Source: an optimization exercise on an open RTL-to-GDS flow (aim: small area and a short achievable clock period). Production flows keep margins and buffers that such runs may drop.
At most, simulation tests tie the RTL to the original design; equivalence was not proved.
The series may have gaps, and a smaller design here may also do less where the tests do not look.
Only the layout flow was run in runs 3, 7 and 14 to 16; the RTL was not checked for function there.

Run 1, track usage over the die:
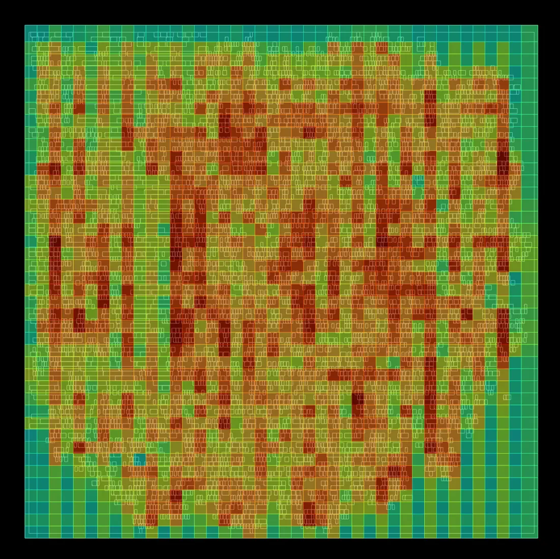
Run 1, cells by drive strength:
Bar = 100 um.
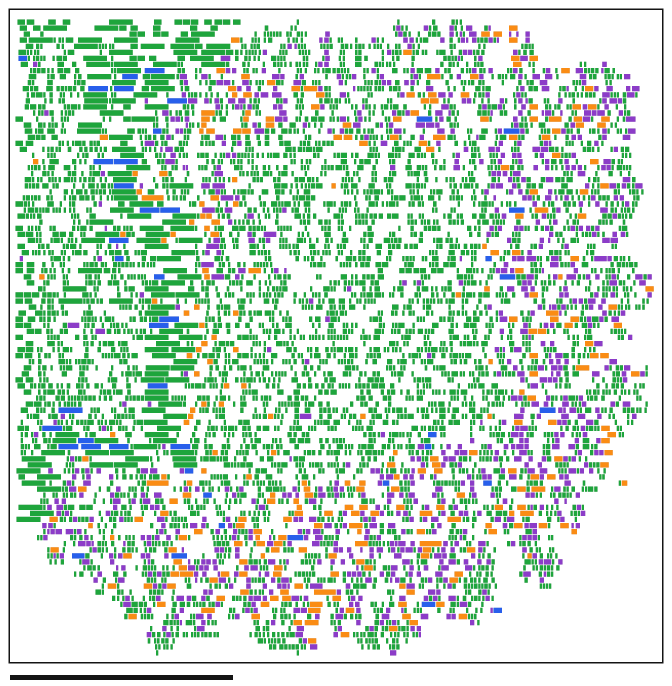
Run 1, metal 3:
Bar = 100 um.
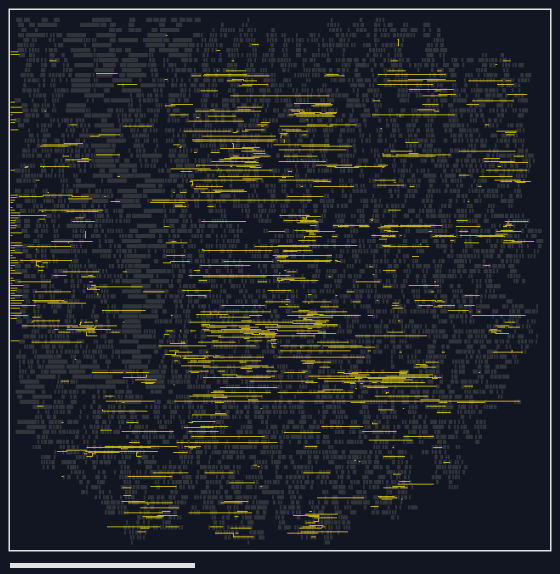
--- design.v ---
module a_s(s_in, c_in, y, s_out, c_out, qp2, qp1, qn1, qn2);
   input  [26:0] s_in;
   input  [26:0] c_in;
   input  [22:0] y;
   output [26:0] s_out;
   output [26:0] c_out;
   output        qp2, qp1, qn1, qn2;
   wire [6:0] est = s_in[26:20] + c_in[26:20];
   div_nr_wsticky qds(.yt(y[22:20]), .est(est), .q({qp2, qp1, qn1, qn2}));
   wire [28:0] d1 = {3'b000, 1'b1, y, 2'b00};
   wire [28:0] d2 = {2'b00, 1'b1, y, 3'b000};
   wire [28:0] m = ({29{qp1}} & ~d1) | ({29{qp2}} & ~d2) | ({29{qn1}} & d1) | ({29{qn2}} & d2);
   wire [28:0] a = {s_in, 2'b00};
   wire [28:0] b = {c_in, 1'b0, qp1 | qp2};
   wire [28:0] sum = a ^ b ^ m;
   wire [28:0] cy  = (a & b) | (a & m) | (b & m);
   assign s_out = sum[26:0];
   assign c_out = {cy[25:0], 1'b0};
endmodule
module div_nr_wsticky(yt, est, q);
   input  [2:0] yt;
   input  [6:0] est;
   output reg [3:0] q;
   always @(*) begin
      case ({yt, est})
         10'd0: q = 4'b0000;
         10'd1: q = 4'b0000;
         10'd2: q = 4'b0000;
         10'd3: q = 4'b0000;
         10'd4: q = 4'b0100;
         10'd5: q = 4'b0100;
         10'd6: q = 4'b0100;
         10'd7: q = 4'b0100;
         10'd8: q = 4'b0100;
         10'd9: q = 4'b0100;
         10'd10: q = 4'b0100;
         10'd11: q = 4'b0100;
         10'd12: q = 4'b1000;
         10'd13: q = 4'b1000;
         10'd14: q = 4'b1000;
         10'd15: q = 4'b1000;
         10'd16: q = 4'b1000;
         10'd17: q = 4'b1000;
         10'd18: q = 4'b1000;
         10'd19: q = 4'b1000;
         10'd20: q = 4'b1000;
         10'd21: q = 4'b1000;
         10'd22: q = 4'b1000;
         10'd23: q = 4'b1000;
         10'd24: q = 4'b1000;
         10'd25: q = 4'b1000;
         10'd26: q = 4'b1000;
         10'd27: q = 4'b1000;
         10'd28: q = 4'b1000;
         10'd29: q = 4'b1000;
         10'd30: q = 4'b1000;
         10'd31: q = 4'b1000;
         10'd32: q = 4'b1000;
         10'd33: q = 4'b1000;
         10'd34: q = 4'b1000;
         10'd35: q = 4'b1000;
         10'd36: q = 4'b1000;
         10'd37: q = 4'b1000;
         10'd38: q = 4'b1000;
         10'd39: q = 4'b1000;
         10'd40: q = 4'b1000;
         10'd41: q = 4'b1000;
         10'd42: q = 4'b1000;
         10'd43: q = 4'b1000;
         10'd44: q = 4'b1000;
         10'd45: q = 4'b1000;
         10'd46: q = 4'b1000;
         10'd47: q = 4'b1000;
         10'd48: q = 4'b1000;
         10'd49: q = 4'b1000;
         10'd50: q = 4'b1000;
         10'd51: q = 4'b1000;
         10'd52: q = 4'b1000;
         10'd53: q = 4'b1000;
         10'd54: q = 4'b1000;
         10'd55: q = 4'b1000;
         10'd56: q = 4'b1000;
         10'd57: q = 4'b1000;
         10'd58: q = 4'b1000;
         10'd59: q = 4'b1000;
         10'd60: q = 4'b1000;
         10'd61: q = 4'b1000;
         10'd62: q = 4'b1000;
         10'd63: q = 4'b1000;
         10'd64: q = 4'b0001;
         10'd65: q = 4'b0001;
         10'd66: q = 4'b0001;
         10'd67: q = 4'b0001;
         10'd68: q = 4'b0001;
         10'd69: q = 4'b0001;
         10'd70: q = 4'b0001;
         10'd71: q = 4'b0001;
         10'd72: q = 4'b0001;
         10'd73: q = 4'b0001;
         10'd74: q = 4'b0001;
         10'd75: q = 4'b0001;
         10'd76: q = 4'b0001;
         10'd77: q = 4'b0001;
         10'd78: q = 4'b0001;
         10'd79: q = 4'b0001;
         10'd80: q = 4'b0001;
         10'd81: q = 4'b0001;
         10'd82: q = 4'b0001;
         10'd83: q = 4'b0001;
         10'd84: q = 4'b0001;
         10'd85: q = 4'b0001;
         10'd86: q = 4'b0001;
         10'd87: q = 4'b0001;
         10'd88: q = 4'b0001;
         10'd89: q = 4'b0001;
         10'd90: q = 4'b0001;
         10'd91: q = 4'b0001;
         10'd92: q = 4'b0001;
         10'd93: q = 4'b0001;
         10'd94: q = 4'b0001;
         10'd95: q = 4'b0001;
         10'd96: q = 4'b0001;
         10'd97: q = 4'b0001;
         10'd98: q = 4'b0001;
         10'd99: q = 4'b0001;
         10'd100: q = 4'b0001;
         10'd101: q = 4'b0001;
         10'd102: q = 4'b0001;
         10'd103: q = 4'b0001;
         10'd104: q = 4'b0001;
         10'd105: q = 4'b0001;
         10'd106: q = 4'b0001;
         10'd107: q = 4'b0001;
         10'd108: q = 4'b0001;
         10'd109: q = 4'b0001;
         10'd110: q = 4'b0001;
         10'd111: q = 4'b0001;
         10'd112: q = 4'b0001;
         10'd113: q = 4'b0001;
         10'd114: q = 4'b0001;
         10'd115: q = 4'b0010;
         10'd116: q = 4'b0010;
         10'd117: q = 4'b0010;
         10'd118: q = 4'b0010;
         10'd119: q = 4'b0010;
         10'd120: q = 4'b0010;
         10'd121: q = 4'b0010;
         10'd122: q = 4'b0010;
         10'd123: q = 4'b0010;
         10'd124: q = 4'b0000;
         10'd125: q = 4'b0000;
         10'd126: q = 4'b0000;
         10'd127: q = 4'b0000;
         10'd128: q = 4'b0000;
         10'd129: q = 4'b0000;
         10'd130: q = 4'b0000;
         10'd131: q = 4'b0000;
         10'd132: q = 4'b0100;
         10'd133: q = 4'b0100;
         10'd134: q = 4'b0100;
         10'd135: q = 4'b0100;
         10'd136: q = 4'b0100;
         10'd137: q = 4'b0100;
         10'd138: q = 4'b0100;
         10'd139: q = 4'b0100;
         10'd140: q = 4'b0100;
         10'd141: q = 4'b0100;
         10'd142: q = 4'b1000;
         10'd143: q = 4'b1000;
         10'd144: q = 4'b1000;
         10'd145: q = 4'b1000;
         10'd146: q = 4'b1000;
         10'd147: q = 4'b1000;
         10'd148: q = 4'b1000;
         10'd149: q = 4'b1000;
         10'd150: q = 4'b1000;
         10'd151: q = 4'b1000;
         10'd152: q = 4'b1000;
         10'd153: q = 4'b1000;
         10'd154: q = 4'b1000;
         10'd155: q = 4'b1000;
         10'd156: q = 4'b1000;
         10'd157: q = 4'b1000;
         10'd158: q = 4'b1000;
         10'd159: q = 4'b1000;
         10'd160: q = 4'b1000;
         10'd161: q = 4'b1000;
         10'd162: q = 4'b1000;
         10'd163: q = 4'b1000;
         10'd164: q = 4'b1000;
         10'd165: q = 4'b1000;
         10'd166: q = 4'b1000;
         10'd167: q = 4'b1000;
         10'd168: q = 4'b1000;
         10'd169: q = 4'b1000;
         10'd170: q = 4'b1000;
         10'd171: q = 4'b1000;
         10'd172: q = 4'b1000;
         10'd173: q = 4'b1000;
         10'd174: q = 4'b1000;
         10'd175: q = 4'b1000;
         10'd176: q = 4'b1000;
         10'd177: q = 4'b1000;
         10'd178: q = 4'b1000;
         10'd179: q = 4'b1000;
         10'd180: q = 4'b1000;
         10'd181: q = 4'b1000;
         10'd182: q = 4'b1000;
         10'd183: q = 4'b1000;
         10'd184: q = 4'b1000;
         10'd185: q = 4'b1000;
         10'd186: q = 4'b1000;
         10'd187: q = 4'b1000;
         10'd188: q = 4'b1000;
         10'd189: q = 4'b1000;
         10'd190: q = 4'b1000;
         10'd191: q = 4'b1000;
         10'd192: q = 4'b0001;
         10'd193: q = 4'b0001;
         10'd194: q = 4'b0001;
         10'd195: q = 4'b0001;
         10'd196: q = 4'b0001;
         10'd197: q = 4'b0001;
         10'd198: q = 4'b0001;
         10'd199: q = 4'b0001;
         10'd200: q = 4'b0001;
         10'd201: q = 4'b0001;
         10'd202: q = 4'b0001;
         10'd203: q = 4'b0001;
         10'd204: q = 4'b0001;
         10'd205: q = 4'b0001;
         10'd206: q = 4'b0001;
         10'd207: q = 4'b0001;
         10'd208: q = 4'b0001;
         10'd209: q = 4'b0001;
         10'd210: q = 4'b0001;
         10'd211: q = 4'b0001;
         10'd212: q = 4'b0001;
         10'd213: q = 4'b0001;
         10'd214: q = 4'b0001;
         10'd215: q = 4'b0001;
         10'd216: q = 4'b0001;
         10'd217: q = 4'b0001;
         10'd218: q = 4'b0001;
         10'd219: q = 4'b0001;
         10'd220: q = 4'b0001;
         10'd221: q = 4'b0001;
         10'd222: q = 4'b0001;
         10'd223: q = 4'b0001;
         10'd224: q = 4'b0001;
         10'd225: q = 4'b0001;
         10'd226: q = 4'b0001;
         10'd227: q = 4'b0001;
         10'd228: q = 4'b0001;
         10'd229: q = 4'b0001;
         10'd230: q = 4'b0001;
         10'd231: q = 4'b0001;
         10'd232: q = 4'b0001;
         10'd233: q = 4'b0001;
         10'd234: q = 4'b0001;
         10'd235: q = 4'b0001;
         10'd236: q = 4'b0001;
         10'd237: q = 4'b0001;
         10'd238: q = 4'b0001;
         10'd239: q = 4'b0001;
         10'd240: q = 4'b0001;
         10'd241: q = 4'b0010;
         10'd242: q = 4'b0010;
         10'd243: q = 4'b0010;
         10'd244: q = 4'b0010;
         10'd245: q = 4'b0010;
         10'd246: q = 4'b0010;
         10'd247: q = 4'b0010;
         10'd248: q = 4'b0010;
         10'd249: q = 4'b0010;
         10'd250: q = 4'b0000;
         10'd251: q = 4'b0000;
         10'd252: q = 4'b0000;
         10'd253: q = 4'b0000;
         10'd254: q = 4'b0000;
         10'd255: q = 4'b0000;
         10'd256: q = 4'b0000;
         10'd257: q = 4'b0000;
         10'd258: q = 4'b0000;
         10'd259: q = 4'b0000;
         10'd260: q = 4'b0100;
         10'd261: q = 4'b0100;
         10'd262: q = 4'b0100;
         10'd263: q = 4'b0100;
         10'd264: q = 4'b0100;
         10'd265: q = 4'b0100;
         10'd266: q = 4'b0100;
         10'd267: q = 4'b0100;
         10'd268: q = 4'b0100;
         10'd269: q = 4'b0100;
         10'd270: q = 4'b0100;
         10'd271: q = 4'b1000;
         10'd272: q = 4'b1000;
         10'd273: q = 4'b1000;
         10'd274: q = 4'b1000;
         10'd275: q = 4'b1000;
         10'd276: q = 4'b1000;
         10'd277: q = 4'b1000;
         10'd278: q = 4'b1000;
         10'd279: q = 4'b1000;
         10'd280: q = 4'b1000;
         10'd281: q = 4'b1000;
         10'd282: q = 4'b1000;
         10'd283: q = 4'b1000;
         10'd284: q = 4'b1000;
         10'd285: q = 4'b1000;
         10'd286: q = 4'b1000;
         10'd287: q = 4'b1000;
         10'd288: q = 4'b1000;
         10'd289: q = 4'b1000;
         10'd290: q = 4'b1000;
         10'd291: q = 4'b1000;
         10'd292: q = 4'b1000;
         10'd293: q = 4'b1000;
         10'd294: q = 4'b1000;
         10'd295: q = 4'b1000;
         10'd296: q = 4'b1000;
         10'd297: q = 4'b1000;
         10'd298: q = 4'b1000;
         10'd299: q = 4'b1000;
         10'd300: q = 4'b1000;
         10'd301: q = 4'b1000;
         10'd302: q = 4'b1000;
         10'd303: q = 4'b1000;
         10'd304: q = 4'b1000;
         10'd305: q = 4'b1000;
         10'd306: q = 4'b1000;
         10'd307: q = 4'b1000;
         10'd308: q = 4'b1000;
         10'd309: q = 4'b1000;
         10'd310: q = 4'b1000;
         10'd311: q = 4'b1000;
         10'd312: q = 4'b1000;
         10'd313: q = 4'b1000;
         10'd314: q = 4'b1000;
         10'd315: q = 4'b1000;
         10'd316: q = 4'b1000;
         10'd317: q = 4'b1000;
         10'd318: q = 4'b1000;
         10'd319: q = 4'b1000;
         10'd320: q = 4'b0001;
         10'd321: q = 4'b0001;
         10'd322: q = 4'b0001;
         10'd323: q = 4'b0001;
         10'd324: q = 4'b0001;
         10'd325: q = 4'b0001;
         10'd326: q = 4'b0001;
         10'd327: q = 4'b0001;
         10'd328: q = 4'b0001;
         10'd329: q = 4'b0001;
         10'd330: q = 4'b0001;
         10'd331: q = 4'b0001;
         10'd332: q = 4'b0001;
         10'd333: q = 4'b0001;
         10'd334: q = 4'b0001;
         10'd335: q = 4'b0001;
         10'd336: q = 4'b0001;
         10'd337: q = 4'b0001;
         10'd338: q = 4'b0001;
         10'd339: q = 4'b0001;
         10'd340: q = 4'b0001;
         10'd341: q = 4'b0001;
         10'd342: q = 4'b0001;
         10'd343: q = 4'b0001;
         10'd344: q = 4'b0001;
         10'd345: q = 4'b0001;
         10'd346: q = 4'b0001;
         10'd347: q = 4'b0001;
         10'd348: q = 4'b0001;
         10'd349: q = 4'b0001;
         10'd350: q = 4'b0001;
         10'd351: q = 4'b0001;
         10'd352: q = 4'b0001;
         10'd353: q = 4'b0001;
         10'd354: q = 4'b0001;
         10'd355: q = 4'b0001;
         10'd356: q = 4'b0001;
         10'd357: q = 4'b0001;
         10'd358: q = 4'b0001;
         10'd359: q = 4'b0001;
         10'd360: q = 4'b0001;
         10'd361: q = 4'b0001;
         10'd362: q = 4'b0001;
         10'd363: q = 4'b0001;
         10'd364: q = 4'b0001;
         10'd365: q = 4'b0001;
         10'd366: q = 4'b0001;
         10'd367: q = 4'b0001;
         10'd368: q = 4'b0010;
         10'd369: q = 4'b0010;
         10'd370: q = 4'b0010;
         10'd371: q = 4'b0010;
         10'd372: q = 4'b0010;
         10'd373: q = 4'b0010;
         10'd374: q = 4'b0010;
         10'd375: q = 4'b0010;
         10'd376: q = 4'b0010;
         10'd377: q = 4'b0010;
         10'd378: q = 4'b0000;
         10'd379: q = 4'b0000;
         10'd380: q = 4'b0000;
         10'd381: q = 4'b0000;
         10'd382: q = 4'b0000;
         10'd383: q = 4'b0000;
         10'd384: q = 4'b0000;
         10'd385: q = 4'b0000;
         10'd386: q = 4'b0000;
         10'd387: q = 4'b0000;
         10'd388: q = 4'b0100;
         10'd389: q = 4'b0100;
         10'd390: q = 4'b0100;
         10'd391: q = 4'b0100;
         10'd392: q = 4'b0100;
         10'd393: q = 4'b0100;
         10'd394: q = 4'b0100;
         10'd395: q = 4'b0100;
         10'd396: q = 4'b0100;
         10'd397: q = 4'b0100;
         10'd398: q = 4'b0100;
         10'd399: q = 4'b0100;
         10'd400: q = 4'b1000;
         10'd401: q = 4'b1000;
         10'd402: q = 4'b1000;
         10'd403: q = 4'b1000;
         10'd404: q = 4'b1000;
         10'd405: q = 4'b1000;
         10'd406: q = 4'b1000;
         10'd407: q = 4'b1000;
         10'd408: q = 4'b1000;
         10'd409: q = 4'b1000;
         10'd410: q = 4'b1000;
         10'd411: q = 4'b1000;
         10'd412: q = 4'b1000;
         10'd413: q = 4'b1000;
         10'd414: q = 4'b1000;
         10'd415: q = 4'b1000;
         10'd416: q = 4'b1000;
         10'd417: q = 4'b1000;
         10'd418: q = 4'b1000;
         10'd419: q = 4'b1000;
         10'd420: q = 4'b1000;
         10'd421: q = 4'b1000;
         10'd422: q = 4'b1000;
         10'd423: q = 4'b1000;
         10'd424: q = 4'b1000;
         10'd425: q = 4'b1000;
         10'd426: q = 4'b1000;
         10'd427: q = 4'b1000;
         10'd428: q = 4'b1000;
         10'd429: q = 4'b1000;
         10'd430: q = 4'b1000;
         10'd431: q = 4'b1000;
         10'd432: q = 4'b1000;
         10'd433: q = 4'b1000;
         10'd434: q = 4'b1000;
         10'd435: q = 4'b1000;
         10'd436: q = 4'b1000;
         10'd437: q = 4'b1000;
         10'd438: q = 4'b1000;
         10'd439: q = 4'b1000;
         10'd440: q = 4'b1000;
         10'd441: q = 4'b1000;
         10'd442: q = 4'b1000;
         10'd443: q = 4'b1000;
         10'd444: q = 4'b1000;
         10'd445: q = 4'b1000;
         10'd446: q = 4'b1000;
         10'd447: q = 4'b1000;
         10'd448: q = 4'b0001;
         10'd449: q = 4'b0001;
         10'd450: q = 4'b0001;
         10'd451: q = 4'b0001;
         10'd452: q = 4'b0001;
         10'd453: q = 4'b0001;
         10'd454: q = 4'b0001;
         10'd455: q = 4'b0001;
         10'd456: q = 4'b0001;
         10'd457: q = 4'b0001;
         10'd458: q = 4'b0001;
         10'd459: q = 4'b0001;
         10'd460: q = 4'b0001;
         10'd461: q = 4'b0001;
         10'd462: q = 4'b0001;
         10'd463: q = 4'b0001;
         10'd464: q = 4'b0001;
         10'd465: q = 4'b0001;
         10'd466: q = 4'b0001;
         10'd467: q = 4'b0001;
         10'd468: q = 4'b0001;
         10'd469: q = 4'b0001;
         10'd470: q = 4'b0001;
         10'd471: q = 4'b0001;
         10'd472: q = 4'b0001;
         10'd473: q = 4'b0001;
         10'd474: q = 4'b0001;
         10'd475: q = 4'b0001;
         10'd476: q = 4'b0001;
         10'd477: q = 4'b0001;
         10'd478: q = 4'b0001;
         10'd479: q = 4'b0001;
         10'd480: q = 4'b0001;
         10'd481: q = 4'b0001;
         10'd482: q = 4'b0001;
         10'd483: q = 4'b0001;
         10'd484: q = 4'b0001;
         10'd485: q = 4'b0001;
         10'd486: q = 4'b0001;
         10'd487: q = 4'b0001;
         10'd488: q = 4'b0001;
         10'd489: q = 4'b0001;
         10'd490: q = 4'b0001;
         10'd491: q = 4'b0001;
         10'd492: q = 4'b0001;
         10'd493: q = 4'b0001;
         10'd494: q = 4'b0010;
         10'd495: q = 4'b0010;
         10'd496: q = 4'b0010;
         10'd497: q = 4'b0010;
         10'd498: q = 4'b0010;
         10'd499: q = 4'b0010;
         10'd500: q = 4'b0010;
         10'd501: q = 4'b0010;
         10'd502: q = 4'b0010;
         10'd503: q = 4'b0010;
         10'd504: q = 4'b0010;
         10'd505: q = 4'b0010;
         10'd506: q = 4'b0000;
         10'd507: q = 4'b0000;
         10'd508: q = 4'b0000;
         10'd509: q = 4'b0000;
         10'd510: q = 4'b0000;
         10'd511: q = 4'b0000;
         10'd512: q = 4'b0000;
         10'd513: q = 4'b0000;
         10'd514: q = 4'b0000;
         10'd515: q = 4'b0000;
         10'd516: q = 4'b0000;
         10'd517: q = 4'b0000;
         10'd518: q = 4'b0100;
         10'd519: q = 4'b0100;
         10'd520: q = 4'b0100;
         10'd521: q = 4'b0100;
         10'd522: q = 4'b0100;
         10'd523: q = 4'b0100;
         10'd524: q = 4'b0100;
         10'd525: q = 4'b0100;
         10'd526: q = 4'b0100;
         10'd527: q = 4'b0100;
         10'd528: q = 4'b0100;
         10'd529: q = 4'b0100;
         10'd530: q = 4'b1000;
         10'd531: q = 4'b1000;
         10'd532: q = 4'b1000;
         10'd533: q = 4'b1000;
         10'd534: q = 4'b1000;
         10'd535: q = 4'b1000;
         10'd536: q = 4'b1000;
         10'd537: q = 4'b1000;
         10'd538: q = 4'b1000;
         10'd539: q = 4'b1000;
         10'd540: q = 4'b1000;
         10'd541: q = 4'b1000;
         10'd542: q = 4'b1000;
         10'd543: q = 4'b1000;
         10'd544: q = 4'b1000;
         10'd545: q = 4'b1000;
         10'd546: q = 4'b1000;
         10'd547: q = 4'b1000;
         10'd548: q = 4'b1000;
         10'd549: q = 4'b1000;
         10'd550: q = 4'b1000;
         10'd551: q = 4'b1000;
         10'd552: q = 4'b1000;
         10'd553: q = 4'b1000;
         10'd554: q = 4'b1000;
         10'd555: q = 4'b1000;
         10'd556: q = 4'b1000;
         10'd557: q = 4'b1000;
         10'd558: q = 4'b1000;
         10'd559: q = 4'b1000;
         10'd560: q = 4'b1000;
         10'd561: q = 4'b1000;
         10'd562: q = 4'b1000;
         10'd563: q = 4'b1000;
         10'd564: q = 4'b1000;
         10'd565: q = 4'b1000;
         10'd566: q = 4'b1000;
         10'd567: q = 4'b1000;
         10'd568: q = 4'b1000;
         10'd569: q = 4'b1000;
         10'd570: q = 4'b1000;
         10'd571: q = 4'b1000;
         10'd572: q = 4'b1000;
         10'd573: q = 4'b1000;
         10'd574: q = 4'b1000;
         10'd575: q = 4'b1000;
         10'd576: q = 4'b0001;
         10'd577: q = 4'b0001;
         10'd578: q = 4'b0001;
         10'd579: q = 4'b0001;
         10'd580: q = 4'b0001;
         10'd581: q = 4'b0001;
         10'd582: q = 4'b0001;
         10'd583: q = 4'b0001;
         10'd584: q = 4'b0001;
         10'd585: q = 4'b0001;
         10'd586: q = 4'b0001;
         10'd587: q = 4'b0001;
         10'd588: q = 4'b0001;
         10'd589: q = 4'b0001;
         10'd590: q = 4'b0001;
         10'd591: q = 4'b0001;
         10'd592: q = 4'b0001;
         10'd593: q = 4'b0001;
         10'd594: q = 4'b0001;
         10'd595: q = 4'b0001;
         10'd596: q = 4'b0001;
         10'd597: q = 4'b0001;
         10'd598: q = 4'b0001;
         10'd599: q = 4'b0001;
         10'd600: q = 4'b0001;
         10'd601: q = 4'b0001;
         10'd602: q = 4'b0001;
         10'd603: q = 4'b0001;
         10'd604: q = 4'b0001;
         10'd605: q = 4'b0001;
         10'd606: q = 4'b0001;
         10'd607: q = 4'b0001;
         10'd608: q = 4'b0001;
         10'd609: q = 4'b0001;
         10'd610: q = 4'b0001;
         10'd611: q = 4'b0001;
         10'd612: q = 4'b0001;
         10'd613: q = 4'b0001;
         10'd614: q = 4'b0001;
         10'd615: q = 4'b0001;
         10'd616: q = 4'b0001;
         10'd617: q = 4'b0001;
         10'd618: q = 4'b0001;
         10'd619: q = 4'b0001;
         10'd620: q = 4'b0010;
         10'd621: q = 4'b0010;
         10'd622: q = 4'b0010;
         10'd623: q = 4'b0010;
         10'd624: q = 4'b0010;
         10'd625: q = 4'b0010;
         10'd626: q = 4'b0010;
         10'd627: q = 4'b0010;
         10'd628: q = 4'b0010;
         10'd629: q = 4'b0010;
         10'd630: q = 4'b0010;
         10'd631: q = 4'b0010;
         10'd632: q = 4'b0000;
         10'd633: q = 4'b0000;
         10'd634: q = 4'b0000;
         10'd635: q = 4'b0000;
         10'd636: q = 4'b0000;
         10'd637: q = 4'b0000;
         10'd638: q = 4'b0000;
         10'd639: q = 4'b0000;
         10'd640: q = 4'b0000;
         10'd641: q = 4'b0000;
         10'd642: q = 4'b0000;
         10'd643: q = 4'b0000;
         10'd644: q = 4'b0000;
         10'd645: q = 4'b0000;
         10'd646: q = 4'b0100;
         10'd647: q = 4'b0100;
         10'd648: q = 4'b0100;
         10'd649: q = 4'b0100;
         10'd650: q = 4'b0100;
         10'd651: q = 4'b0100;
         10'd652: q = 4'b0100;
         10'd653: q = 4'b0100;
         10'd654: q = 4'b0100;
         10'd655: q = 4'b0100;
         10'd656: q = 4'b0100;
         10'd657: q = 4'b0100;
         10'd658: q = 4'b0100;
         10'd659: q = 4'b0100;
         10'd660: q = 4'b1000;
         10'd661: q = 4'b1000;
         10'd662: q = 4'b1000;
         10'd663: q = 4'b1000;
         10'd664: q = 4'b1000;
         10'd665: q = 4'b1000;
         10'd666: q = 4'b1000;
         10'd667: q = 4'b1000;
         10'd668: q = 4'b1000;
         10'd669: q = 4'b1000;
         10'd670: q = 4'b1000;
         10'd671: q = 4'b1000;
         10'd672: q = 4'b1000;
         10'd673: q = 4'b1000;
         10'd674: q = 4'b1000;
         10'd675: q = 4'b1000;
         10'd676: q = 4'b1000;
         10'd677: q = 4'b1000;
         10'd678: q = 4'b1000;
         10'd679: q = 4'b1000;
         10'd680: q = 4'b1000;
         10'd681: q = 4'b1000;
         10'd682: q = 4'b1000;
         10'd683: q = 4'b1000;
         10'd684: q = 4'b1000;
         10'd685: q = 4'b1000;
         10'd686: q = 4'b1000;
         10'd687: q = 4'b1000;
         10'd688: q = 4'b1000;
         10'd689: q = 4'b1000;
         10'd690: q = 4'b1000;
         10'd691: q = 4'b1000;
         10'd692: q = 4'b1000;
         10'd693: q = 4'b1000;
         10'd694: q = 4'b1000;
         10'd695: q = 4'b1000;
         10'd696: q = 4'b1000;
         10'd697: q = 4'b1000;
         10'd698: q = 4'b1000;
         10'd699: q = 4'b1000;
         10'd700: q = 4'b1000;
         10'd701: q = 4'b1000;
         10'd702: q = 4'b1000;
         10'd703: q = 4'b1000;
         10'd704: q = 4'b0001;
         10'd705: q = 4'b0001;
         10'd706: q = 4'b0001;
         10'd707: q = 4'b0001;
         10'd708: q = 4'b0001;
         10'd709: q = 4'b0001;
         10'd710: q = 4'b0001;
         10'd711: q = 4'b0001;
         10'd712: q = 4'b0001;
         10'd713: q = 4'b0001;
         10'd714: q = 4'b0001;
         10'd715: q = 4'b0001;
         10'd716: q = 4'b0001;
         10'd717: q = 4'b0001;
         10'd718: q = 4'b0001;
         10'd719: q = 4'b0001;
         10'd720: q = 4'b0001;
         10'd721: q = 4'b0001;
         10'd722: q = 4'b0001;
         10'd723: q = 4'b0001;
         10'd724: q = 4'b0001;
         10'd725: q = 4'b0001;
         10'd726: q = 4'b0001;
         10'd727: q = 4'b0001;
         10'd728: q = 4'b0001;
         10'd729: q = 4'b0001;
         10'd730: q = 4'b0001;
         10'd731: q = 4'b0001;
         10'd732: q = 4'b0001;
         10'd733: q = 4'b0001;
         10'd734: q = 4'b0001;
         10'd735: q = 4'b0001;
         10'd736: q = 4'b0001;
         10'd737: q = 4'b0001;
         10'd738: q = 4'b0001;
         10'd739: q = 4'b0001;
         10'd740: q = 4'b0001;
         10'd741: q = 4'b0001;
         10'd742: q = 4'b0001;
         10'd743: q = 4'b0001;
         10'd744: q = 4'b0001;
         10'd745: q = 4'b0001;
         10'd746: q = 4'b0001;
         10'd747: q = 4'b0001;
         10'd748: q = 4'b0010;
         10'd749: q = 4'b0010;
         10'd750: q = 4'b0010;
         10'd751: q = 4'b0010;
         10'd752: q = 4'b0010;
         10'd753: q = 4'b0010;
         10'd754: q = 4'b0010;
         10'd755: q = 4'b0010;
         10'd756: q = 4'b0010;
         10'd757: q = 4'b0010;
         10'd758: q = 4'b0010;
         10'd759: q = 4'b0010;
         10'd760: q = 4'b0000;
         10'd761: q = 4'b0000;
         10'd762: q = 4'b0000;
         10'd763: q = 4'b0000;
         10'd764: q = 4'b0000;
         10'd765: q = 4'b0000;
         10'd766: q = 4'b0000;
         10'd767: q = 4'b0000;
         10'd768: q = 4'b0000;
         10'd769: q = 4'b0000;
         10'd770: q = 4'b0000;
         10'd771: q = 4'b0000;
         10'd772: q = 4'b0000;
         10'd773: q = 4'b0000;
         10'd774: q = 4'b0000;
         10'd775: q = 4'b0000;
         10'd776: q = 4'b0100;
         10'd777: q = 4'b0100;
         10'd778: q = 4'b0100;
         10'd779: q = 4'b0100;
         10'd780: q = 4'b0100;
         10'd781: q = 4'b0100;
         10'd782: q = 4'b0100;
         10'd783: q = 4'b0100;
         10'd784: q = 4'b0100;
         10'd785: q = 4'b0100;
         10'd786: q = 4'b0100;
         10'd787: q = 4'b0100;
         10'd788: q = 4'b1000;
         10'd789: q = 4'b1000;
         10'd790: q = 4'b1000;
         10'd791: q = 4'b1000;
         10'd792: q = 4'b1000;
         10'd793: q = 4'b1000;
         10'd794: q = 4'b1000;
         10'd795: q = 4'b1000;
         10'd796: q = 4'b1000;
         10'd797: q = 4'b1000;
         10'd798: q = 4'b1000;
         10'd799: q = 4'b1000;
         10'd800: q = 4'b1000;
         10'd801: q = 4'b1000;
         10'd802: q = 4'b1000;
         10'd803: q = 4'b1000;
         10'd804: q = 4'b1000;
         10'd805: q = 4'b1000;
         10'd806: q = 4'b1000;
         10'd807: q = 4'b1000;
         10'd808: q = 4'b1000;
         10'd809: q = 4'b1000;
         10'd810: q = 4'b1000;
         10'd811: q = 4'b1000;
         10'd812: q = 4'b1000;
         10'd813: q = 4'b1000;
         10'd814: q = 4'b1000;
         10'd815: q = 4'b1000;
         10'd816: q = 4'b1000;
         10'd817: q = 4'b1000;
         10'd818: q = 4'b1000;
         10'd819: q = 4'b1000;
         10'd820: q = 4'b1000;
         10'd821: q = 4'b1000;
         10'd822: q = 4'b1000;
         10'd823: q = 4'b1000;
         10'd824: q = 4'b1000;
         10'd825: q = 4'b1000;
         10'd826: q = 4'b1000;
         10'd827: q = 4'b1000;
         10'd828: q = 4'b1000;
         10'd829: q = 4'b1000;
         10'd830: q = 4'b1000;
         10'd831: q = 4'b1000;
         10'd832: q = 4'b0001;
         10'd833: q = 4'b0001;
         10'd834: q = 4'b0001;
         10'd835: q = 4'b0001;
         10'd836: q = 4'b0001;
         10'd837: q = 4'b0001;
         10'd838: q = 4'b0001;
         10'd839: q = 4'b0001;
         10'd840: q = 4'b0001;
         10'd841: q = 4'b0001;
         10'd842: q = 4'b0001;
         10'd843: q = 4'b0001;
         10'd844: q = 4'b0001;
         10'd845: q = 4'b0001;
         10'd846: q = 4'b0001;
         10'd847: q = 4'b0001;
         10'd848: q = 4'b0001;
         10'd849: q = 4'b0001;
         10'd850: q = 4'b0001;
         10'd851: q = 4'b0001;
         10'd852: q = 4'b0001;
         10'd853: q = 4'b0001;
         10'd854: q = 4'b0001;
         10'd855: q = 4'b0001;
         10'd856: q = 4'b0001;
         10'd857: q = 4'b0001;
         10'd858: q = 4'b0001;
         10'd859: q = 4'b0001;
         10'd860: q = 4'b0001;
         10'd861: q = 4'b0001;
         10'd862: q = 4'b0001;
         10'd863: q = 4'b0001;
         10'd864: q = 4'b0001;
         10'd865: q = 4'b0001;
         10'd866: q = 4'b0001;
         10'd867: q = 4'b0001;
         10'd868: q = 4'b0001;
         10'd869: q = 4'b0001;
         10'd870: q = 4'b0001;
         10'd871: q = 4'b0001;
         10'd872: q = 4'b0001;
         10'd873: q = 4'b0001;
         10'd874: q = 4'b0010;
         10'd875: q = 4'b0010;
         10'd876: q = 4'b0010;
         10'd877: q = 4'b0010;
         10'd878: q = 4'b0010;
         10'd879: q = 4'b0010;
         10'd880: q = 4'b0010;
         10'd881: q = 4'b0010;
         10'd882: q = 4'b0010;
         10'd883: q = 4'b0010;
         10'd884: q = 4'b0010;
         10'd885: q = 4'b0010;
         10'd886: q = 4'b0010;
         10'd887: q = 4'b0010;
         10'd888: q = 4'b0000;
         10'd889: q = 4'b0000;
         10'd890: q = 4'b0000;
         10'd891: q = 4'b0000;
         10'd892: q = 4'b0000;
         10'd893: q = 4'b0000;
         10'd894: q = 4'b0000;
         10'd895: q = 4'b0000;
         10'd896: q = 4'b0000;
         10'd897: q = 4'b0000;
         10'd898: q = 4'b0000;
         10'd899: q = 4'b0000;
         10'd900: q = 4'b0000;
         10'd901: q = 4'b0000;
         10'd902: q = 4'b0000;
         10'd903: q = 4'b0000;
         10'd904: q = 4'b0100;
         10'd905: q = 4'b0100;
         10'd906: q = 4'b0100;
         10'd907: q = 4'b0100;
         10'd908: q = 4'b0100;
         10'd909: q = 4'b0100;
         10'd910: q = 4'b0100;
         10'd911: q = 4'b0100;
         10'd912: q = 4'b0100;
         10'd913: q = 4'b0100;
         10'd914: q = 4'b0100;
         10'd915: q = 4'b0100;
         10'd916: q = 4'b0100;
         10'd917: q = 4'b0100;
         10'd918: q = 4'b0100;
         10'd919: q = 4'b0100;
         10'd920: q = 4'b1000;
         10'd921: q = 4'b1000;
         10'd922: q = 4'b1000;
         10'd923: q = 4'b1000;
         10'd924: q = 4'b1000;
         10'd925: q = 4'b1000;
         10'd926: q = 4'b1000;
         10'd927: q = 4'b1000;
         10'd928: q = 4'b1000;
         10'd929: q = 4'b1000;
         10'd930: q = 4'b1000;
         10'd931: q = 4'b1000;
         10'd932: q = 4'b1000;
         10'd933: q = 4'b1000;
         10'd934: q = 4'b1000;
         10'd935: q = 4'b1000;
         10'd936: q = 4'b1000;
         10'd937: q = 4'b1000;
         10'd938: q = 4'b1000;
         10'd939: q = 4'b1000;
         10'd940: q = 4'b1000;
         10'd941: q = 4'b1000;
         10'd942: q = 4'b1000;
         10'd943: q = 4'b1000;
         10'd944: q = 4'b1000;
         10'd945: q = 4'b1000;
         10'd946: q = 4'b1000;
         10'd947: q = 4'b1000;
         10'd948: q = 4'b1000;
         10'd949: q = 4'b1000;
         10'd950: q = 4'b1000;
         10'd951: q = 4'b1000;
         10'd952: q = 4'b1000;
         10'd953: q = 4'b1000;
         10'd954: q = 4'b1000;
         10'd955: q = 4'b1000;
         10'd956: q = 4'b1000;
         10'd957: q = 4'b1000;
         10'd958: q = 4'b1000;
         10'd959: q = 4'b1000;
         10'd960: q = 4'b0001;
         10'd961: q = 4'b0001;
         10'd962: q = 4'b0001;
         10'd963: q = 4'b0001;
         10'd964: q = 4'b0001;
         10'd965: q = 4'b0001;
         10'd966: q = 4'b0001;
         10'd967: q = 4'b0001;
         10'd968: q = 4'b0001;
         10'd969: q = 4'b0001;
         10'd970: q = 4'b0001;
         10'd971: q = 4'b0001;
         10'd972: q = 4'b0001;
         10'd973: q = 4'b0001;
         10'd974: q = 4'b0001;
         10'd975: q = 4'b0001;
         10'd976: q = 4'b0001;
         10'd977: q = 4'b0001;
         10'd978: q = 4'b0001;
         10'd979: q = 4'b0001;
         10'd980: q = 4'b0001;
         10'd981: q = 4'b0001;
         10'd982: q = 4'b0001;
         10'd983: q = 4'b0001;
         10'd984: q = 4'b0001;
         10'd985: q = 4'b0001;
         10'd986: q = 4'b0001;
         10'd987: q = 4'b0001;
         10'd988: q = 4'b0001;
         10'd989: q = 4'b0001;
         10'd990: q = 4'b0001;
         10'd991: q = 4'b0001;
         10'd992: q = 4'b0001;
         10'd993: q = 4'b0001;
         10'd994: q = 4'b0001;
         10'd995: q = 4'b0001;
         10'd996: q = 4'b0001;
         10'd997: q = 4'b0001;
         10'd998: q = 4'b0001;
         10'd999: q = 4'b0001;
         10'd1000: q = 4'b0010;
         10'd1001: q = 4'b0010;
         10'd1002: q = 4'b0010;
         10'd1003: q = 4'b0010;
         10'd1004: q = 4'b0010;
         10'd1005: q = 4'b0010;
         10'd1006: q = 4'b0010;
         10'd1007: q = 4'b0010;
         10'd1008: q = 4'b0010;
         10'd1009: q = 4'b0010;
         10'd1010: q = 4'b0010;
         10'd1011: q = 4'b0010;
         10'd1012: q = 4'b0010;
         10'd1013: q = 4'b0010;
         10'd1014: q = 4'b0010;
         10'd1015: q = 4'b0010;
         10'd1016: q = 4'b0000;
         10'd1017: q = 4'b0000;
         10'd1018: q = 4'b0000;
         10'd1019: q = 4'b0000;
         10'd1020: q = 4'b0000;
         10'd1021: q = 4'b0000;
         10'd1022: q = 4'b0000;
         10'd1023: q = 4'b0000;
         default: q = 4'b0000;
      endcase
   end
endmodule
module FP_div(FP_A, FP_B, clk, ce, FP_Z);
   parameter K = 2;
   input  [31:0] FP_A;
   input  [31:0] FP_B;
   input         clk;
   input         ce;
   output [31:0] FP_Z;
   reg    [31:0] FP_Z;
   wire [26:0]  s1, c1;
   wire [K-1:0] p2_1, p1_1, n1_1, n2_1;
   wire [1:0]   cls1;
   wire         sign1;
   wire [7:0]   exp1;
   fp_div_s1 #(K) st1(.FP_A(FP_A), .FP_B(FP_B), .s(s1), .c(c1),
                      .p2(p2_1), .p1(p1_1), .n1(n1_1), .n2(n2_1),
                      .cls(cls1), .sign(sign1), .expo(exp1));
   reg [26:0]  s_r, c_r;
   reg [22:0]  y_r;
   reg [K-1:0] p2_r, p1_r, n1_r, n2_r;
   reg [1:0]   cls_r;
   reg         sign_r;
   reg [7:0]   exp_r;
   always @(posedge clk) begin
      if (ce) begin
         s_r <= s1;
         c_r <= c1;
         y_r <= FP_B[22:0];
         p2_r <= p2_1;
         p1_r <= p1_1;
         n1_r <= n1_1;
         n2_r <= n2_1;
         cls_r <= cls1;
         sign_r <= sign1;
         exp_r <= exp1;
      end
   end
   wire [31:0] z;
   fp_div_s2 #(K) st2(.s(s_r), .c(c_r), .y(y_r), .p2(p2_r), .p1(p1_r), .n1(n1_r), .n2(n2_r),
                      .cls(cls_r), .sign(sign_r), .expo(exp_r), .z(z));
   always @(posedge clk)
      if (ce)
         FP_Z <= z;
endmodule
module fp_div_s1(FP_A, FP_B, s, c, p2, p1, n1, n2, cls, sign, expo);
   parameter K = 2;
   input  [31:0]  FP_A;
   input  [31:0]  FP_B;
   output [26:0]  s, c;
   output [K-1:0] p2, p1, n1, n2;
   output [1:0]   cls;
   output         sign;
   output [7:0]   expo;
   wire [7:0] ea = FP_A[30:23];
   wire [7:0] eb = FP_B[30:23];
   wire fa_z = (FP_A[22:0] == 23'd0);
   wire fb_z = (FP_B[22:0] == 23'd0);
   wire nan1  = (&ea & ~fa_z) | (&eb & ~fb_z);
   wire inf1  = (&ea) | (&eb) | (eb == 8'd0);
   wire zero1 = (ea == 8'd0) & fa_z;
   wire hi = (FP_A[22:0] >= FP_B[22:0]);
   wire [8:0] en = {1'b0, ea} - {1'b0, eb} + 9'd126 + {8'd0, hi};
   wire ovf = (en[8:7] == 2'b10) | (en == 9'd255);
   wire unf = (en[8:7] == 2'b11) | (en[7:0] == 8'd0);
   assign cls = nan1 ? 2'd3 : (inf1 | ovf) ? 2'd2 : (zero1 | unf) ? 2'd1 : 2'd0;
   assign sign = FP_A[31] ^ FP_B[31];
   assign expo = en[7:0];
   wire [26:0] sr [0:K];
   wire [26:0] cr [0:K];
   assign sr[0] = hi ? {3'b000, 1'b1, FP_A[22:0]} : {2'b00, 1'b1, FP_A[22:0], 1'b0};
   assign cr[0] = 27'd0;
   genvar i;
   generate
      for (i = 0; i < K; i = i + 1) begin : row
         a_s r(.s_in(sr[i]), .c_in(cr[i]), .y(FP_B[22:0]),
               .s_out(sr[i+1]), .c_out(cr[i+1]),
               .qp2(p2[K-1-i]), .qp1(p1[K-1-i]), .qn1(n1[K-1-i]), .qn2(n2[K-1-i]));
      end
   endgenerate
   assign s = sr[K];
   assign c = cr[K];
endmodule
module fp_div_s2(s, c, y, p2, p1, n1, n2, cls, sign, expo, z);
   parameter K = 2;
   input  [26:0]  s, c;
   input  [22:0]  y;
   input  [K-1:0] p2, p1, n1, n2;
   input  [1:0]   cls;
   input          sign;
   input  [7:0]   expo;
   output [31:0]  z;
   wire [26:0] sr [0:13-K];
   wire [26:0] cr [0:13-K];
   wire [12-K:0] p2_2, p1_2, n1_2, n2_2;
   assign sr[0] = s;
   assign cr[0] = c;
   genvar i;
   generate
      for (i = 0; i < 13 - K; i = i + 1) begin : row
         a_s r(.s_in(sr[i]), .c_in(cr[i]), .y(y),
               .s_out(sr[i+1]), .c_out(cr[i+1]),
               .qp2(p2_2[12-K-i]), .qp1(p1_2[12-K-i]), .qn1(n1_2[12-K-i]), .qn2(n2_2[12-K-i]));
      end
   endgenerate
   wire [12:0] a2 = {p2, p2_2}, a1 = {p1, p1_2}, b1 = {n1, n1_2}, b2 = {n2, n2_2};
   wire [25:0] qp, qn;
   generate
      for (i = 0; i < 13; i = i + 1) begin : dig
         assign qp[2*i+1:2*i] = {a2[i], a1[i]};
         assign qn[2*i+1:2*i] = {b2[i], b1[i]};
      end
   endgenerate
   wire [26:0] w = sr[13-K] + cr[13-K];
   wire [25:0] q0 = qp - qn;
   wire [25:0] q1 = qp - qn + 26'd1;
   wire [22:0] man = w[26] ? q0[23:1] : q1[23:1];
   reg [30:0] zz;
   always @(*) begin
      case (cls)
         2'd3: zz = {8'hff, 23'h400000};
         2'd2: zz = {8'hff, 23'd0};
         2'd1: zz = 31'd0;
         default: zz = {expo, man};
      endcase
   end
   assign z = {sign, zz};
endmodule
--- flow/run.sh ---
#!/bin/bash
# The standard layout, except that synthesis does not extract full and half
# adders into the library's adder cells (ADDER_MAP_FILE empty): the adder
# cells are slow, and they cut the logic into pieces that ABC maps one by one,
# so ABC can not see the real critical paths.  Everything else, including the
# synthesis script, is the standard flow's own.  make's output goes to standard.log; the
# ORFS tools keep their own logs under orfs/logs.
set -euo pipefail
bash standard.sh ADDER_MAP_FILE= finish > standard.log 2>&1
--- standard.sh ---
#!/bin/bash
# synth_recipe.tcl (not shown) runs the flow's synth.tcl, then flattens the netlist and writes it again
# the make line also repeats each setting of config.mk as NAME=value (left out here)
make -C /OpenROAD-flow-scripts/flow DESIGN_CONFIG=/design/flow/config.mk WORK_HOME=/design/flow/orfs CLKGATE_MAP_FILE= SYNTH_SCRIPT=/design/flow/synth_recipe.tcl "${@:-finish}"
--- config.mk ---
export PLATFORM = sky130hd
export DESIGN_NAME = FP_div
export DESIGN_NICKNAME = FP_div
export VERILOG_FILES = /design/flow/design.v
export SDC_FILE = /design/flow/constraint.sdc
export NUM_CORES = 4
export LEC_CHECK = 0
export ABC_AREA = 1
export CAP_MARGIN = 60
export CORE_MARGIN = 2
export CORE_UTILIZATION = 45
export PLACE_DENSITY = 0.6
export SLEW_MARGIN = 60
--- constraint.sdc ---
create_clock -name core_clock -period 80.0 [get_ports {clk}]
set_input_delay 16.0000 -clock core_clock [delete_from_list [all_inputs] [get_ports {clk}]]
set_output_delay 16.0000 -clock core_clock [all_outputs]
set_load 0.01 [all_outputs]
==> run_results.csv, run 1 <==
group,metric,value,unit
logic_synthesis,netlist_instances,6343,
cells_and_area,layout.area.seq,3570,sq um
cells_and_area,final_cells,7389,
status,outcome,"finished clean",
placement,dp_hpwl,99000,um
cells_and_area,seq_cell_count,119,
clock_tree,clk_latency,420,ps
detailed_routing,wl_per_cell,17.0,um
cells_and_area,final_cell_mix,"1695 x nand2_1, 706 x inv_1, 682 x nor2_1",
clock_tree,postCtsSetupBuffers,0,
cells_and_area,fill_cells,8887,
critical_path,rr_worst_depth,181,
logic_synthesis,synth-async-reset-ratio,0,
floorplanning,num_rows,105,
logic_synthesis,syn_avg_cell_area,5.90,sq um
detailed_routing,num_vias,40400,
clock_tree,htree_levels,4,
detailed_routing,drc,0,
timing,rsz0062_at_grt,"false",
logic_synthesis,synth-edff-count,119,
clock_tree,cts_sinks,119,
hold_path,hp-class,"reg -> reg",
clock_tree,root_buffer,"clkbuf_16",
critical_path,regToRegEndpoint,"FP_Z[19]",
global_route,grt_use_total,0.285,
critical_path,worst_path_max_delay_cell,"xor2_1",
critical_path,critPathLaunchType,"flip-flop",
clock_tree,holdBufCountCts,0,
clock_tree,cts.repair.resized,0,
clock_tree,cts_tree,"built",
global_route,grt_pass1_vias,36900,
timing,slew_viol_final,0,
detailed_routing,ant_nets,0,
logic_synthesis,yosysWarnings,4,
critical_path,slowest_delay,450,ps
flow_run,max-cap-violations,0,
critical_path,critPathMaxFanout,37,
cells_and_area,buf_share,0.0394,
hold_path,holdPathEnd,"FP_Z[31]",
floorplanning,initial_utilization,0.455,
logic_synthesis,synth.distinct_cells,90,
placement,gp_congestion,0.931,
timing,slew_headroom,0.607,
floorplanning,die-area,85500,sq um
cells_and_area,multi_input_area_share,0.736,
critical_path,r2r_start,"y_r[20]",
critical_path,path_class,"reg -> reg",
global_route,grt_pass1_wl,198000,um
critical_path,cpMostUsedCell,"nand2_1",
cells_and_area,antennaDiodeCount,0,
timing,worstMarginPinSlew,589,ps
detailed_routing,routed_wl,126000,um
timing,max_freq,0.0392,GHz
detailed_routing,routed_via_density,5.47,
placement,port-buffer-count,97,
logic_synthesis,seq_area_frac_synth,0.0955,
detailed_routing,drtIter0Drc,3099,
cells_and_area,clock_tree_area_fraction,0.0141,
global_route,grt_max_degree,64,
detailed_routing,firstDrtPassIters,9,
logic_synthesis,ys.flop_type,"edfxtp_1",
timing,min_period,25510,ps
cells_and_area,layout_commonest_cell,"nand2_1",
timing,setup_viol_count_final,0,
floorplanning,coreArea,82200,sq um
critical_path,reg2reg_slack,54490,ps
timing,whs,424,ps
logic_synthesis,ys_ff_latch,119,
floorplanning,die_x,292,um
timing,worst_slack,54490,ps
cells_and_area,clock_buffers,19,
timing,fin_tns_setup,0,ps
timing,finClkSkew,12.9,ps
critical_path,arrival,25680,ps
placement,place_ws,54840,ps
floorplanning,pin_count,98,
hold_path,hp-start,"sign_r",
cells_and_area,multi_input_area,28400,sq um
cells_and_area,num-multi-input-gates,5185,
cells_and_area,inv_count,821,
floorplanning,nWellTaps,1070,
clock_tree,cts.clk_slew.worst_paths,50,ps
global_route,antenna_found_initial,1,
clock_tree,cts_buffer_depth,2,
floorplanning,dieHeight,292,um
timing,hold_viol,0,
cells_and_area,drive_gt1_frac,0.199,
hold_path,hold_path_depth,0,
placement,dpl_cell_area,37900,sq um
critical_path,worstPathRequired,80160,ps
cells_and_area,top_area_cell_class,"multi-input combinational cells",
placement,dp_cells,7356,
cells_and_area,final_area,38500,sq um
critical_path,endpoint_kind,"flip-flop",
cells_and_area,signal_buffers,164,
timing,min_period_over_period,0.319,
global_route,overflow,0,
logic_synthesis,syn_area,37400,sq um
clock_tree,cts_buffers,17,
cells_and_area,seq_share,0.0927,
cells_and_area,area_growth_syn_to_layout,2.99,%
cells_and_area,nets,6374,
-- 'track usage over the die' (at the start) --
GR peak layer: met2
post-layout util: 0.469

-- 'cells by drive strength' (at the start) --
blue -> _6 and larger  # cells 43, most used clkbuf_16
purple -> _2 cells  # cells 924, most used nand2_2
orange -> _3 and _4 cells  # cells 291, most used nand2_4
green -> _0 and _1 cells  # cells 5061, most used nand2_1

-- 'metal 3' (at the start) --
nets with wire on the layer = 404
share of all routed wire = 6.4%

-- run 1: synthesized netlist by cell type (all sizes together) (9+ instances only) --
library cell,n,share of area
clkbuf,166,0.048
and2,11,0.0020
nor3,43,0.0063
edfxtp,119,0.096
o211ai,11,0.0023
nand3,516,0.091
o221ai,14,0.0033
nor2,836,0.10
a211oi,21,0.0042
xor2,153,0.038
nor4,14,0.0023
o21bai,33,0.0068
a21oi,262,0.039
nand4,156,0.027
clkinv,25,0.0031
a21boi,18,0.0039
nand3b,9,0.0019
or2,41,0.0069
xnor2,72,0.019
a22oi,11,0.0022
nand2,2331,0.30
o22ai,108,0.018
o21ai,398,0.056
o2111ai,32,0.0075
buf,49,0.013
a221oi,57,0.013
inv,794,0.081
-- run 1: logic make-up after synthesis --
| logic type | share of synthesized area |
|---|---|
| XOR/XNOR | 0.0565 |
| other | 0.000100 |
| AND/OR/NAND/NOR | 0.539 |
| AO/OA/AOI/OAI | 0.162 |
| flip-flops | 0.0955 |
| buffers and inverters | 0.147 |
-- run 1: critical path: cells and delay by family, from the launching register on --
kind / cells / cell delay [ps]
flops: 1 / 350
compound gates: 12 / 2220
simple gates: 154 / 19450
buf+inv: 11 / 2030
xor+xnor: 4 / 1000
-- run 1: flip-flops by register name, summed over array words and instances (netlist names) --
signal  flops
c_r        24
y_r        23
p2_r        1
FP_Z       32
exp_r       8
sign_r      1
n1_r        1
p1_r        1
cls_r       2
n2_r        1
s_r        25
-- run 1: how the worst max path moves through the flow --
stage,start,endpoint,slack (ps),depth (start not counted)
5_1_grt,c_r[24],FP_Z[19],51880,196
4_1_cts,y_r[20],FP_Z[19],54750,186
3_5_place_dp,y_r[20],FP_Z[19],54840,186
6_report,y_r[20],FP_Z[19],54490,181
2_1_floorplan,FP_B[20],c_r[24],58620,39
3_3_place_gp,y_r[20],FP_Z[19],54640,186
-- run 1: layer usage --
metal,vias to the layer above,share of wire,track usage
li1,20500,-,-
met5,-,0.00010,0
met4,2,0.028,0.0864
met1,18400,0.45,0.382
met3,175,0.064,0.0212
met2,1363,0.46,0.486
Run 1, selected gate families:
Bar = 100 um.
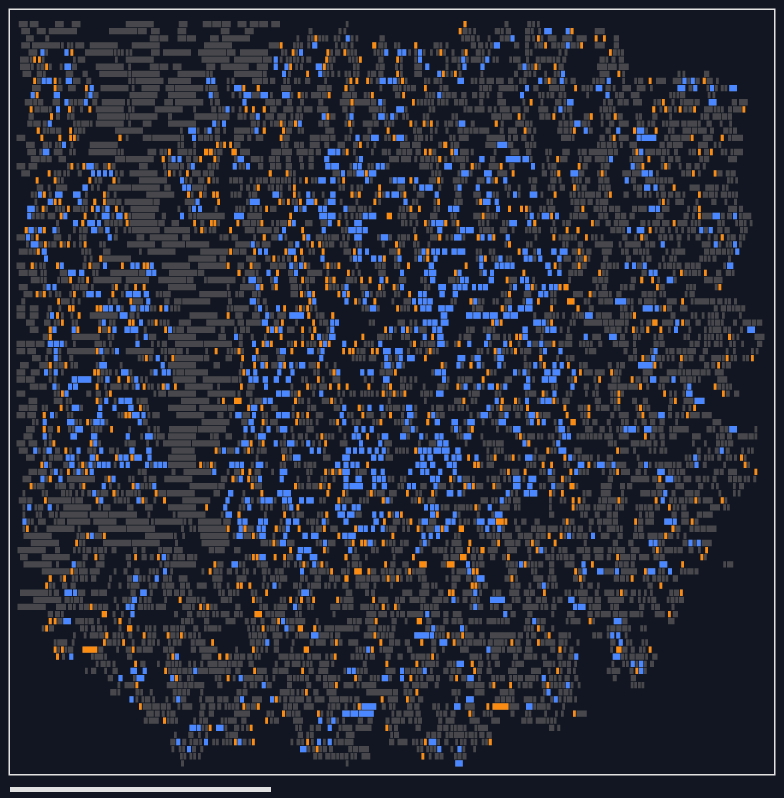

==> run 2: changes to the inputs <==
--- a/config.mk
+++ b/config.mk
@@ -10,4 +10,4 @@
 export CORE_MARGIN = 2
 export CORE_UTILIZATION = 45
-export PLACE_DENSITY = 0.6
+export PLACE_DENSITY = 0.8
 export SLEW_MARGIN = 60
Run 2, selected gate families:
Bar = 100 um.
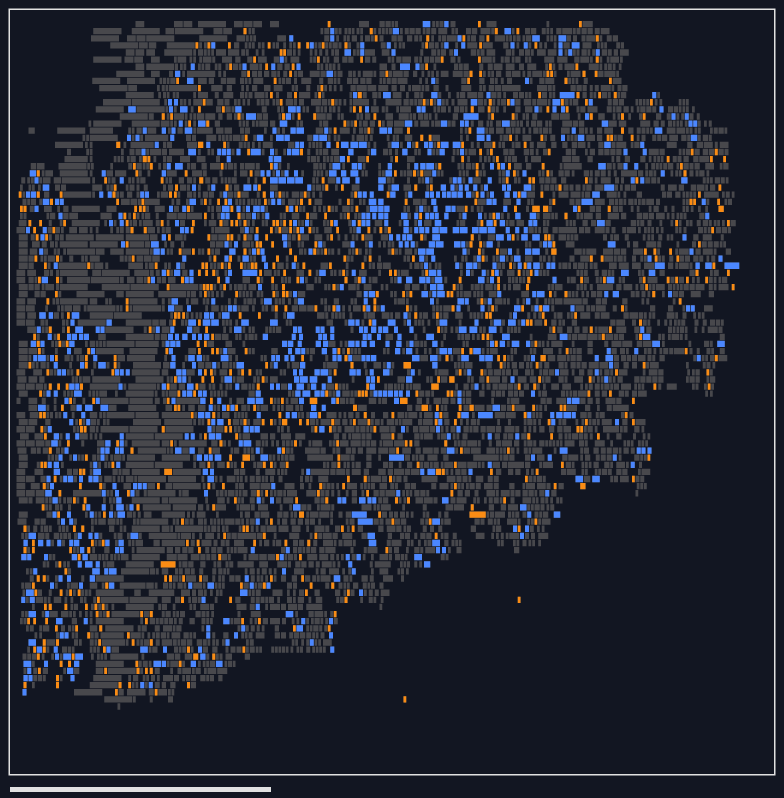
orange -> inverters  # cells 821, most used inv_1
blue -> inverting AOI/OAI gates  # cells 978, most used o21ai_0

Run 2, cells by drive strength:
Bar = 100 um.
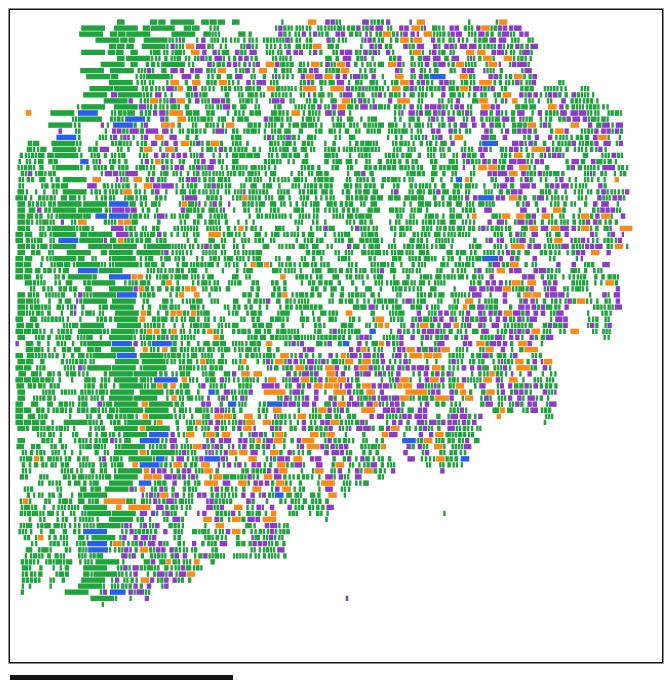
orange -> _3 and _4 cells  # cells 294, most used nand2_4
purple -> _2 cells  # cells 925, most used nand2_2
green -> _0 and _1 cells  # cells 5059, most used nand2_1
blue -> _6 and larger  # cells 39, most used clkbuf_16

==> run 2 against run 1 <==
  * Fmax shrank 0.45%
  * Via count grew 3.4%
  * Register-to-register slack lost 120 ps
  * Setup slack lost 120 ps
  * Critical endpoint unchanged
==> run_results.csv, run 2 <==
group,metric,value,unit
clock_tree,postCtsSetupBuffers,0,
logic_synthesis,synth-edff-count,119,
detailed_routing,drtIter0Drc,4531,
floorplanning,num_rows,105,
logic_synthesis,yosysWarnings,4,
logic_synthesis,synth_fa_ha_area_frac,0,
timing,rsz0062_at_grt,"false",
critical_path,worstPathRequired,80180,ps
clock_tree,root_buffer,"clkbuf_16",
cells_and_area,final_cell_mix,"1696 x nand2_1, 701 x inv_1, 682 x nor2_1",
critical_path,worst_path_max_delay_cell,"nand2_4",
logic_synthesis,ys_ff_latch,119,
floorplanning,pin_count,98,
logic_synthesis,synth_top_family_by_area,"simple AND/OR/NAND/NOR gates",
global_route,grt_max_degree,82,
critical_path,arrival,25800,ps
logic_synthesis,seq_area_frac_synth,0.0955,
logic_synthesis,synthTopCellsByArea,"nand2_1 17%, edfxtp_1 9.6%, nand2_2 7.9%",
clock_tree,clk_latency,430,ps
clock_tree,cts_buffers,17,
critical_path,critPathMaxFanout,37,
logic_synthesis,netlist_instances,6343,
logic_synthesis,syn_area,37400,sq um
logic_synthesis,yosys.area_share.xor_xnor,0.0565,
cells_and_area,top_regs,"FP_Z x32, s_r x25, c_r x24",
timing,finClkSkew,13.9,ps
global_route,grt_pass1_wl,195000,um
cells_and_area,layout_commonest_cell,"nand2_1",
logic_synthesis,synth-simple-area-share,0.539,
timing,max_freq,0.0390,GHz
critical_path,critPathLaunchType,"flip-flop",
critical_path,path_class,"reg -> reg",
placement,dpl_cell_area,37900,sq um
logic_synthesis,synth_compound_gate_area_share,0.162,
cells_and_area,largest_reg_flops,32,
logic_synthesis,synth-async-reset-ratio,0,
timing,worstMarginPinSlew,639,ps
cells_and_area,top_register,"FP_Z",
clock_tree,holdBufCountCts,0,
critical_path,crit_buf_inv,10,
logic_synthesis,syn_avg_cell_area,5.90,sq um
global_route,grt_use_total,0.276,
timing,min_period,25630,ps
logic_synthesis,yosysTopAreaCell,"nand2_1",
floorplanning,initial_utilization,0.455,
clock_tree,cts_sinks,119,
cells_and_area,drive_gt1_frac,0.199,
logic_synthesis,synth_most_common_cell,"nand2_1",
clock_tree,cts.clk_slew.worst_paths,60,ps
logic_synthesis,yosysTopAreaCellShare,0.170,
logic_synthesis,ys_top_cells_by_count,"1697 x nand2_1, 713 x inv_1, 685 x nor2_1, 474 x nand2_2, 368 x nand3_1",
timing,slew_viol_final,0,
logic_synthesis,synth.distinct_cells,90,
status,outcome,"finished clean",
clock_tree,cts_buffer_depth,2,
floorplanning,coreArea,82200,sq um
hold_path,hp-class,"reg -> reg",
cells_and_area,final_area,38500,sq um
placement,port-buffer-count,97,
floorplanning,die-area,85500,sq um
logic_synthesis,ys.flop_type,"edfxtp_1",
Run 2, port wiring:
Bar = 100 um.
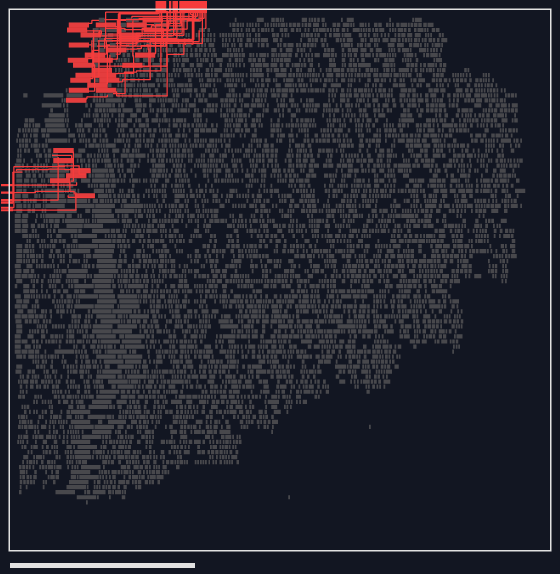
red -> FP_Z  # bits 32, direction output, edge 26 north, 6 west, end cells 32, buffers 32, wire 1930 um

## run 2: final cells by class
cell class | instances | area, sq um
clock inverter | 11 | 110
sequential | 119 | 3570
multi-input combinational | 5185 | 28400
clock buffer | 19 | 433
tap | 1070 | 1340
antenna | 1 | 2.50
fill | 8449 | 43700
inverter | 821 | 3180
timing repair buffer | 162 | 1500
## run 2: layer usage
metal / vias to the layer above / track usage / share of wire
met2: 2142 / 0.442 / 0.43
li1: 20500 / - / -
met1: 18800 / 0.372 / 0.42
met4: 2 / 0.108 / 0.041
met5: - / 0 / 0.00011
met3: 325 / 0.0412 / 0.11
## run 2: cells by family (layout without fill, tap and decap cells)
kind of cell / Yosys count / after routing
xor gates and xnor gates: 225 / 225
and+or+nand+nor: 3970 / 3970
other: 1 / 2
DFF: 119 / 119
AOI/OAI and AO/OA: 989 / 989
buffers and inverters: 1039 / 1013
## run 2: stage by stage
stage               instances  setup slack (ps)
floorplan                6343             58620
global placement         7346             55120
detailed placement       7353             54760
CTS                      7383             54680
global route             7388             51950
finish                   7388             54370
## run 2: path summary, 6_finish.rpt
kind / slack [ps] / startpoint / cells after the start / end
setup / recovery: 54370 / y_r[21] / 185 / FP_Z[19]
setup reg to reg: 54370 / y_r[21] / 185 / FP_Z[19]
hold / removal: 420 / sign_r / 0 / FP_Z[31]
hold reg to reg: 420 / sign_r / 0 / FP_Z[31]
Run 2, track usage over the die:
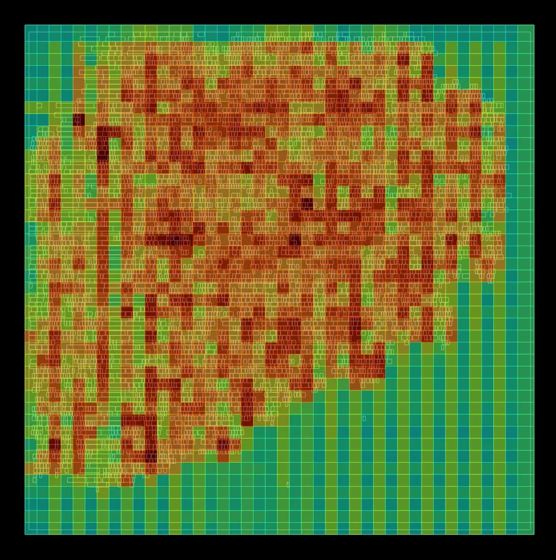

==> run 3: changes to the inputs <==
--- a/design.v
+++ b/design.v
@@ -6,9 +6,27 @@
    output [26:0] c_out;
    output        qp2, qp1, qn1, qn2;
+   a_s_sel sel(.s_in(s_in), .c_in(c_in), .y(y), .q({qp2, qp1, qn1, qn2}));
+   a_s_csa csa(.s_in(s_in), .c_in(c_in), .y(y), .q({qp2, qp1, qn1, qn2}),
+               .s_out(s_out), .c_out(c_out));
+endmodule
+module a_s_sel(s_in, c_in, y, q);
+   input  [26:0] s_in;
+   input  [26:0] c_in;
+   input  [22:0] y;
+   output [3:0]  q;
    wire [6:0] est = s_in[26:20] + c_in[26:20];
-   div_nr_wsticky qds(.yt(y[22:20]), .est(est), .q({qp2, qp1, qn1, qn2}));
+   div_nr_wsticky qds(.yt(y[22:20]), .est(est), .q(q));
+endmodule
+module a_s_csa(s_in, c_in, y, q, s_out, c_out);
+   input  [26:0] s_in;
+   input  [26:0] c_in;
+   input  [22:0] y;
+   input  [3:0]  q;
+   output [26:0] s_out;
+   output [26:0] c_out;
+   wire qp2 = q[3], qp1 = q[2], qn1 = q[1], qn2 = q[0];
    wire [28:0] d1 = {3'b000, 1'b1, y, 2'b00};
    wire [28:0] d2 = {2'b00, 1'b1, y, 3'b000};
-   wire [28:0] m = ({29{qp1}} & ~d1) | ({29{qp2}} & ~d2) | ({29{qn1}} & d1) | ({29{qn2}} & d2);
+   wire [28:0] m = ({29{qp1 | qn1}} & d1 | {29{qp2 | qn2}} & d2) ^ {29{qp1 | qp2}};
    wire [28:0] a = {s_in, 2'b00};
    wire [28:0] b = {c_in, 1'b0, qp1 | qp2};
@@ -1065,5 +1083,6 @@
    wire         sign1;
    wire [7:0]   exp1;
-   fp_div_s1 #(K) st1(.FP_A(FP_A), .FP_B(FP_B), .s(s1), .c(c1),
+   wire [3:0]   qk1;
+   fp_div_s1 #(K) st1(.FP_A(FP_A), .FP_B(FP_B), .s(s1), .c(c1), .qk(qk1),
                       .p2(p2_1), .p1(p1_1), .n1(n1_1), .n2(n2_1),
                       .cls(cls1), .sign(sign1), .expo(exp1));
@@ -1074,6 +1093,8 @@
    reg         sign_r;
    reg [7:0]   exp_r;
+   reg [3:0]   qk_r;
    always @(posedge clk) begin
       if (ce) begin
+         qk_r <= qk1;
          s_r <= s1;
          c_r <= c1;
@@ -1089,5 +1110,5 @@
    end
    wire [31:0] z;
-   fp_div_s2 #(K) st2(.s(s_r), .c(c_r), .y(y_r), .p2(p2_r), .p1(p1_r), .n1(n1_r), .n2(n2_r),
+   fp_div_s2 #(K) st2(.s(s_r), .c(c_r), .qk(qk_r), .y(y_r), .p2(p2_r), .p1(p1_r), .n1(n1_r), .n2(n2_r),
                       .cls(cls_r), .sign(sign_r), .expo(exp_r), .z(z));
    always @(posedge clk)
@@ -1095,9 +1116,10 @@
          FP_Z <= z;
 endmodule
-module fp_div_s1(FP_A, FP_B, s, c, p2, p1, n1, n2, cls, sign, expo);
+module fp_div_s1(FP_A, FP_B, s, c, qk, p2, p1, n1, n2, cls, sign, expo);
    parameter K = 2;
    input  [31:0]  FP_A;
    input  [31:0]  FP_B;
    output [26:0]  s, c;
+   output [3:0]   qk;
    output [K-1:0] p2, p1, n1, n2;
    output [1:0]   cls;
@@ -1132,8 +1154,10 @@
    assign s = sr[K];
    assign c = cr[K];
+   a_s_sel selk(.s_in(sr[K]), .c_in(cr[K]), .y(FP_B[22:0]), .q(qk));
 endmodule
-module fp_div_s2(s, c, y, p2, p1, n1, n2, cls, sign, expo, z);
+module fp_div_s2(s, c, qk, y, p2, p1, n1, n2, cls, sign, expo, z);
    parameter K = 2;
    input  [26:0]  s, c;
+   input  [3:0]   qk;
    input  [22:0]  y;
    input  [K-1:0] p2, p1, n1, n2;
@@ -1148,6 +1172,8 @@
    assign cr[0] = c;
    genvar i;
+   assign {p2_2[12-K], p1_2[12-K], n1_2[12-K], n2_2[12-K]} = qk;
+   a_s_csa r0(.s_in(sr[0]), .c_in(cr[0]), .y(y), .q(qk), .s_out(sr[1]), .c_out(cr[1]));
    generate
-      for (i = 0; i < 13 - K; i = i + 1) begin : row
+      for (i = 1; i < 13 - K; i = i + 1) begin : row
          a_s r(.s_in(sr[i]), .c_in(cr[i]), .y(y),
                .s_out(sr[i+1]), .c_out(cr[i+1]),
--- a/config.mk
+++ b/config.mk
@@ -10,4 +10,4 @@
 export CORE_MARGIN = 2
 export CORE_UTILIZATION = 45
-export PLACE_DENSITY = 0.8
+export PLACE_DENSITY = 0.6
 export SLEW_MARGIN = 60
Run 3, track usage over the die:
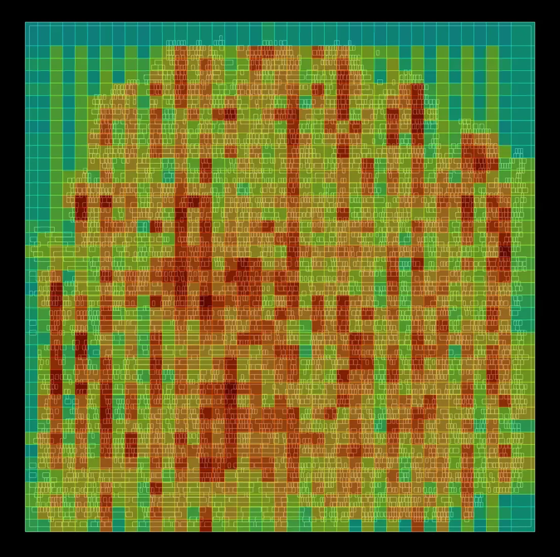
routing usage on met2: 0.483
post-layout util: 0.471

Run 3, metal 3:
Bar = 100 um.
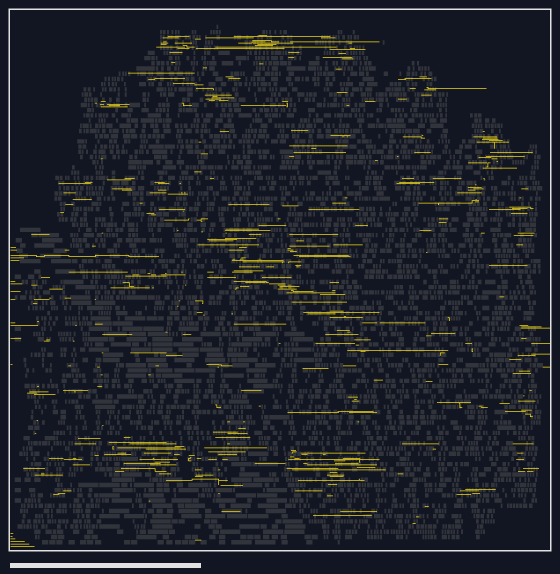
longest straight run = 63.0 um
main direction = horizontal
share of all routed wire = 3.8%
wire length on this layer = 3990 um

Run 3, selected gate families:
Bar = 100 um.
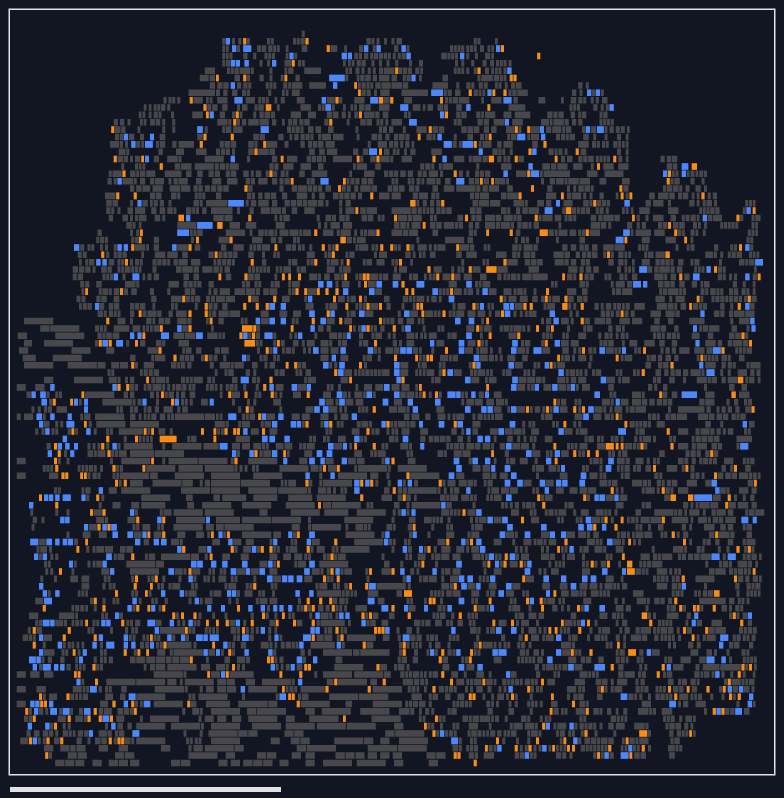
orange -> inverters  # cells 643, most used inv_1, where all over the die
blue -> inverting AOI/OAI gates  # cells 590, most used o22ai_1, where all over the die

==> run 3 against run 2 <==
  * Still clean on timing, DRC and antenna
  * Design area shrank 5.6%
  * Via count fell by 14%
  * Critical path depth is 7 higher
  * Utilization grew 0.34 points
  * Non-clock buffer count down 20
  * Hold slack gained 2.3 ps
  * Die area down 6.8%
  * Sequential share of layout area is 0.55 points higher
  * Critical path type unchanged
  * Largest cell class unchanged
==> run_results.csv, run 3 <==
group,metric,value,unit
status,outcome,"finished clean",
logic_synthesis,synth.area.mux_share,0,
critical_path,critPathLaunchType,"flip-flop",
timing,min_period,26830,ps
timing,worstMarginPinSlew,588,ps
clock_tree,cts_tree,"built",
global_route,busiest_layer,"met2",
cells_and_area,drive_gt1_frac,0.200,
critical_path,regToRegEndpoint,"FP_Z[21]",
floorplanning,coreArea,77100,sq um
clock_tree,holdBufCountCts,0,
cells_and_area,largest_reg_flops,32,
flow_run,max-cap-violations,0,
floorplanning,initial_utilization,0.452,
cells_and_area,final_cells,6810,
timing,min_period_over_period,0.335,
detailed_routing,wl_per_cell,15.7,um
critical_path,worst_path_max_delay_cell,"edfxtp_1",
logic_synthesis,synth_top_family_by_area,"simple AND/OR/NAND/NOR gates",
cells_and_area,final_cell_mix,"1677 x nand2_1, 589 x nand3_1, 539 x inv_1",
cells_and_area,nets,5823,
timing,fin_tns_setup,0,ps
logic_synthesis,seq_area_frac_synth,0.103,
logic_synthesis,netlist_instances,5767,
logic_synthesis,synth_fa_ha_area_frac,0.000287,
critical_path,endpoint,"FP_Z[21]",
floorplanning,die_x,282,um
critical_path,critPathMaxFanout,29,
global_route,grt_pass1_wl,170000,um
critical_path,slowest_delay,500,ps
detailed_routing,ant_nets,0,
cells_and_area,top_regs,"FP_Z x32, s_r x24, y_r x23",
clock_tree,htree_levels,4,
placement,gp_congestion,0.930,
logic_synthesis,ys_ff_latch,119,
critical_path,worstPathRequired,80250,ps
logic_synthesis,synth-simple-area-share,0.550,
timing,hold_viol,0,
logic_synthesis,syn_area,34800,sq um
placement,port-buffer-count,97,
clock_tree,cts_sinks,119,
logic_synthesis,synth-edff-count,119,
global_route,grt_use_met3,0.0145,
clock_tree,clk_latency,420,ps
cells_and_area,antennaDiodeCount,0,
critical_path,crit_path_start,"qk_r[3]",
detailed_routing,drtIter0Drc,2445,
global_route,grt_use_total,0.263,
critical_path,rr_worst_depth,192,
timing,rsz0062_at_grt,"false",
floorplanning,die-area,79600,sq um
logic_synthesis,ys_top_cells_by_count,"1678 x nand2_1, 590 x nand3_1, 543 x inv_1, 463 x nand2_2, 457 x nor2_1",
logic_synthesis,synth_most_common_cell,"nand2_1",
cells_and_area,top_register,"FP_Z",
clock_tree,cts.clk_slew.worst_paths,60,ps
timing,slew_headroom,0.608,
floorplanning,pin_count,98,
cells_and_area,layout_commonest_cell,"nand2_1",
detailed_routing,num_vias,35800,
timing,max_freq,0.0373,GHz
timing,finClkSkew,18.1,ps
logic_synthesis,yosysTopAreaCellShare,0.181,
logic_synthesis,synth_compound_gate_area_share,0.104,
critical_path,endpoint_kind,"flip-flop",
timing,whs,425,ps
critical_path,path_class,"reg -> reg",
clock_tree,postCtsSetupBuffers,0,
logic_synthesis,synthTopCellsByArea,"nand2_1 18%, edfxtp_1 10%, xor2_1 8.8%",
detailed_routing,firstDrtPassIters,6,
detailed_routing,drc,0,
global_route,grt_pass1_vias,32800,
clock_tree,cts_buffer_depth,2,
detailed_routing,routed_via_density,5.26,
critical_path,arrival,27080,ps
clock_tree,root_buffer,"clkbuf_16",
cells_and_area,area_growth_syn_to_layout,4.36,%
critical_path,reg2reg_slack,53170,ps
logic_synthesis,syn_avg_cell_area,6.04,sq um
critical_path,r2r_start,"qk_r[3]",
global_route,overflow,0,
logic_synthesis,ys.flop_type,"edfxtp_1",
logic_synthesis,yosysTopAreaCell,"nand2_1",
timing,slew_viol_final,0,
logic_synthesis,synth.distinct_cells,86,
placement,dp_hpwl,85300,um
placement,dp_cells,6774,
timing,setup_viol_count_final,0,
global_route,antenna_found_initial,0,
logic_synthesis,yosys.area_share.xor_xnor,0.120,
global_route,grt_max_degree,66,
detailed_routing,routed_wl,107000,um
floorplanning,dieHeight,282,um
logic_synthesis,yosysWarnings,4,
clock_tree,cts.repair.resized,0,
floorplanning,num_rows,102,
global_route,globalRouteMet1Util,0.334,
logic_synthesis,synth-async-reset-ratio,0,
critical_path,cpMostUsedCell,"nand2_1",
hold_path,hp-class,"reg -> reg",
clock_tree,cts_buffers,17,
-- run 3: kinds of logic (layout without fill, tap and decap cells) --
logic type                 after synthesis  count (layout)
and+or+nand+nor                       3778            3778
buffers and inverters                  814             817
AOI/OAI and AO/OA                      601             601
other                                    1               1
adders and majority gates                1               1
xor gates and xnor gates               453             453
DFF                                    119             119
-- run 3: stage by stage --
stage               area [sq um]  worst slack, ps
floorplan                  34800            56570
global placement           35700            52510
detailed placement         35700            53260
CTS                        36300            53260
global route               36300            50220
finish                     36300            53170
-- run 3: worst min path at each step --
stage / from / end / slack (ps) / cells after the start
after CTS: sign_r / FP_Z[31] / 420 / 0
after detailed placement: sign_r / FP_Z[31] / 420 / 0
final: sign_r / FP_Z[31] / 420 / 0
after floorplan: sign_r / FP_Z[31] / 400 / 0
after global routing: sign_r / FP_Z[31] / 440 / 0
after global placement: sign_r / FP_Z[31] / 410 / 0
-- run 3: metal layers --
metal  part of all wire  vias to the layer above  wire length [um]
met5                  0                        -                 0
met4              0.026                        0              2730
met1               0.45                    16300             47400
li1                   -                    18500                 -
met2               0.49                      833             52400
met3              0.037                      145              3990
-- run 3: layout make-up --
class,count,area (sq um)
Fill cell,8216,40700
Tap cell,1040,1300
Sequential cell,119,3570
Clock inverter,15,178
Timing Repair Buffer,142,1340
Inverter,643,2520
Clock buffer,17,425
Multi-Input combinational cell,4834,27000
-- run 3: critical path, delay by kind of cell, from the launching register on --
kind                   cells  cell delay [ps]
AO/OA/AOI/OAI             11             2040
XOR/XNOR                   4             1100
buffers and inverters     19             3520
flip-flops                 1              500
AND/OR/NAND/NOR          158            19300
Run 3, cells by drive strength:
Bar = 100 um.
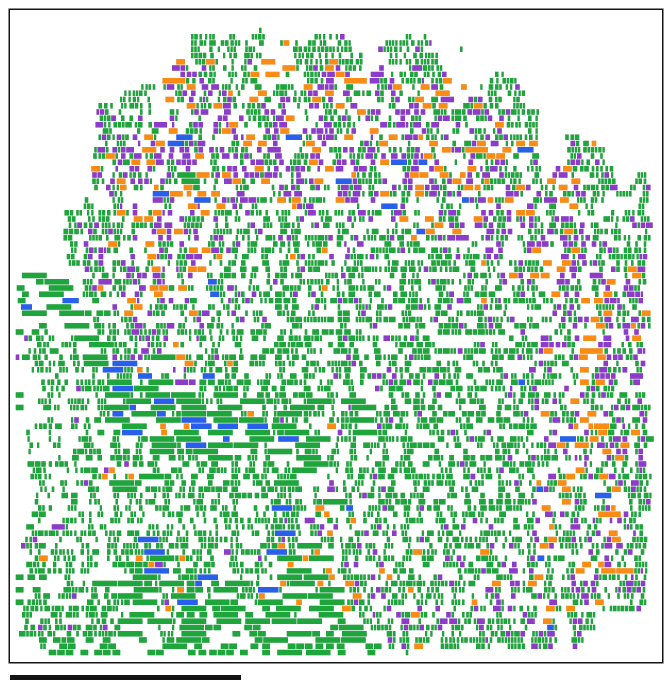

==> run 4: changes to the inputs <==
--- a/design.v
+++ b/design.v
@@ -28,5 +28,5 @@
    wire [28:0] d1 = {3'b000, 1'b1, y, 2'b00};
    wire [28:0] d2 = {2'b00, 1'b1, y, 3'b000};
-   wire [28:0] m = ({29{qp1 | qn1}} & d1 | {29{qp2 | qn2}} & d2) ^ {29{qp1 | qp2}};
+   wire [28:0] m = ({29{qp1}} & ~d1) | ({29{qp2}} & ~d2) | ({29{qn1}} & d1) | ({29{qn2}} & d2);
    wire [28:0] a = {s_in, 2'b00};
    wire [28:0] b = {c_in, 1'b0, qp1 | qp2};
--- a/config.mk
+++ b/config.mk
@@ -7,7 +7,7 @@
 export LEC_CHECK = 0
 export ABC_AREA = 1
-export CAP_MARGIN = 60
+export CAP_MARGIN = 85
 export CORE_MARGIN = 2
 export CORE_UTILIZATION = 45
 export PLACE_DENSITY = 0.6
-export SLEW_MARGIN = 60
+export SLEW_MARGIN = 85
Run 4, cells by drive strength:
Bar = 100 um.
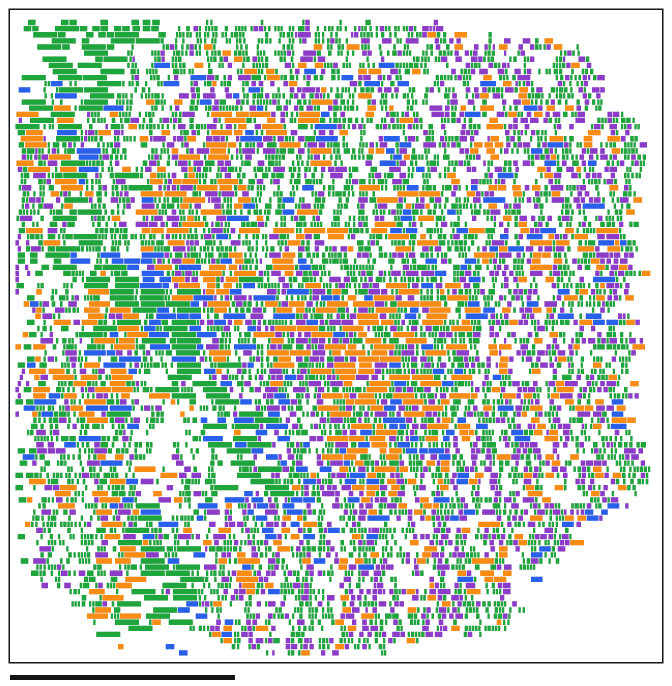
orange -> _3 and _4 cells  # cells 569, most used nand2_4
blue -> _6 and larger  # cells 257, most used buf_8
purple -> _2 cells  # cells 1399, most used nand2_2
green -> _0 and _1 cells  # cells 4334, most used nand2_1

Run 4, metal 3:
Bar = 100 um.
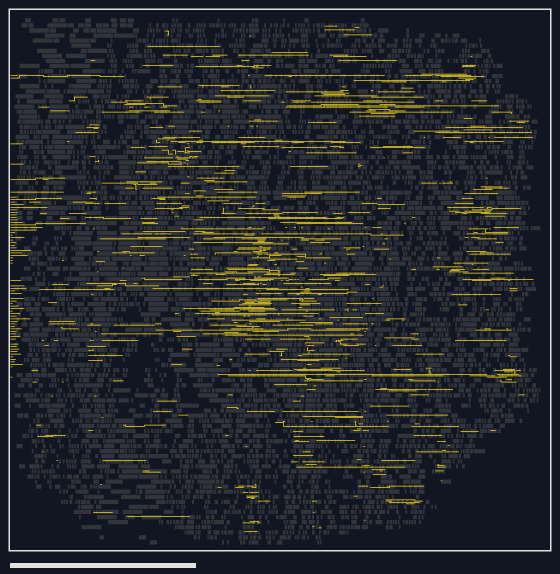
Post-Route WL: 134000 um
GRT met3 Usage: 0.0335
routed vias: 42600

Run 4, track usage over the die:
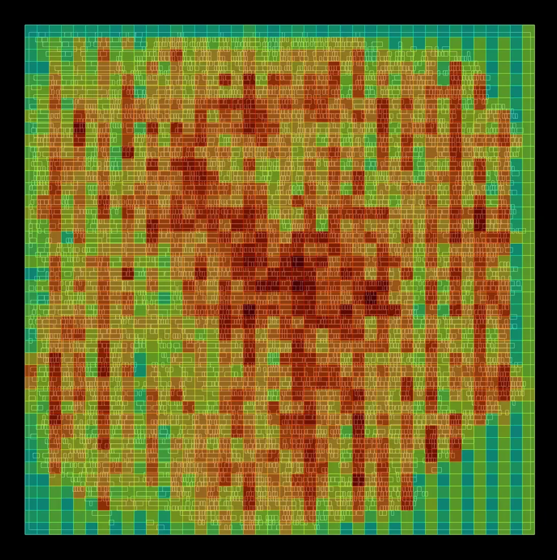
routing usage on met2: 0.517
post-layout util: 0.599
Avg WL per Cell: 17.6 um

==> run 4 against run 3 <==
  * Synthesized area up 5.6%
  * Register-to-register slack better by 2000 ps
  * Fmax up 3.8%
  * Synthesized cell count up 9.5%
  * Critical endpoint is now qk_r[2]
==> run_results.csv, run 4 <==
group,metric,value,unit
status,outcome,"finished clean",
logic_synthesis,synth.distinct_cells,81,
floorplanning,pin_count,98,
timing,min_period,25860,ps
timing,rsz0062_at_grt,"false",
global_route,grt_pass1_vias,39800,
logic_synthesis,synth-edff-count,119,
critical_path,critPathLaunchType,"input port",
logic_synthesis,synth-async-reset-ratio,0,
detailed_routing,routed_via_density,5.60,
logic_synthesis,syn_area,36800,sq um
global_route,grt_pass1_wl,212000,um
clock_tree,postCtsSetupBuffers,0,
logic_synthesis,yosysTopAreaCellShare,0.181,
clock_tree,clk_latency,430,ps
floorplanning,num_rows,104,
hold_path,hold_path_depth,0,
timing,fin_tns_setup,0,ps
placement,dp_hpwl,109000,um
logic_synthesis,yosysTopAreaCell,"nand2_1",
clock_tree,holdBufCountCts,0,
critical_path,critPathMaxFanout,23,
cells_and_area,drive_gt1_frac,0.339,
critical_path,rr_worst_depth,193,
timing,hold_viol,0,
cells_and_area,top_register,"FP_Z",
detailed_routing,ant_nets,0,
critical_path,r2r_start,"qk_r[3]",
logic_synthesis,netlist_instances,6312,
logic_synthesis,seq_area_frac_synth,0.0972,
cells_and_area,final_cell_mix,"1739 x nand2_1, 659 x inv_1, 480 x nand2_2",
critical_path,crit_path_start,"FP_A[9]",
global_route,grt_use_total,0.305,
timing,min_period_over_period,0.323,
cells_and_area,antennaDiodeCount,0,
global_route,overflow,0,
cells_and_area,largest_reg_flops,32,
detailed_routing,drc,0,
cells_and_area,fill_cells,7455,
clock_tree,htree_levels,4,
detailed_routing,drtIter0Drc,3269,
critical_path,reg2reg_slack,55200,ps
floorplanning,die_x,290,um
critical_path,arrival,26020,ps
global_route,grt_max_degree,25,
timing,finClkSkew,17.6,ps
cells_and_area,layout_commonest_cell,"nand2_1",
logic_synthesis,ys_ff_latch,119,
detailed_routing,firstDrtPassIters,6,
cells_and_area,nets,6612,
global_route,antenna_found_initial,0,
floorplanning,coreArea,80700,sq um
critical_path,critical_path.top_delay_family,"buffers and inverters",
cells_and_area,top_regs,"FP_Z x32, s_r x24, y_r x23",
timing,max_freq,0.0387,GHz
logic_synthesis,synth_most_common_cell,"nand2_1",
logic_synthesis,ys_top_cells_by_count,"1768 x nand2_1, 710 x inv_1, 578 x nor2_1, 479 x nand2_2, 399 x nand3_1",
clock_tree,cts.repair.resized,0,
clock_tree,cts_buffer_depth,2,
logic_synthesis,synthTopCellsByArea,"nand2_1 18%, edfxtp_1 9.7%, nand2_2 8.2%",
timing,setup_viol_count_final,0,
critical_path,worst_path_max_delay_cell,"clkdlybuf4s50_1",
clock_tree,cts_tree,"built",
placement,port-buffer-count,97,
critical_path,regToRegEndpoint,"FP_Z[21]",
logic_synthesis,syn_avg_cell_area,5.82,sq um
floorplanning,initial_utilization,0.456,
logic_synthesis,ys.flop_type,"edfxtp_1",
critical_path,worstPathRequired,80160,ps
critical_path,endpoint,"qk_r[2]",
floorplanning,die-area,84000,sq um
critical_path,slowest_delay,560,ps
flow_run,max-cap-violations,0,
clock_tree,cts.clk_slew.worst_paths,60,ps
critical_path,endpoint_kind,"flip-flop",
## run 4: routing by layer
metal / GRT usage / part of all wire
met4: 0.104 / 0.037
met3: 0.0335 / 0.062
met1: 0.402 / 0.43
met2: 0.517 / 0.47
met5: 0 / 0
## run 4: logic make-up after synthesis
| logic type | synth area share |
|---|---|
| buffers and inverters | 0.141 |
| other | 0.000102 |
| DFF | 0.0972 |
| xor gates and xnor gates | 0.0612 |
| and+or+nand+nor | 0.541 |
| AOI/OAI and AO/OA | 0.159 |
## run 4: area by class of cell
class,instances,area [sq um],area share
Timing Repair Buffer,447,4820,0.0997
Sequential cell,119,3570,0.0740
Clock inverter,15,165,0.00342
Inverter,813,3440,0.0712
Tap cell,1060,1330,0.0275
Clock buffer,17,425,0.00881
Multi-Input combinational cell,5148,34600,0.715
## run 4: per-stage QoR
stage | worst slack, ps | instances | instance area (sq um) | hold slack [ps] | utilization
CTS | 54700 | 7559 | 46200 | 416 | 0.572
floorplan | 57150 | 6312 | 36800 | 400 | -
detailed placement | 54300 | 7527 | 45600 | 407 | 0.565
finish | 54140 | 7619 | 48300 | 416 | 0.599
global route | 52980 | 7619 | 48300 | 431 | 0.599
global placement | 54080 | 7287 | 37400 | 402 | 0.463
## run 4: worst min path at each step
stage,slack (ps),startpoint,to
2_1_floorplan,400,sign_r,FP_Z[31]
3_3_place_gp,400,sign_r,FP_Z[31]
3_5_place_dp,410,sign_r,FP_Z[31]
4_1_cts,420,sign_r,FP_Z[31]
5_1_grt,430,sign_r,FP_Z[31]
6_report,420,sign_r,FP_Z[31]
## run 4: worst reg2reg max path, delay by kind of cell, from the launching register on
kind | cells | cell delay [ps]
buf+inv | 36 | 6830
flops | 1 | 370
xor+xnor | 2 | 400
simple gates | 143 | 15050
compound gates | 12 | 1890
Run 4, selected gate families:
Bar = 100 um.
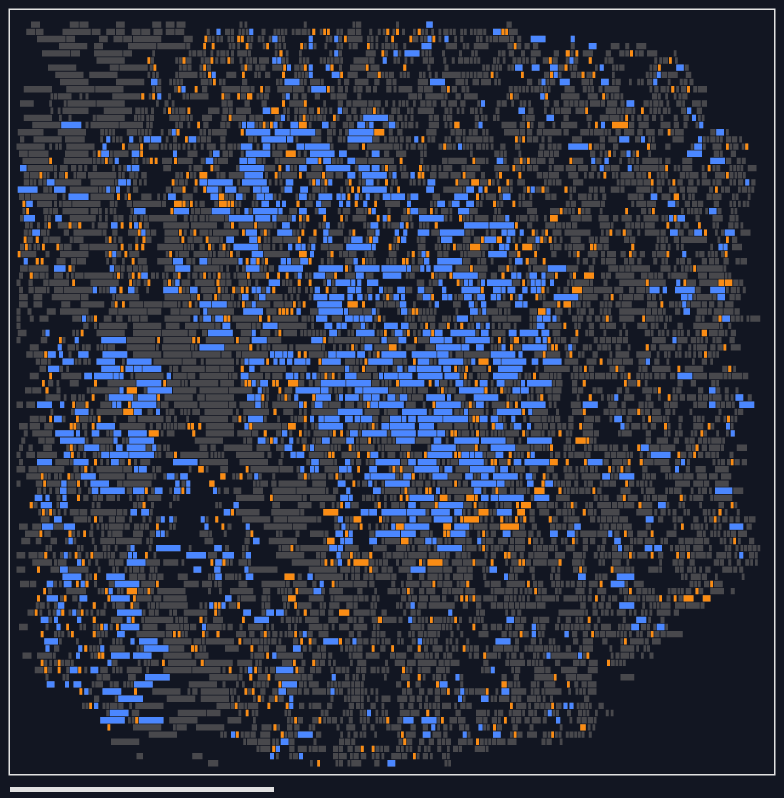

==> run 5: changes to the inputs <==
--- a/config.mk
+++ b/config.mk
@@ -7,7 +7,7 @@
 export LEC_CHECK = 0
 export ABC_AREA = 1
-export CAP_MARGIN = 85
+export CAP_MARGIN = 20
 export CORE_MARGIN = 2
 export CORE_UTILIZATION = 45
 export PLACE_DENSITY = 0.6
-export SLEW_MARGIN = 85
+export SLEW_MARGIN = 20
Run 5, selected gate families:
Bar = 100 um.
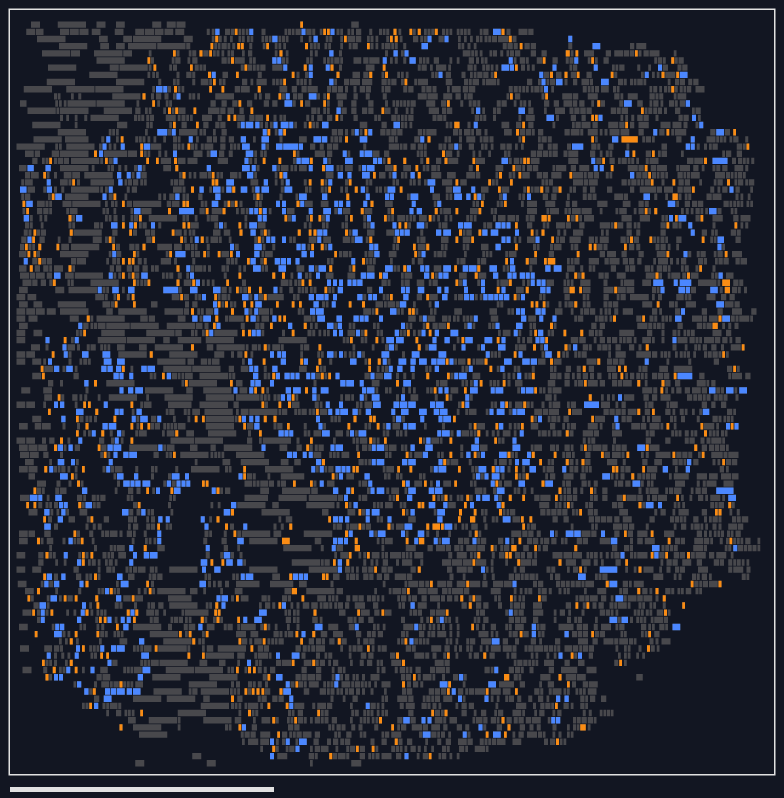
blue -> inverting AOI/OAI gates  # cells 927, most used o21ai_0
orange -> inverters  # cells 813, most used inv_1, where all over the die

Run 5, metal 3:
Bar = 100 um.
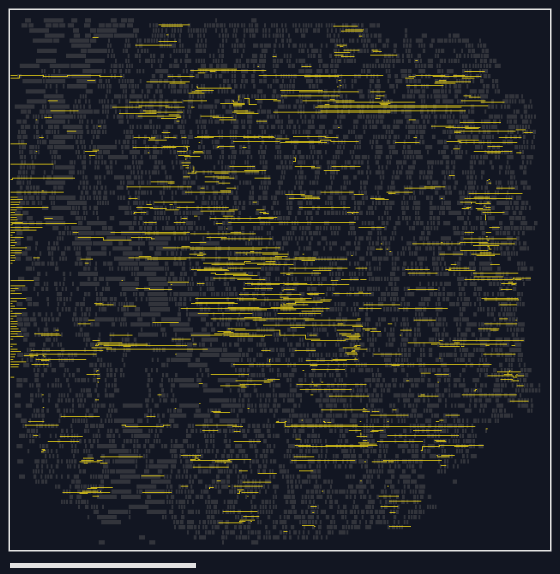
wire length on this layer = 7860 um
share of all routed wire = 6.3%
longest straight run = 139 um
nets with wire on the layer = 427

==> run 5 against run 4 <==
  * Global-route usage shrank 1.7 points
  * Hold slack gained 6.9 ps
  * Cell count shrank 3.9%
  * Non-clock buffer count shrank 300
  * Setup slack gained 290 ps
  * First-iteration DRC count grew 5.0%
  * Still clean on timing, DRC and antenna
  * Highest routed layer is now met5
==> run_results.csv, run 5 <==
group,metric,value,unit
detailed_routing,num_vias,40200,
logic_synthesis,synth-edff-count,119,
critical_path,arrival,25720,ps
logic_synthesis,netlist_instances,6312,
clock_tree,clk_latency,430,ps
floorplanning,die_x,290,um
logic_synthesis,ys.flop_type,"edfxtp_1",
detailed_routing,drc,0,
hold_path,holdPathEnd,"FP_Z[31]",
detailed_routing,wl_met3,7860,um
critical_path,reg2reg_slack,54870,ps
critical_path,crit_path_start,"FP_B[20]",
global_route,grt_use_total,0.288,
timing,min_period_over_period,0.320,
floorplanning,pin_count,98,
detailed_routing,routed_via_density,5.49,
cells_and_area,fill_cells,8850,
clock_tree,cts.clk_slew.worst_paths,60,ps
clock_tree,htree_levels,4,
timing,slew_headroom,0.334,
detailed_routing,drtIter0Drc,3431,
global_route,grt_pass1_vias,36700,
critical_path,endpoint_kind,"flip-flop",
critical_path,r2r_start,"y_r[18]",
logic_synthesis,yosysTopAreaCell,"nand2_1",
detailed_routing,firstDrtPassIters,6,
logic_synthesis,synth-async-reset-ratio,0,
timing,setup_viol_count_final,0,
hold_path,hold_path_depth,0,
detailed_routing,ant_nets,0,
cells_and_area,top_register,"FP_Z",
critical_path,worstPathRequired,80150,ps
status,outcome,"finished clean",
logic_synthesis,synth.distinct_cells,81,
detailed_routing,dr_wl_met2,56400,um
logic_synthesis,yosysTopAreaCellShare,0.181,
timing,max_freq,0.0391,GHz
clock_tree,postCtsSetupBuffers,0,
global_route,grt_max_degree,77,
logic_synthesis,synth_most_common_cell,"nand2_1",
cells_and_area,nets,6312,
floorplanning,coreArea,80700,sq um
timing,min_period,25570,ps
global_route,antenna_found_initial,3,
flow_run,max-cap-violations,0,
timing,hold_viol,0,
timing,worst_slack,54430,ps
clock_tree,cts.repair.resized,0,
cells_and_area,layout_commonest_cell,"nand2_1",
logic_synthesis,syn_area,36800,sq um
timing,whs,423,ps
detailed_routing,wl_met1,56700,um
critical_path,slowest_delay,590,ps
clock_tree,cts_sinks,119,
clock_tree,holdBufCountCts,0,
critical_path,critPathLaunchType,"input port",
placement,place_ws,54240,ps
detailed_routing,routed_wl,124000,um
logic_synthesis,ys_top_cells_by_count,"1768 x nand2_1, 710 x inv_1, 578 x nor2_1, 479 x nand2_2, 399 x nand3_1",
timing,finClkSkew,12.4,ps
cells_and_area,drive_gt1_frac,0.194,
floorplanning,dieHeight,290,um
hold_path,hp-start,"sign_r",
logic_synthesis,seq_area_frac_synth,0.0972,
floorplanning,num_rows,104,
critical_path,critPathMaxFanout,45,
placement,dp_hpwl,98600,um
cells_and_area,antennaDiodeCount,0,
timing,rsz0062_at_grt,"false",
logic_synthesis,ys_ff_latch,119,
detailed_routing,top_layer_used,"met5",
timing,worstMarginPinSlew,999,ps
critical_path,regToRegEndpoint,"FP_Z[13]",
clock_tree,cts_tree,"built",
cells_and_area,top_regs,"FP_Z x32, s_r x24, y_r x23",
detailed_routing,wl_per_cell,17.0,um
floorplanning,initial_utilization,0.456,
cells_and_area,largest_reg_flops,32,
placement,port-buffer-count,97,
cells_and_area,final_cell_mix,"1768 x nand2_1, 708 x inv_1, 578 x nor2_1",
clock_tree,cts_buffer_depth,2,
global_route,overflow,0,
critical_path,rr_worst_depth,176,
floorplanning,die-area,84000,sq um
timing,slew_viol_final,0,
timing,fin_tns_setup,0,ps
logic_synthesis,synthTopCellsByArea,"nand2_1 18%, edfxtp_1 9.7%, nand2_2 8.2%",
critical_path,worst_path_max_delay_cell,"inv_1",
global_route,grt_pass1_wl,200000,um
Run 5, cells by drive strength:
Bar = 100 um.
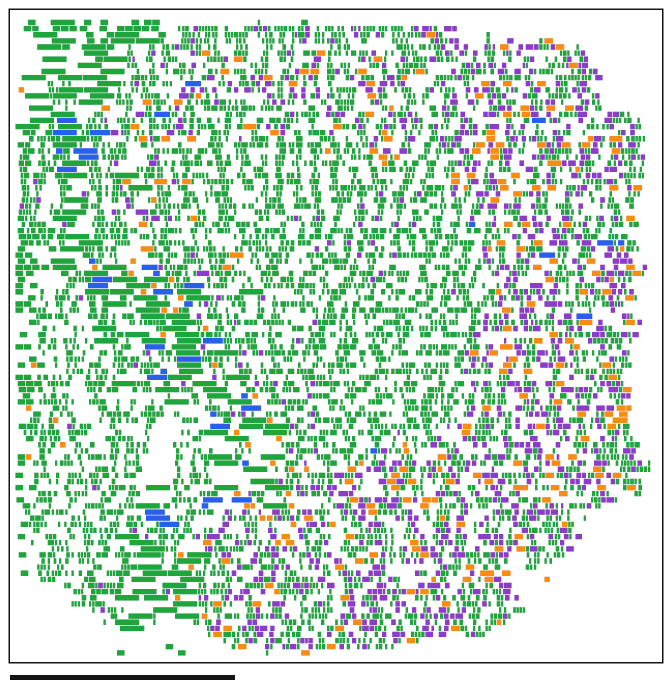
green -> _0 and _1 cells  # cells 5043, most used nand2_1
orange -> _3 and _4 cells  # cells 260, most used nand2_4
purple -> _2 cells  # cells 916, most used nand2_2
blue -> _6 and larger  # cells 40, most used clkbuf_16

==> run 5: cell count changes in the layout (fill, tap and decap cells not counted), moves of 71 or more <==
| cell | change |
|---|---|
| o21ai_2 | -120 |
| a221oi_4 | -107 |
| buf_8 | -118 |
| o21ai_1 | -71 |
| o21ai_0 | +224 |
| nor2_1 | +103 |
| a221oi_1 | +114 |
| a21oi_1 | +73 |
==> run 5: final cells by class <==
type | count | area [sq um] | share of cell area
sequential | 119 | 3570 | 0.0940
clock buffer | 17 | 425 | 0.0112
timing repair buffer | 147 | 1340 | 0.0354
multi-input combinational | 5148 | 28000 | 0.737
inverter | 813 | 3120 | 0.0821
tap | 1060 | 1330 | 0.0349
clock inverter | 15 | 214 | 0.00563
==> run 5: per-stage QoR <==
stage	cells	cell area, sq um
finish	7319	38000
global route	7319	38000
CTS	7319	38000
detailed placement	7287	37400
global placement	7287	37400
floorplan	6312	36800
==> run 5: per-layer routing <==
metal  up-vias  global-route usage
met3       186              0.0316
met2      1328               0.486
li1      20400                   -
met4         6              0.0762
met5         -                   0
met1     18300               0.389
==> run 5: how the worst max path moves through the flow <==
stage | to | slack (ps)
2_1_floorplan | qk_r[0] | 57150
3_3_place_gp | qk_r[0] | 54080
3_5_place_dp | qk_r[0] | 54240
4_1_cts | qk_r[0] | 54660
5_1_grt | FP_Z[13] | 52100
6_report | qk_r[0] | 54430
==> run 5: critical path, delay by kind of cell <==
kind | cells | cell delay [ps]
simple gates | 36 | 4830
buf+inv | 12 | 2620
compound gates | 11 | 1930
xor+xnor | 1 | 310
==> run 5: cell families (layout without fill, tap and decap cells) <==
logic type      after synthesis  in the layout  synth area share
buf+inv                    1045            992             0.141
simple gates               3959           3959             0.541
xor+xnor                    249            249            0.0612
other cells                   1              1          0.000102
flops                       119            119            0.0972
compound gates              939            939             0.159
Run 5, port wiring:
Bar = 100 um.
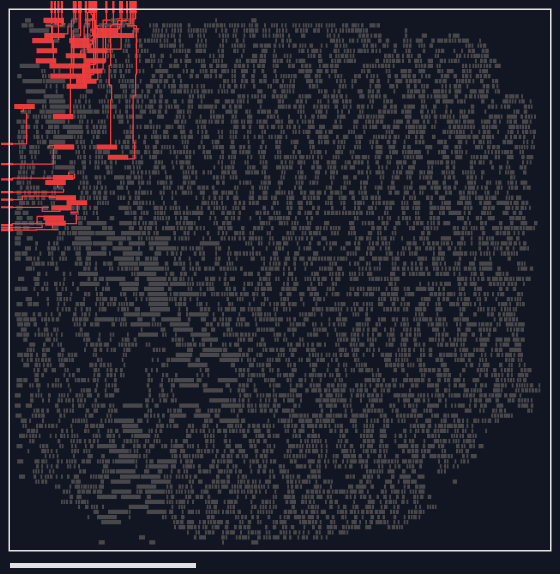

==> run 6: changes to the inputs <==
--- a/config.mk
+++ b/config.mk
@@ -7,7 +7,7 @@
 export LEC_CHECK = 0
 export ABC_AREA = 1
-export CAP_MARGIN = 20
+export CAP_MARGIN = 60
 export CORE_MARGIN = 2
 export CORE_UTILIZATION = 45
 export PLACE_DENSITY = 0.6
-export SLEW_MARGIN = 20
+export SLEW_MARGIN = 60
Run 6, port wiring:
Bar = 100 um.
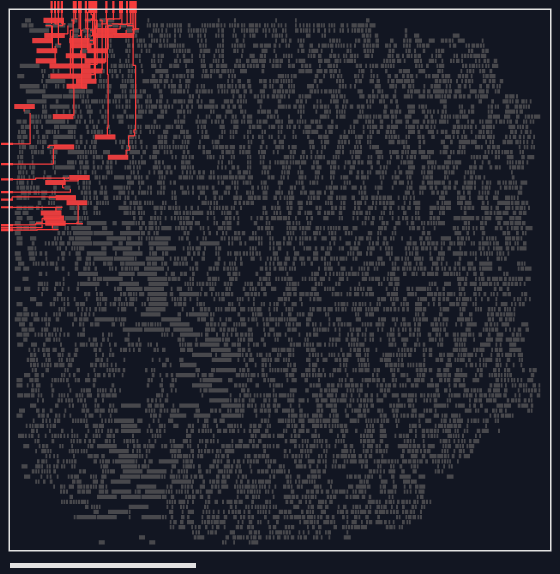
I/O Pins: 98
Buffers on Ports: 97

Run 6, track usage over the die:
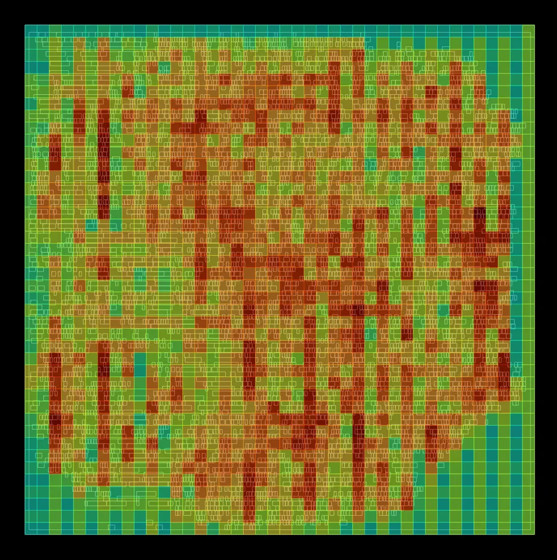
GRT met3 Usage: 0.0293
met1 Use GR: 0.390
Avg WL per Cell: 17.0 um
post-layout util: 0.473
routing usage on met2: 0.480

==> run 6 against run 5 <==
  * Synthesized area unchanged
  * Utilization up 0.18 points
  * Hold slack better by 0.73 ps
  * Cell count up 0.19%
  * Fmax up 1.5%
  * Highest routed layer unchanged
  * Clock skew down 3.5 ps
  * Wire length up 0.41%
  * Count of clock-buffer cells in the layout up 1
  * Synthesized cell count unchanged
  * Critical endpoint is now qk_r[1]
  * Non-clock buffer count up 14
  * Still clean on timing, DRC and antenna
==> run_results.csv, run 6 <==
group,metric,value,unit
status,outcome,"finished clean",
detailed_routing,ant_nets,0,
clock_tree,clk_latency,420,ps
cells_and_area,final_cells,7333,
logic_synthesis,seq_area_frac_synth,0.0972,
timing,setup_viol_count_final,0,
placement,dpl_cell_area,37500,sq um
global_route,grt_pass1_vias,36600,
logic_synthesis,yosysTopAreaCell,"nand2_1",
logic_synthesis,synth-async-reset-ratio,0,
critical_path,worst_path_max_delay_cell,"inv_1",
cells_and_area,layout_commonest_cell,"nand2_1",
timing,min_period_over_period,0.315,
floorplanning,die-area,84000,sq um
timing,whs,424,ps
floorplanning,coreArea,80700,sq um
cells_and_area,top_regs,"FP_Z x32, s_r x24, y_r x23",
timing,min_period,25200,ps
critical_path,slowest_delay,420,ps
global_route,overflow,0,
timing,hold_viol,0,
logic_synthesis,ys_ff_latch,119,
detailed_routing,drtIter0Drc,3366,
flow_run,max-cap-violations,0,
global_route,busiest_layer,"met2",
critical_path,critPathLaunchType,"input port",
timing,worst_slack,54800,ps
cells_and_area,antennaDiodeCount,0,
timing,max_freq,0.0397,GHz
logic_synthesis,synth-edff-count,119,
cells_and_area,top_register,"FP_Z",
floorplanning,initial_utilization,0.456,
timing,worstMarginPinSlew,584,ps
logic_synthesis,ys_top_cells_by_count,"1768 x nand2_1, 710 x inv_1, 578 x nor2_1, 479 x nand2_2, 399 x nand3_1",
cells_and_area,nets,6326,
placement,dp_hpwl,98700,um
clock_tree,postCtsSetupBuffers,0,
detailed_routing,firstDrtPassIters,6,
clock_tree,htree_levels,4,
clock_tree,cts_buffer_depth,2,
clock_tree,cts.repair.resized,0,
cells_and_area,fill_cells,8838,
logic_synthesis,ys.flop_type,"edfxtp_1",
timing,finClkSkew,8.82,ps
placement,dp_cells,7294,
floorplanning,die_x,290,um
logic_synthesis,syn_area,36800,sq um
clock_tree,cts_sinks,119,
floorplanning,dieHeight,290,um
global_route,grt_pass1_wl,199000,um
critical_path,arrival,25450,ps
timing,fin_tns_setup,0,ps
critical_path,worstPathRequired,80240,ps
clock_tree,holdBufCountCts,0,
logic_synthesis,synth.distinct_cells,81,
cells_and_area,drive_gt1_frac,0.199,
clock_tree,cts.clk_slew.worst_paths,60,ps
critical_path,endpoint_kind,"flip-flop",
timing,rsz0062_at_grt,"false",
logic_synthesis,synth_most_common_cell,"nand2_1",
detailed_routing,routed_wl,125000,um
timing,slew_viol_final,0,
logic_synthesis,synthTopCellsByArea,"nand2_1 18%, edfxtp_1 9.7%, nand2_2 8.2%",
placement,place_ws,54470,ps
Run 6, metal 3:
Bar = 100 um.
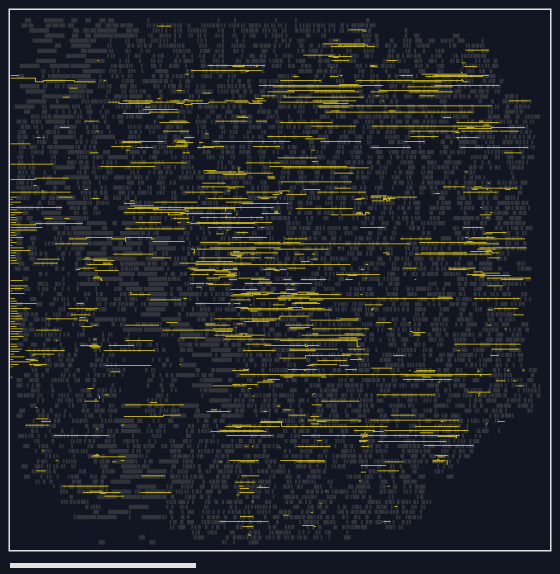
wire length on this layer = 8210 um
nets with wire on the layer = 428
share of all routed wire = 6.6%
main direction = horizontal

[run 6: cell counts after synthesis]
No cell type changed its count.
[run 6: worst max-delay path, delay by kind of cell]
| kind | cells | cell delay [ps] |
|---|---|---|
| AOI/OAI and AO/OA | 11 | 1900 |
| and+or+nand+nor | 37 | 4820 |
| xor gates and xnor gates | 1 | 300 |
| buffers and inverters | 12 | 2420 |
[run 6: area by class of cell]
| type | instances | area, sq um | share of cell area |
|---|---|---|---|
| well taps | 1060 | 1330 | 0.0348 |
| flip-flops and latches | 119 | 3570 | 0.0937 |
| clock inverters | 14 | 150 | 0.00394 |
| clock buffers | 18 | 429 | 0.0113 |
| multi-input cells | 5148 | 28000 | 0.735 |
| inverters | 813 | 3120 | 0.0818 |
| repair buffers | 161 | 1510 | 0.0396 |
[run 6: routing by layer]
| layer | vias up | share of wire |
|---|---|---|
| met5 | - | 0.00025 |
| met1 | 18300 | 0.46 |
| li1 | 20400 | - |
| met4 | 4 | 0.027 |
| met3 | 182 | 0.066 |
| met2 | 1337 | 0.45 |
[run 6: final timing paths]
check,start,end,slack [ps],cells after the start
setup reg to reg,y_r[21],FP_Z[20],55240,179
hold / removal,sign_r,FP_Z[31],420,0
setup / recovery,FP_B[21],qk_r[1],54800,61
hold reg to reg,sign_r,FP_Z[31],420,0
[run 6: cell families after synthesis]
group | Yosys count | synth area share
AOI/OAI and AO/OA | 939 | 0.159
xor gates and xnor gates | 249 | 0.0612
buffers and inverters | 1045 | 0.141
DFF | 119 | 0.0972
other | 1 | 0.000102
and+or+nand+nor | 3959 | 0.541
Run 6, selected gate families:
Bar = 100 um.
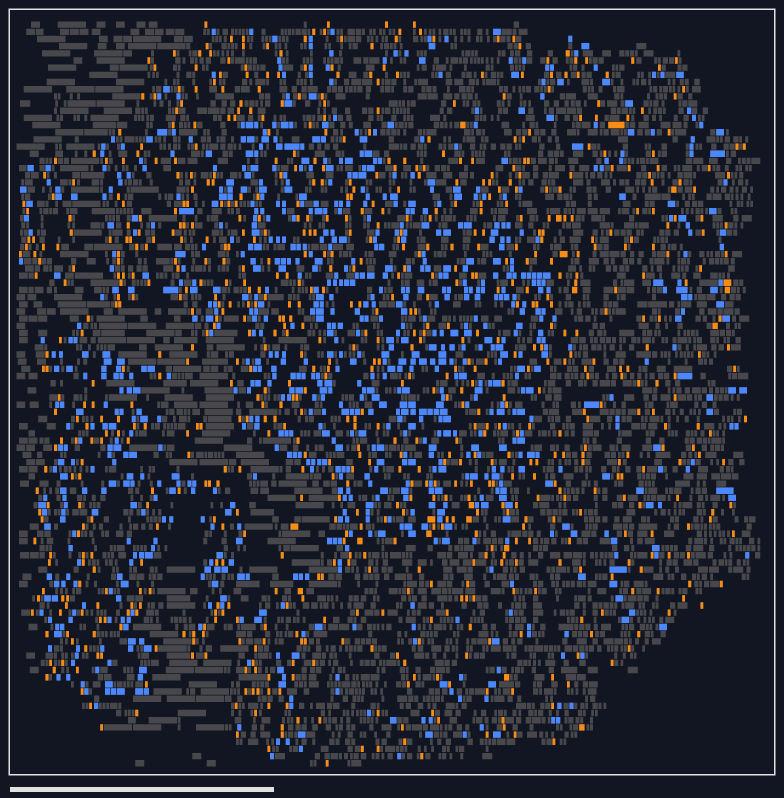

==> run 7: changes to the inputs <==
--- a/design.v
+++ b/design.v
@@ -1,38 +1,39 @@
 module a_s(s_in, c_in, y, s_out, c_out, qp2, qp1, qn1, qn2);
-   input  [26:0] s_in;
-   input  [26:0] c_in;
+   input  [24:0] s_in;
+   input  [24:0] c_in;
    input  [22:0] y;
-   output [26:0] s_out;
-   output [26:0] c_out;
+   output [24:0] s_out;
+   output [24:0] c_out;
    output        qp2, qp1, qn1, qn2;
-   a_s_sel sel(.s_in(s_in), .c_in(c_in), .y(y), .q({qp2, qp1, qn1, qn2}));
-   a_s_csa csa(.s_in(s_in), .c_in(c_in), .y(y), .q({qp2, qp1, qn1, qn2}),
+   wire [26:0] a = {s_in, 2'b00};
+   wire [26:0] b = {c_in, 2'b00};
+   a_s_sel sel(.a(a), .b(b), .y(y), .q({qp2, qp1, qn1, qn2}));
+   a_s_csa csa(.a(a), .b(b), .y(y), .q({qp2, qp1, qn1, qn2}),
                .s_out(s_out), .c_out(c_out));
 endmodule
-module a_s_sel(s_in, c_in, y, q);
-   input  [26:0] s_in;
-   input  [26:0] c_in;
+module a_s_sel(a, b, y, q);
+   input  [26:0] a;
+   input  [26:0] b;
    input  [22:0] y;
    output [3:0]  q;
-   wire [6:0] est = s_in[26:20] + c_in[26:20];
+   wire [6:0] est = a[26:20] + b[26:20];
    div_nr_wsticky qds(.yt(y[22:20]), .est(est), .q(q));
 endmodule
-module a_s_csa(s_in, c_in, y, q, s_out, c_out);
-   input  [26:0] s_in;
-   input  [26:0] c_in;
+module a_s_csa(a, b, y, q, s_out, c_out);
+   input  [26:0] a;
+   input  [26:0] b;
    input  [22:0] y;
    input  [3:0]  q;
-   output [26:0] s_out;
-   output [26:0] c_out;
+   output [24:0] s_out;
+   output [24:0] c_out;
    wire qp2 = q[3], qp1 = q[2], qn1 = q[1], qn2 = q[0];
-   wire [28:0] d1 = {3'b000, 1'b1, y, 2'b00};
-   wire [28:0] d2 = {2'b00, 1'b1, y, 3'b000};
-   wire [28:0] m = ({29{qp1}} & ~d1) | ({29{qp2}} & ~d2) | ({29{qn1}} & d1) | ({29{qn2}} & d2);
-   wire [28:0] a = {s_in, 2'b00};
-   wire [28:0] b = {c_in, 1'b0, qp1 | qp2};
-   wire [28:0] sum = a ^ b ^ m;
-   wire [28:0] cy  = (a & b) | (a & m) | (b & m);
-   assign s_out = sum[26:0];
-   assign c_out = {cy[25:0], 1'b0};
+   wire [26:0] d1 = {3'b000, 1'b1, y};
+   wire [26:0] d2 = {2'b00, 1'b1, y, 1'b0};
+   wire [26:0] m = ({27{qp1}} & ~d1) | ({27{qp2}} & ~d2) | ({27{qn1}} & d1) | ({27{qn2}} & d2);
+   wire [26:0] bb = {b[26:1], qp1 | qp2};
+   wire [26:0] sum = a ^ bb ^ m;
+   wire [26:0] cy  = (a & bb) | (a & m) | (bb & m);
+   assign s_out = sum[24:0];
+   assign c_out = {cy[23:0], 1'b0};
 endmodule
 module div_nr_wsticky(yt, est, q);
@@ -1078,5 +1079,5 @@
    output [31:0] FP_Z;
    reg    [31:0] FP_Z;
-   wire [26:0]  s1, c1;
+   wire [24:0]  s1, c1;
    wire [K-1:0] p2_1, p1_1, n1_1, n2_1;
    wire [1:0]   cls1;
@@ -1087,5 +1088,5 @@
                       .p2(p2_1), .p1(p1_1), .n1(n1_1), .n2(n2_1),
                       .cls(cls1), .sign(sign1), .expo(exp1));
-   reg [26:0]  s_r, c_r;
+   reg [24:0]  s_r, c_r;
    reg [22:0]  y_r;
    reg [K-1:0] p2_r, p1_r, n1_r, n2_r;
@@ -1120,5 +1121,5 @@
    input  [31:0]  FP_A;
    input  [31:0]  FP_B;
-   output [26:0]  s, c;
+   output [24:0]  s, c;
    output [3:0]   qk;
    output [K-1:0] p2, p1, n1, n2;
@@ -1140,11 +1141,14 @@
    assign sign = FP_A[31] ^ FP_B[31];
    assign expo = en[7:0];
-   wire [26:0] sr [0:K];
-   wire [26:0] cr [0:K];
-   assign sr[0] = hi ? {3'b000, 1'b1, FP_A[22:0]} : {2'b00, 1'b1, FP_A[22:0], 1'b0};
-   assign cr[0] = 27'd0;
+   wire [24:0] sr [1:K];
+   wire [24:0] cr [1:K];
+   wire [26:0] x4 = hi ? {3'b000, 1'b1, FP_A[22:0]} : {2'b00, 1'b1, FP_A[22:0], 1'b0};
+   wire [3:0]  q0;
+   a_s_sel sel0(.a(x4), .b(27'd0), .y(FP_B[22:0]), .q(q0));
+   a_s_csa csa0(.a(x4), .b(27'd0), .y(FP_B[22:0]), .q(q0), .s_out(sr[1]), .c_out(cr[1]));
+   assign {p2[K-1], p1[K-1], n1[K-1], n2[K-1]} = q0;
    genvar i;
    generate
-      for (i = 0; i < K; i = i + 1) begin : row
+      for (i = 1; i < K; i = i + 1) begin : row
          a_s r(.s_in(sr[i]), .c_in(cr[i]), .y(FP_B[22:0]),
                .s_out(sr[i+1]), .c_out(cr[i+1]),
@@ -1154,9 +1158,9 @@
    assign s = sr[K];
    assign c = cr[K];
-   a_s_sel selk(.s_in(sr[K]), .c_in(cr[K]), .y(FP_B[22:0]), .q(qk));
+   a_s_sel selk(.a({sr[K], 2'b00}), .b({cr[K], 2'b00}), .y(FP_B[22:0]), .q(qk));
 endmodule
 module fp_div_s2(s, c, qk, y, p2, p1, n1, n2, cls, sign, expo, z);
    parameter K = 2;
-   input  [26:0]  s, c;
+   input  [24:0]  s, c;
    input  [3:0]   qk;
    input  [22:0]  y;
@@ -1166,6 +1170,6 @@
    input  [7:0]   expo;
    output [31:0]  z;
-   wire [26:0] sr [0:13-K];
-   wire [26:0] cr [0:13-K];
+   wire [24:0] sr [0:13-K];
+   wire [24:0] cr [0:13-K];
    wire [12-K:0] p2_2, p1_2, n1_2, n2_2;
    assign sr[0] = s;
@@ -1173,5 +1177,5 @@
    genvar i;
    assign {p2_2[12-K], p1_2[12-K], n1_2[12-K], n2_2[12-K]} = qk;
-   a_s_csa r0(.s_in(sr[0]), .c_in(cr[0]), .y(y), .q(qk), .s_out(sr[1]), .c_out(cr[1]));
+   a_s_csa r0(.a({sr[0], 2'b00}), .b({cr[0], 2'b00}), .y(y), .q(qk), .s_out(sr[1]), .c_out(cr[1]));
    generate
       for (i = 1; i < 13 - K; i = i + 1) begin : row
@@ -1189,8 +1193,9 @@
       end
    endgenerate
-   wire [26:0] w = sr[13-K] + cr[13-K];
-   wire [25:0] q0 = qp - qn;
-   wire [25:0] q1 = qp - qn + 26'd1;
-   wire [22:0] man = w[26] ? q0[23:1] : q1[23:1];
+   wire [24:0] w = sr[13-K] + cr[13-K];
+   wire [25:0] q = qp - qn;
+   wire [22:0] qh = q[23:1];
+   wire [22:0] qh1 = q[23:1] + 23'd1;
+   wire [22:0] man = (q[0] & ~w[24]) ? qh1 : qh;
    reg [30:0] zz;
    always @(*) begin
Run 7, selected gate families:
Bar = 100 um.
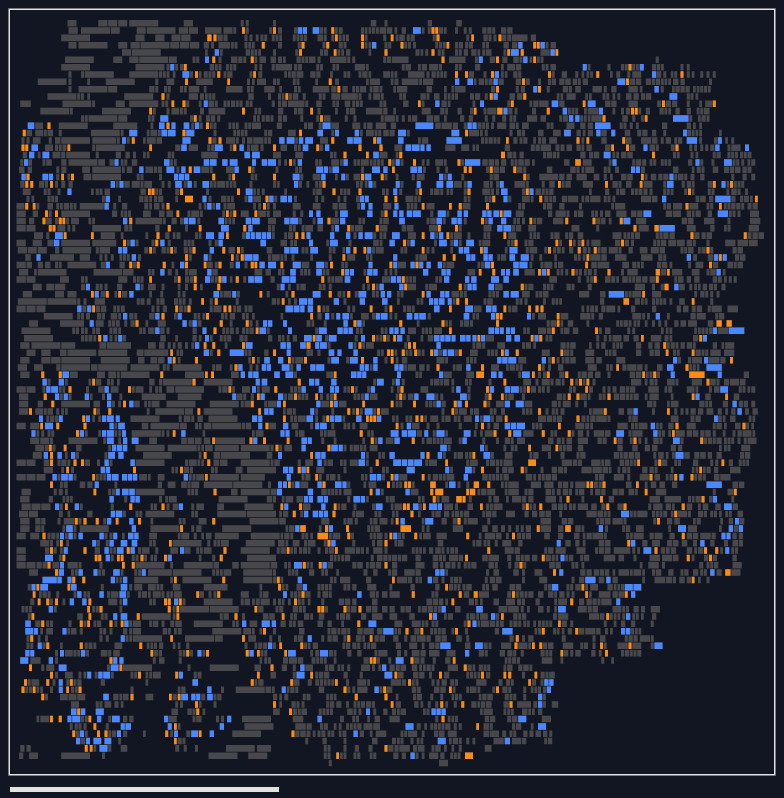
multi-input combinational area share: 0.734
non-filler instance count after layout: 7292

Run 7, track usage over the die:
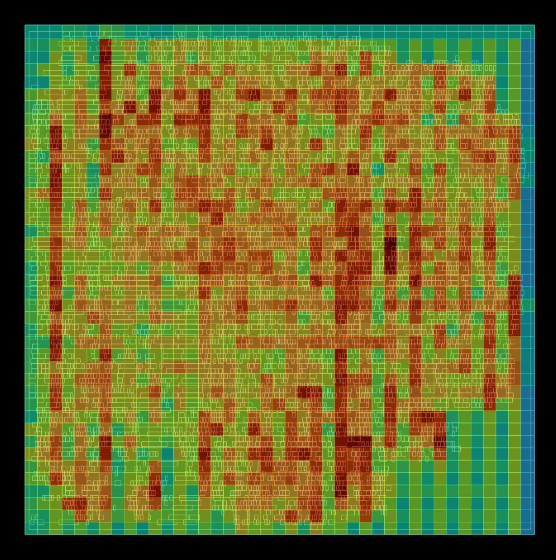
GRT met3 Usage: 0.0201
Tot GR Track Use: 0.277
routing usage on met2: 0.457
Avg WL per Cell: 15.9 um
met1 Use GR: 0.387

==> run 7 against run 6 <==
  * Fmax shrank 1.2%
  * Cell count shrank 0.56%
  * Via count shrank 2.3%
  * Utilization grew 0.44 points
  * Synthesized cell count shrank 0.38%
  * Synthesized area shrank 4.2%
  * Sequential cell count shrank 1
  * Design area shrank 3.1%
  * Highest routed layer is now met4
  * First-iteration DRC count shrank 11%
==> run_results.csv, run 7 <==
group,metric,value,unit
hold_path,hp-class,"reg -> reg",
detailed_routing,routed_via_density,5.39,
logic_synthesis,yosysTopAreaCellShare,0.207,
placement,port-buffer-count,97,
cells_and_area,largest_reg_flops,32,
placement,gp_congestion,0.919,
cells_and_area,drive_gt1_frac,0.169,
global_route,grt_max_degree,75,
critical_path,rr_worst_depth,186,
floorplanning,die_x,284,um
clock_tree,clk_latency,420,ps
critical_path,regToRegEndpoint,"FP_Z[22]",
floorplanning,num_rows,102,
floorplanning,coreArea,77500,sq um
logic_synthesis,syn_avg_cell_area,5.60,sq um
timing,worst_slack,54490,ps
global_route,antenna_found_initial,0,
placement,dpl_cell_area,36400,sq um
timing,worstMarginPinSlew,605,ps
cells_and_area,area_growth_syn_to_layout,4.99,%
logic_synthesis,netlist_instances,6288,
logic_synthesis,yosysWarnings,4,
critical_path,slowest_delay,500,ps
timing,rsz0062_at_grt,"false",
timing,setup_viol_count_final,0,
clock_tree,holdBufCountCts,0,
timing,max_freq,0.0392,GHz
cells_and_area,final_area,37000,sq um
detailed_routing,num_vias,39300,
clock_tree,cts.repair.resized,0,
critical_path,critPathMaxFanout,23,
clock_tree,cts_tree,"built",
hold_path,hold_path_depth,0,
critical_path,path_class,"reg -> reg",
cells_and_area,nets,6305,
placement,dp_hpwl,91200,um
cells_and_area,antennaDiodeCount,0,
cells_and_area,top_register,"FP_Z",
clock_tree,root_buffer,"clkbuf_16",
logic_synthesis,ys_top_cells_by_count,"1940 x nand2_1, 670 x inv_1, 631 x nor2_1, 459 x nand3_1, 384 x nand2_2",
logic_synthesis,seq_area_frac_synth,0.101,
global_route,overflow,0,
logic_synthesis,synth.distinct_cells,74,
detailed_routing,ant_nets,0,
timing,finClkSkew,13.3,ps
cells_and_area,final_cell_mix,"1935 x nand2_1, 654 x inv_1, 628 x nor2_1",
clock_tree,htree_levels,4,
critical_path,critPathLaunchType,"flip-flop",
timing,min_period,25510,ps
critical_path,reg2reg_slack,54490,ps
flow_run,max-cap-violations,0,
critical_path,arrival,25670,ps
logic_synthesis,yosysTopAreaCell,"nand2_1",
floorplanning,dieHeight,284,um
timing,slew_viol_final,0,
clock_tree,cts_sinks,118,
placement,place_ws,53880,ps
placement,dp_cells,7257,
logic_synthesis,synth_most_common_cell,"nand2_1",
detailed_routing,routed_wl,116000,um
floorplanning,initial_utilization,0.454,
logic_synthesis,ys.flop_type,"edfxtp_1",
logic_synthesis,syn_area,35200,sq um
floorplanning,die-area,80500,sq um
floorplanning,pin_count,98,
timing,hold_viol,0,
clock_tree,postCtsSetupBuffers,0,
critical_path,worst_path_max_delay_cell,"o21ai_4",
cells_and_area,layout_commonest_cell,"nand2_1",
clock_tree,cts.clk_slew.worst_paths,60,ps
logic_synthesis,synth-edff-count,118,
clock_tree,cts_buffers,17,
global_route,grt_pass1_wl,185000,um
global_route,grt_pass1_vias,35100,
clock_tree,cts_buffer_depth,2,
critical_path,worstPathRequired,80160,ps
status,outcome,"finished clean",
critical_path,crit_path_start,"y_r[19]",
hold_path,hp-start,"sign_r",
detailed_routing,drc,0,
critical_path,r2r_start,"y_r[19]",
timing,min_period_over_period,0.319,
timing,fin_tns_setup,0,ps
cells_and_area,fill_cells,8428,
detailed_routing,firstDrtPassIters,8,
logic_synthesis,synthTopCellsByArea,"nand2_1 21%, edfxtp_1 10%, inv_1 7.1%",
critical_path,endpoint_kind,"flip-flop",
timing,slew_headroom,0.597,
critical_path,cpMostUsedCell,"nand2_1",
cells_and_area,top_regs,"FP_Z x32, s_r x23, y_r x23",
detailed_routing,drtIter0Drc,2994,
hold_path,holdPathEnd,"FP_Z[31]",
logic_synthesis,ys_ff_latch,118,
logic_synthesis,synth-async-reset-ratio,0,
Run 7, cells by drive strength:
Bar = 100 um.
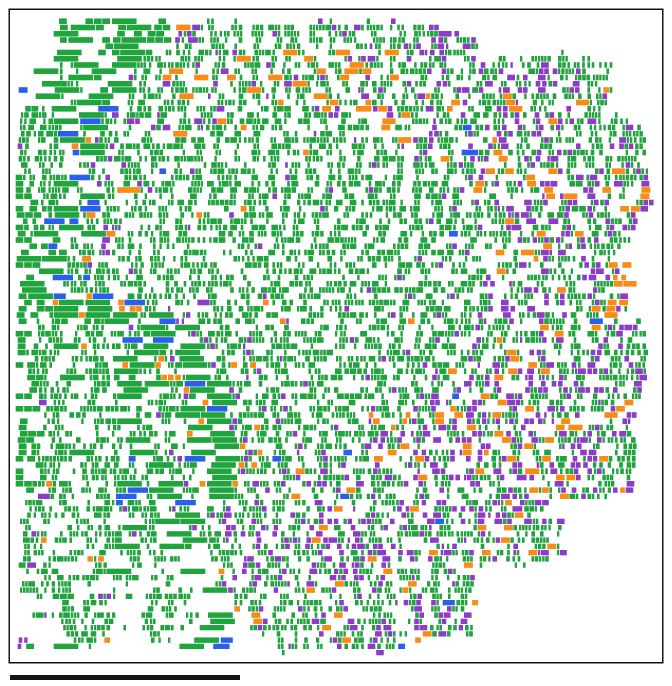
orange -> _3 and _4 cells  # cells 214, most used nand2_4
purple -> _2 cells  # cells 803, most used nand2_2
blue -> _6 and larger  # cells 41, most used clkbuf_16
green -> _0 and _1 cells  # cells 5194, most used nand2_1

==> run 7: area by class of cell <==
cell class                      instances  area, sq um  share of cell area
Multi-Input combinational cell       5174        27100               0.734
Inverter                              778         3010              0.0815
Clock inverter                         15          121             0.00328
Timing Repair Buffer                  150         1430              0.0386
Clock buffer                           17          425              0.0115
Tap cell                             1040         1300              0.0352
Sequential cell                       118         3540              0.0959
==> run 7: worst max-delay path by stage <==
stage          slack (ps)  endpoint  cells past startpoint
2_1_floorplan       56750   qk_r[1]                     56
3_3_place_gp        53540   qk_r[1]                     60
3_5_place_dp        53880   qk_r[1]                     59
4_1_cts             54300   qk_r[1]                     59
5_1_grt             51700  FP_Z[17]                    191
6_report            54490  FP_Z[22]                    186
==> run 7: kinds of logic after synthesis <==
kind of cell | count (synthesis) | synth area share
compound gates | 884 | 0.155
xor+xnor | 243 | 0.0610
buf+inv | 996 | 0.130
flops | 118 | 0.101
simple gates | 4047 | 0.553
==> run 7: metal layers <==
| layer | part of all wire | GRT usage | up-vias |
|---|---|---|---|
| met4 | 0.027 | 0.0787 | 0 |
| met3 | 0.060 | 0.0201 | 169 |
| met5 | 0 | 0 | - |
| met1 | 0.47 | 0.387 | 17600 |
| li1 | - | - | 20300 |
| met2 | 0.44 | 0.457 | 1243 |
==> run 7: critical path: cells and delay by family (launching register included) <==
family | cells | cell delay (ps)
buffers and inverters | 11 | 1620
AOI/OAI and AO/OA | 12 | 2730
and+or+nand+nor | 162 | 20210
xor gates and xnor gates | 1 | 160
DFF | 1 | 340
==> run 7: per-stage QoR <==
step	utilization	hold slack (ps)
3_5_place_dp	0.469	408
3_3_place_gp	0.468	402
4_1_cts	0.476	425
5_1_grt	0.477	431
6_report	0.477	424
2_1_floorplan	-	400
Run 7, metal 3:
Bar = 100 um.
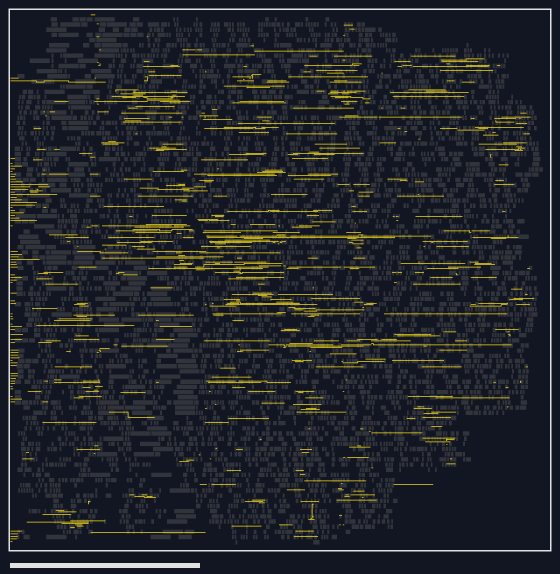

==> run 8: changes to the inputs <==
--- a/design.v
+++ b/design.v
@@ -1194,8 +1194,7 @@
    endgenerate
    wire [24:0] w = sr[13-K] + cr[13-K];
-   wire [25:0] q = qp - qn;
-   wire [22:0] qh = q[23:1];
-   wire [22:0] qh1 = q[23:1] + 23'd1;
-   wire [22:0] man = (q[0] & ~w[24]) ? qh1 : qh;
+   wire [25:0] q0 = qp - qn;
+   wire [25:0] q1 = qp - qn + 26'd1;
+   wire [22:0] man = w[24] ? q0[23:1] : q1[23:1];
    reg [30:0] zz;
    always @(*) begin
Run 8, metal 3:
Bar = 100 um.
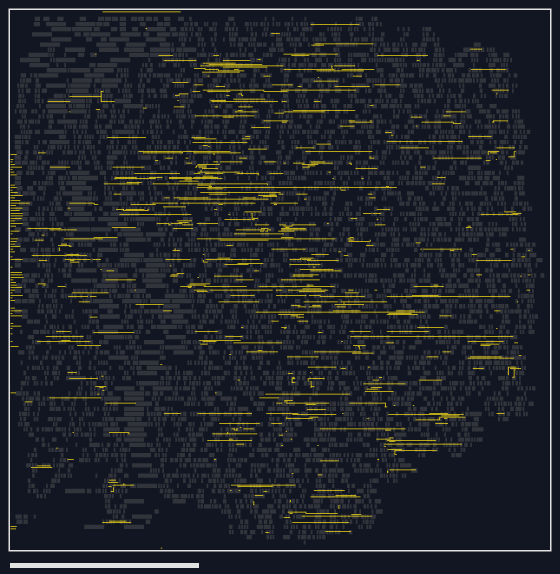
wire length on this layer = 5700 um
main direction = horizontal

Run 8, track usage over the die:
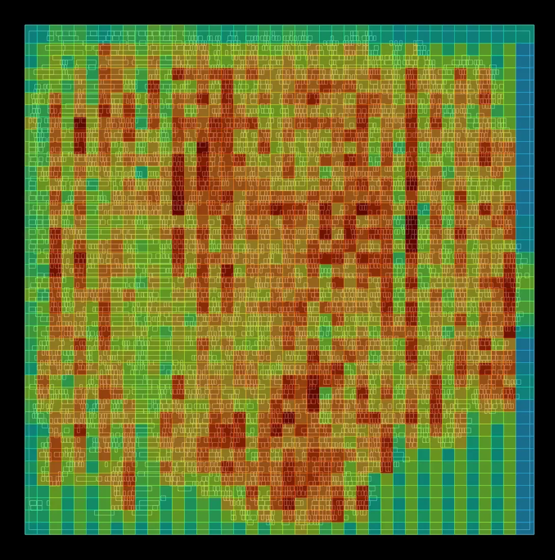
Tot GR Track Use: 0.276
GRT met3 Usage: 0.0178

Run 8, port wiring:
Bar = 100 um.
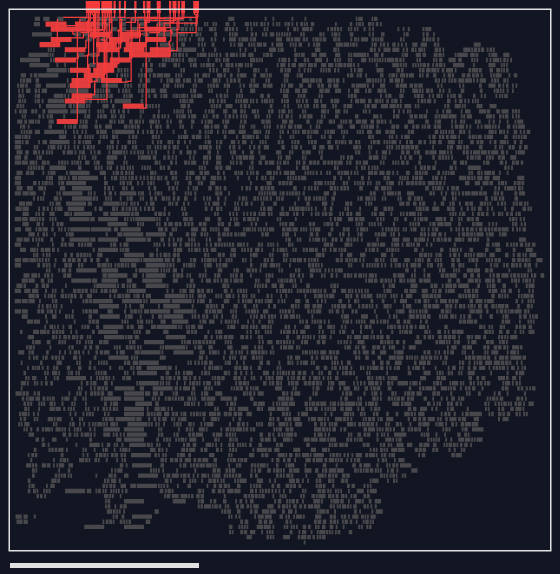
red -> FP_Z  # bits 32, direction output, edge north, end cells 32, buffers 32, wire 1080 um

==> run 8 against run 7 <==
  * Sequential share of layout area down 0.10 points
  * Synthesized cell count down 0.64%
  * Fmax up 1.6%
  * Count of clock-buffer cells in the layout unchanged
==> run_results.csv, run 8 <==
group,metric,value,unit
critical_path,arrival,25290,ps
cells_and_area,multi_input_area,27100,sq um
floorplanning,die_x,286,um
timing,slew_viol_final,0,
cells_and_area,largest_reg_flops,32,
logic_synthesis,syn_avg_cell_area,5.74,sq um
clock_tree,cts_sinks,118,
timing,setup_viol_count_final,0,
cells_and_area,layout.area.seq,3540,sq um
global_route,overflow,0,
clock_tree,cts.repair.resized,0,
detailed_routing,firstDrtPassIters,6,
critical_path,path_class,"in -> reg",
logic_synthesis,yosysTopAreaCell,"nand2_1",
timing,worstMarginPinSlew,593,ps
floorplanning,num_rows,103,
detailed_routing,num_vias,39100,
detailed_routing,top_layer_used,"met4",
logic_synthesis,ys.flop_type,"edfxtp_1",
logic_synthesis,synth_compound_gate_area_share,0.155,
floorplanning,die-area,81900,sq um
timing,worst_slack,54880,ps
placement,gp_congestion,0.913,
critical_path,worst_path_max_delay_cell,"clkinv_1",
clock_tree,cts_tree,"built",
critical_path,endpoint_kind,"flip-flop",
floorplanning,pin_count,98,
detailed_routing,drc,0,
clock_tree,cts_buffers,17,
critical_path,worstPathRequired,80170,ps
logic_synthesis,synthTopCellsByArea,"nand2_1 18%, edfxtp_1 9.9%, nand2_2 8.1%",
cells_and_area,area_growth_syn_to_layout,4.21,%
clock_tree,holdBufCountCts,0,
clock_tree,cts.clk_slew.worst_paths,60,ps
floorplanning,initial_utilization,0.455,
cells_and_area,drive_gt1_frac,0.188,
global_route,antenna_found_initial,1,
critical_path,critPathLaunchType,"input port",
timing,min_period,25120,ps
detailed_routing,wl_per_cell,15.9,um
timing,rsz0062_at_grt,"false",
critical_path,critPathMaxFanout,42,
global_route,grt_pass1_vias,35400,
logic_synthesis,synth.area.mux_share,0,
logic_synthesis,yosysTopAreaCellShare,0.181,
cells_and_area,top_register,"FP_Z",
floorplanning,coreArea,78900,sq um
logic_synthesis,synth_most_common_cell,"nand2_1",
logic_synthesis,synth-edff-count,118,
cells_and_area,final_cell_mix,"1723 x nand2_1, 699 x inv_1, 665 x nor2_1",
critical_path,slowest_delay,490,ps
cells_and_area,top_regs,"FP_Z x32, s_r x23, y_r x23",
placement,dp_hpwl,92700,um
detailed_routing,dr_wl_met2,54400,um
clock_tree,htree_levels,4,
flow_run,max-cap-violations,0,
timing,min_period_over_period,0.314,
global_route,grt_max_degree,64,
status,outcome,"finished clean",
hold_path,hp-class,"reg -> reg",
critical_path,cpMostUsedCell,"nand2_1",
cells_and_area,layout_commonest_cell,"nand2_1",
timing,slew_headroom,0.605,
timing,whs,426,ps
logic_synthesis,synth-simple-area-share,0.544,
detailed_routing,wl_met1,52900,um
detailed_routing,wl_met3,5700,um
logic_synthesis,syn_area,35900,sq um
floorplanning,dieHeight,286,um
logic_synthesis,seq_area_frac_synth,0.0988,
detailed_routing,ant_nets,0,
logic_synthesis,synth-async-reset-ratio,0,
logic_synthesis,synth_top_family_by_area,"simple AND/OR/NAND/NOR gates",
timing,fin_tns_setup,0,ps
placement,port-buffer-count,97,
timing,max_freq,0.0398,GHz
clock_tree,root_buffer,"clkbuf_16",
clock_tree,cts_buffer_depth,2,
timing,finClkSkew,13.9,ps
logic_synthesis,synth.distinct_cells,77,
logic_synthesis,ys_top_cells_by_count,"1726 x nand2_1, 708 x inv_1, 668 x nor2_1, 465 x nand2_2, 410 x nand3_1",
clock_tree,postCtsSetupBuffers,0,
detailed_routing,routed_wl,116000,um
logic_synthesis,netlist_instances,6248,
logic_synthesis,synth_fa_ha_area_frac,0.000558,
cells_and_area,final_util,0.474,
cells_and_area,final_cells,7265,
global_route,grt_pass1_wl,186000,um
logic_synthesis,yosys.area_share.xor_xnor,0.0555,
placement,place_ws,54580,ps
cells_and_area,nets,6267,
logic_synthesis,yosysWarnings,4,
placement,dp_cells,7231,
detailed_routing,drtIter0Drc,3066,
timing,hold_viol,0,
cells_and_area,fill_cells,8573,
detailed_routing,routed_via_density,5.38,
clock_tree,clk_latency,430,ps
logic_synthesis,ys_ff_latch,118,
run 8: final cells by class:
| cell class | instances | area share |
|---|---|---|
| timing repair buffer | 157 | 0.0401 |
| clock inverter | 15 | 0.00643 |
| sequential | 118 | 0.0948 |
| clock buffer | 17 | 0.0114 |
| inverter | 828 | 0.0855 |
| multi-input combinational | 5079 | 0.727 |
| tap | 1050 | 0.0352 |
| antenna | 1 | 0.0000670 |
run 8: kinds of logic (layout without fill, tap and decap cells):
kind of cell	count (synthesis)	in the layout
xor+xnor	222	222
simple gates	3951	3951
compound gates	904	904
flops	118	118
fa+ha+maj	2	2
other cells	0	1
buf+inv	1051	1017
run 8: critical path, delay by kind of cell:
family,cells,cell delay (ps)
AO/OA/AOI/OAI,12,2310
XOR/XNOR,3,990
buffers and inverters,14,2660
AND/OR/NAND/NOR,30,3310
run 8: path summary, 6_finish.rpt:
kind / from / to / slack, ps / cells past startpoint
worst max-delay path: FP_B[20] / qk_r[2] / 54880 / 59
worst min-delay path: sign_r / FP_Z[31] / 430 / 0
worst max register to register: y_r[17] / FP_Z[22] / 54960 / 187
worst min register to register: sign_r / FP_Z[31] / 430 / 0
run 8: layer usage:
layer | GRT usage | vias to the layer above
met5 | 0 | -
met1 | 0.367 | 17700
met4 | 0.0801 | 0
li1 | - | 20100
met3 | 0.0178 | 146
met2 | 0.477 | 1113
run 8: stage by stage:
step	area (sq um)
after floorplan	35900
after global placement	36500
after detailed placement	36700
after CTS	37300
after global routing	37400
final	37400
Run 8, selected gate families:
Bar = 100 um.
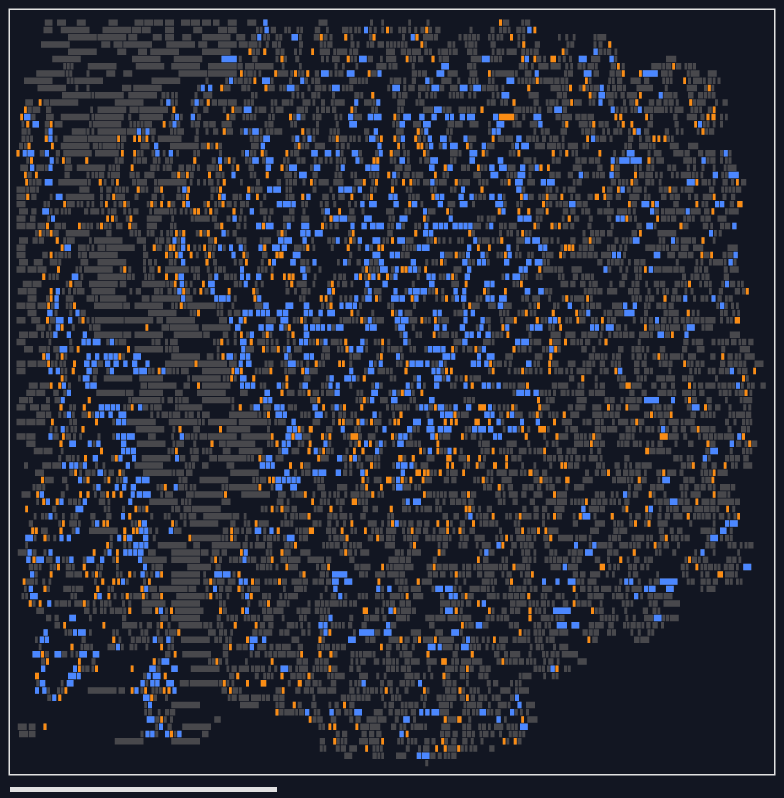

==> run 9: changes to the inputs <==
--- a/config.mk
+++ b/config.mk
@@ -9,5 +9,5 @@
 export CAP_MARGIN = 60
 export CORE_MARGIN = 2
-export CORE_UTILIZATION = 45
-export PLACE_DENSITY = 0.6
+export CORE_UTILIZATION = 55
+export PLACE_DENSITY = 0.7
 export SLEW_MARGIN = 60
Run 9, selected gate families:
Bar = 100 um.
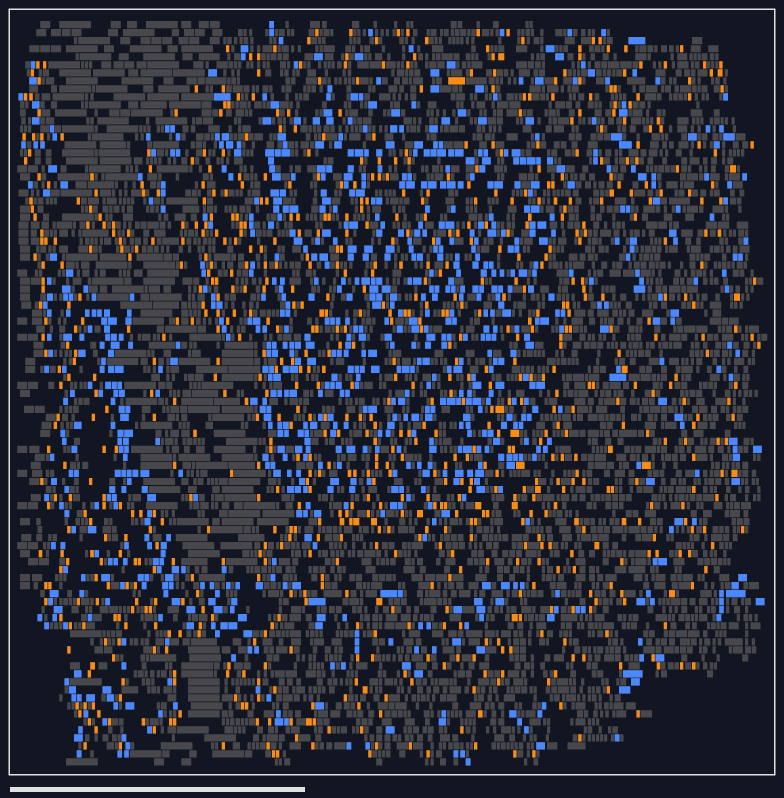
multi-input combinational area share: 0.734
commonest non-fill, non-tap cell in the layout: nand2_1
non-filler instance count after layout: 7065

Run 9, metal 3:
Bar = 100 um.
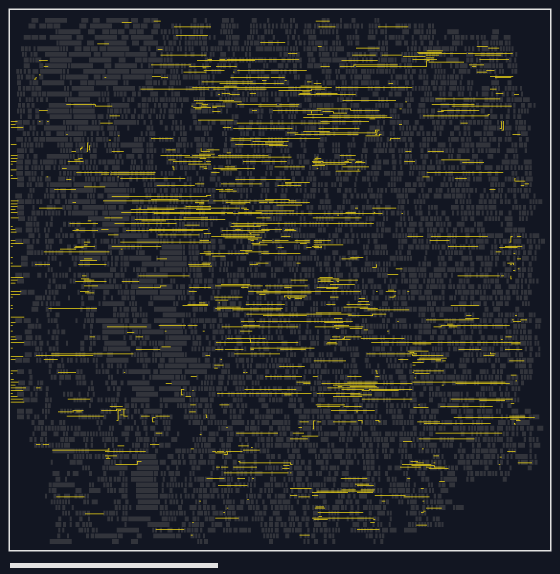
GRT met3 Usage: 0.0207
routed vias: 39500
Post-Route WL: 110000 um

==> run 9 against run 8 <==
  * Cell count down 2.8%
  * Register-to-register slack better by 160 ps
  * Critical path depth down 1
  * Clock skew down 1.8 ps
  * Sequential cell count unchanged
  * Count of clock-buffer cells in the layout unchanged
  * Wire length down 4.8%
  * Setup slack worse by 120 ps
  * Fmax down 0.49%
  * Design area down 1.0%
==> run_results.csv, run 9 <==
group,metric,value,unit
flow_run,max-cap-violations,0,
detailed_routing,routed_via_density,5.60,
timing,rsz0062_at_grt,"false",
critical_path,endpoint_kind,"flip-flop",
placement,gp_congestion,0.924,
logic_synthesis,synth_compound_gate_area_share,0.155,
clock_tree,holdBufCountCts,0,
logic_synthesis,ys_ff_latch,118,
placement,place_ws,54400,ps
timing,fin_tns_setup,0,ps
timing,finClkSkew,12.1,ps
global_route,grt_max_degree,77,
logic_synthesis,seq_area_frac_synth,0.0988,
logic_synthesis,netlist_instances,6248,
logic_synthesis,yosysTopAreaCell,"nand2_1",
logic_synthesis,yosys.area_share.xor_xnor,0.0555,
timing,slew_viol_final,0,
clock_tree,cts_tree,"built",
logic_synthesis,synth-edff-count,118,
global_route,overflow,0,
critical_path,cpMostUsedCell,"nand2_1",
critical_path,critPathLaunchType,"input port",
floorplanning,die-area,67200,sq um
critical_path,worstPathRequired,80180,ps
logic_synthesis,yosysWarnings,4,
cells_and_area,final_util,0.574,
global_route,grt_pass1_wl,178000,um
timing,slew_headroom,0.615,
logic_synthesis,synth_fa_ha_area_frac,0.000558,
placement,port-buffer-count,97,
critical_path,arrival,25430,ps
logic_synthesis,synth_top_family_by_area,"simple AND/OR/NAND/NOR gates",
hold_path,hp-class,"reg -> reg",
logic_synthesis,synth_most_common_cell,"nand2_1",
cells_and_area,top_register,"FP_Z",
timing,min_period_over_period,0.316,
logic_synthesis,synthTopCellsByArea,"nand2_1 18%, edfxtp_1 9.9%, nand2_2 8.1%",
logic_synthesis,synth.distinct_cells,77,
logic_synthesis,yosysTopAreaCellShare,0.181,
logic_synthesis,synth-simple-area-share,0.544,
critical_path,slowest_delay,470,ps
timing,max_freq,0.0396,GHz
logic_synthesis,syn_area,35900,sq um
logic_synthesis,synth-async-reset-ratio,0,
cells_and_area,drive_gt1_frac,0.188,
global_route,antenna_found_initial,0,
detailed_routing,drtIter0Drc,3520,
global_route,grt_pass1_vias,35000,
floorplanning,die_x,259,um
logic_synthesis,ys_top_cells_by_count,"1726 x nand2_1, 708 x inv_1, 668 x nor2_1, 465 x nand2_2, 410 x nand3_1",
placement,dp_hpwl,87600,um
clock_tree,cts.clk_slew.worst_paths,70,ps
timing,hold_viol,0,
timing,setup_viol_count_final,0,
clock_tree,htree_levels,4,
clock_tree,cts_sinks,118,
logic_synthesis,ys.flop_type,"edfxtp_1",
cells_and_area,final_cell_mix,"1724 x nand2_1, 697 x inv_1, 665 x nor2_1",
floorplanning,coreArea,64500,sq um
clock_tree,clk_latency,420,ps
cells_and_area,nets,6263,
cells_and_area,largest_reg_flops,32,
floorplanning,num_rows,93,
critical_path,critPathMaxFanout,47,
timing,min_period,25250,ps
cells_and_area,area_growth_syn_to_layout,3.15,%
clock_tree,root_buffer,"clkbuf_16",
clock_tree,cts_buffers,17,
detailed_routing,ant_nets,0,
cells_and_area,antennaDiodeCount,0,
status,outcome,"finished clean",
logic_synthesis,synth.area.mux_share,0,
clock_tree,postCtsSetupBuffers,0,
detailed_routing,firstDrtPassIters,6,
cells_and_area,top_regs,"FP_Z x32, s_r x23, y_r x23",
timing,worst_slack,54750,ps
critical_path,worst_path_max_delay_cell,"o21ai_0",
floorplanning,dieHeight,259,um
critical_path,path_class,"in -> reg",
clock_tree,cts.repair.resized,0,
clock_tree,cts_buffer_depth,2,
logic_synthesis,syn_avg_cell_area,5.74,sq um
detailed_routing,drc,0,
timing,worstMarginPinSlew,577,ps
floorplanning,initial_utilization,0.556,
timing,whs,437,ps
floorplanning,pin_count,98,
Run 9, track usage over the die:
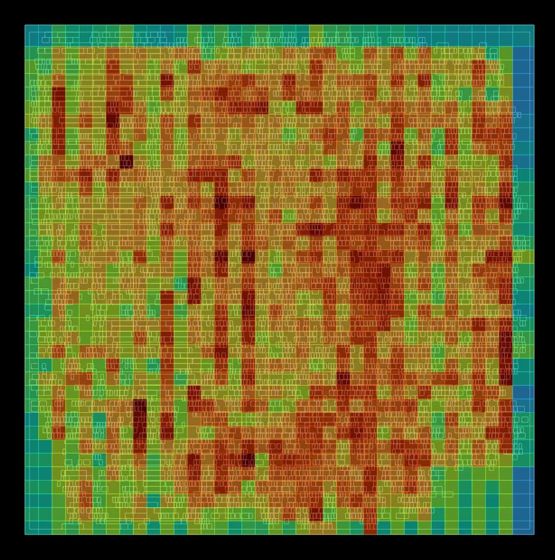
routing usage on met2: 0.542
Tot GR Track Use: 0.319
Avg WL per Cell: 15.6 um
met1 Use GR: 0.429

run 9: cell counts after synthesis:
Identical to the previous run, type by type.
run 9: cell families (layout without fill, tap and decap cells):
family,count (synthesis),in the layout
buf+inv,1051,1013
xor+xnor,222,222
compound gates,904,904
fa+ha+maj,2,2
simple gates,3951,3951
flops,118,118
run 9: metrics by stage:
stage                     area (sq um)  instances
after floorplan                  35900       6248
after global placement           36200       7026
after detailed placement         36300       7032
after CTS                        36900       7064
after global routing             37000       7065
final                            37000       7065
run 9: metal layers:
metal	routed length (um)	GRT usage	up-vias
met3	7090	0.0207	203
met1	49000	0.429	17800
met2	50700	0.542	1386
met4	3430	0.102	0
li1	-	-	20100
met5	0	0	-
run 9: worst max-delay path, delay by kind of cell:
kind,cells,cell delay (ps)
simple gates,29,3360
compound gates,13,3050
buf+inv,14,2440
xor+xnor,2,530
run 9: area by class of cell:
type                    instances  area, sq um
clock buffers                  17          425
clock inverters                15          169
fillers                      6659        27500
inverters                     828         3190
multi-input cells            5079        27100
flip-flops and latches        118         3540
well taps                     855         1070
repair buffers                153         1450
run 9: worst paths after layout:
check | start | cells past startpoint | slack, ps | to
setup / recovery | FP_B[20] | 58 | 54750 | qk_r[2]
hold / removal | sign_r | 0 | 440 | FP_Z[31]
setup reg to reg | y_r[19] | 185 | 55120 | FP_Z[22]
hold reg to reg | sign_r | 0 | 440 | FP_Z[31]
Run 9, port wiring:
Bar = 100 um.
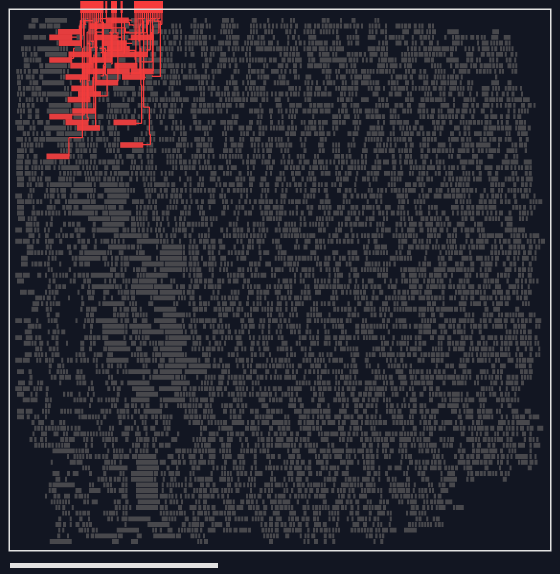

==> run 10: changes to the inputs <==
--- a/design.v
+++ b/design.v
@@ -1072,5 +1072,5 @@
 endmodule
 module FP_div(FP_A, FP_B, clk, ce, FP_Z);
-   parameter K = 2;
+   localparam K = 2;
    input  [31:0] FP_A;
    input  [31:0] FP_B;
--- a/config.mk
+++ b/config.mk
@@ -10,4 +10,5 @@
 export CORE_MARGIN = 2
 export CORE_UTILIZATION = 55
+export GPL_ROUTABILITY_DRIVEN = 0
 export PLACE_DENSITY = 0.7
 export SLEW_MARGIN = 60
Run 10, port wiring:
Bar = 100 um.
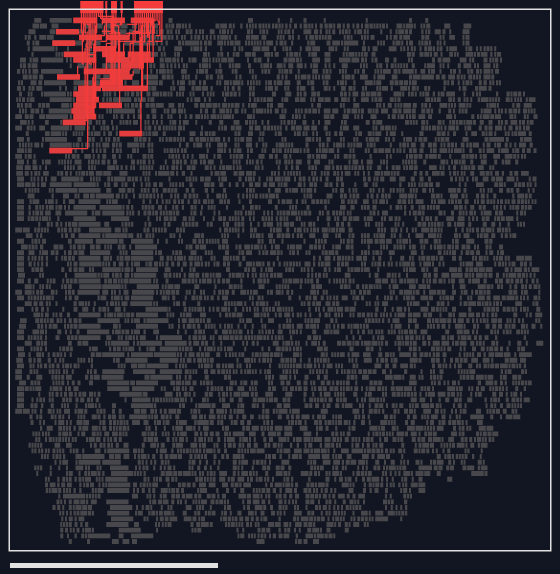

Run 10, track usage over the die:
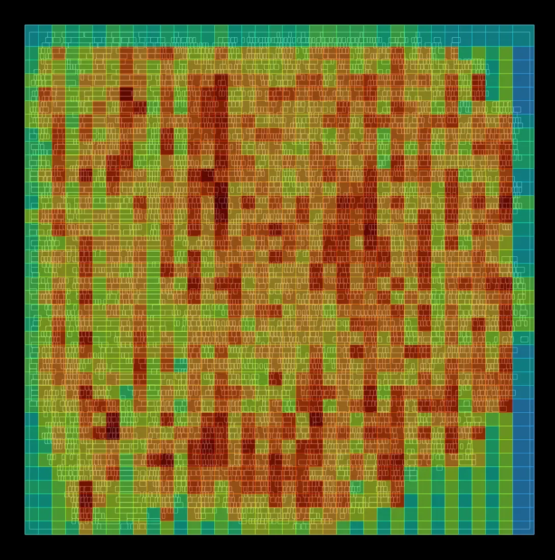
routing usage on met2: 0.543
met1 Use GR: 0.420
post-layout util: 0.574

==> run 10 against run 9 <==
  * Still clean on timing, DRC and antenna
  * Cell count barely moved
  * Setup slack worse by 400 ps
  * Critical path type unchanged
==> run_results.csv, run 10 <==
group,metric,value,unit
status,outcome,"finished clean",
critical_path,r2r_start,"y_r[18]",
placement,dp_hpwl,87100,um
critical_path,critPathMaxFanout,48,
detailed_routing,ant_nets,0,
cells_and_area,largest_reg_flops,32,
cells_and_area,final_cell_mix,"1724 x nand2_1, 697 x inv_1, 666 x nor2_1",
clock_tree,cts_buffer_depth,2,
logic_synthesis,netlist_instances,6248,
logic_synthesis,ys.flop_type,"edfxtp_1",
floorplanning,num_rows,93,
floorplanning,dieHeight,259,um
hold_path,hp-class,"reg -> reg",
logic_synthesis,yosysWarnings,4,
cells_and_area,layout.area.seq,3540,sq um
cells_and_area,top_regs,"FP_Z x32, s_r x23, y_r x23",
cells_and_area,fill_cells,6602,
detailed_routing,wl_per_cell,15.5,um
timing,min_period,25640,ps
critical_path,slowest_delay,510,ps
timing,slew_viol_final,0,
global_route,grt_max_degree,80,
timing,setup_viol_count_final,0,
detailed_routing,num_vias,39500,
timing,fin_tns_setup,0,ps
clock_tree,cts_sinks,118,
cells_and_area,drive_gt1_frac,0.188,
flow_run,max-cap-violations,0,
hold_path,hold_path_depth,0,
cells_and_area,top_register,"FP_Z",
hold_path,hp-start,"sign_r",
logic_synthesis,synth-async-reset-ratio,0,
floorplanning,initial_utilization,0.556,
placement,port-buffer-count,97,
clock_tree,htree_levels,4,
logic_synthesis,synth_most_common_cell,"nand2_1",
critical_path,path_class,"in -> reg",
floorplanning,die-area,67200,sq um
logic_synthesis,yosysTopAreaCellShare,0.181,
critical_path,arrival,25810,ps
clock_tree,postCtsSetupBuffers,0,
cells_and_area,area_growth_syn_to_layout,3.20,%
global_route,grt_pass1_vias,35300,
logic_synthesis,synthTopCellsByArea,"nand2_1 18%, edfxtp_1 9.9%, nand2_2 8.1%",
floorplanning,coreArea,64500,sq um
critical_path,regToRegEndpoint,"FP_Z[22]",
detailed_routing,firstDrtPassIters,8,
cells_and_area,layout_commonest_cell,"nand2_1",
clock_tree,holdBufCountCts,0,
timing,slew_headroom,0.582,
placement,dp_cells,7033,
global_route,overflow,0,
timing,max_freq,0.0390,GHz
floorplanning,die_x,259,um
critical_path,cpMostUsedCell,"nand2_1",
critical_path,reg2reg_slack,55300,ps
timing,min_period_over_period,0.321,
cells_and_area,multi_input_area,27100,sq um
clock_tree,root_buffer,"clkbuf_16",
timing,hold_viol,0,
hold_path,holdPathEnd,"FP_Z[31]",
logic_synthesis,syn_avg_cell_area,5.74,sq um
logic_synthesis,syn_area,35900,sq um
clock_tree,cts.clk_slew.worst_paths,60,ps
logic_synthesis,ys_top_cells_by_count,"1726 x nand2_1, 708 x inv_1, 668 x nor2_1, 465 x nand2_2, 410 x nand3_1",
logic_synthesis,synth-edff-count,118,
critical_path,worst_path_max_delay_cell,"xnor2_1",
cells_and_area,nets,6267,
logic_synthesis,ys_ff_latch,118,
logic_synthesis,yosysTopAreaCell,"nand2_1",
critical_path,critPathLaunchType,"input port",
cells_and_area,final_cells,7069,
detailed_routing,routed_wl,110000,um
logic_synthesis,synth.distinct_cells,77,
clock_tree,clk_latency,420,ps
timing,worstMarginPinSlew,622,ps
detailed_routing,drc,0,
global_route,grt_pass1_wl,178000,um
logic_synthesis,seq_area_frac_synth,0.0988,
detailed_routing,routed_via_density,5.59,
cells_and_area,antennaDiodeCount,0,
floorplanning,pin_count,98,
clock_tree,cts_buffers,17,
global_route,grt_use_total,0.318,
clock_tree,cts.repair.resized,0,
critical_path,endpoint_kind,"flip-flop",
detailed_routing,drtIter0Drc,3521,
timing,finClkSkew,7.85,ps
Run 10, cells by drive strength:
Bar = 100 um.
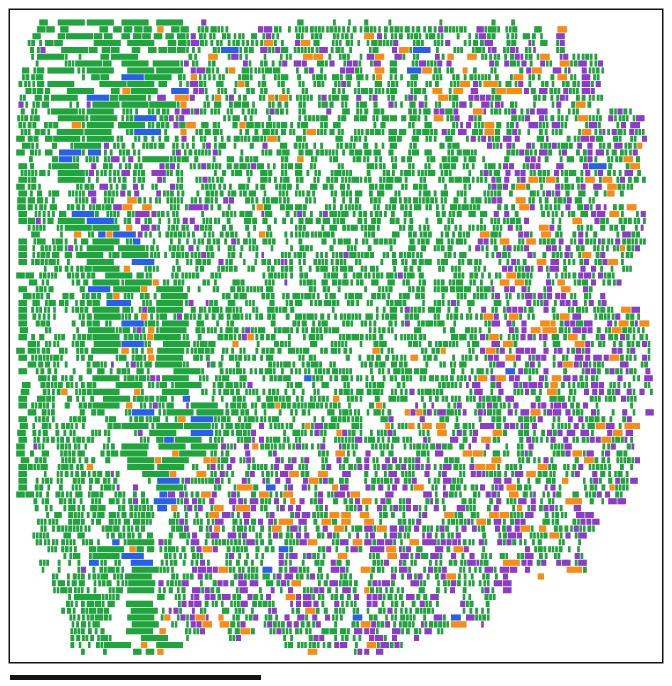
orange -> _3 and _4 cells  # cells 240, most used nand2_4
green -> _0 and _1 cells  # cells 5048, most used nand2_1
purple -> _2 cells  # cells 884, most used nand2_2
blue -> _6 and larger  # cells 42, most used clkbuf_16

[run 10: cell counts after synthesis]
No cell type changed its count.
[run 10: worst max path at each step]
stage	start	endpoint	slack (ps)	cells past startpoint
2_1_floorplan	FP_B[20]	qk_r[2]	56960	54
3_3_place_gp	FP_B[20]	qk_r[2]	54210	60
3_5_place_dp	FP_B[20]	qk_r[2]	54280	58
4_1_cts	FP_B[20]	qk_r[2]	54690	58
5_1_grt	y_r[18]	FP_Z[22]	52910	191
6_report	FP_B[20]	qk_r[2]	54360	60
[run 10: layer usage]
layer  routed length [um]  track usage  up-vias
met5                    0            0        -
met4                 3680        0.106        0
met3                 7720       0.0257      237
met2                50400        0.543     1530
met1                48100        0.420    17600
li1                     -            -    20200
[run 10: kinds of logic (layout without fill, tap and decap cells)]
kind of cell	count (synthesis)	after routing	share of synthesized area
AO/OA/AOI/OAI	904	904	0.155
XOR/XNOR	222	222	0.0555
adder cells (fa/ha/maj)	2	2	0.000558
buffers and inverters	1051	1017	0.145
flip-flops	118	118	0.0988
AND/OR/NAND/NOR	3951	3951	0.544
[run 10: final cells by class]
cell class	count	area share
clock buffer	17	0.0115
clock inverter	15	0.00453
inverter	828	0.0862
multi-input combinational	5079	0.733
sequential	118	0.0958
tap	855	0.0289
timing repair buffer	157	0.0400
[run 10: worst max-delay path, delay by kind of cell]
family,cells,cell delay [ps]
simple gates,30,3540
buf+inv,15,2890
compound gates,13,2610
xor+xnor,2,800
[run 10: stage by stage]
step                setup WS (ps)  utilization  hold WS [ps]  area (sq um)
floorplan                   56960            -           400         35900
global placement            54210        0.562           404         36200
finish                      54360        0.574           426         37000
detailed placement          54280        0.564           405         36300
CTS                         54690        0.573           426         36900
global route                52910        0.574           434         37000
==> run 11: changes to the inputs <==
--- a/config.mk
+++ b/config.mk
@@ -10,5 +10,4 @@
 export CORE_MARGIN = 2
 export CORE_UTILIZATION = 55
-export GPL_ROUTABILITY_DRIVEN = 0
 export PLACE_DENSITY = 0.7
 export SLEW_MARGIN = 60
Run 11, cells by drive strength:
Bar = 100 um.
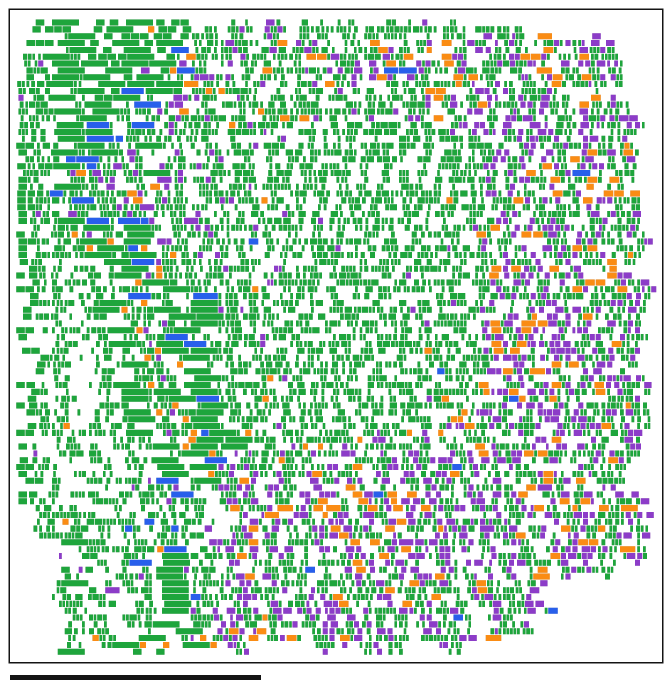
blue -> _6 and larger  # cells 44, most used clkbuf_16
purple -> _2 cells  # cells 889, most used nand2_2
green -> _0 and _1 cells  # cells 5043, most used nand2_1
orange -> _3 and _4 cells  # cells 234, most used nand2_4

==> run 11 against run 10 <==
  * Still clean
  * Utilization is essentially flat
  * Non-clock buffer count shrank 4
  * Register-to-register slack lost 180 ps
  * Design area is essentially flat
  * Die area is the same
  * Fmax grew 1.6%
  * Count of clock-buffer cells in the layout is the same
  * Synthesized cell count is the same
  * Sequential cell count is the same
  * Setup slack gained 400 ps
  * Synthesized area is the same
  * Critical endpoint unchanged
  * Highest routed layer unchanged
==> run_results.csv, run 11 <==
group,metric,value,unit
cells_and_area,area_growth_syn_to_layout,3.15,%
global_route,antenna_found_initial,0,
logic_synthesis,netlist_instances,6248,
hold_path,hp-class,"reg -> reg",
cells_and_area,top_register,"FP_Z",
global_route,grt_pass1_wl,178000,um
clock_tree,cts.repair.resized,0,
detailed_routing,routed_via_density,5.60,
logic_synthesis,synth-edff-count,118,
floorplanning,num_rows,93,
clock_tree,cts_buffers,17,
timing,min_period_over_period,0.316,
cells_and_area,final_area,37000,sq um
logic_synthesis,ys_top_cells_by_count,"1726 x nand2_1, 708 x inv_1, 668 x nor2_1, 465 x nand2_2, 410 x nand3_1",
critical_path,slowest_delay,470,ps
timing,hold_viol,0,
detailed_routing,firstDrtPassIters,6,
placement,gp_congestion,0.924,
detailed_routing,drtIter0Drc,3520,
cells_and_area,top_regs,"FP_Z x32, s_r x23, y_r x23",
detailed_routing,wl_per_cell,15.6,um
logic_synthesis,ys.flop_type,"edfxtp_1",
clock_tree,cts_buffer_depth,2,
critical_path,path_class,"in -> reg",
detailed_routing,drc,0,
flow_run,max-cap-violations,0,
logic_synthesis,seq_area_frac_synth,0.0988,
clock_tree,clk_latency,420,ps
logic_synthesis,synth.distinct_cells,77,
placement,place_ws,54400,ps
cells_and_area,layout_commonest_cell,"nand2_1",
logic_synthesis,ys_ff_latch,118,
timing,slew_viol_final,0,
timing,setup_viol_count_final,0,
cells_and_area,largest_reg_flops,32,
timing,fin_tns_setup,0,ps
critical_path,critPathMaxFanout,47,
clock_tree,root_buffer,"clkbuf_16",
cells_and_area,antennaDiodeCount,0,
floorplanning,die_x,259,um
floorplanning,coreArea,64500,sq um
critical_path,rr_worst_depth,185,
logic_synthesis,yosysTopAreaCellShare,0.181,
critical_path,cpMostUsedCell,"nand2_1",
critical_path,worst_path_max_delay_cell,"o21ai_0",
clock_tree,postCtsSetupBuffers,0,
timing,max_freq,0.0396,GHz
global_route,grt_use_total,0.319,
timing,finClkSkew,12.1,ps
timing,min_period,25250,ps
logic_synthesis,synthTopCellsByArea,"nand2_1 18%, edfxtp_1 9.9%, nand2_2 8.1%",
logic_synthesis,yosysTopAreaCell,"nand2_1",
timing,rsz0062_at_grt,"false",
floorplanning,initial_utilization,0.556,
clock_tree,cts_tree,"built",
global_route,grt_max_degree,77,
critical_path,worstPathRequired,80180,ps
logic_synthesis,syn_area,35900,sq um
cells_and_area,fill_cells,6659,
logic_synthesis,synth_most_common_cell,"nand2_1",
floorplanning,pin_count,98,
detailed_routing,num_vias,39500,
critical_path,endpoint_kind,"flip-flop",
logic_synthesis,synth-async-reset-ratio,0,
floorplanning,dieHeight,259,um
clock_tree,cts.clk_slew.worst_paths,70,ps
logic_synthesis,syn_avg_cell_area,5.74,sq um
detailed_routing,ant_nets,0,
detailed_routing,routed_wl,110000,um
critical_path,arrival,25430,ps
placement,port-buffer-count,97,
cells_and_area,final_cell_mix,"1724 x nand2_1, 697 x inv_1, 665 x nor2_1",
global_route,grt_pass1_vias,35000,
cells_and_area,nets,6263,
clock_tree,cts_sinks,118,
cells_and_area,drive_gt1_frac,0.188,
status,outcome,"finished clean",
placement,dpl_cell_area,36300,sq um
critical_path,critPathLaunchType,"input port",
placement,dp_hpwl,87600,um
global_route,overflow,0,
hold_path,hold_path_depth,0,
timing,worstMarginPinSlew,577,ps
clock_tree,holdBufCountCts,0,
timing,worst_slack,54750,ps
clock_tree,htree_levels,4,
floorplanning,die-area,67200,sq um
logic_synthesis,yosysWarnings,4,
timing,slew_headroom,0.615,
## run 11: final cells by class
type / count / area [sq um] / area share
Timing Repair Buffer: 153 / 1450 / 0.0392
Multi-Input combinational cell: 5079 / 27100 / 0.734
Tap cell: 855 / 1070 / 0.0289
Clock inverter: 15 / 169 / 0.00457
Clock buffer: 17 / 425 / 0.0115
Sequential cell: 118 / 3540 / 0.0958
Inverter: 828 / 3190 / 0.0863
## run 11: kinds of logic (layout without fill, tap and decap cells)
kind of cell | Yosys count | after routing | share of synthesized area
AOI/OAI and AO/OA | 904 | 904 | 0.155
buffers and inverters | 1051 | 1013 | 0.145
and+or+nand+nor | 3951 | 3951 | 0.544
xor gates and xnor gates | 222 | 222 | 0.0555
adders and majority gates | 2 | 2 | 0.000558
DFF | 118 | 118 | 0.0988
## run 11: worst paths after layout
check	startpoint	to	slack, ps
setup / recovery	FP_B[20]	qk_r[2]	54750
hold / removal	sign_r	FP_Z[31]	440
setup reg to reg	y_r[19]	FP_Z[22]	55120
hold reg to reg	sign_r	FP_Z[31]	440
## run 11: routing by layer
metal | up-vias | GRT usage | wire length (um)
met5 | - | 0 | 0
met4 | 0 | 0.102 | 3430
met3 | 203 | 0.0207 | 7090
met2 | 1386 | 0.542 | 50700
met1 | 17800 | 0.429 | 49000
li1 | 20100 | - | -
## run 11: worst max-delay path, delay by kind of cell
kind / cells / cell delay, ps
xor+xnor: 2 / 530
simple gates: 29 / 3360
compound gates: 13 / 3050
buf+inv: 14 / 2440
## run 11: per-stage QoR
| step | cells | util | hold slack [ps] |
|---|---|---|---|
| after detailed placement | 7032 | 0.564 | 424 |
| after global placement | 7026 | 0.562 | 405 |
| after global routing | 7065 | 0.574 | 445 |
| after floorplan | 6248 | - | 400 |
| final | 7065 | 0.574 | 437 |
| after CTS | 7064 | 0.573 | 444 |
==> run 12: changes to the inputs <==
--- a/config.mk
+++ b/config.mk
@@ -9,5 +9,5 @@
 export CAP_MARGIN = 60
 export CORE_MARGIN = 2
-export CORE_UTILIZATION = 55
-export PLACE_DENSITY = 0.7
+export CORE_UTILIZATION = 62
+export PLACE_DENSITY = 0.75
 export SLEW_MARGIN = 60
Run 12, port wiring:
Bar = 50 um.
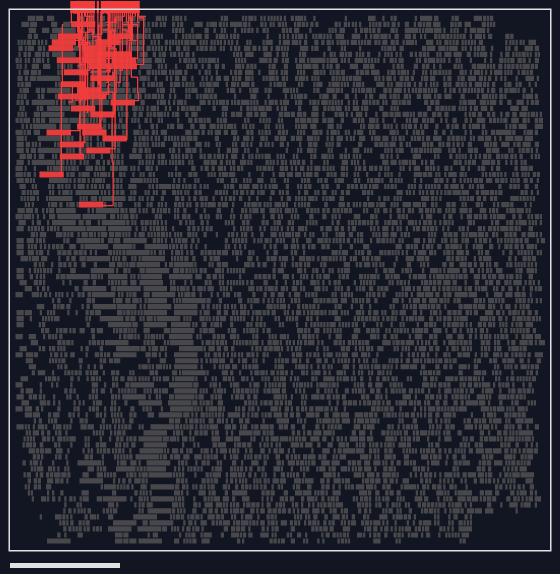
red -> FP_Z  # bits 32, direction output, edge north, end cells 32, buffers 32, wire 1370 um

Run 12, selected gate families:
Bar = 50 um.
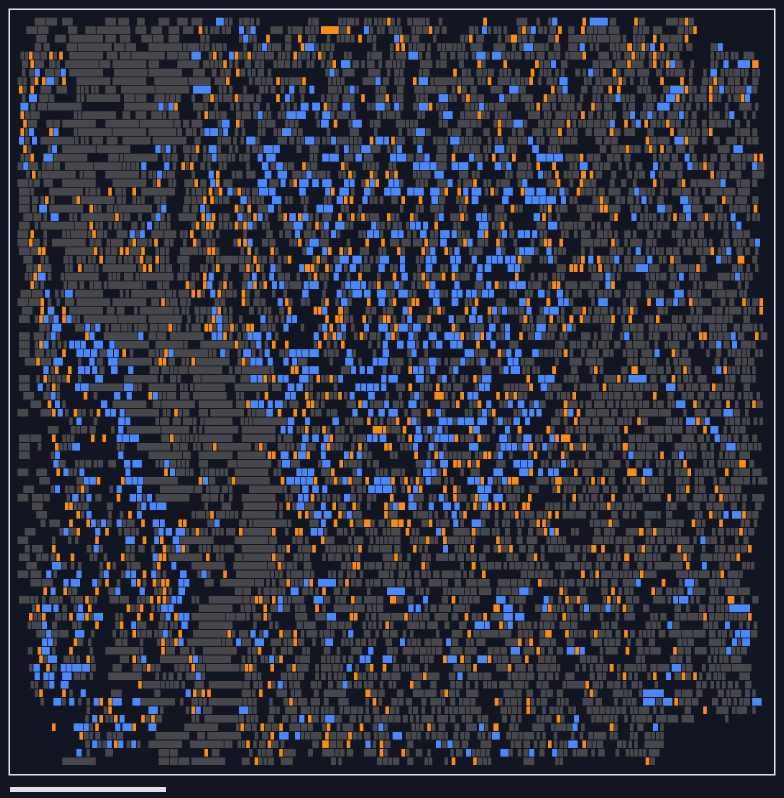
multi-input combinational area share: 0.736
non-filler instance count after layout: 6972

==> run 12 against run 11 <==
  * Global-route usage up 3.7 points
  * Via count rose by 0.63%
  * Setup slack better by 130 ps
  * Sequential share of layout area hardly changed
  * Non-clock buffer count is 2 lower
  * Register-to-register slack got worse by 120 ps
  * Sequential cell count did not move
  * Synthesized cell count unchanged
  * Utilization grew 6.8 points
  * Wire length down 0.48%
==> run_results.csv, run 12 <==
group,metric,value,unit
detailed_routing,drtIter0Drc,3632,
detailed_routing,drc,0,
logic_synthesis,synth_most_common_cell,"nand2_1",
cells_and_area,top_regs,"FP_Z x32, s_r x23, y_r x23",
critical_path,critPathLaunchType,"input port",
timing,setup_viol_count_final,0,
logic_synthesis,synth-edff-count,118,
logic_synthesis,synthTopCellsByArea,"nand2_1 18%, edfxtp_1 9.9%, nand2_2 8.1%",
clock_tree,cts_sinks,118,
critical_path,slowest_delay,450,ps
floorplanning,die_x,244,um
critical_path,worstPathRequired,80180,ps
critical_path,crit_buf_inv,15,
floorplanning,die-area,59800,sq um
timing,slew_headroom,0.585,
clock_tree,postCtsSetupBuffers,0,
clock_tree,root_buffer,"clkbuf_16",
clock_tree,holdBufCountCts,0,
critical_path,path_class,"in -> reg",
critical_path,r2r_start,"y_r[18]",
global_route,overflow,0,
cells_and_area,nets,6261,
clock_tree,htree_levels,4,
global_route,antenna_found_initial,0,
timing,min_period,25120,ps
logic_synthesis,ys.flop_type,"edfxtp_1",
global_route,grt_pass1_wl,177000,um
timing,finClkSkew,15.6,ps
critical_path,cpMostUsedCell,"nand2_1",
timing,hold_viol,0,
clock_tree,cts_buffer_depth,2,
logic_synthesis,ys_ff_latch,118,
status,outcome,"finished clean",
logic_synthesis,synth-async-reset-ratio,0,
global_route,grt_max_degree,78,
cells_and_area,area_growth_syn_to_layout,2.87,%
cells_and_area,final_cell_mix,"1724 x nand2_1, 694 x inv_1, 666 x nor2_1",
placement,port-buffer-count,97,
placement,dp_hpwl,86000,um
clock_tree,cts_buffers,17,
clock_tree,clk_latency,430,ps
placement,gp_congestion,0.949,
floorplanning,num_rows,88,
logic_synthesis,netlist_instances,6248,
floorplanning,pin_count,98,
logic_synthesis,yosysTopAreaCellShare,0.181,
critical_path,arrival,25300,ps
hold_path,hold_path_depth,0,
clock_tree,cts_tree,"built",
detailed_routing,num_vias,39800,
hold_path,hp-class,"reg -> reg",
global_route,grt_pass1_vias,35400,
timing,max_freq,0.0398,GHz
timing,rsz0062_at_grt,"false",
critical_path,rr_worst_depth,189,
critical_path,critPathMaxFanout,48,
cells_and_area,top_register,"FP_Z",
detailed_routing,routed_wl,110000,um
cells_and_area,layout_commonest_cell,"nand2_1",
critical_path,worst_path_max_delay_cell,"clkdlybuf4s50_1",
floorplanning,dieHeight,244,um
floorplanning,coreArea,57500,sq um
hold_path,holdPathEnd,"FP_Z[31]",
hold_path,hp-start,"sign_r",
timing,min_period_over_period,0.314,
cells_and_area,antennaDiodeCount,0,
timing,worstMarginPinSlew,620,ps
floorplanning,initial_utilization,0.624,
clock_tree,cts.repair.resized,0,
logic_synthesis,yosysWarnings,4,
critical_path,critical_path.top_delay_family,"simple AND/OR/NAND/NOR gates",
detailed_routing,routed_via_density,5.71,
detailed_routing,firstDrtPassIters,8,
critical_path,endpoint_kind,"flip-flop",
timing,whs,423,ps
Run 12, track usage over the die:
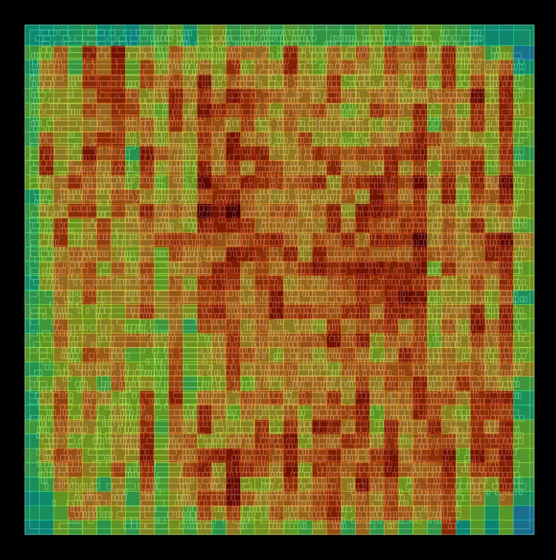
Tot GR Track Use: 0.356
post-layout util: 0.642

[run 12: cells by family after synthesis]
logic type,Yosys count,synth area share
AO/OA/AOI/OAI,904,0.155
buffers and inverters,1051,0.145
XOR/XNOR,222,0.0555
flip-flops,118,0.0988
adder cells (fa/ha/maj),2,0.000558
AND/OR/NAND/NOR,3951,0.544
[run 12: cell type report]
class | instances | area (sq um) | area share
Tap cell | 765 | 957 | 0.0260
Clock inverter | 13 | 183 | 0.00495
Timing Repair Buffer | 151 | 1450 | 0.0393
Multi-Input combinational cell | 5079 | 27100 | 0.736
Sequential cell | 118 | 3540 | 0.0961
Inverter | 828 | 3190 | 0.0865
Clock buffer | 18 | 429 | 0.0116
[run 12: worst reg2reg max path, delay by kind of cell, from the launching register on]
kind,cells,cell delay [ps]
simple gates,162,19780
buf+inv,17,2500
flops,1,310
compound gates,10,2170
[run 12: per-layer routing]
| layer | share of wire | routed length (um) | GRT usage | up-vias |
|---|---|---|---|---|
| met1 | 0.43 | 46800 | 0.465 | 17800 |
| met4 | 0.038 | 4170 | 0.145 | 0 |
| li1 | - | - | - | 20100 |
| met2 | 0.46 | 49900 | 0.601 | 1577 |
| met3 | 0.081 | 8840 | 0.0350 | 262 |
| met5 | 0 | 0 | 0 | - |
[run 12: through the flow]
step,area [sq um],std cells
global route,36900,6972
global placement,36100,6930
detailed placement,36200,6937
CTS,36800,6968
finish,36900,6972
floorplan,35900,6248
[run 12: worst max path at each step]
| stage | startpoint | endpoint | slack, ps | depth (start not counted) |
|---|---|---|---|---|
| 2_1_floorplan | FP_B[20] | qk_r[2] | 56960 | 54 |
| 3_5_place_dp | FP_B[20] | qk_r[2] | 54360 | 60 |
| 5_1_grt | y_r[18] | FP_Z[22] | 52690 | 187 |
| 4_1_cts | FP_B[20] | qk_r[2] | 54800 | 60 |
| 3_3_place_gp | FP_B[20] | qk_r[2] | 54070 | 60 |
| 6_report | FP_B[20] | qk_r[2] | 54880 | 60 |
Run 12, metal 3:
Bar = 50 um.
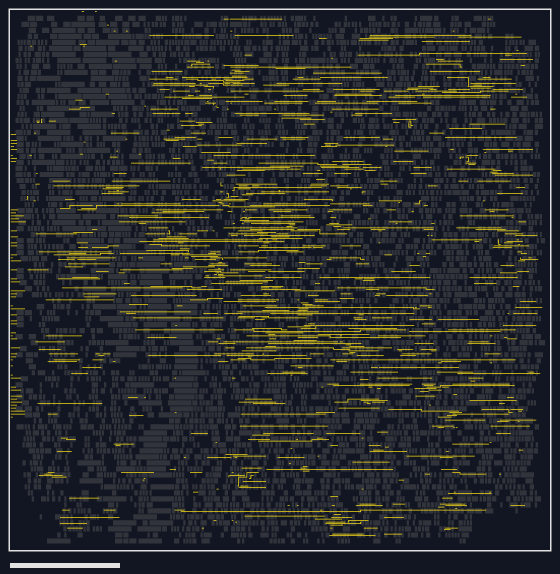

==> run 13: changes to the inputs <==
--- a/config.mk
+++ b/config.mk
@@ -7,7 +7,7 @@
 export LEC_CHECK = 0
 export ABC_AREA = 1
-export CAP_MARGIN = 60
+export CAP_MARGIN = 40
 export CORE_MARGIN = 2
-export CORE_UTILIZATION = 62
-export PLACE_DENSITY = 0.75
-export SLEW_MARGIN = 60
+export CORE_UTILIZATION = 55
+export PLACE_DENSITY = 0.7
+export SLEW_MARGIN = 40
Run 13, metal 3:
Bar = 100 um.
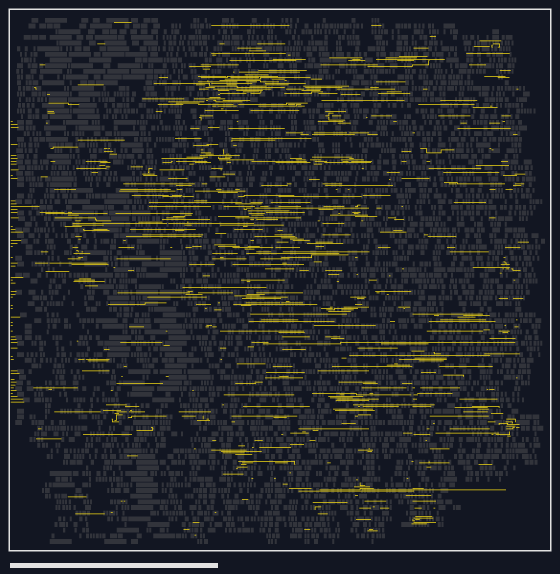
GRT met3 Usage: 0.0244
Post-Route WL: 110000 um
routed vias: 39300

Run 13, cells by drive strength:
Bar = 100 um.
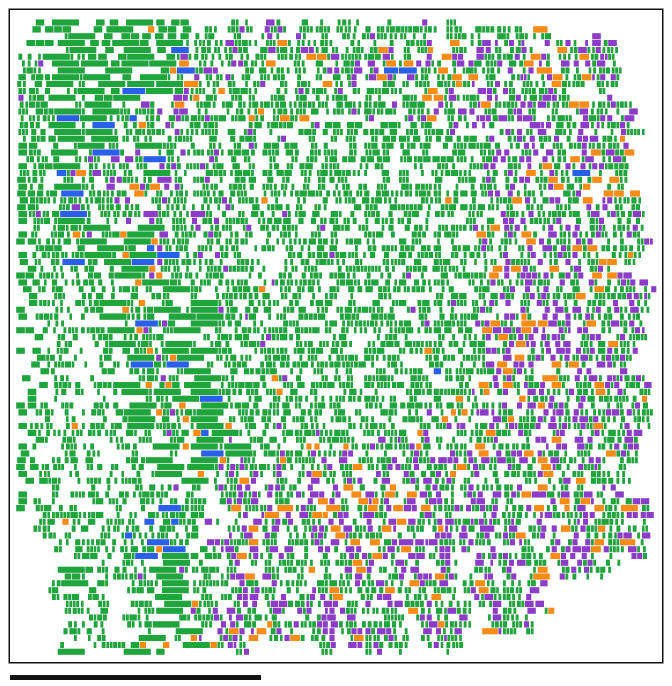
fin area: 36800 sq um
Non-clock buffers: 146

Run 13, port wiring:
Bar = 100 um.
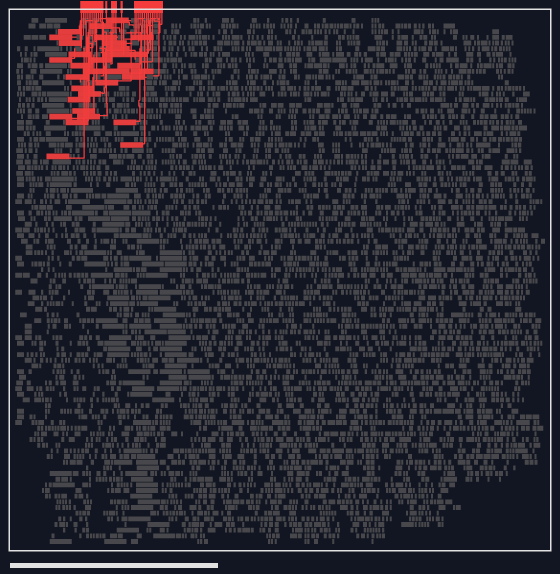
red -> FP_Z  # bits 32, direction output, edge north, end cells 32, buffers 32, wire 1130 um

==> run 13 against run 12 <==
  * Via count decreased by 1.1%
  * Non-clock buffer count decreased by 5
  * Count of clock-buffer cells in the layout decreased by 1
  * Clock skew decreased by 7.9 ps
  * Synthesized cell count unchanged
  * Critical path depth unchanged
  * Critical endpoint unchanged
  * Largest cell class unchanged
==> run_results.csv, run 13 <==
group,metric,value,unit
timing,max_freq,0.0388,GHz
critical_path,critPathLaunchType,"input port",
floorplanning,initial_utilization,0.556,
critical_path,worst_path_max_delay_cell,"inv_1",
clock_tree,root_buffer,"clkbuf_16",
critical_path,slowest_delay,620,ps
floorplanning,die_x,259,um
flow_run,max-cap-violations,0,
clock_tree,htree_levels,4,
critical_path,rr_worst_depth,186,
global_route,grt_use_total,0.319,
status,outcome,"finished clean",
placement,port-buffer-count,97,
floorplanning,coreArea,64500,sq um
critical_path,worstPathRequired,80190,ps
floorplanning,die-area,67200,sq um
logic_synthesis,synth-async-reset-ratio,0,
cells_and_area,top_regs,"FP_Z x32, s_r x23, y_r x23",
detailed_routing,routed_via_density,5.57,
logic_synthesis,yosysWarnings,4,
clock_tree,cts_buffer_depth,2,
timing,setup_viol_count_final,0,
placement,dp_hpwl,87600,um
logic_synthesis,synth_most_common_cell,"nand2_1",
timing,finClkSkew,7.71,ps
critical_path,critPathMaxFanout,47,
critical_path,path_class,"in -> reg",
critical_path,cpMostUsedCell,"nand2_1",
floorplanning,num_rows,93,
placement,dpl_cell_area,36200,sq um
global_route,grt_max_degree,77,
floorplanning,dieHeight,259,um
logic_synthesis,netlist_instances,6248,
hold_path,hold_path_depth,0,
logic_synthesis,ys_ff_latch,118,
cells_and_area,nets,6256,
hold_path,hp-class,"reg -> reg",
logic_synthesis,yosysTopAreaCellShare,0.181,
cells_and_area,antennaDiodeCount,0,
cells_and_area,largest_reg_flops,32,
hold_path,hp-start,"sign_r",
global_route,overflow,0,
clock_tree,cts.clk_slew.worst_paths,70,ps
detailed_routing,drtIter0Drc,3642,
global_route,antenna_found_initial,1,
placement,gp_congestion,0.924,
logic_synthesis,synth-edff-count,118,
logic_synthesis,yosysTopAreaCell,"nand2_1",
clock_tree,cts_tree,"built",
clock_tree,clk_latency,430,ps
critical_path,crit_buf_inv,16,
cells_and_area,final_cell_mix,"1726 x nand2_1, 708 x inv_1, 667 x nor2_1",
detailed_routing,drc,0,
clock_tree,cts_buffers,17,
clock_tree,cts_sinks,118,
cells_and_area,area_growth_syn_to_layout,2.74,%
cells_and_area,layout_commonest_cell,"nand2_1",
timing,worstMarginPinSlew,872,ps
logic_synthesis,ys.flop_type,"edfxtp_1",
timing,min_period,25770,ps
global_route,grt_pass1_vias,35100,
floorplanning,pin_count,98,
timing,whs,431,ps
critical_path,r2r_start,"y_r[19]",
clock_tree,cts.repair.resized,0,
global_route,grt_pass1_wl,179000,um
clock_tree,postCtsSetupBuffers,0,
detailed_routing,firstDrtPassIters,6,
logic_synthesis,synthTopCellsByArea,"nand2_1 18%, edfxtp_1 9.9%, nand2_2 8.1%",
timing,rsz0062_at_grt,"false",
cells_and_area,top_register,"FP_Z",
critical_path,critical_path.top_delay_family,"buffers and inverters",
timing,hold_viol,0,
critical_path,arrival,25960,ps
critical_path,endpoint_kind,"flip-flop",
hold_path,holdPathEnd,"FP_Z[31]",
clock_tree,holdBufCountCts,0,
timing,slew_headroom,0.416,
[run 13: worst reg2reg max path, delay by kind of cell (launching register included)]
family	cells	cell delay [ps]
buffers and inverters	19	2930
AND/OR/NAND/NOR	157	19430
flip-flops	1	360
AO/OA/AOI/OAI	10	2270
[run 13: metrics by stage]
stage          utilization  std cells
6_report             0.571       7058
5_1_grt              0.571       7058
4_1_cts              0.571       7058
3_5_place_dp         0.562       7026
3_3_place_gp         0.562       7026
2_1_floorplan            -       6248
[run 13: cell families (layout without fill, tap and decap cells)]
logic type | Yosys count | after routing | share of synthesized area
AO/OA/AOI/OAI | 904 | 904 | 0.155
XOR/XNOR | 222 | 222 | 0.0555
flip-flops | 118 | 118 | 0.0988
buffers and inverters | 1051 | 1006 | 0.145
adder cells (fa/ha/maj) | 2 | 2 | 0.000558
AND/OR/NAND/NOR | 3951 | 3951 | 0.544
[run 13: layout make-up]
type | instances | area [sq um] | share of cell area
timing repair buffer | 146 | 1340 | 0.0364
clock inverter | 15 | 168 | 0.00455
sequential | 118 | 3540 | 0.0962
tap | 855 | 1070 | 0.0290
multi-input combinational | 5079 | 27100 | 0.736
inverter | 828 | 3190 | 0.0866
clock buffer | 17 | 425 | 0.0115
[run 13: metal layers]
layer,vias up,track usage,share of wire
met2,1336,0.542,0.46
met4,2,0.102,0.031
met3,200,0.0244,0.065
met5,-,0,0.00012
li1,20100,-,-
met1,17700,0.429,0.45
[run 13: how the worst max path moves through the flow]
stage                     startpoint        to  depth (start not counted)
after detailed placement    FP_B[20]   qk_r[2]                         60
after floorplan             FP_B[20]   qk_r[2]                         54
after global routing         y_r[19]  FP_Z[13]                        189
after global placement      FP_B[20]   qk_r[2]                         60
after CTS                   FP_B[20]   qk_r[2]                         60
final                       FP_B[20]   qk_r[2]                         60
Run 13, track usage over the die:
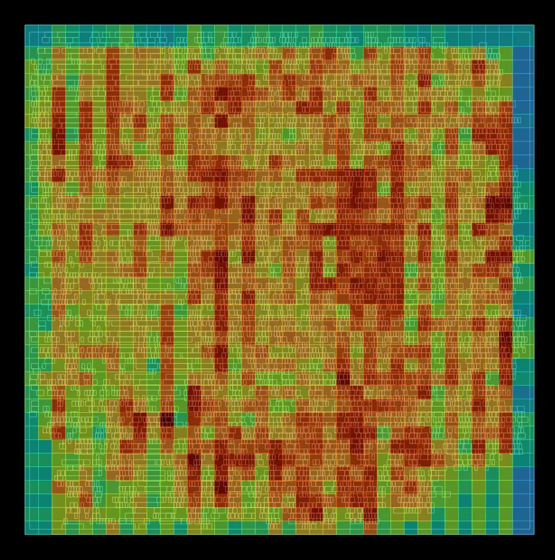

==> run 14: changes to the inputs <==
--- a/design.v
+++ b/design.v
@@ -1170,31 +1170,35 @@
    input  [7:0]   expo;
    output [31:0]  z;
-   wire [24:0] sr [0:13-K];
-   wire [24:0] cr [0:13-K];
-   wire [12-K:0] p2_2, p1_2, n1_2, n2_2;
+   wire [24:0] sr [0:12-K];
+   wire [24:0] cr [0:12-K];
+   wire [11-K:0] p2_2, p1_2, n1_2, n2_2;
    assign sr[0] = s;
    assign cr[0] = c;
    genvar i;
-   assign {p2_2[12-K], p1_2[12-K], n1_2[12-K], n2_2[12-K]} = qk;
+   assign {p2_2[11-K], p1_2[11-K], n1_2[11-K], n2_2[11-K]} = qk;
    a_s_csa r0(.a({sr[0], 2'b00}), .b({cr[0], 2'b00}), .y(y), .q(qk), .s_out(sr[1]), .c_out(cr[1]));
    generate
-      for (i = 1; i < 13 - K; i = i + 1) begin : row
+      for (i = 1; i < 12 - K; i = i + 1) begin : row
          a_s r(.s_in(sr[i]), .c_in(cr[i]), .y(y),
                .s_out(sr[i+1]), .c_out(cr[i+1]),
-               .qp2(p2_2[12-K-i]), .qp1(p1_2[12-K-i]), .qn1(n1_2[12-K-i]), .qn2(n2_2[12-K-i]));
+               .qp2(p2_2[11-K-i]), .qp1(p1_2[11-K-i]), .qn1(n1_2[11-K-i]), .qn2(n2_2[11-K-i]));
       end
    endgenerate
-   wire [12:0] a2 = {p2, p2_2}, a1 = {p1, p1_2}, b1 = {n1, n1_2}, b2 = {n2, n2_2};
-   wire [25:0] qp, qn;
+   wire [11:0] a2 = {p2, p2_2}, a1 = {p1, p1_2}, b1 = {n1, n1_2}, b2 = {n2, n2_2};
+   wire [23:0] qp, qn;
    generate
-      for (i = 0; i < 13; i = i + 1) begin : dig
+      for (i = 0; i < 12; i = i + 1) begin : dig
          assign qp[2*i+1:2*i] = {a2[i], a1[i]};
          assign qn[2*i+1:2*i] = {b2[i], b1[i]};
       end
    endgenerate
-   wire [24:0] w = sr[13-K] + cr[13-K];
-   wire [25:0] q0 = qp - qn;
-   wire [25:0] q1 = qp - qn + 26'd1;
-   wire [22:0] man = w[24] ? q0[23:1] : q1[23:1];
+   wire [21:0] q0 = qp[21:0] - qn[21:0];
+   wire [21:0] qm = qp[21:0] - qn[21:0] - 22'd1;
+   wire [26:0] d1 = {3'b000, 1'b1, y};
+   wire [26:0] wmd = {sr[12-K], 2'b00} + {cr[12-K], 2'b00} - d1;
+   wire [26:0] wpd = {sr[12-K], 2'b00} + {cr[12-K], 2'b00} + d1;
+   wire up = ~wmd[26];
+   wire dn = wpd[26];
+   wire [22:0] man = up ? {q0, 1'b1} : dn ? {qm, 1'b1} : {q0, 1'b0};
    reg [30:0] zz;
    always @(*) begin
--- a/config.mk
+++ b/config.mk
@@ -7,7 +7,7 @@
 export LEC_CHECK = 0
 export ABC_AREA = 1
-export CAP_MARGIN = 40
+export CAP_MARGIN = 60
 export CORE_MARGIN = 2
 export CORE_UTILIZATION = 55
 export PLACE_DENSITY = 0.7
-export SLEW_MARGIN = 40
+export SLEW_MARGIN = 60
Run 14, track usage over the die:
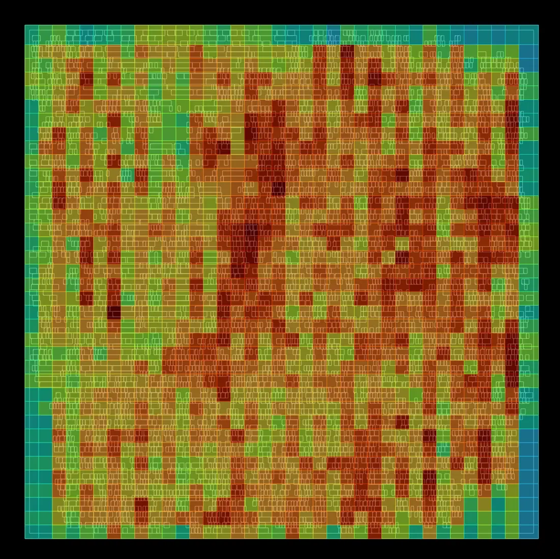
met1 Use GR: 0.441
routing usage on met2: 0.568

Run 14, metal 3:
Bar = 100 um.
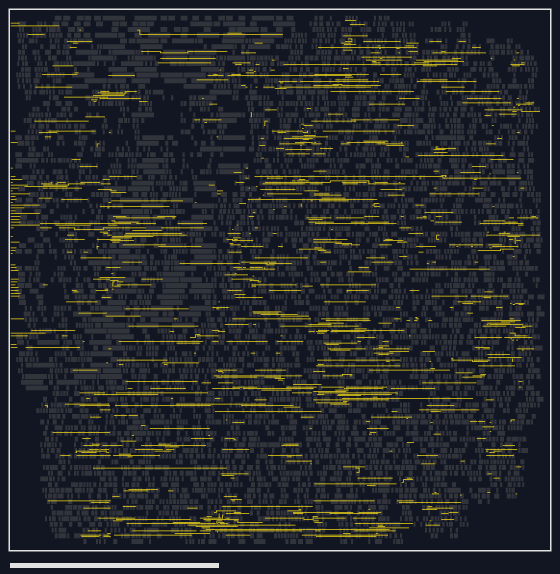
Post-Route WL: 115000 um
GRT met3 Usage: 0.0291
routed vias: 40000

Run 14, selected gate families:
Bar = 100 um.
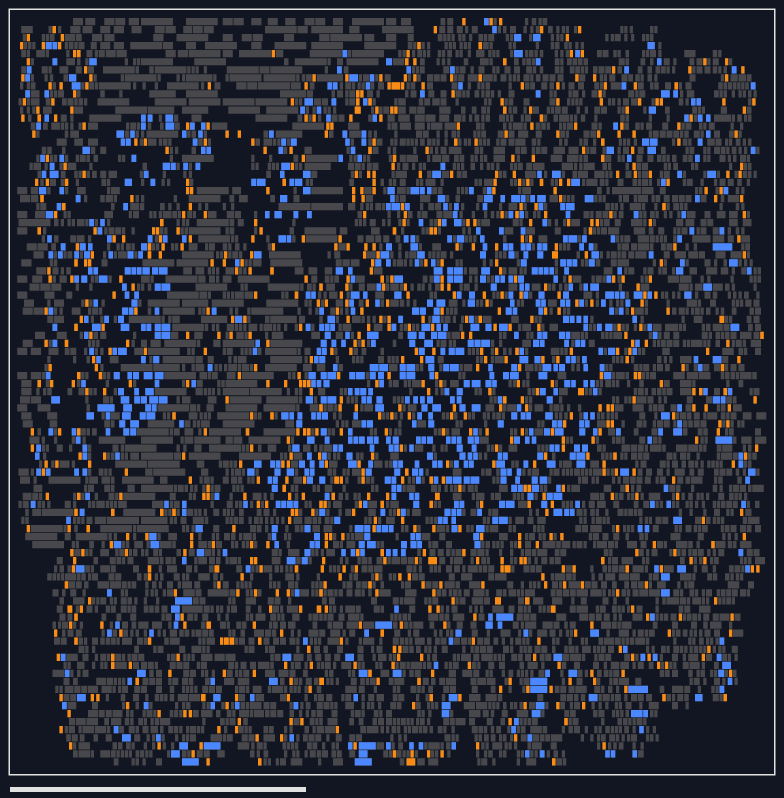
orange -> inverters  # cells 823, most used inv_1, where all over the die
blue -> inverting AOI/OAI gates  # cells 887, most used o21ai_0

==> run 14 against run 13 <==
  * Global-route usage rose by 1.7 points
  * Setup slack worse by 48 ps
  * Die area down 0.85%
  * Hold slack improved by 19 ps
  * Non-clock buffer count grew 20
  * Register-to-register slack gained 1400 ps
==> run_results.csv, run 14 <==
group,metric,value,unit
status,outcome,"finished clean",
floorplanning,die_x,258,um
critical_path,worstPathRequired,80260,ps
floorplanning,die-area,66700,sq um
clock_tree,cts_sinks,118,
clock_tree,cts_tree,"built",
timing,min_period,25810,ps
floorplanning,coreArea,64100,sq um
floorplanning,dieHeight,258,um
critical_path,cpMostUsedCell,"nand2_1",
clock_tree,cts_buffers,17,
critical_path,critPathLaunchType,"input port",
critical_path,slowest_delay,590,ps
cells_and_area,nets,6323,
logic_synthesis,ys_ff_latch,118,
timing,slew_headroom,0.565,
clock_tree,clk_latency,420,ps
critical_path,worst_path_max_delay_cell,"a221oi_1",
placement,dpl_cell_area,36200,sq um
timing,finClkSkew,9.83,ps
clock_tree,cts.repair.resized,0,
timing,hold_viol,0,
detailed_routing,drc,0,
critical_path,endpoint_kind,"flip-flop",
detailed_routing,firstDrtPassIters,6,
clock_tree,holdBufCountCts,0,
cells_and_area,final_util,0.575,
global_route,overflow,0,
critical_path,path_class,"in -> reg",
clock_tree,cts_buffer_depth,2,
logic_synthesis,synth_most_common_cell,"nand2_1",
logic_synthesis,synth-edff-count,118,
clock_tree,postCtsSetupBuffers,0,
cells_and_area,final_area,36800,sq um
logic_synthesis,yosysTopAreaCellShare,0.192,
logic_synthesis,ys.flop_type,"edfxtp_1",
detailed_routing,drtIter0Drc,3721,
global_route,grt_pass1_vias,35700,
floorplanning,num_rows,93,
flow_run,max-cap-violations,0,
global_route,grt_pass1_wl,185000,um
logic_synthesis,netlist_instances,6289,
logic_synthesis,synth-async-reset-ratio,0,
cells_and_area,largest_reg_flops,32,
placement,gp_congestion,0.958,
placement,dp_hpwl,91800,um
clock_tree,cts.clk_slew.worst_paths,60,ps
timing,worstMarginPinSlew,645,ps
critical_path,arrival,26070,ps
cells_and_area,top_regs,"FP_Z x32, s_r x23, y_r x23",
cells_and_area,antennaDiodeCount,0,
timing,setup_viol_count_final,0,
detailed_routing,wl_per_cell,16.2,um
global_route,grt_max_degree,67,
logic_synthesis,yosysTopAreaCell,"nand2_1",
critical_path,critPathMaxFanout,44,
logic_synthesis,synthTopCellsByArea,"nand2_1 19%, edfxtp_1 10%, nand2_2 7.8%",
timing,rsz0062_at_grt,"false",
placement,port-buffer-count,97,
hold_path,hp-class,"reg -> reg",
floorplanning,initial_utilization,0.554,
global_route,grt_use_total,0.336,
clock_tree,htree_levels,4,
clock_tree,root_buffer,"clkbuf_16",
cells_and_area,top_register,"FP_Z",
global_route,antenna_found_initial,0,
-- run 14: kinds of logic (layout without fill, tap and decap cells) --
logic type	Yosys count	count (layout)	synth area share
buf+inv	1040	1021	0.142
xor+xnor	213	213	0.0527
simple gates	4021	4021	0.551
compound gates	896	896	0.155
mux	1	1	0.000282
flops	118	118	0.0997
-- run 14: per-stage QoR --
stage,std cells,hold WS [ps]
4_1_cts,7120,448
3_3_place_gp,7076,403
2_1_floorplan,6289,400
5_1_grt,7125,454
3_5_place_dp,7088,422
6_report,7125,450
-- run 14: cell type report --
type / count / area [sq um] / share of cell area
well taps: 855 / 1070 / 0.0290
inverters: 823 / 3130 / 0.0850
clock buffers: 19 / 433 / 0.0118
multi-input cells: 5131 / 27000 / 0.732
repair buffers: 166 / 1520 / 0.0413
clock inverters: 13 / 156 / 0.00425
flip-flops and latches: 118 / 3540 / 0.0962
-- run 14: worst paths after layout --
check                              start  endpoint  slack [ps]  depth (start not counted)
worst max-delay path            FP_B[22]   qk_r[1]       54190                         57
worst min-delay path              sign_r  FP_Z[31]         450                          0
worst max register to register   y_r[21]   FP_Z[5]       56210                        172
worst min register to register    sign_r  FP_Z[31]         450                          0
-- run 14: critical path, delay by kind of cell --
family / cells / cell delay [ps]
simple gates: 31 / 4130
xor+xnor: 1 / 290
buf+inv: 15 / 3120
compound gates: 10 / 2510
-- run 14: metal layers --
layer,global-route usage,up-vias,routed length [um],share of wire
met4,0.136,0,4910,0.043
met3,0.0291,262,7860,0.068
met2,0.568,1490,52600,0.46
li1,-,20300,-,-
met5,0,-,0,0
met1,0.441,18000,49700,0.43
Run 14, port wiring:
Bar = 100 um.
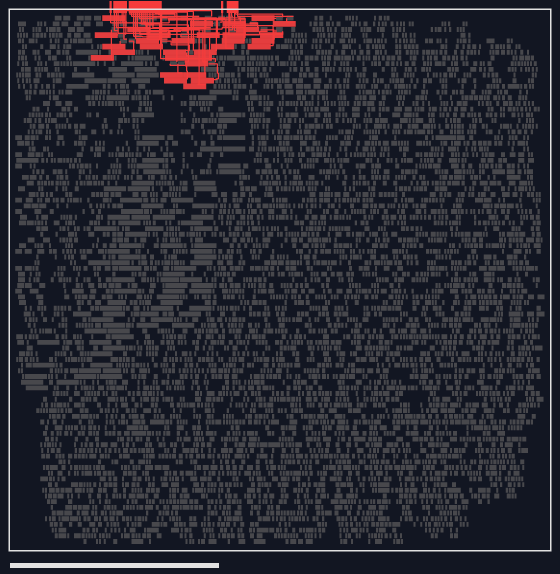

==> run 15: changes to the inputs <==
--- a/design.v
+++ b/design.v
@@ -1071,4 +1071,22 @@
    end
 endmodule
+module qds_cmp(yt, est, q);
+   input  [2:0] yt;
+   input  [6:0] est;
+   output [3:0] q;
+   wire [6:0] t_m1 = (yt == 3'd0) ? -7'sd13 : (yt == 3'd1) ? -7'sd15 : (yt == 3'd2) ? -7'sd16 :
+                     (yt == 3'd3) ? -7'sd18 : (yt == 3'd4) ? -7'sd20 : (yt == 3'd5) ? -7'sd20 :
+                     (yt == 3'd6) ? -7'sd22 : -7'sd24;
+   wire [6:0] t_0  = (yt == 3'd0) ? -7'sd4 : (yt[2] == 1'b0) ? -7'sd6 : -7'sd8;
+   wire [6:0] t_1  = (yt[2] == 1'b0) ? 7'sd4 : (yt[1] == 1'b0) ? 7'sd6 : 7'sd8;
+   wire [6:0] t_2  = (yt == 3'd0) ? 7'sd12 : (yt == 3'd1) ? 7'sd14 : (yt == 3'd2) ? 7'sd15 :
+                     (yt == 3'd3) ? 7'sd16 : (yt == 3'd4) ? 7'sd18 : (yt == 3'd5) ? 7'sd20 :
+                     (yt == 3'd6) ? 7'sd20 : 7'sd24;
+   wire ge_m1 = $signed(est) >= $signed(t_m1);
+   wire ge_0  = $signed(est) >= $signed(t_0);
+   wire ge_1  = $signed(est) >= $signed(t_1);
+   wire ge_2  = $signed(est) >= $signed(t_2);
+   assign q = {ge_2, ge_1 & ~ge_2, ge_m1 & ~ge_0, ~ge_m1};
+endmodule
 module FP_div(FP_A, FP_B, clk, ce, FP_Z);
    localparam K = 2;
@@ -1084,6 +1102,6 @@
    wire         sign1;
    wire [7:0]   exp1;
-   wire [3:0]   qk1;
-   fp_div_s1 #(K) st1(.FP_A(FP_A), .FP_B(FP_B), .s(s1), .c(c1), .qk(qk1),
+   wire [6:0]   ek1;
+   fp_div_s1 #(K) st1(.FP_A(FP_A), .FP_B(FP_B), .s(s1), .c(c1), .ek(ek1),
                       .p2(p2_1), .p1(p1_1), .n1(n1_1), .n2(n2_1),
                       .cls(cls1), .sign(sign1), .expo(exp1));
@@ -1094,8 +1112,8 @@
    reg         sign_r;
    reg [7:0]   exp_r;
-   reg [3:0]   qk_r;
+   reg [6:0]   ek_r;
    always @(posedge clk) begin
       if (ce) begin
-         qk_r <= qk1;
+         ek_r <= ek1;
          s_r <= s1;
          c_r <= c1;
@@ -1111,5 +1129,5 @@
    end
    wire [31:0] z;
-   fp_div_s2 #(K) st2(.s(s_r), .c(c_r), .qk(qk_r), .y(y_r), .p2(p2_r), .p1(p1_r), .n1(n1_r), .n2(n2_r),
+   fp_div_s2 #(K) st2(.s(s_r), .c(c_r), .ek(ek_r), .y(y_r), .p2(p2_r), .p1(p1_r), .n1(n1_r), .n2(n2_r),
                       .cls(cls_r), .sign(sign_r), .expo(exp_r), .z(z));
    always @(posedge clk)
@@ -1117,10 +1135,10 @@
          FP_Z <= z;
 endmodule
-module fp_div_s1(FP_A, FP_B, s, c, qk, p2, p1, n1, n2, cls, sign, expo);
+module fp_div_s1(FP_A, FP_B, s, c, ek, p2, p1, n1, n2, cls, sign, expo);
    parameter K = 2;
    input  [31:0]  FP_A;
    input  [31:0]  FP_B;
    output [24:0]  s, c;
-   output [3:0]   qk;
+   output [6:0]   ek;
    output [K-1:0] p2, p1, n1, n2;
    output [1:0]   cls;
@@ -1158,10 +1176,10 @@
    assign s = sr[K];
    assign c = cr[K];
-   a_s_sel selk(.a({sr[K], 2'b00}), .b({cr[K], 2'b00}), .y(FP_B[22:0]), .q(qk));
+   assign ek = sr[K][24:18] + cr[K][24:18];
 endmodule
-module fp_div_s2(s, c, qk, y, p2, p1, n1, n2, cls, sign, expo, z);
+module fp_div_s2(s, c, ek, y, p2, p1, n1, n2, cls, sign, expo, z);
    parameter K = 2;
    input  [24:0]  s, c;
-   input  [3:0]   qk;
+   input  [6:0]   ek;
    input  [22:0]  y;
    input  [K-1:0] p2, p1, n1, n2;
@@ -1176,4 +1194,6 @@
    assign cr[0] = c;
    genvar i;
+   wire [3:0] qk;
+   qds_cmp qdsk(.yt(y[22:20]), .est(ek), .q(qk));
    assign {p2_2[11-K], p1_2[11-K], n1_2[11-K], n2_2[11-K]} = qk;
    a_s_csa r0(.a({sr[0], 2'b00}), .b({cr[0], 2'b00}), .y(y), .q(qk), .s_out(sr[1]), .c_out(cr[1]));
Run 15, port wiring:
Bar = 100 um.
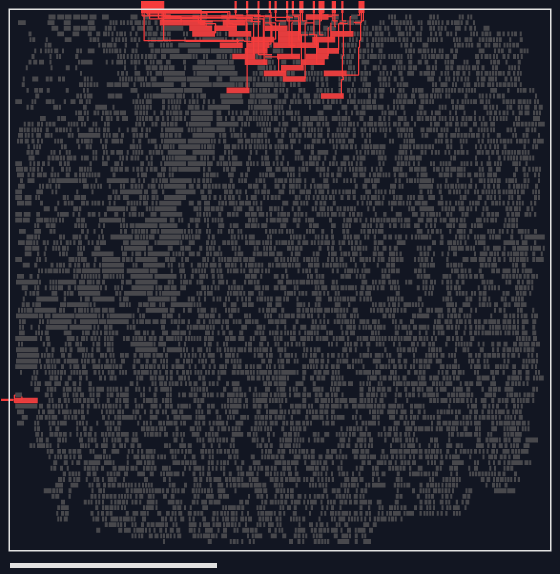
red -> FP_Z  # bits 32, direction output, edge 31 north, 1 west, end cells 32, buffers 32, wire 1250 um

Run 15, cells by drive strength:
Bar = 100 um.
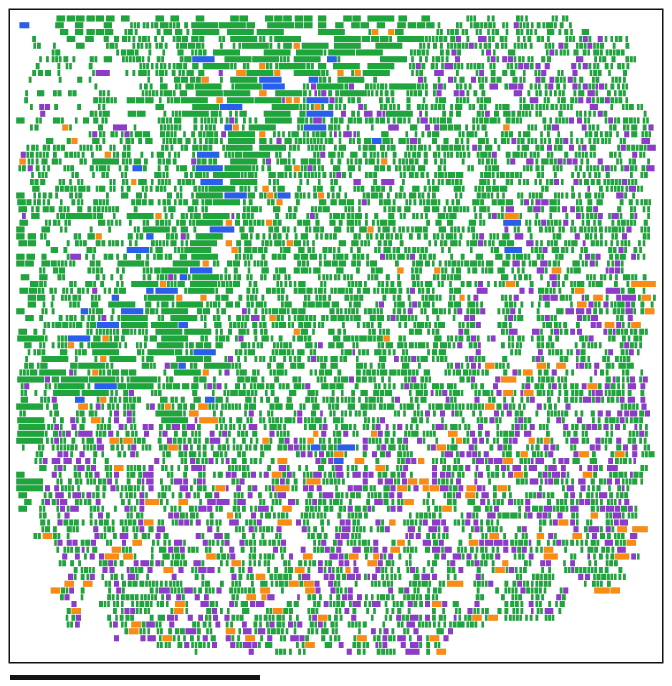
purple -> _2 cells  # cells 852, most used nand2_2
green -> _0 and _1 cells  # cells 5325, most used nand2_1
blue -> _6 and larger  # cells 41, most used clkbuf_16
orange -> _3 and _4 cells  # cells 183, most used nand2_4

Run 15, track usage over the die:
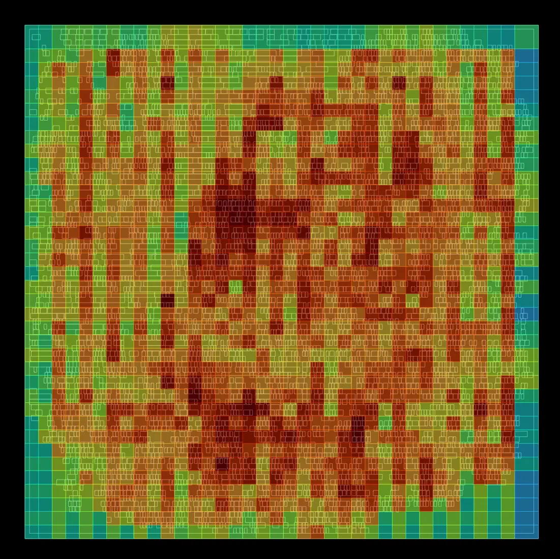
GRT met3 Usage: 0.0371
post-layout util: 0.574
Tot GR Track Use: 0.355

==> run 15 against run 14 <==
  * Critical endpoint is now FP_Z[20]
  * Clock skew grew 15 ps
  * Cell count grew 2.0%
  * Critical path type is now reg -> reg
  * Utilization shrank 0.10 points
  * Global-route usage grew 1.9 points
  * Count of clock-buffer cells in the layout shrank 2
==> run_results.csv, run 15 <==
group,metric,value,unit
clock_tree,cts_buffers,17,
critical_path,endpoint_kind,"flip-flop",
critical_path,crit_path_start,"y_r[21]",
clock_tree,cts.repair.resized,0,
logic_synthesis,seq_area_frac_synth,0.100,
floorplanning,num_rows,94,
clock_tree,postCtsSetupBuffers,0,
critical_path,regToRegEndpoint,"FP_Z[20]",
critical_path,r2r_start,"y_r[21]",
timing,worstMarginPinSlew,599,ps
critical_path,worstPathRequired,80190,ps
critical_path,rr_worst_depth,189,
cells_and_area,top_regs,"FP_Z x32, s_r x23, y_r x23",
logic_synthesis,syn_avg_cell_area,5.64,sq um
global_route,grt_pass1_wl,195000,um
clock_tree,cts_buffer_depth,2,
logic_synthesis,yosysTopAreaCellShare,0.203,
logic_synthesis,synth.distinct_cells,78,
logic_synthesis,ys_ff_latch,121,
detailed_routing,wl_per_cell,17.2,um
floorplanning,die-area,67800,sq um
placement,port-buffer-count,97,
critical_path,slowest_delay,540,ps
critical_path,critPathMaxFanout,29,
detailed_routing,routed_via_density,5.73,
timing,min_period_over_period,0.329,
cells_and_area,area_growth_syn_to_layout,3.73,%
placement,gp_congestion,0.989,
critical_path,cpMostUsedCell,"nand2_1",
critical_path,crit_buf_inv,19,
cells_and_area,top_register,"FP_Z",
cells_and_area,layout_commonest_cell,"nand2_1",
clock_tree,root_buffer,"clkbuf_16",
floorplanning,pin_count,98,
timing,slew_viol_final,0,
hold_path,hold_path_depth,0,
cells_and_area,final_cells,7265,
timing,min_period,26290,ps
clock_tree,holdBufCountCts,0,
logic_synthesis,synth_most_common_cell,"nand2_1",
cells_and_area,antennaDiodeCount,0,
global_route,antenna_found_initial,1,
flow_run,max-cap-violations,0,
critical_path,critPathLaunchType,"flip-flop",
placement,dp_cells,7230,
logic_synthesis,yosysWarnings,4,
detailed_routing,firstDrtPassIters,6,
floorplanning,coreArea,65400,sq um
clock_tree,cts_tree,"built",
clock_tree,clk_latency,440,ps
placement,dp_hpwl,99000,um
detailed_routing,drtIter0Drc,4402,
critical_path,path_class,"reg -> reg",
floorplanning,die_x,260,um
status,outcome,"finished clean",
timing,fin_tns_setup,0,ps
timing,rsz0062_at_grt,"false",
cells_and_area,multi_input_area,27600,sq um
detailed_routing,num_vias,41600,
clock_tree,htree_levels,4,
logic_synthesis,synth-edff-count,121,
floorplanning,initial_utilization,0.553,
clock_tree,cts.clk_slew.worst_paths,60,ps
global_route,grt_max_degree,75,
critical_path,reg2reg_slack,53710,ps
timing,hold_viol,0,
detailed_routing,ant_nets,0,
logic_synthesis,ys.flop_type,"edfxtp_1",
logic_synthesis,synth-async-reset-ratio,0,
cells_and_area,largest_reg_flops,32,
logic_synthesis,yosysTopAreaCell,"nand2_1",
cells_and_area,final_cell_mix,"1956 x nand2_1, 690 x inv_1, 624 x nor2_1",
timing,finClkSkew,24.9,ps
global_route,grt_pass1_vias,37200,
cells_and_area,layout.area.seq,3630,sq um
global_route,overflow,0,
hold_path,hp-class,"reg -> reg",
timing,slew_headroom,0.601,
logic_synthesis,netlist_instances,6416,
hold_path,holdPathEnd,"FP_Z[31]",
floorplanning,dieHeight,260,um
clock_tree,cts_sinks,121,
detailed_routing,routed_wl,125000,um
logic_synthesis,syn_area,36200,sq um
logic_synthesis,ys_top_cells_by_count,"1960 x nand2_1, 695 x inv_1, 625 x nor2_1, 488 x nand3_1, 439 x nand2_2",
cells_and_area,nets,6454,
detailed_routing,drc,0,
timing,max_freq,0.0380,GHz
timing,setup_viol_count_final,0,
logic_synthesis,synthTopCellsByArea,"nand2_1 20%, edfxtp_1 10%, nand2_2 7.6%",
cells_and_area,drive_gt1_frac,0.168,
critical_path,arrival,26480,ps
critical_path,critical_path.top_delay_family,"simple AND/OR/NAND/NOR gates",
critical_path,worst_path_max_delay_cell,"buf_4",
cells_and_area,fill_cells,6810,
hold_path,hp-start,"sign_r",
[run 15: cell types whose count changed after synthesis, moves of 13 or more]
cell	before	now
a21oi_1	229	183
a221oi_1	62	49
nand3_2	111	92
nor2_4	39	15
o22ai_1	145	89
a211oi_1	21	38
xnor2_1	44	77
nand2_4	94	81
a22oi_1	0	23
nor2_1	606	625
nand2_1	1814	1960
o21ai_1	39	66
nand4_1	126	191
[run 15: per-layer routing]
| layer | wire [um] | global-route usage | up-vias |
|---|---|---|---|
| li1 | - | - | 20800 |
| met1 | 51800 | 0.451 | 18600 |
| met2 | 57600 | 0.606 | 1876 |
| met3 | 9800 | 0.0371 | 383 |
| met4 | 5900 | 0.160 | 2 |
| met5 | 11 | 0 | - |
[run 15: cell families (layout without fill, tap and decap cells)]
| family | count (synthesis) | in the layout | share of synthesized area |
|---|---|---|---|
| adders and majority gates | 1 | 1 | 0.000277 |
| xor gates and xnor gates | 256 | 256 | 0.0634 |
| AOI/OAI and AO/OA | 863 | 863 | 0.147 |
| and+or+nand+nor | 4166 | 4166 | 0.551 |
| buffers and inverters | 1009 | 994 | 0.137 |
| DFF | 121 | 121 | 0.100 |
[run 15: layout make-up]
type | count | area share
clock buffers | 17 | 0.0113
clock inverters | 15 | 0.00437
inverters | 797 | 0.0806
multi-input cells | 5286 | 0.737
flip-flops and latches | 121 | 0.0969
well taps | 864 | 0.0288
repair buffers | 165 | 0.0409
[run 15: worst max-delay path by stage]
stage                     endpoint  slack (ps)  cells past startpoint
after floorplan            ek_r[6]       56850                     47
after global placement     ek_r[6]       53800                     51
after detailed placement   FP_Z[6]       54230                    185
after CTS                 FP_Z[20]       54150                    186
after global routing      FP_Z[20]       50930                    189
final                     FP_Z[20]       53710                    189
[run 15: worst register-to-register path: cells and delay by family (launching register included)]
kind | cells | cell delay (ps)
and+or+nand+nor | 159 | 20490
AOI/OAI and AO/OA | 11 | 2710
buffers and inverters | 19 | 2460
DFF | 1 | 370
[run 15: per-stage QoR]
stage,setup WS [ps],util,instance area [sq um],hold WS [ps]
after global placement,53800,0.560,36600,423
after floorplan,56850,-,36200,400
after CTS,54150,0.572,37400,437
after detailed placement,54230,0.563,36800,408
final,53710,0.574,37500,434
after global routing,50930,0.574,37500,450
Run 15, metal 3:
Bar = 100 um.
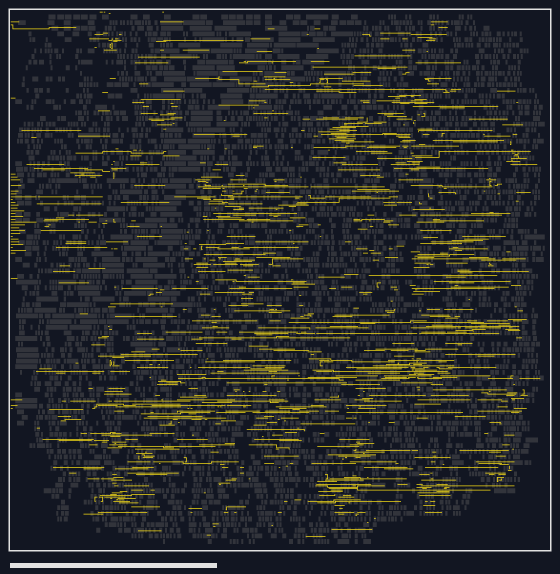

==> run 16: changes to the inputs <==
--- a/design.v
+++ b/design.v
@@ -1071,24 +1071,6 @@
    end
 endmodule
-module qds_cmp(yt, est, q);
-   input  [2:0] yt;
-   input  [6:0] est;
-   output [3:0] q;
-   wire [6:0] t_m1 = (yt == 3'd0) ? -7'sd13 : (yt == 3'd1) ? -7'sd15 : (yt == 3'd2) ? -7'sd16 :
-                     (yt == 3'd3) ? -7'sd18 : (yt == 3'd4) ? -7'sd20 : (yt == 3'd5) ? -7'sd20 :
-                     (yt == 3'd6) ? -7'sd22 : -7'sd24;
-   wire [6:0] t_0  = (yt == 3'd0) ? -7'sd4 : (yt[2] == 1'b0) ? -7'sd6 : -7'sd8;
-   wire [6:0] t_1  = (yt[2] == 1'b0) ? 7'sd4 : (yt[1] == 1'b0) ? 7'sd6 : 7'sd8;
-   wire [6:0] t_2  = (yt == 3'd0) ? 7'sd12 : (yt == 3'd1) ? 7'sd14 : (yt == 3'd2) ? 7'sd15 :
-                     (yt == 3'd3) ? 7'sd16 : (yt == 3'd4) ? 7'sd18 : (yt == 3'd5) ? 7'sd20 :
-                     (yt == 3'd6) ? 7'sd20 : 7'sd24;
-   wire ge_m1 = $signed(est) >= $signed(t_m1);
-   wire ge_0  = $signed(est) >= $signed(t_0);
-   wire ge_1  = $signed(est) >= $signed(t_1);
-   wire ge_2  = $signed(est) >= $signed(t_2);
-   assign q = {ge_2, ge_1 & ~ge_2, ge_m1 & ~ge_0, ~ge_m1};
-endmodule
 module FP_div(FP_A, FP_B, clk, ce, FP_Z);
-   localparam K = 2;
+   localparam K = 3;
    input  [31:0] FP_A;
    input  [31:0] FP_B;
@@ -1102,6 +1084,5 @@
    wire         sign1;
    wire [7:0]   exp1;
-   wire [6:0]   ek1;
-   fp_div_s1 #(K) st1(.FP_A(FP_A), .FP_B(FP_B), .s(s1), .c(c1), .ek(ek1),
+   fp_div_s1 st1(.FP_A(FP_A), .FP_B(FP_B), .s(s1), .c(c1),
                       .p2(p2_1), .p1(p1_1), .n1(n1_1), .n2(n2_1),
                       .cls(cls1), .sign(sign1), .expo(exp1));
@@ -1112,8 +1093,6 @@
    reg         sign_r;
    reg [7:0]   exp_r;
-   reg [6:0]   ek_r;
    always @(posedge clk) begin
       if (ce) begin
-         ek_r <= ek1;
          s_r <= s1;
          c_r <= c1;
@@ -1129,5 +1108,5 @@
    end
    wire [31:0] z;
-   fp_div_s2 #(K) st2(.s(s_r), .c(c_r), .ek(ek_r), .y(y_r), .p2(p2_r), .p1(p1_r), .n1(n1_r), .n2(n2_r),
+   fp_div_s2 st2(.s(s_r), .c(c_r), .y(y_r), .p2(p2_r), .p1(p1_r), .n1(n1_r), .n2(n2_r),
                       .cls(cls_r), .sign(sign_r), .expo(exp_r), .z(z));
    always @(posedge clk)
@@ -1135,10 +1114,9 @@
          FP_Z <= z;
 endmodule
-module fp_div_s1(FP_A, FP_B, s, c, ek, p2, p1, n1, n2, cls, sign, expo);
-   parameter K = 2;
+module fp_div_s1(FP_A, FP_B, s, c, p2, p1, n1, n2, cls, sign, expo);
+   localparam K = 3;
    input  [31:0]  FP_A;
    input  [31:0]  FP_B;
    output [24:0]  s, c;
-   output [6:0]   ek;
    output [K-1:0] p2, p1, n1, n2;
    output [1:0]   cls;
@@ -1176,10 +1154,8 @@
    assign s = sr[K];
    assign c = cr[K];
-   assign ek = sr[K][24:18] + cr[K][24:18];
 endmodule
-module fp_div_s2(s, c, ek, y, p2, p1, n1, n2, cls, sign, expo, z);
-   parameter K = 2;
+module fp_div_s2(s, c, y, p2, p1, n1, n2, cls, sign, expo, z);
+   localparam K = 3;
    input  [24:0]  s, c;
-   input  [6:0]   ek;
    input  [22:0]  y;
    input  [K-1:0] p2, p1, n1, n2;
@@ -1188,37 +1164,29 @@
    input  [7:0]   expo;
    output [31:0]  z;
-   wire [24:0] sr [0:12-K];
-   wire [24:0] cr [0:12-K];
-   wire [11-K:0] p2_2, p1_2, n1_2, n2_2;
+   wire [24:0] sr [0:13-K];
+   wire [24:0] cr [0:13-K];
+   wire [12-K:0] p2_2, p1_2, n1_2, n2_2;
    assign sr[0] = s;
    assign cr[0] = c;
    genvar i;
-   wire [3:0] qk;
-   qds_cmp qdsk(.yt(y[22:20]), .est(ek), .q(qk));
-   assign {p2_2[11-K], p1_2[11-K], n1_2[11-K], n2_2[11-K]} = qk;
-   a_s_csa r0(.a({sr[0], 2'b00}), .b({cr[0], 2'b00}), .y(y), .q(qk), .s_out(sr[1]), .c_out(cr[1]));
    generate
-      for (i = 1; i < 12 - K; i = i + 1) begin : row
+      for (i = 0; i < 13 - K; i = i + 1) begin : row
          a_s r(.s_in(sr[i]), .c_in(cr[i]), .y(y),
                .s_out(sr[i+1]), .c_out(cr[i+1]),
-               .qp2(p2_2[11-K-i]), .qp1(p1_2[11-K-i]), .qn1(n1_2[11-K-i]), .qn2(n2_2[11-K-i]));
+               .qp2(p2_2[12-K-i]), .qp1(p1_2[12-K-i]), .qn1(n1_2[12-K-i]), .qn2(n2_2[12-K-i]));
       end
    endgenerate
-   wire [11:0] a2 = {p2, p2_2}, a1 = {p1, p1_2}, b1 = {n1, n1_2}, b2 = {n2, n2_2};
-   wire [23:0] qp, qn;
+   wire [12:0] a2 = {p2, p2_2}, a1 = {p1, p1_2}, b1 = {n1, n1_2}, b2 = {n2, n2_2};
+   wire [25:0] qp, qn;
    generate
-      for (i = 0; i < 12; i = i + 1) begin : dig
+      for (i = 0; i < 13; i = i + 1) begin : dig
          assign qp[2*i+1:2*i] = {a2[i], a1[i]};
          assign qn[2*i+1:2*i] = {b2[i], b1[i]};
       end
    endgenerate
-   wire [21:0] q0 = qp[21:0] - qn[21:0];
-   wire [21:0] qm = qp[21:0] - qn[21:0] - 22'd1;
-   wire [26:0] d1 = {3'b000, 1'b1, y};
-   wire [26:0] wmd = {sr[12-K], 2'b00} + {cr[12-K], 2'b00} - d1;
-   wire [26:0] wpd = {sr[12-K], 2'b00} + {cr[12-K], 2'b00} + d1;
-   wire up = ~wmd[26];
-   wire dn = wpd[26];
-   wire [22:0] man = up ? {q0, 1'b1} : dn ? {qm, 1'b1} : {q0, 1'b0};
+   wire [24:0] w = sr[13-K] + cr[13-K];
+   wire [25:0] q0 = qp - qn;
+   wire [25:0] q1 = qp - qn + 26'd1;
+   wire [22:0] man = w[24] ? q0[23:1] : q1[23:1];
    reg [30:0] zz;
    always @(*) begin
==> flow/run.sh (replaced) <==
#!/bin/bash
# The standard layout (standard.sh, with the standard flow's own synthesis script) with
# two synthesis settings changed:
#  - ADDER_MAP_FILE empty: no full and half adders are extracted into the
#    library's adder cells.  Those cells are slow, and they cut the logic into
#    pieces that abc maps one by one without seeing the real critical paths.
#  - SYNTH_KEEP_MODULES=fp_div_s1: the logic in front of the first registers
#    is kept as a module until the end of synthesis (the standard flow's script flattens
#    it then), so abc maps it on its own for its own critical path instead
#    of slowing it down to the longer register-to-register logic; abc does
#    not know that the inputs arrive late.
# make's output goes to standard.log; each ORFS tool keeps its own log under
# orfs/logs.
set -euo pipefail
bash standard.sh ADDER_MAP_FILE= SYNTH_KEEP_MODULES=fp_div_s1 finish > standard.log 2>&1
--- a/config.mk
+++ b/config.mk
@@ -9,5 +9,5 @@
 export CAP_MARGIN = 60
 export CORE_MARGIN = 2
-export CORE_UTILIZATION = 55
-export PLACE_DENSITY = 0.7
+export CORE_UTILIZATION = 45
+export PLACE_DENSITY = 0.6
 export SLEW_MARGIN = 60
Run 16, metal 3:
Bar = 100 um.
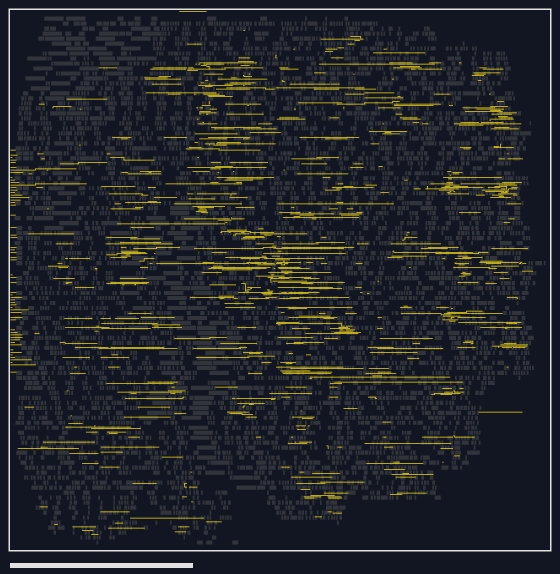
wire length on this layer = 7950 um
longest straight run = 76.4 um
share of all routed wire = 6.3%
main direction = horizontal
nets with wire on the layer = 475

Run 16, selected gate families:
Bar = 100 um.
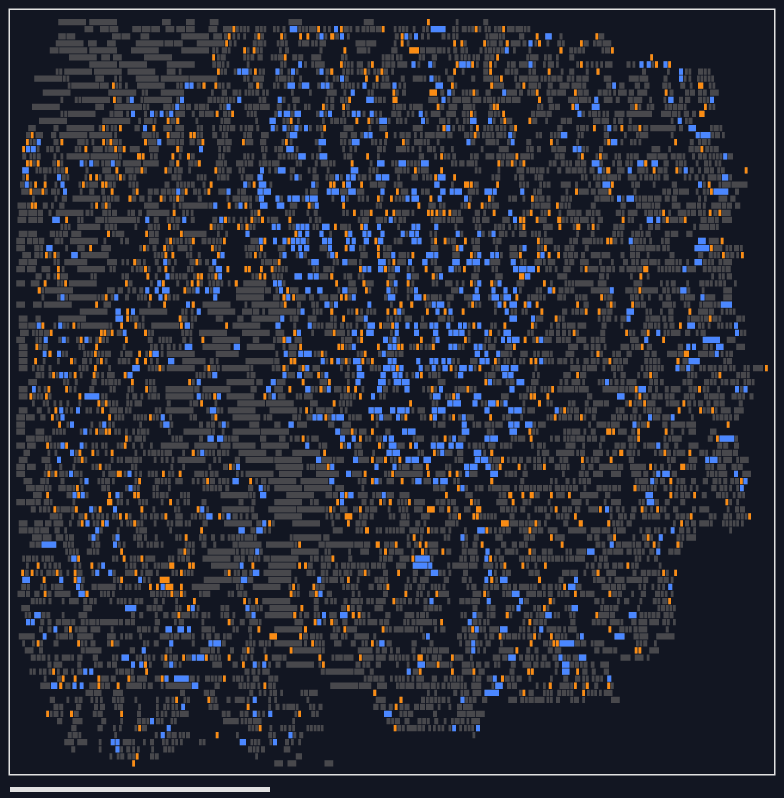
multi-input combinational area share: 0.737
non-filler instance count after layout: 7667

==> run 16 against run 15 <==
  * Still clean
  * Synthesized area increased by 4.9%
  * Register-to-register slack improved by 1700 ps
  * Sequential share of layout area fell by 0.21 points
  * Sequential cell count rose by 3
  * First-iteration DRC count shrank 13%
  * Highest routed layer is now met4
==> run_results.csv, run 16 <==
group,metric,value,unit
status,outcome,"finished clean",
global_route,grt_use_total,0.285,
detailed_routing,routed_wl,125000,um
clock_tree,cts.clk_slew.worst_paths,70,ps
hold_path,hp-class,"reg -> reg",
clock_tree,root_buffer,"clkbuf_16",
critical_path,endpoint_kind,"flip-flop",
critical_path,worst_path_max_delay_cell,"buf_4",
timing,hold_viol,0,
clock_tree,postCtsSetupBuffers,0,
detailed_routing,drtIter0Drc,3819,
placement,port-buffer-count,97,
global_route,antenna_found_initial,0,
detailed_routing,wl_per_cell,16.4,um
critical_path,worstPathRequired,80270,ps
logic_synthesis,yosysWarnings,4,
cells_and_area,area_growth_syn_to_layout,3.60,%
clock_tree,clk_latency,440,ps
floorplanning,initial_utilization,0.454,
logic_synthesis,netlist_instances,6640,
detailed_routing,routed_via_density,5.43,
clock_tree,cts_buffer_depth,2,
timing,setup_viol_count_final,0,
floorplanning,num_rows,106,
critical_path,cpMostUsedCell,"nand2_1",
cells_and_area,top_regs,"FP_Z x32, c_r x25, s_r x25",
detailed_routing,ant_nets,0,
detailed_routing,firstDrtPassIters,6,
timing,slew_viol_final,0,
clock_tree,cts.repair.resized,0,
cells_and_area,largest_reg_flops,32,
flow_run,max-cap-violations,0,
logic_synthesis,syn_area,37900,sq um
cells_and_area,top_register,"FP_Z",
placement,place_ws,55690,ps
global_route,grt_pass1_vias,37600,
timing,min_period_over_period,0.307,
cells_and_area,nets,6640,
floorplanning,die-area,86600,sq um
floorplanning,coreArea,83600,sq um
critical_path,arrival,24820,ps
timing,min_period,24550,ps
detailed_routing,num_vias,41600,
clock_tree,htree_levels,4,
timing,finClkSkew,11.5,ps
critical_path,critPathLaunchType,"flip-flop",
global_route,grt_pass1_wl,201000,um
clock_tree,cts_sinks,124,
clock_tree,cts_buffers,17,
floorplanning,die_x,294,um
critical_path,critPathMaxFanout,41,
clock_tree,holdBufCountCts,0,
detailed_routing,drc,0,
timing,worstMarginPinSlew,597,ps
cells_and_area,drive_gt1_frac,0.192,
timing,worst_slack,55450,ps
cells_and_area,final_cell_mix,"2142 x nand2_1, 689 x inv_1, 560 x nor2_1",
floorplanning,dieHeight,294,um
timing,slew_headroom,0.599,
critical_path,path_class,"reg -> reg",
timing,rsz0062_at_grt,"false",
cells_and_area,layout_commonest_cell,"nand2_1",
cells_and_area,final_util,0.470,
global_route,grt_max_degree,69,
timing,fin_tns_setup,0,ps
floorplanning,pin_count,98,
placement,dp_hpwl,99400,um
clock_tree,cts_tree,"built",
cells_and_area,antennaDiodeCount,0,
global_route,overflow,0,
logic_synthesis,syn_avg_cell_area,5.71,sq um
timing,max_freq,0.0407,GHz
placement,gp_congestion,0.916,
critical_path,slowest_delay,490,ps
Run 16, port wiring:
Bar = 100 um.
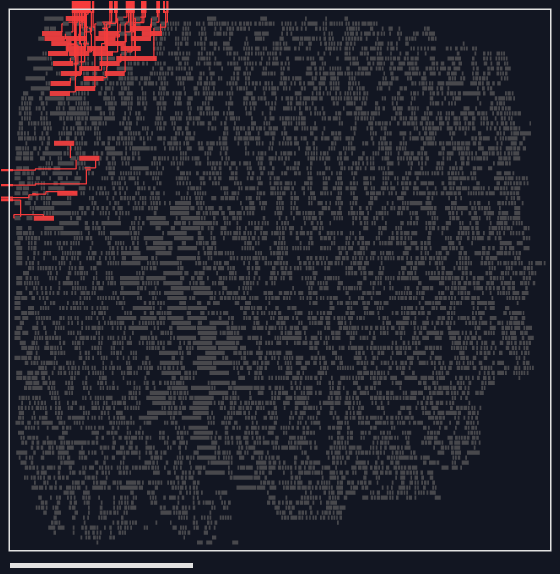

## run 16: cell count changes in the layout (fill, tap and decap cells not counted), moves of 23 or more
cell / delta
a211oi_1: -33
a221oi_1: +33
a22oi_1: -23
inv_2: +34
nand2_1: +186
nand2_4: +47
nand3_1: +61
nand3_2: +43
nor2_1: -64
nor2_4: +25
o21ai_0: -66
o221ai_1: -25
xor2_1: -77
## run 16: per-layer routing
metal | GRT usage | wire, um | share of wire
met5 | 0 | 0 | 0
met4 | 0.0722 | 2900 | 0.023
met3 | 0.0197 | 7950 | 0.063
met2 | 0.471 | 56400 | 0.45
met1 | 0.399 | 58100 | 0.46
## run 16: worst max-delay path: cells and delay by family (launching register included)
family | cells | cell delay (ps)
AO/OA/AOI/OAI | 11 | 2620
XOR/XNOR | 1 | 420
buffers and inverters | 17 | 2840
flip-flops | 1 | 340
AND/OR/NAND/NOR | 146 | 18010
## run 16: final cells by class
cell class	count	area (sq um)
fill	8905	44200
multi-input combinational	5443	29000
sequential	124	3720
inverter	841	3250
timing repair buffer	147	1400
tap	1080	1350
clock buffer	17	425
clock inverter	15	195
## run 16: path summary, 6_finish.rpt
kind	slack, ps	endpoint	start	depth (start not counted)
hold reg to reg	420	FP_Z[31]	sign_r	0
setup reg to reg	55450	FP_Z[18]	y_r[20]	175
hold / removal	420	FP_Z[31]	sign_r	0
setup / recovery	55450	FP_Z[18]	y_r[20]	175
## run 16: stage by stage
stage	instances	instance area, sq um	hold slack, ps
5_1_grt	7667	39300	434
4_1_cts	7662	39200	423
6_report	7667	39300	424
2_1_floorplan	6641	37900	400
3_5_place_dp	7630	38600	406
3_3_place_gp	7625	38500	403

-- re-timing with driven ports --
In the flow no input, the clock included, has a driving cell. The finished layouts below were timed again as built, in two steps.
Step 1 assumes that a clkbuf_16 drives the clock port and a buf_2 every other input.
Step 2 also shifts input and output timing later by t, the mid clock arrival at the registers, as if the neighbouring blocks saw the same clock.
Three values: no drivers, after step 1, after step 2; two values: the first two.
run | t (ns) | setup slack, ns | hold WS [ns] | worst setup path after step 2
run 1 | 0.456 | 54.489 / 54.489 / 54.489 | 0.424 / 0.424 / 0.424 | register to register
run 2 | 0.467 | 54.374 / 54.374 / 54.374 | 0.423 / 0.423 / 0.423 | register to register
run 3 | 0.460 | 53.166 / 53.166 / 53.166 | 0.425 / 0.425 / 0.425 | register to register
run 4 | 0.475 | 54.139 / 54.170 / 53.696 | 0.416 / 0.416 / 0.416 | input to register
run 5 | 0.475 | 54.431 / 54.462 / 53.987 | 0.423 / 0.423 / 0.423 | input to register
run 6 | 0.470 | 54.797 / 54.828 / 54.358 | 0.424 / 0.424 / 0.424 | input to register
run 7 | 0.462 | 54.485 / 54.485 / 54.485 | 0.424 / 0.424 / 0.424 | register to register
run 8 | 0.472 | 54.879 / 54.907 / 54.435 | 0.426 / 0.426 / 0.426 | input to register
run 9 | 0.463 | 54.754 / 54.776 / 54.313 | 0.437 / 0.437 / 0.437 | input to register
run 10 | 0.466 | 54.356 / 54.382 / 53.916 | 0.426 / 0.426 / 0.426 | input to register
run 11 | 0.463 | 54.754 / 54.776 / 54.313 | 0.437 / 0.437 / 0.437 | input to register
run 12 | 0.464 | 54.882 / 54.906 / 54.442 | 0.423 / 0.423 / 0.423 | input to register
run 13 | 0.476 | 54.234 / 54.259 / 53.783 | 0.431 / 0.431 / 0.431 | input to register
run 14 | 0.474 | 54.186 / 54.219 / 53.745 | 0.450 / 0.450 / 0.450 | input to register
run 15 | 0.473 | 53.706 / 53.706 / 53.706 | 0.434 / 0.434 / 0.434 | register to register
run 16 | 0.492 | 55.452 / 55.452 / 55.452 | 0.424 / 0.424 / 0.424 | register to register
After both steps setup and hold are still met in every run listed. The setup slack of run 13, which loses most, moves by +0.025 ns with the drivers and by -0.451 ns with both steps.
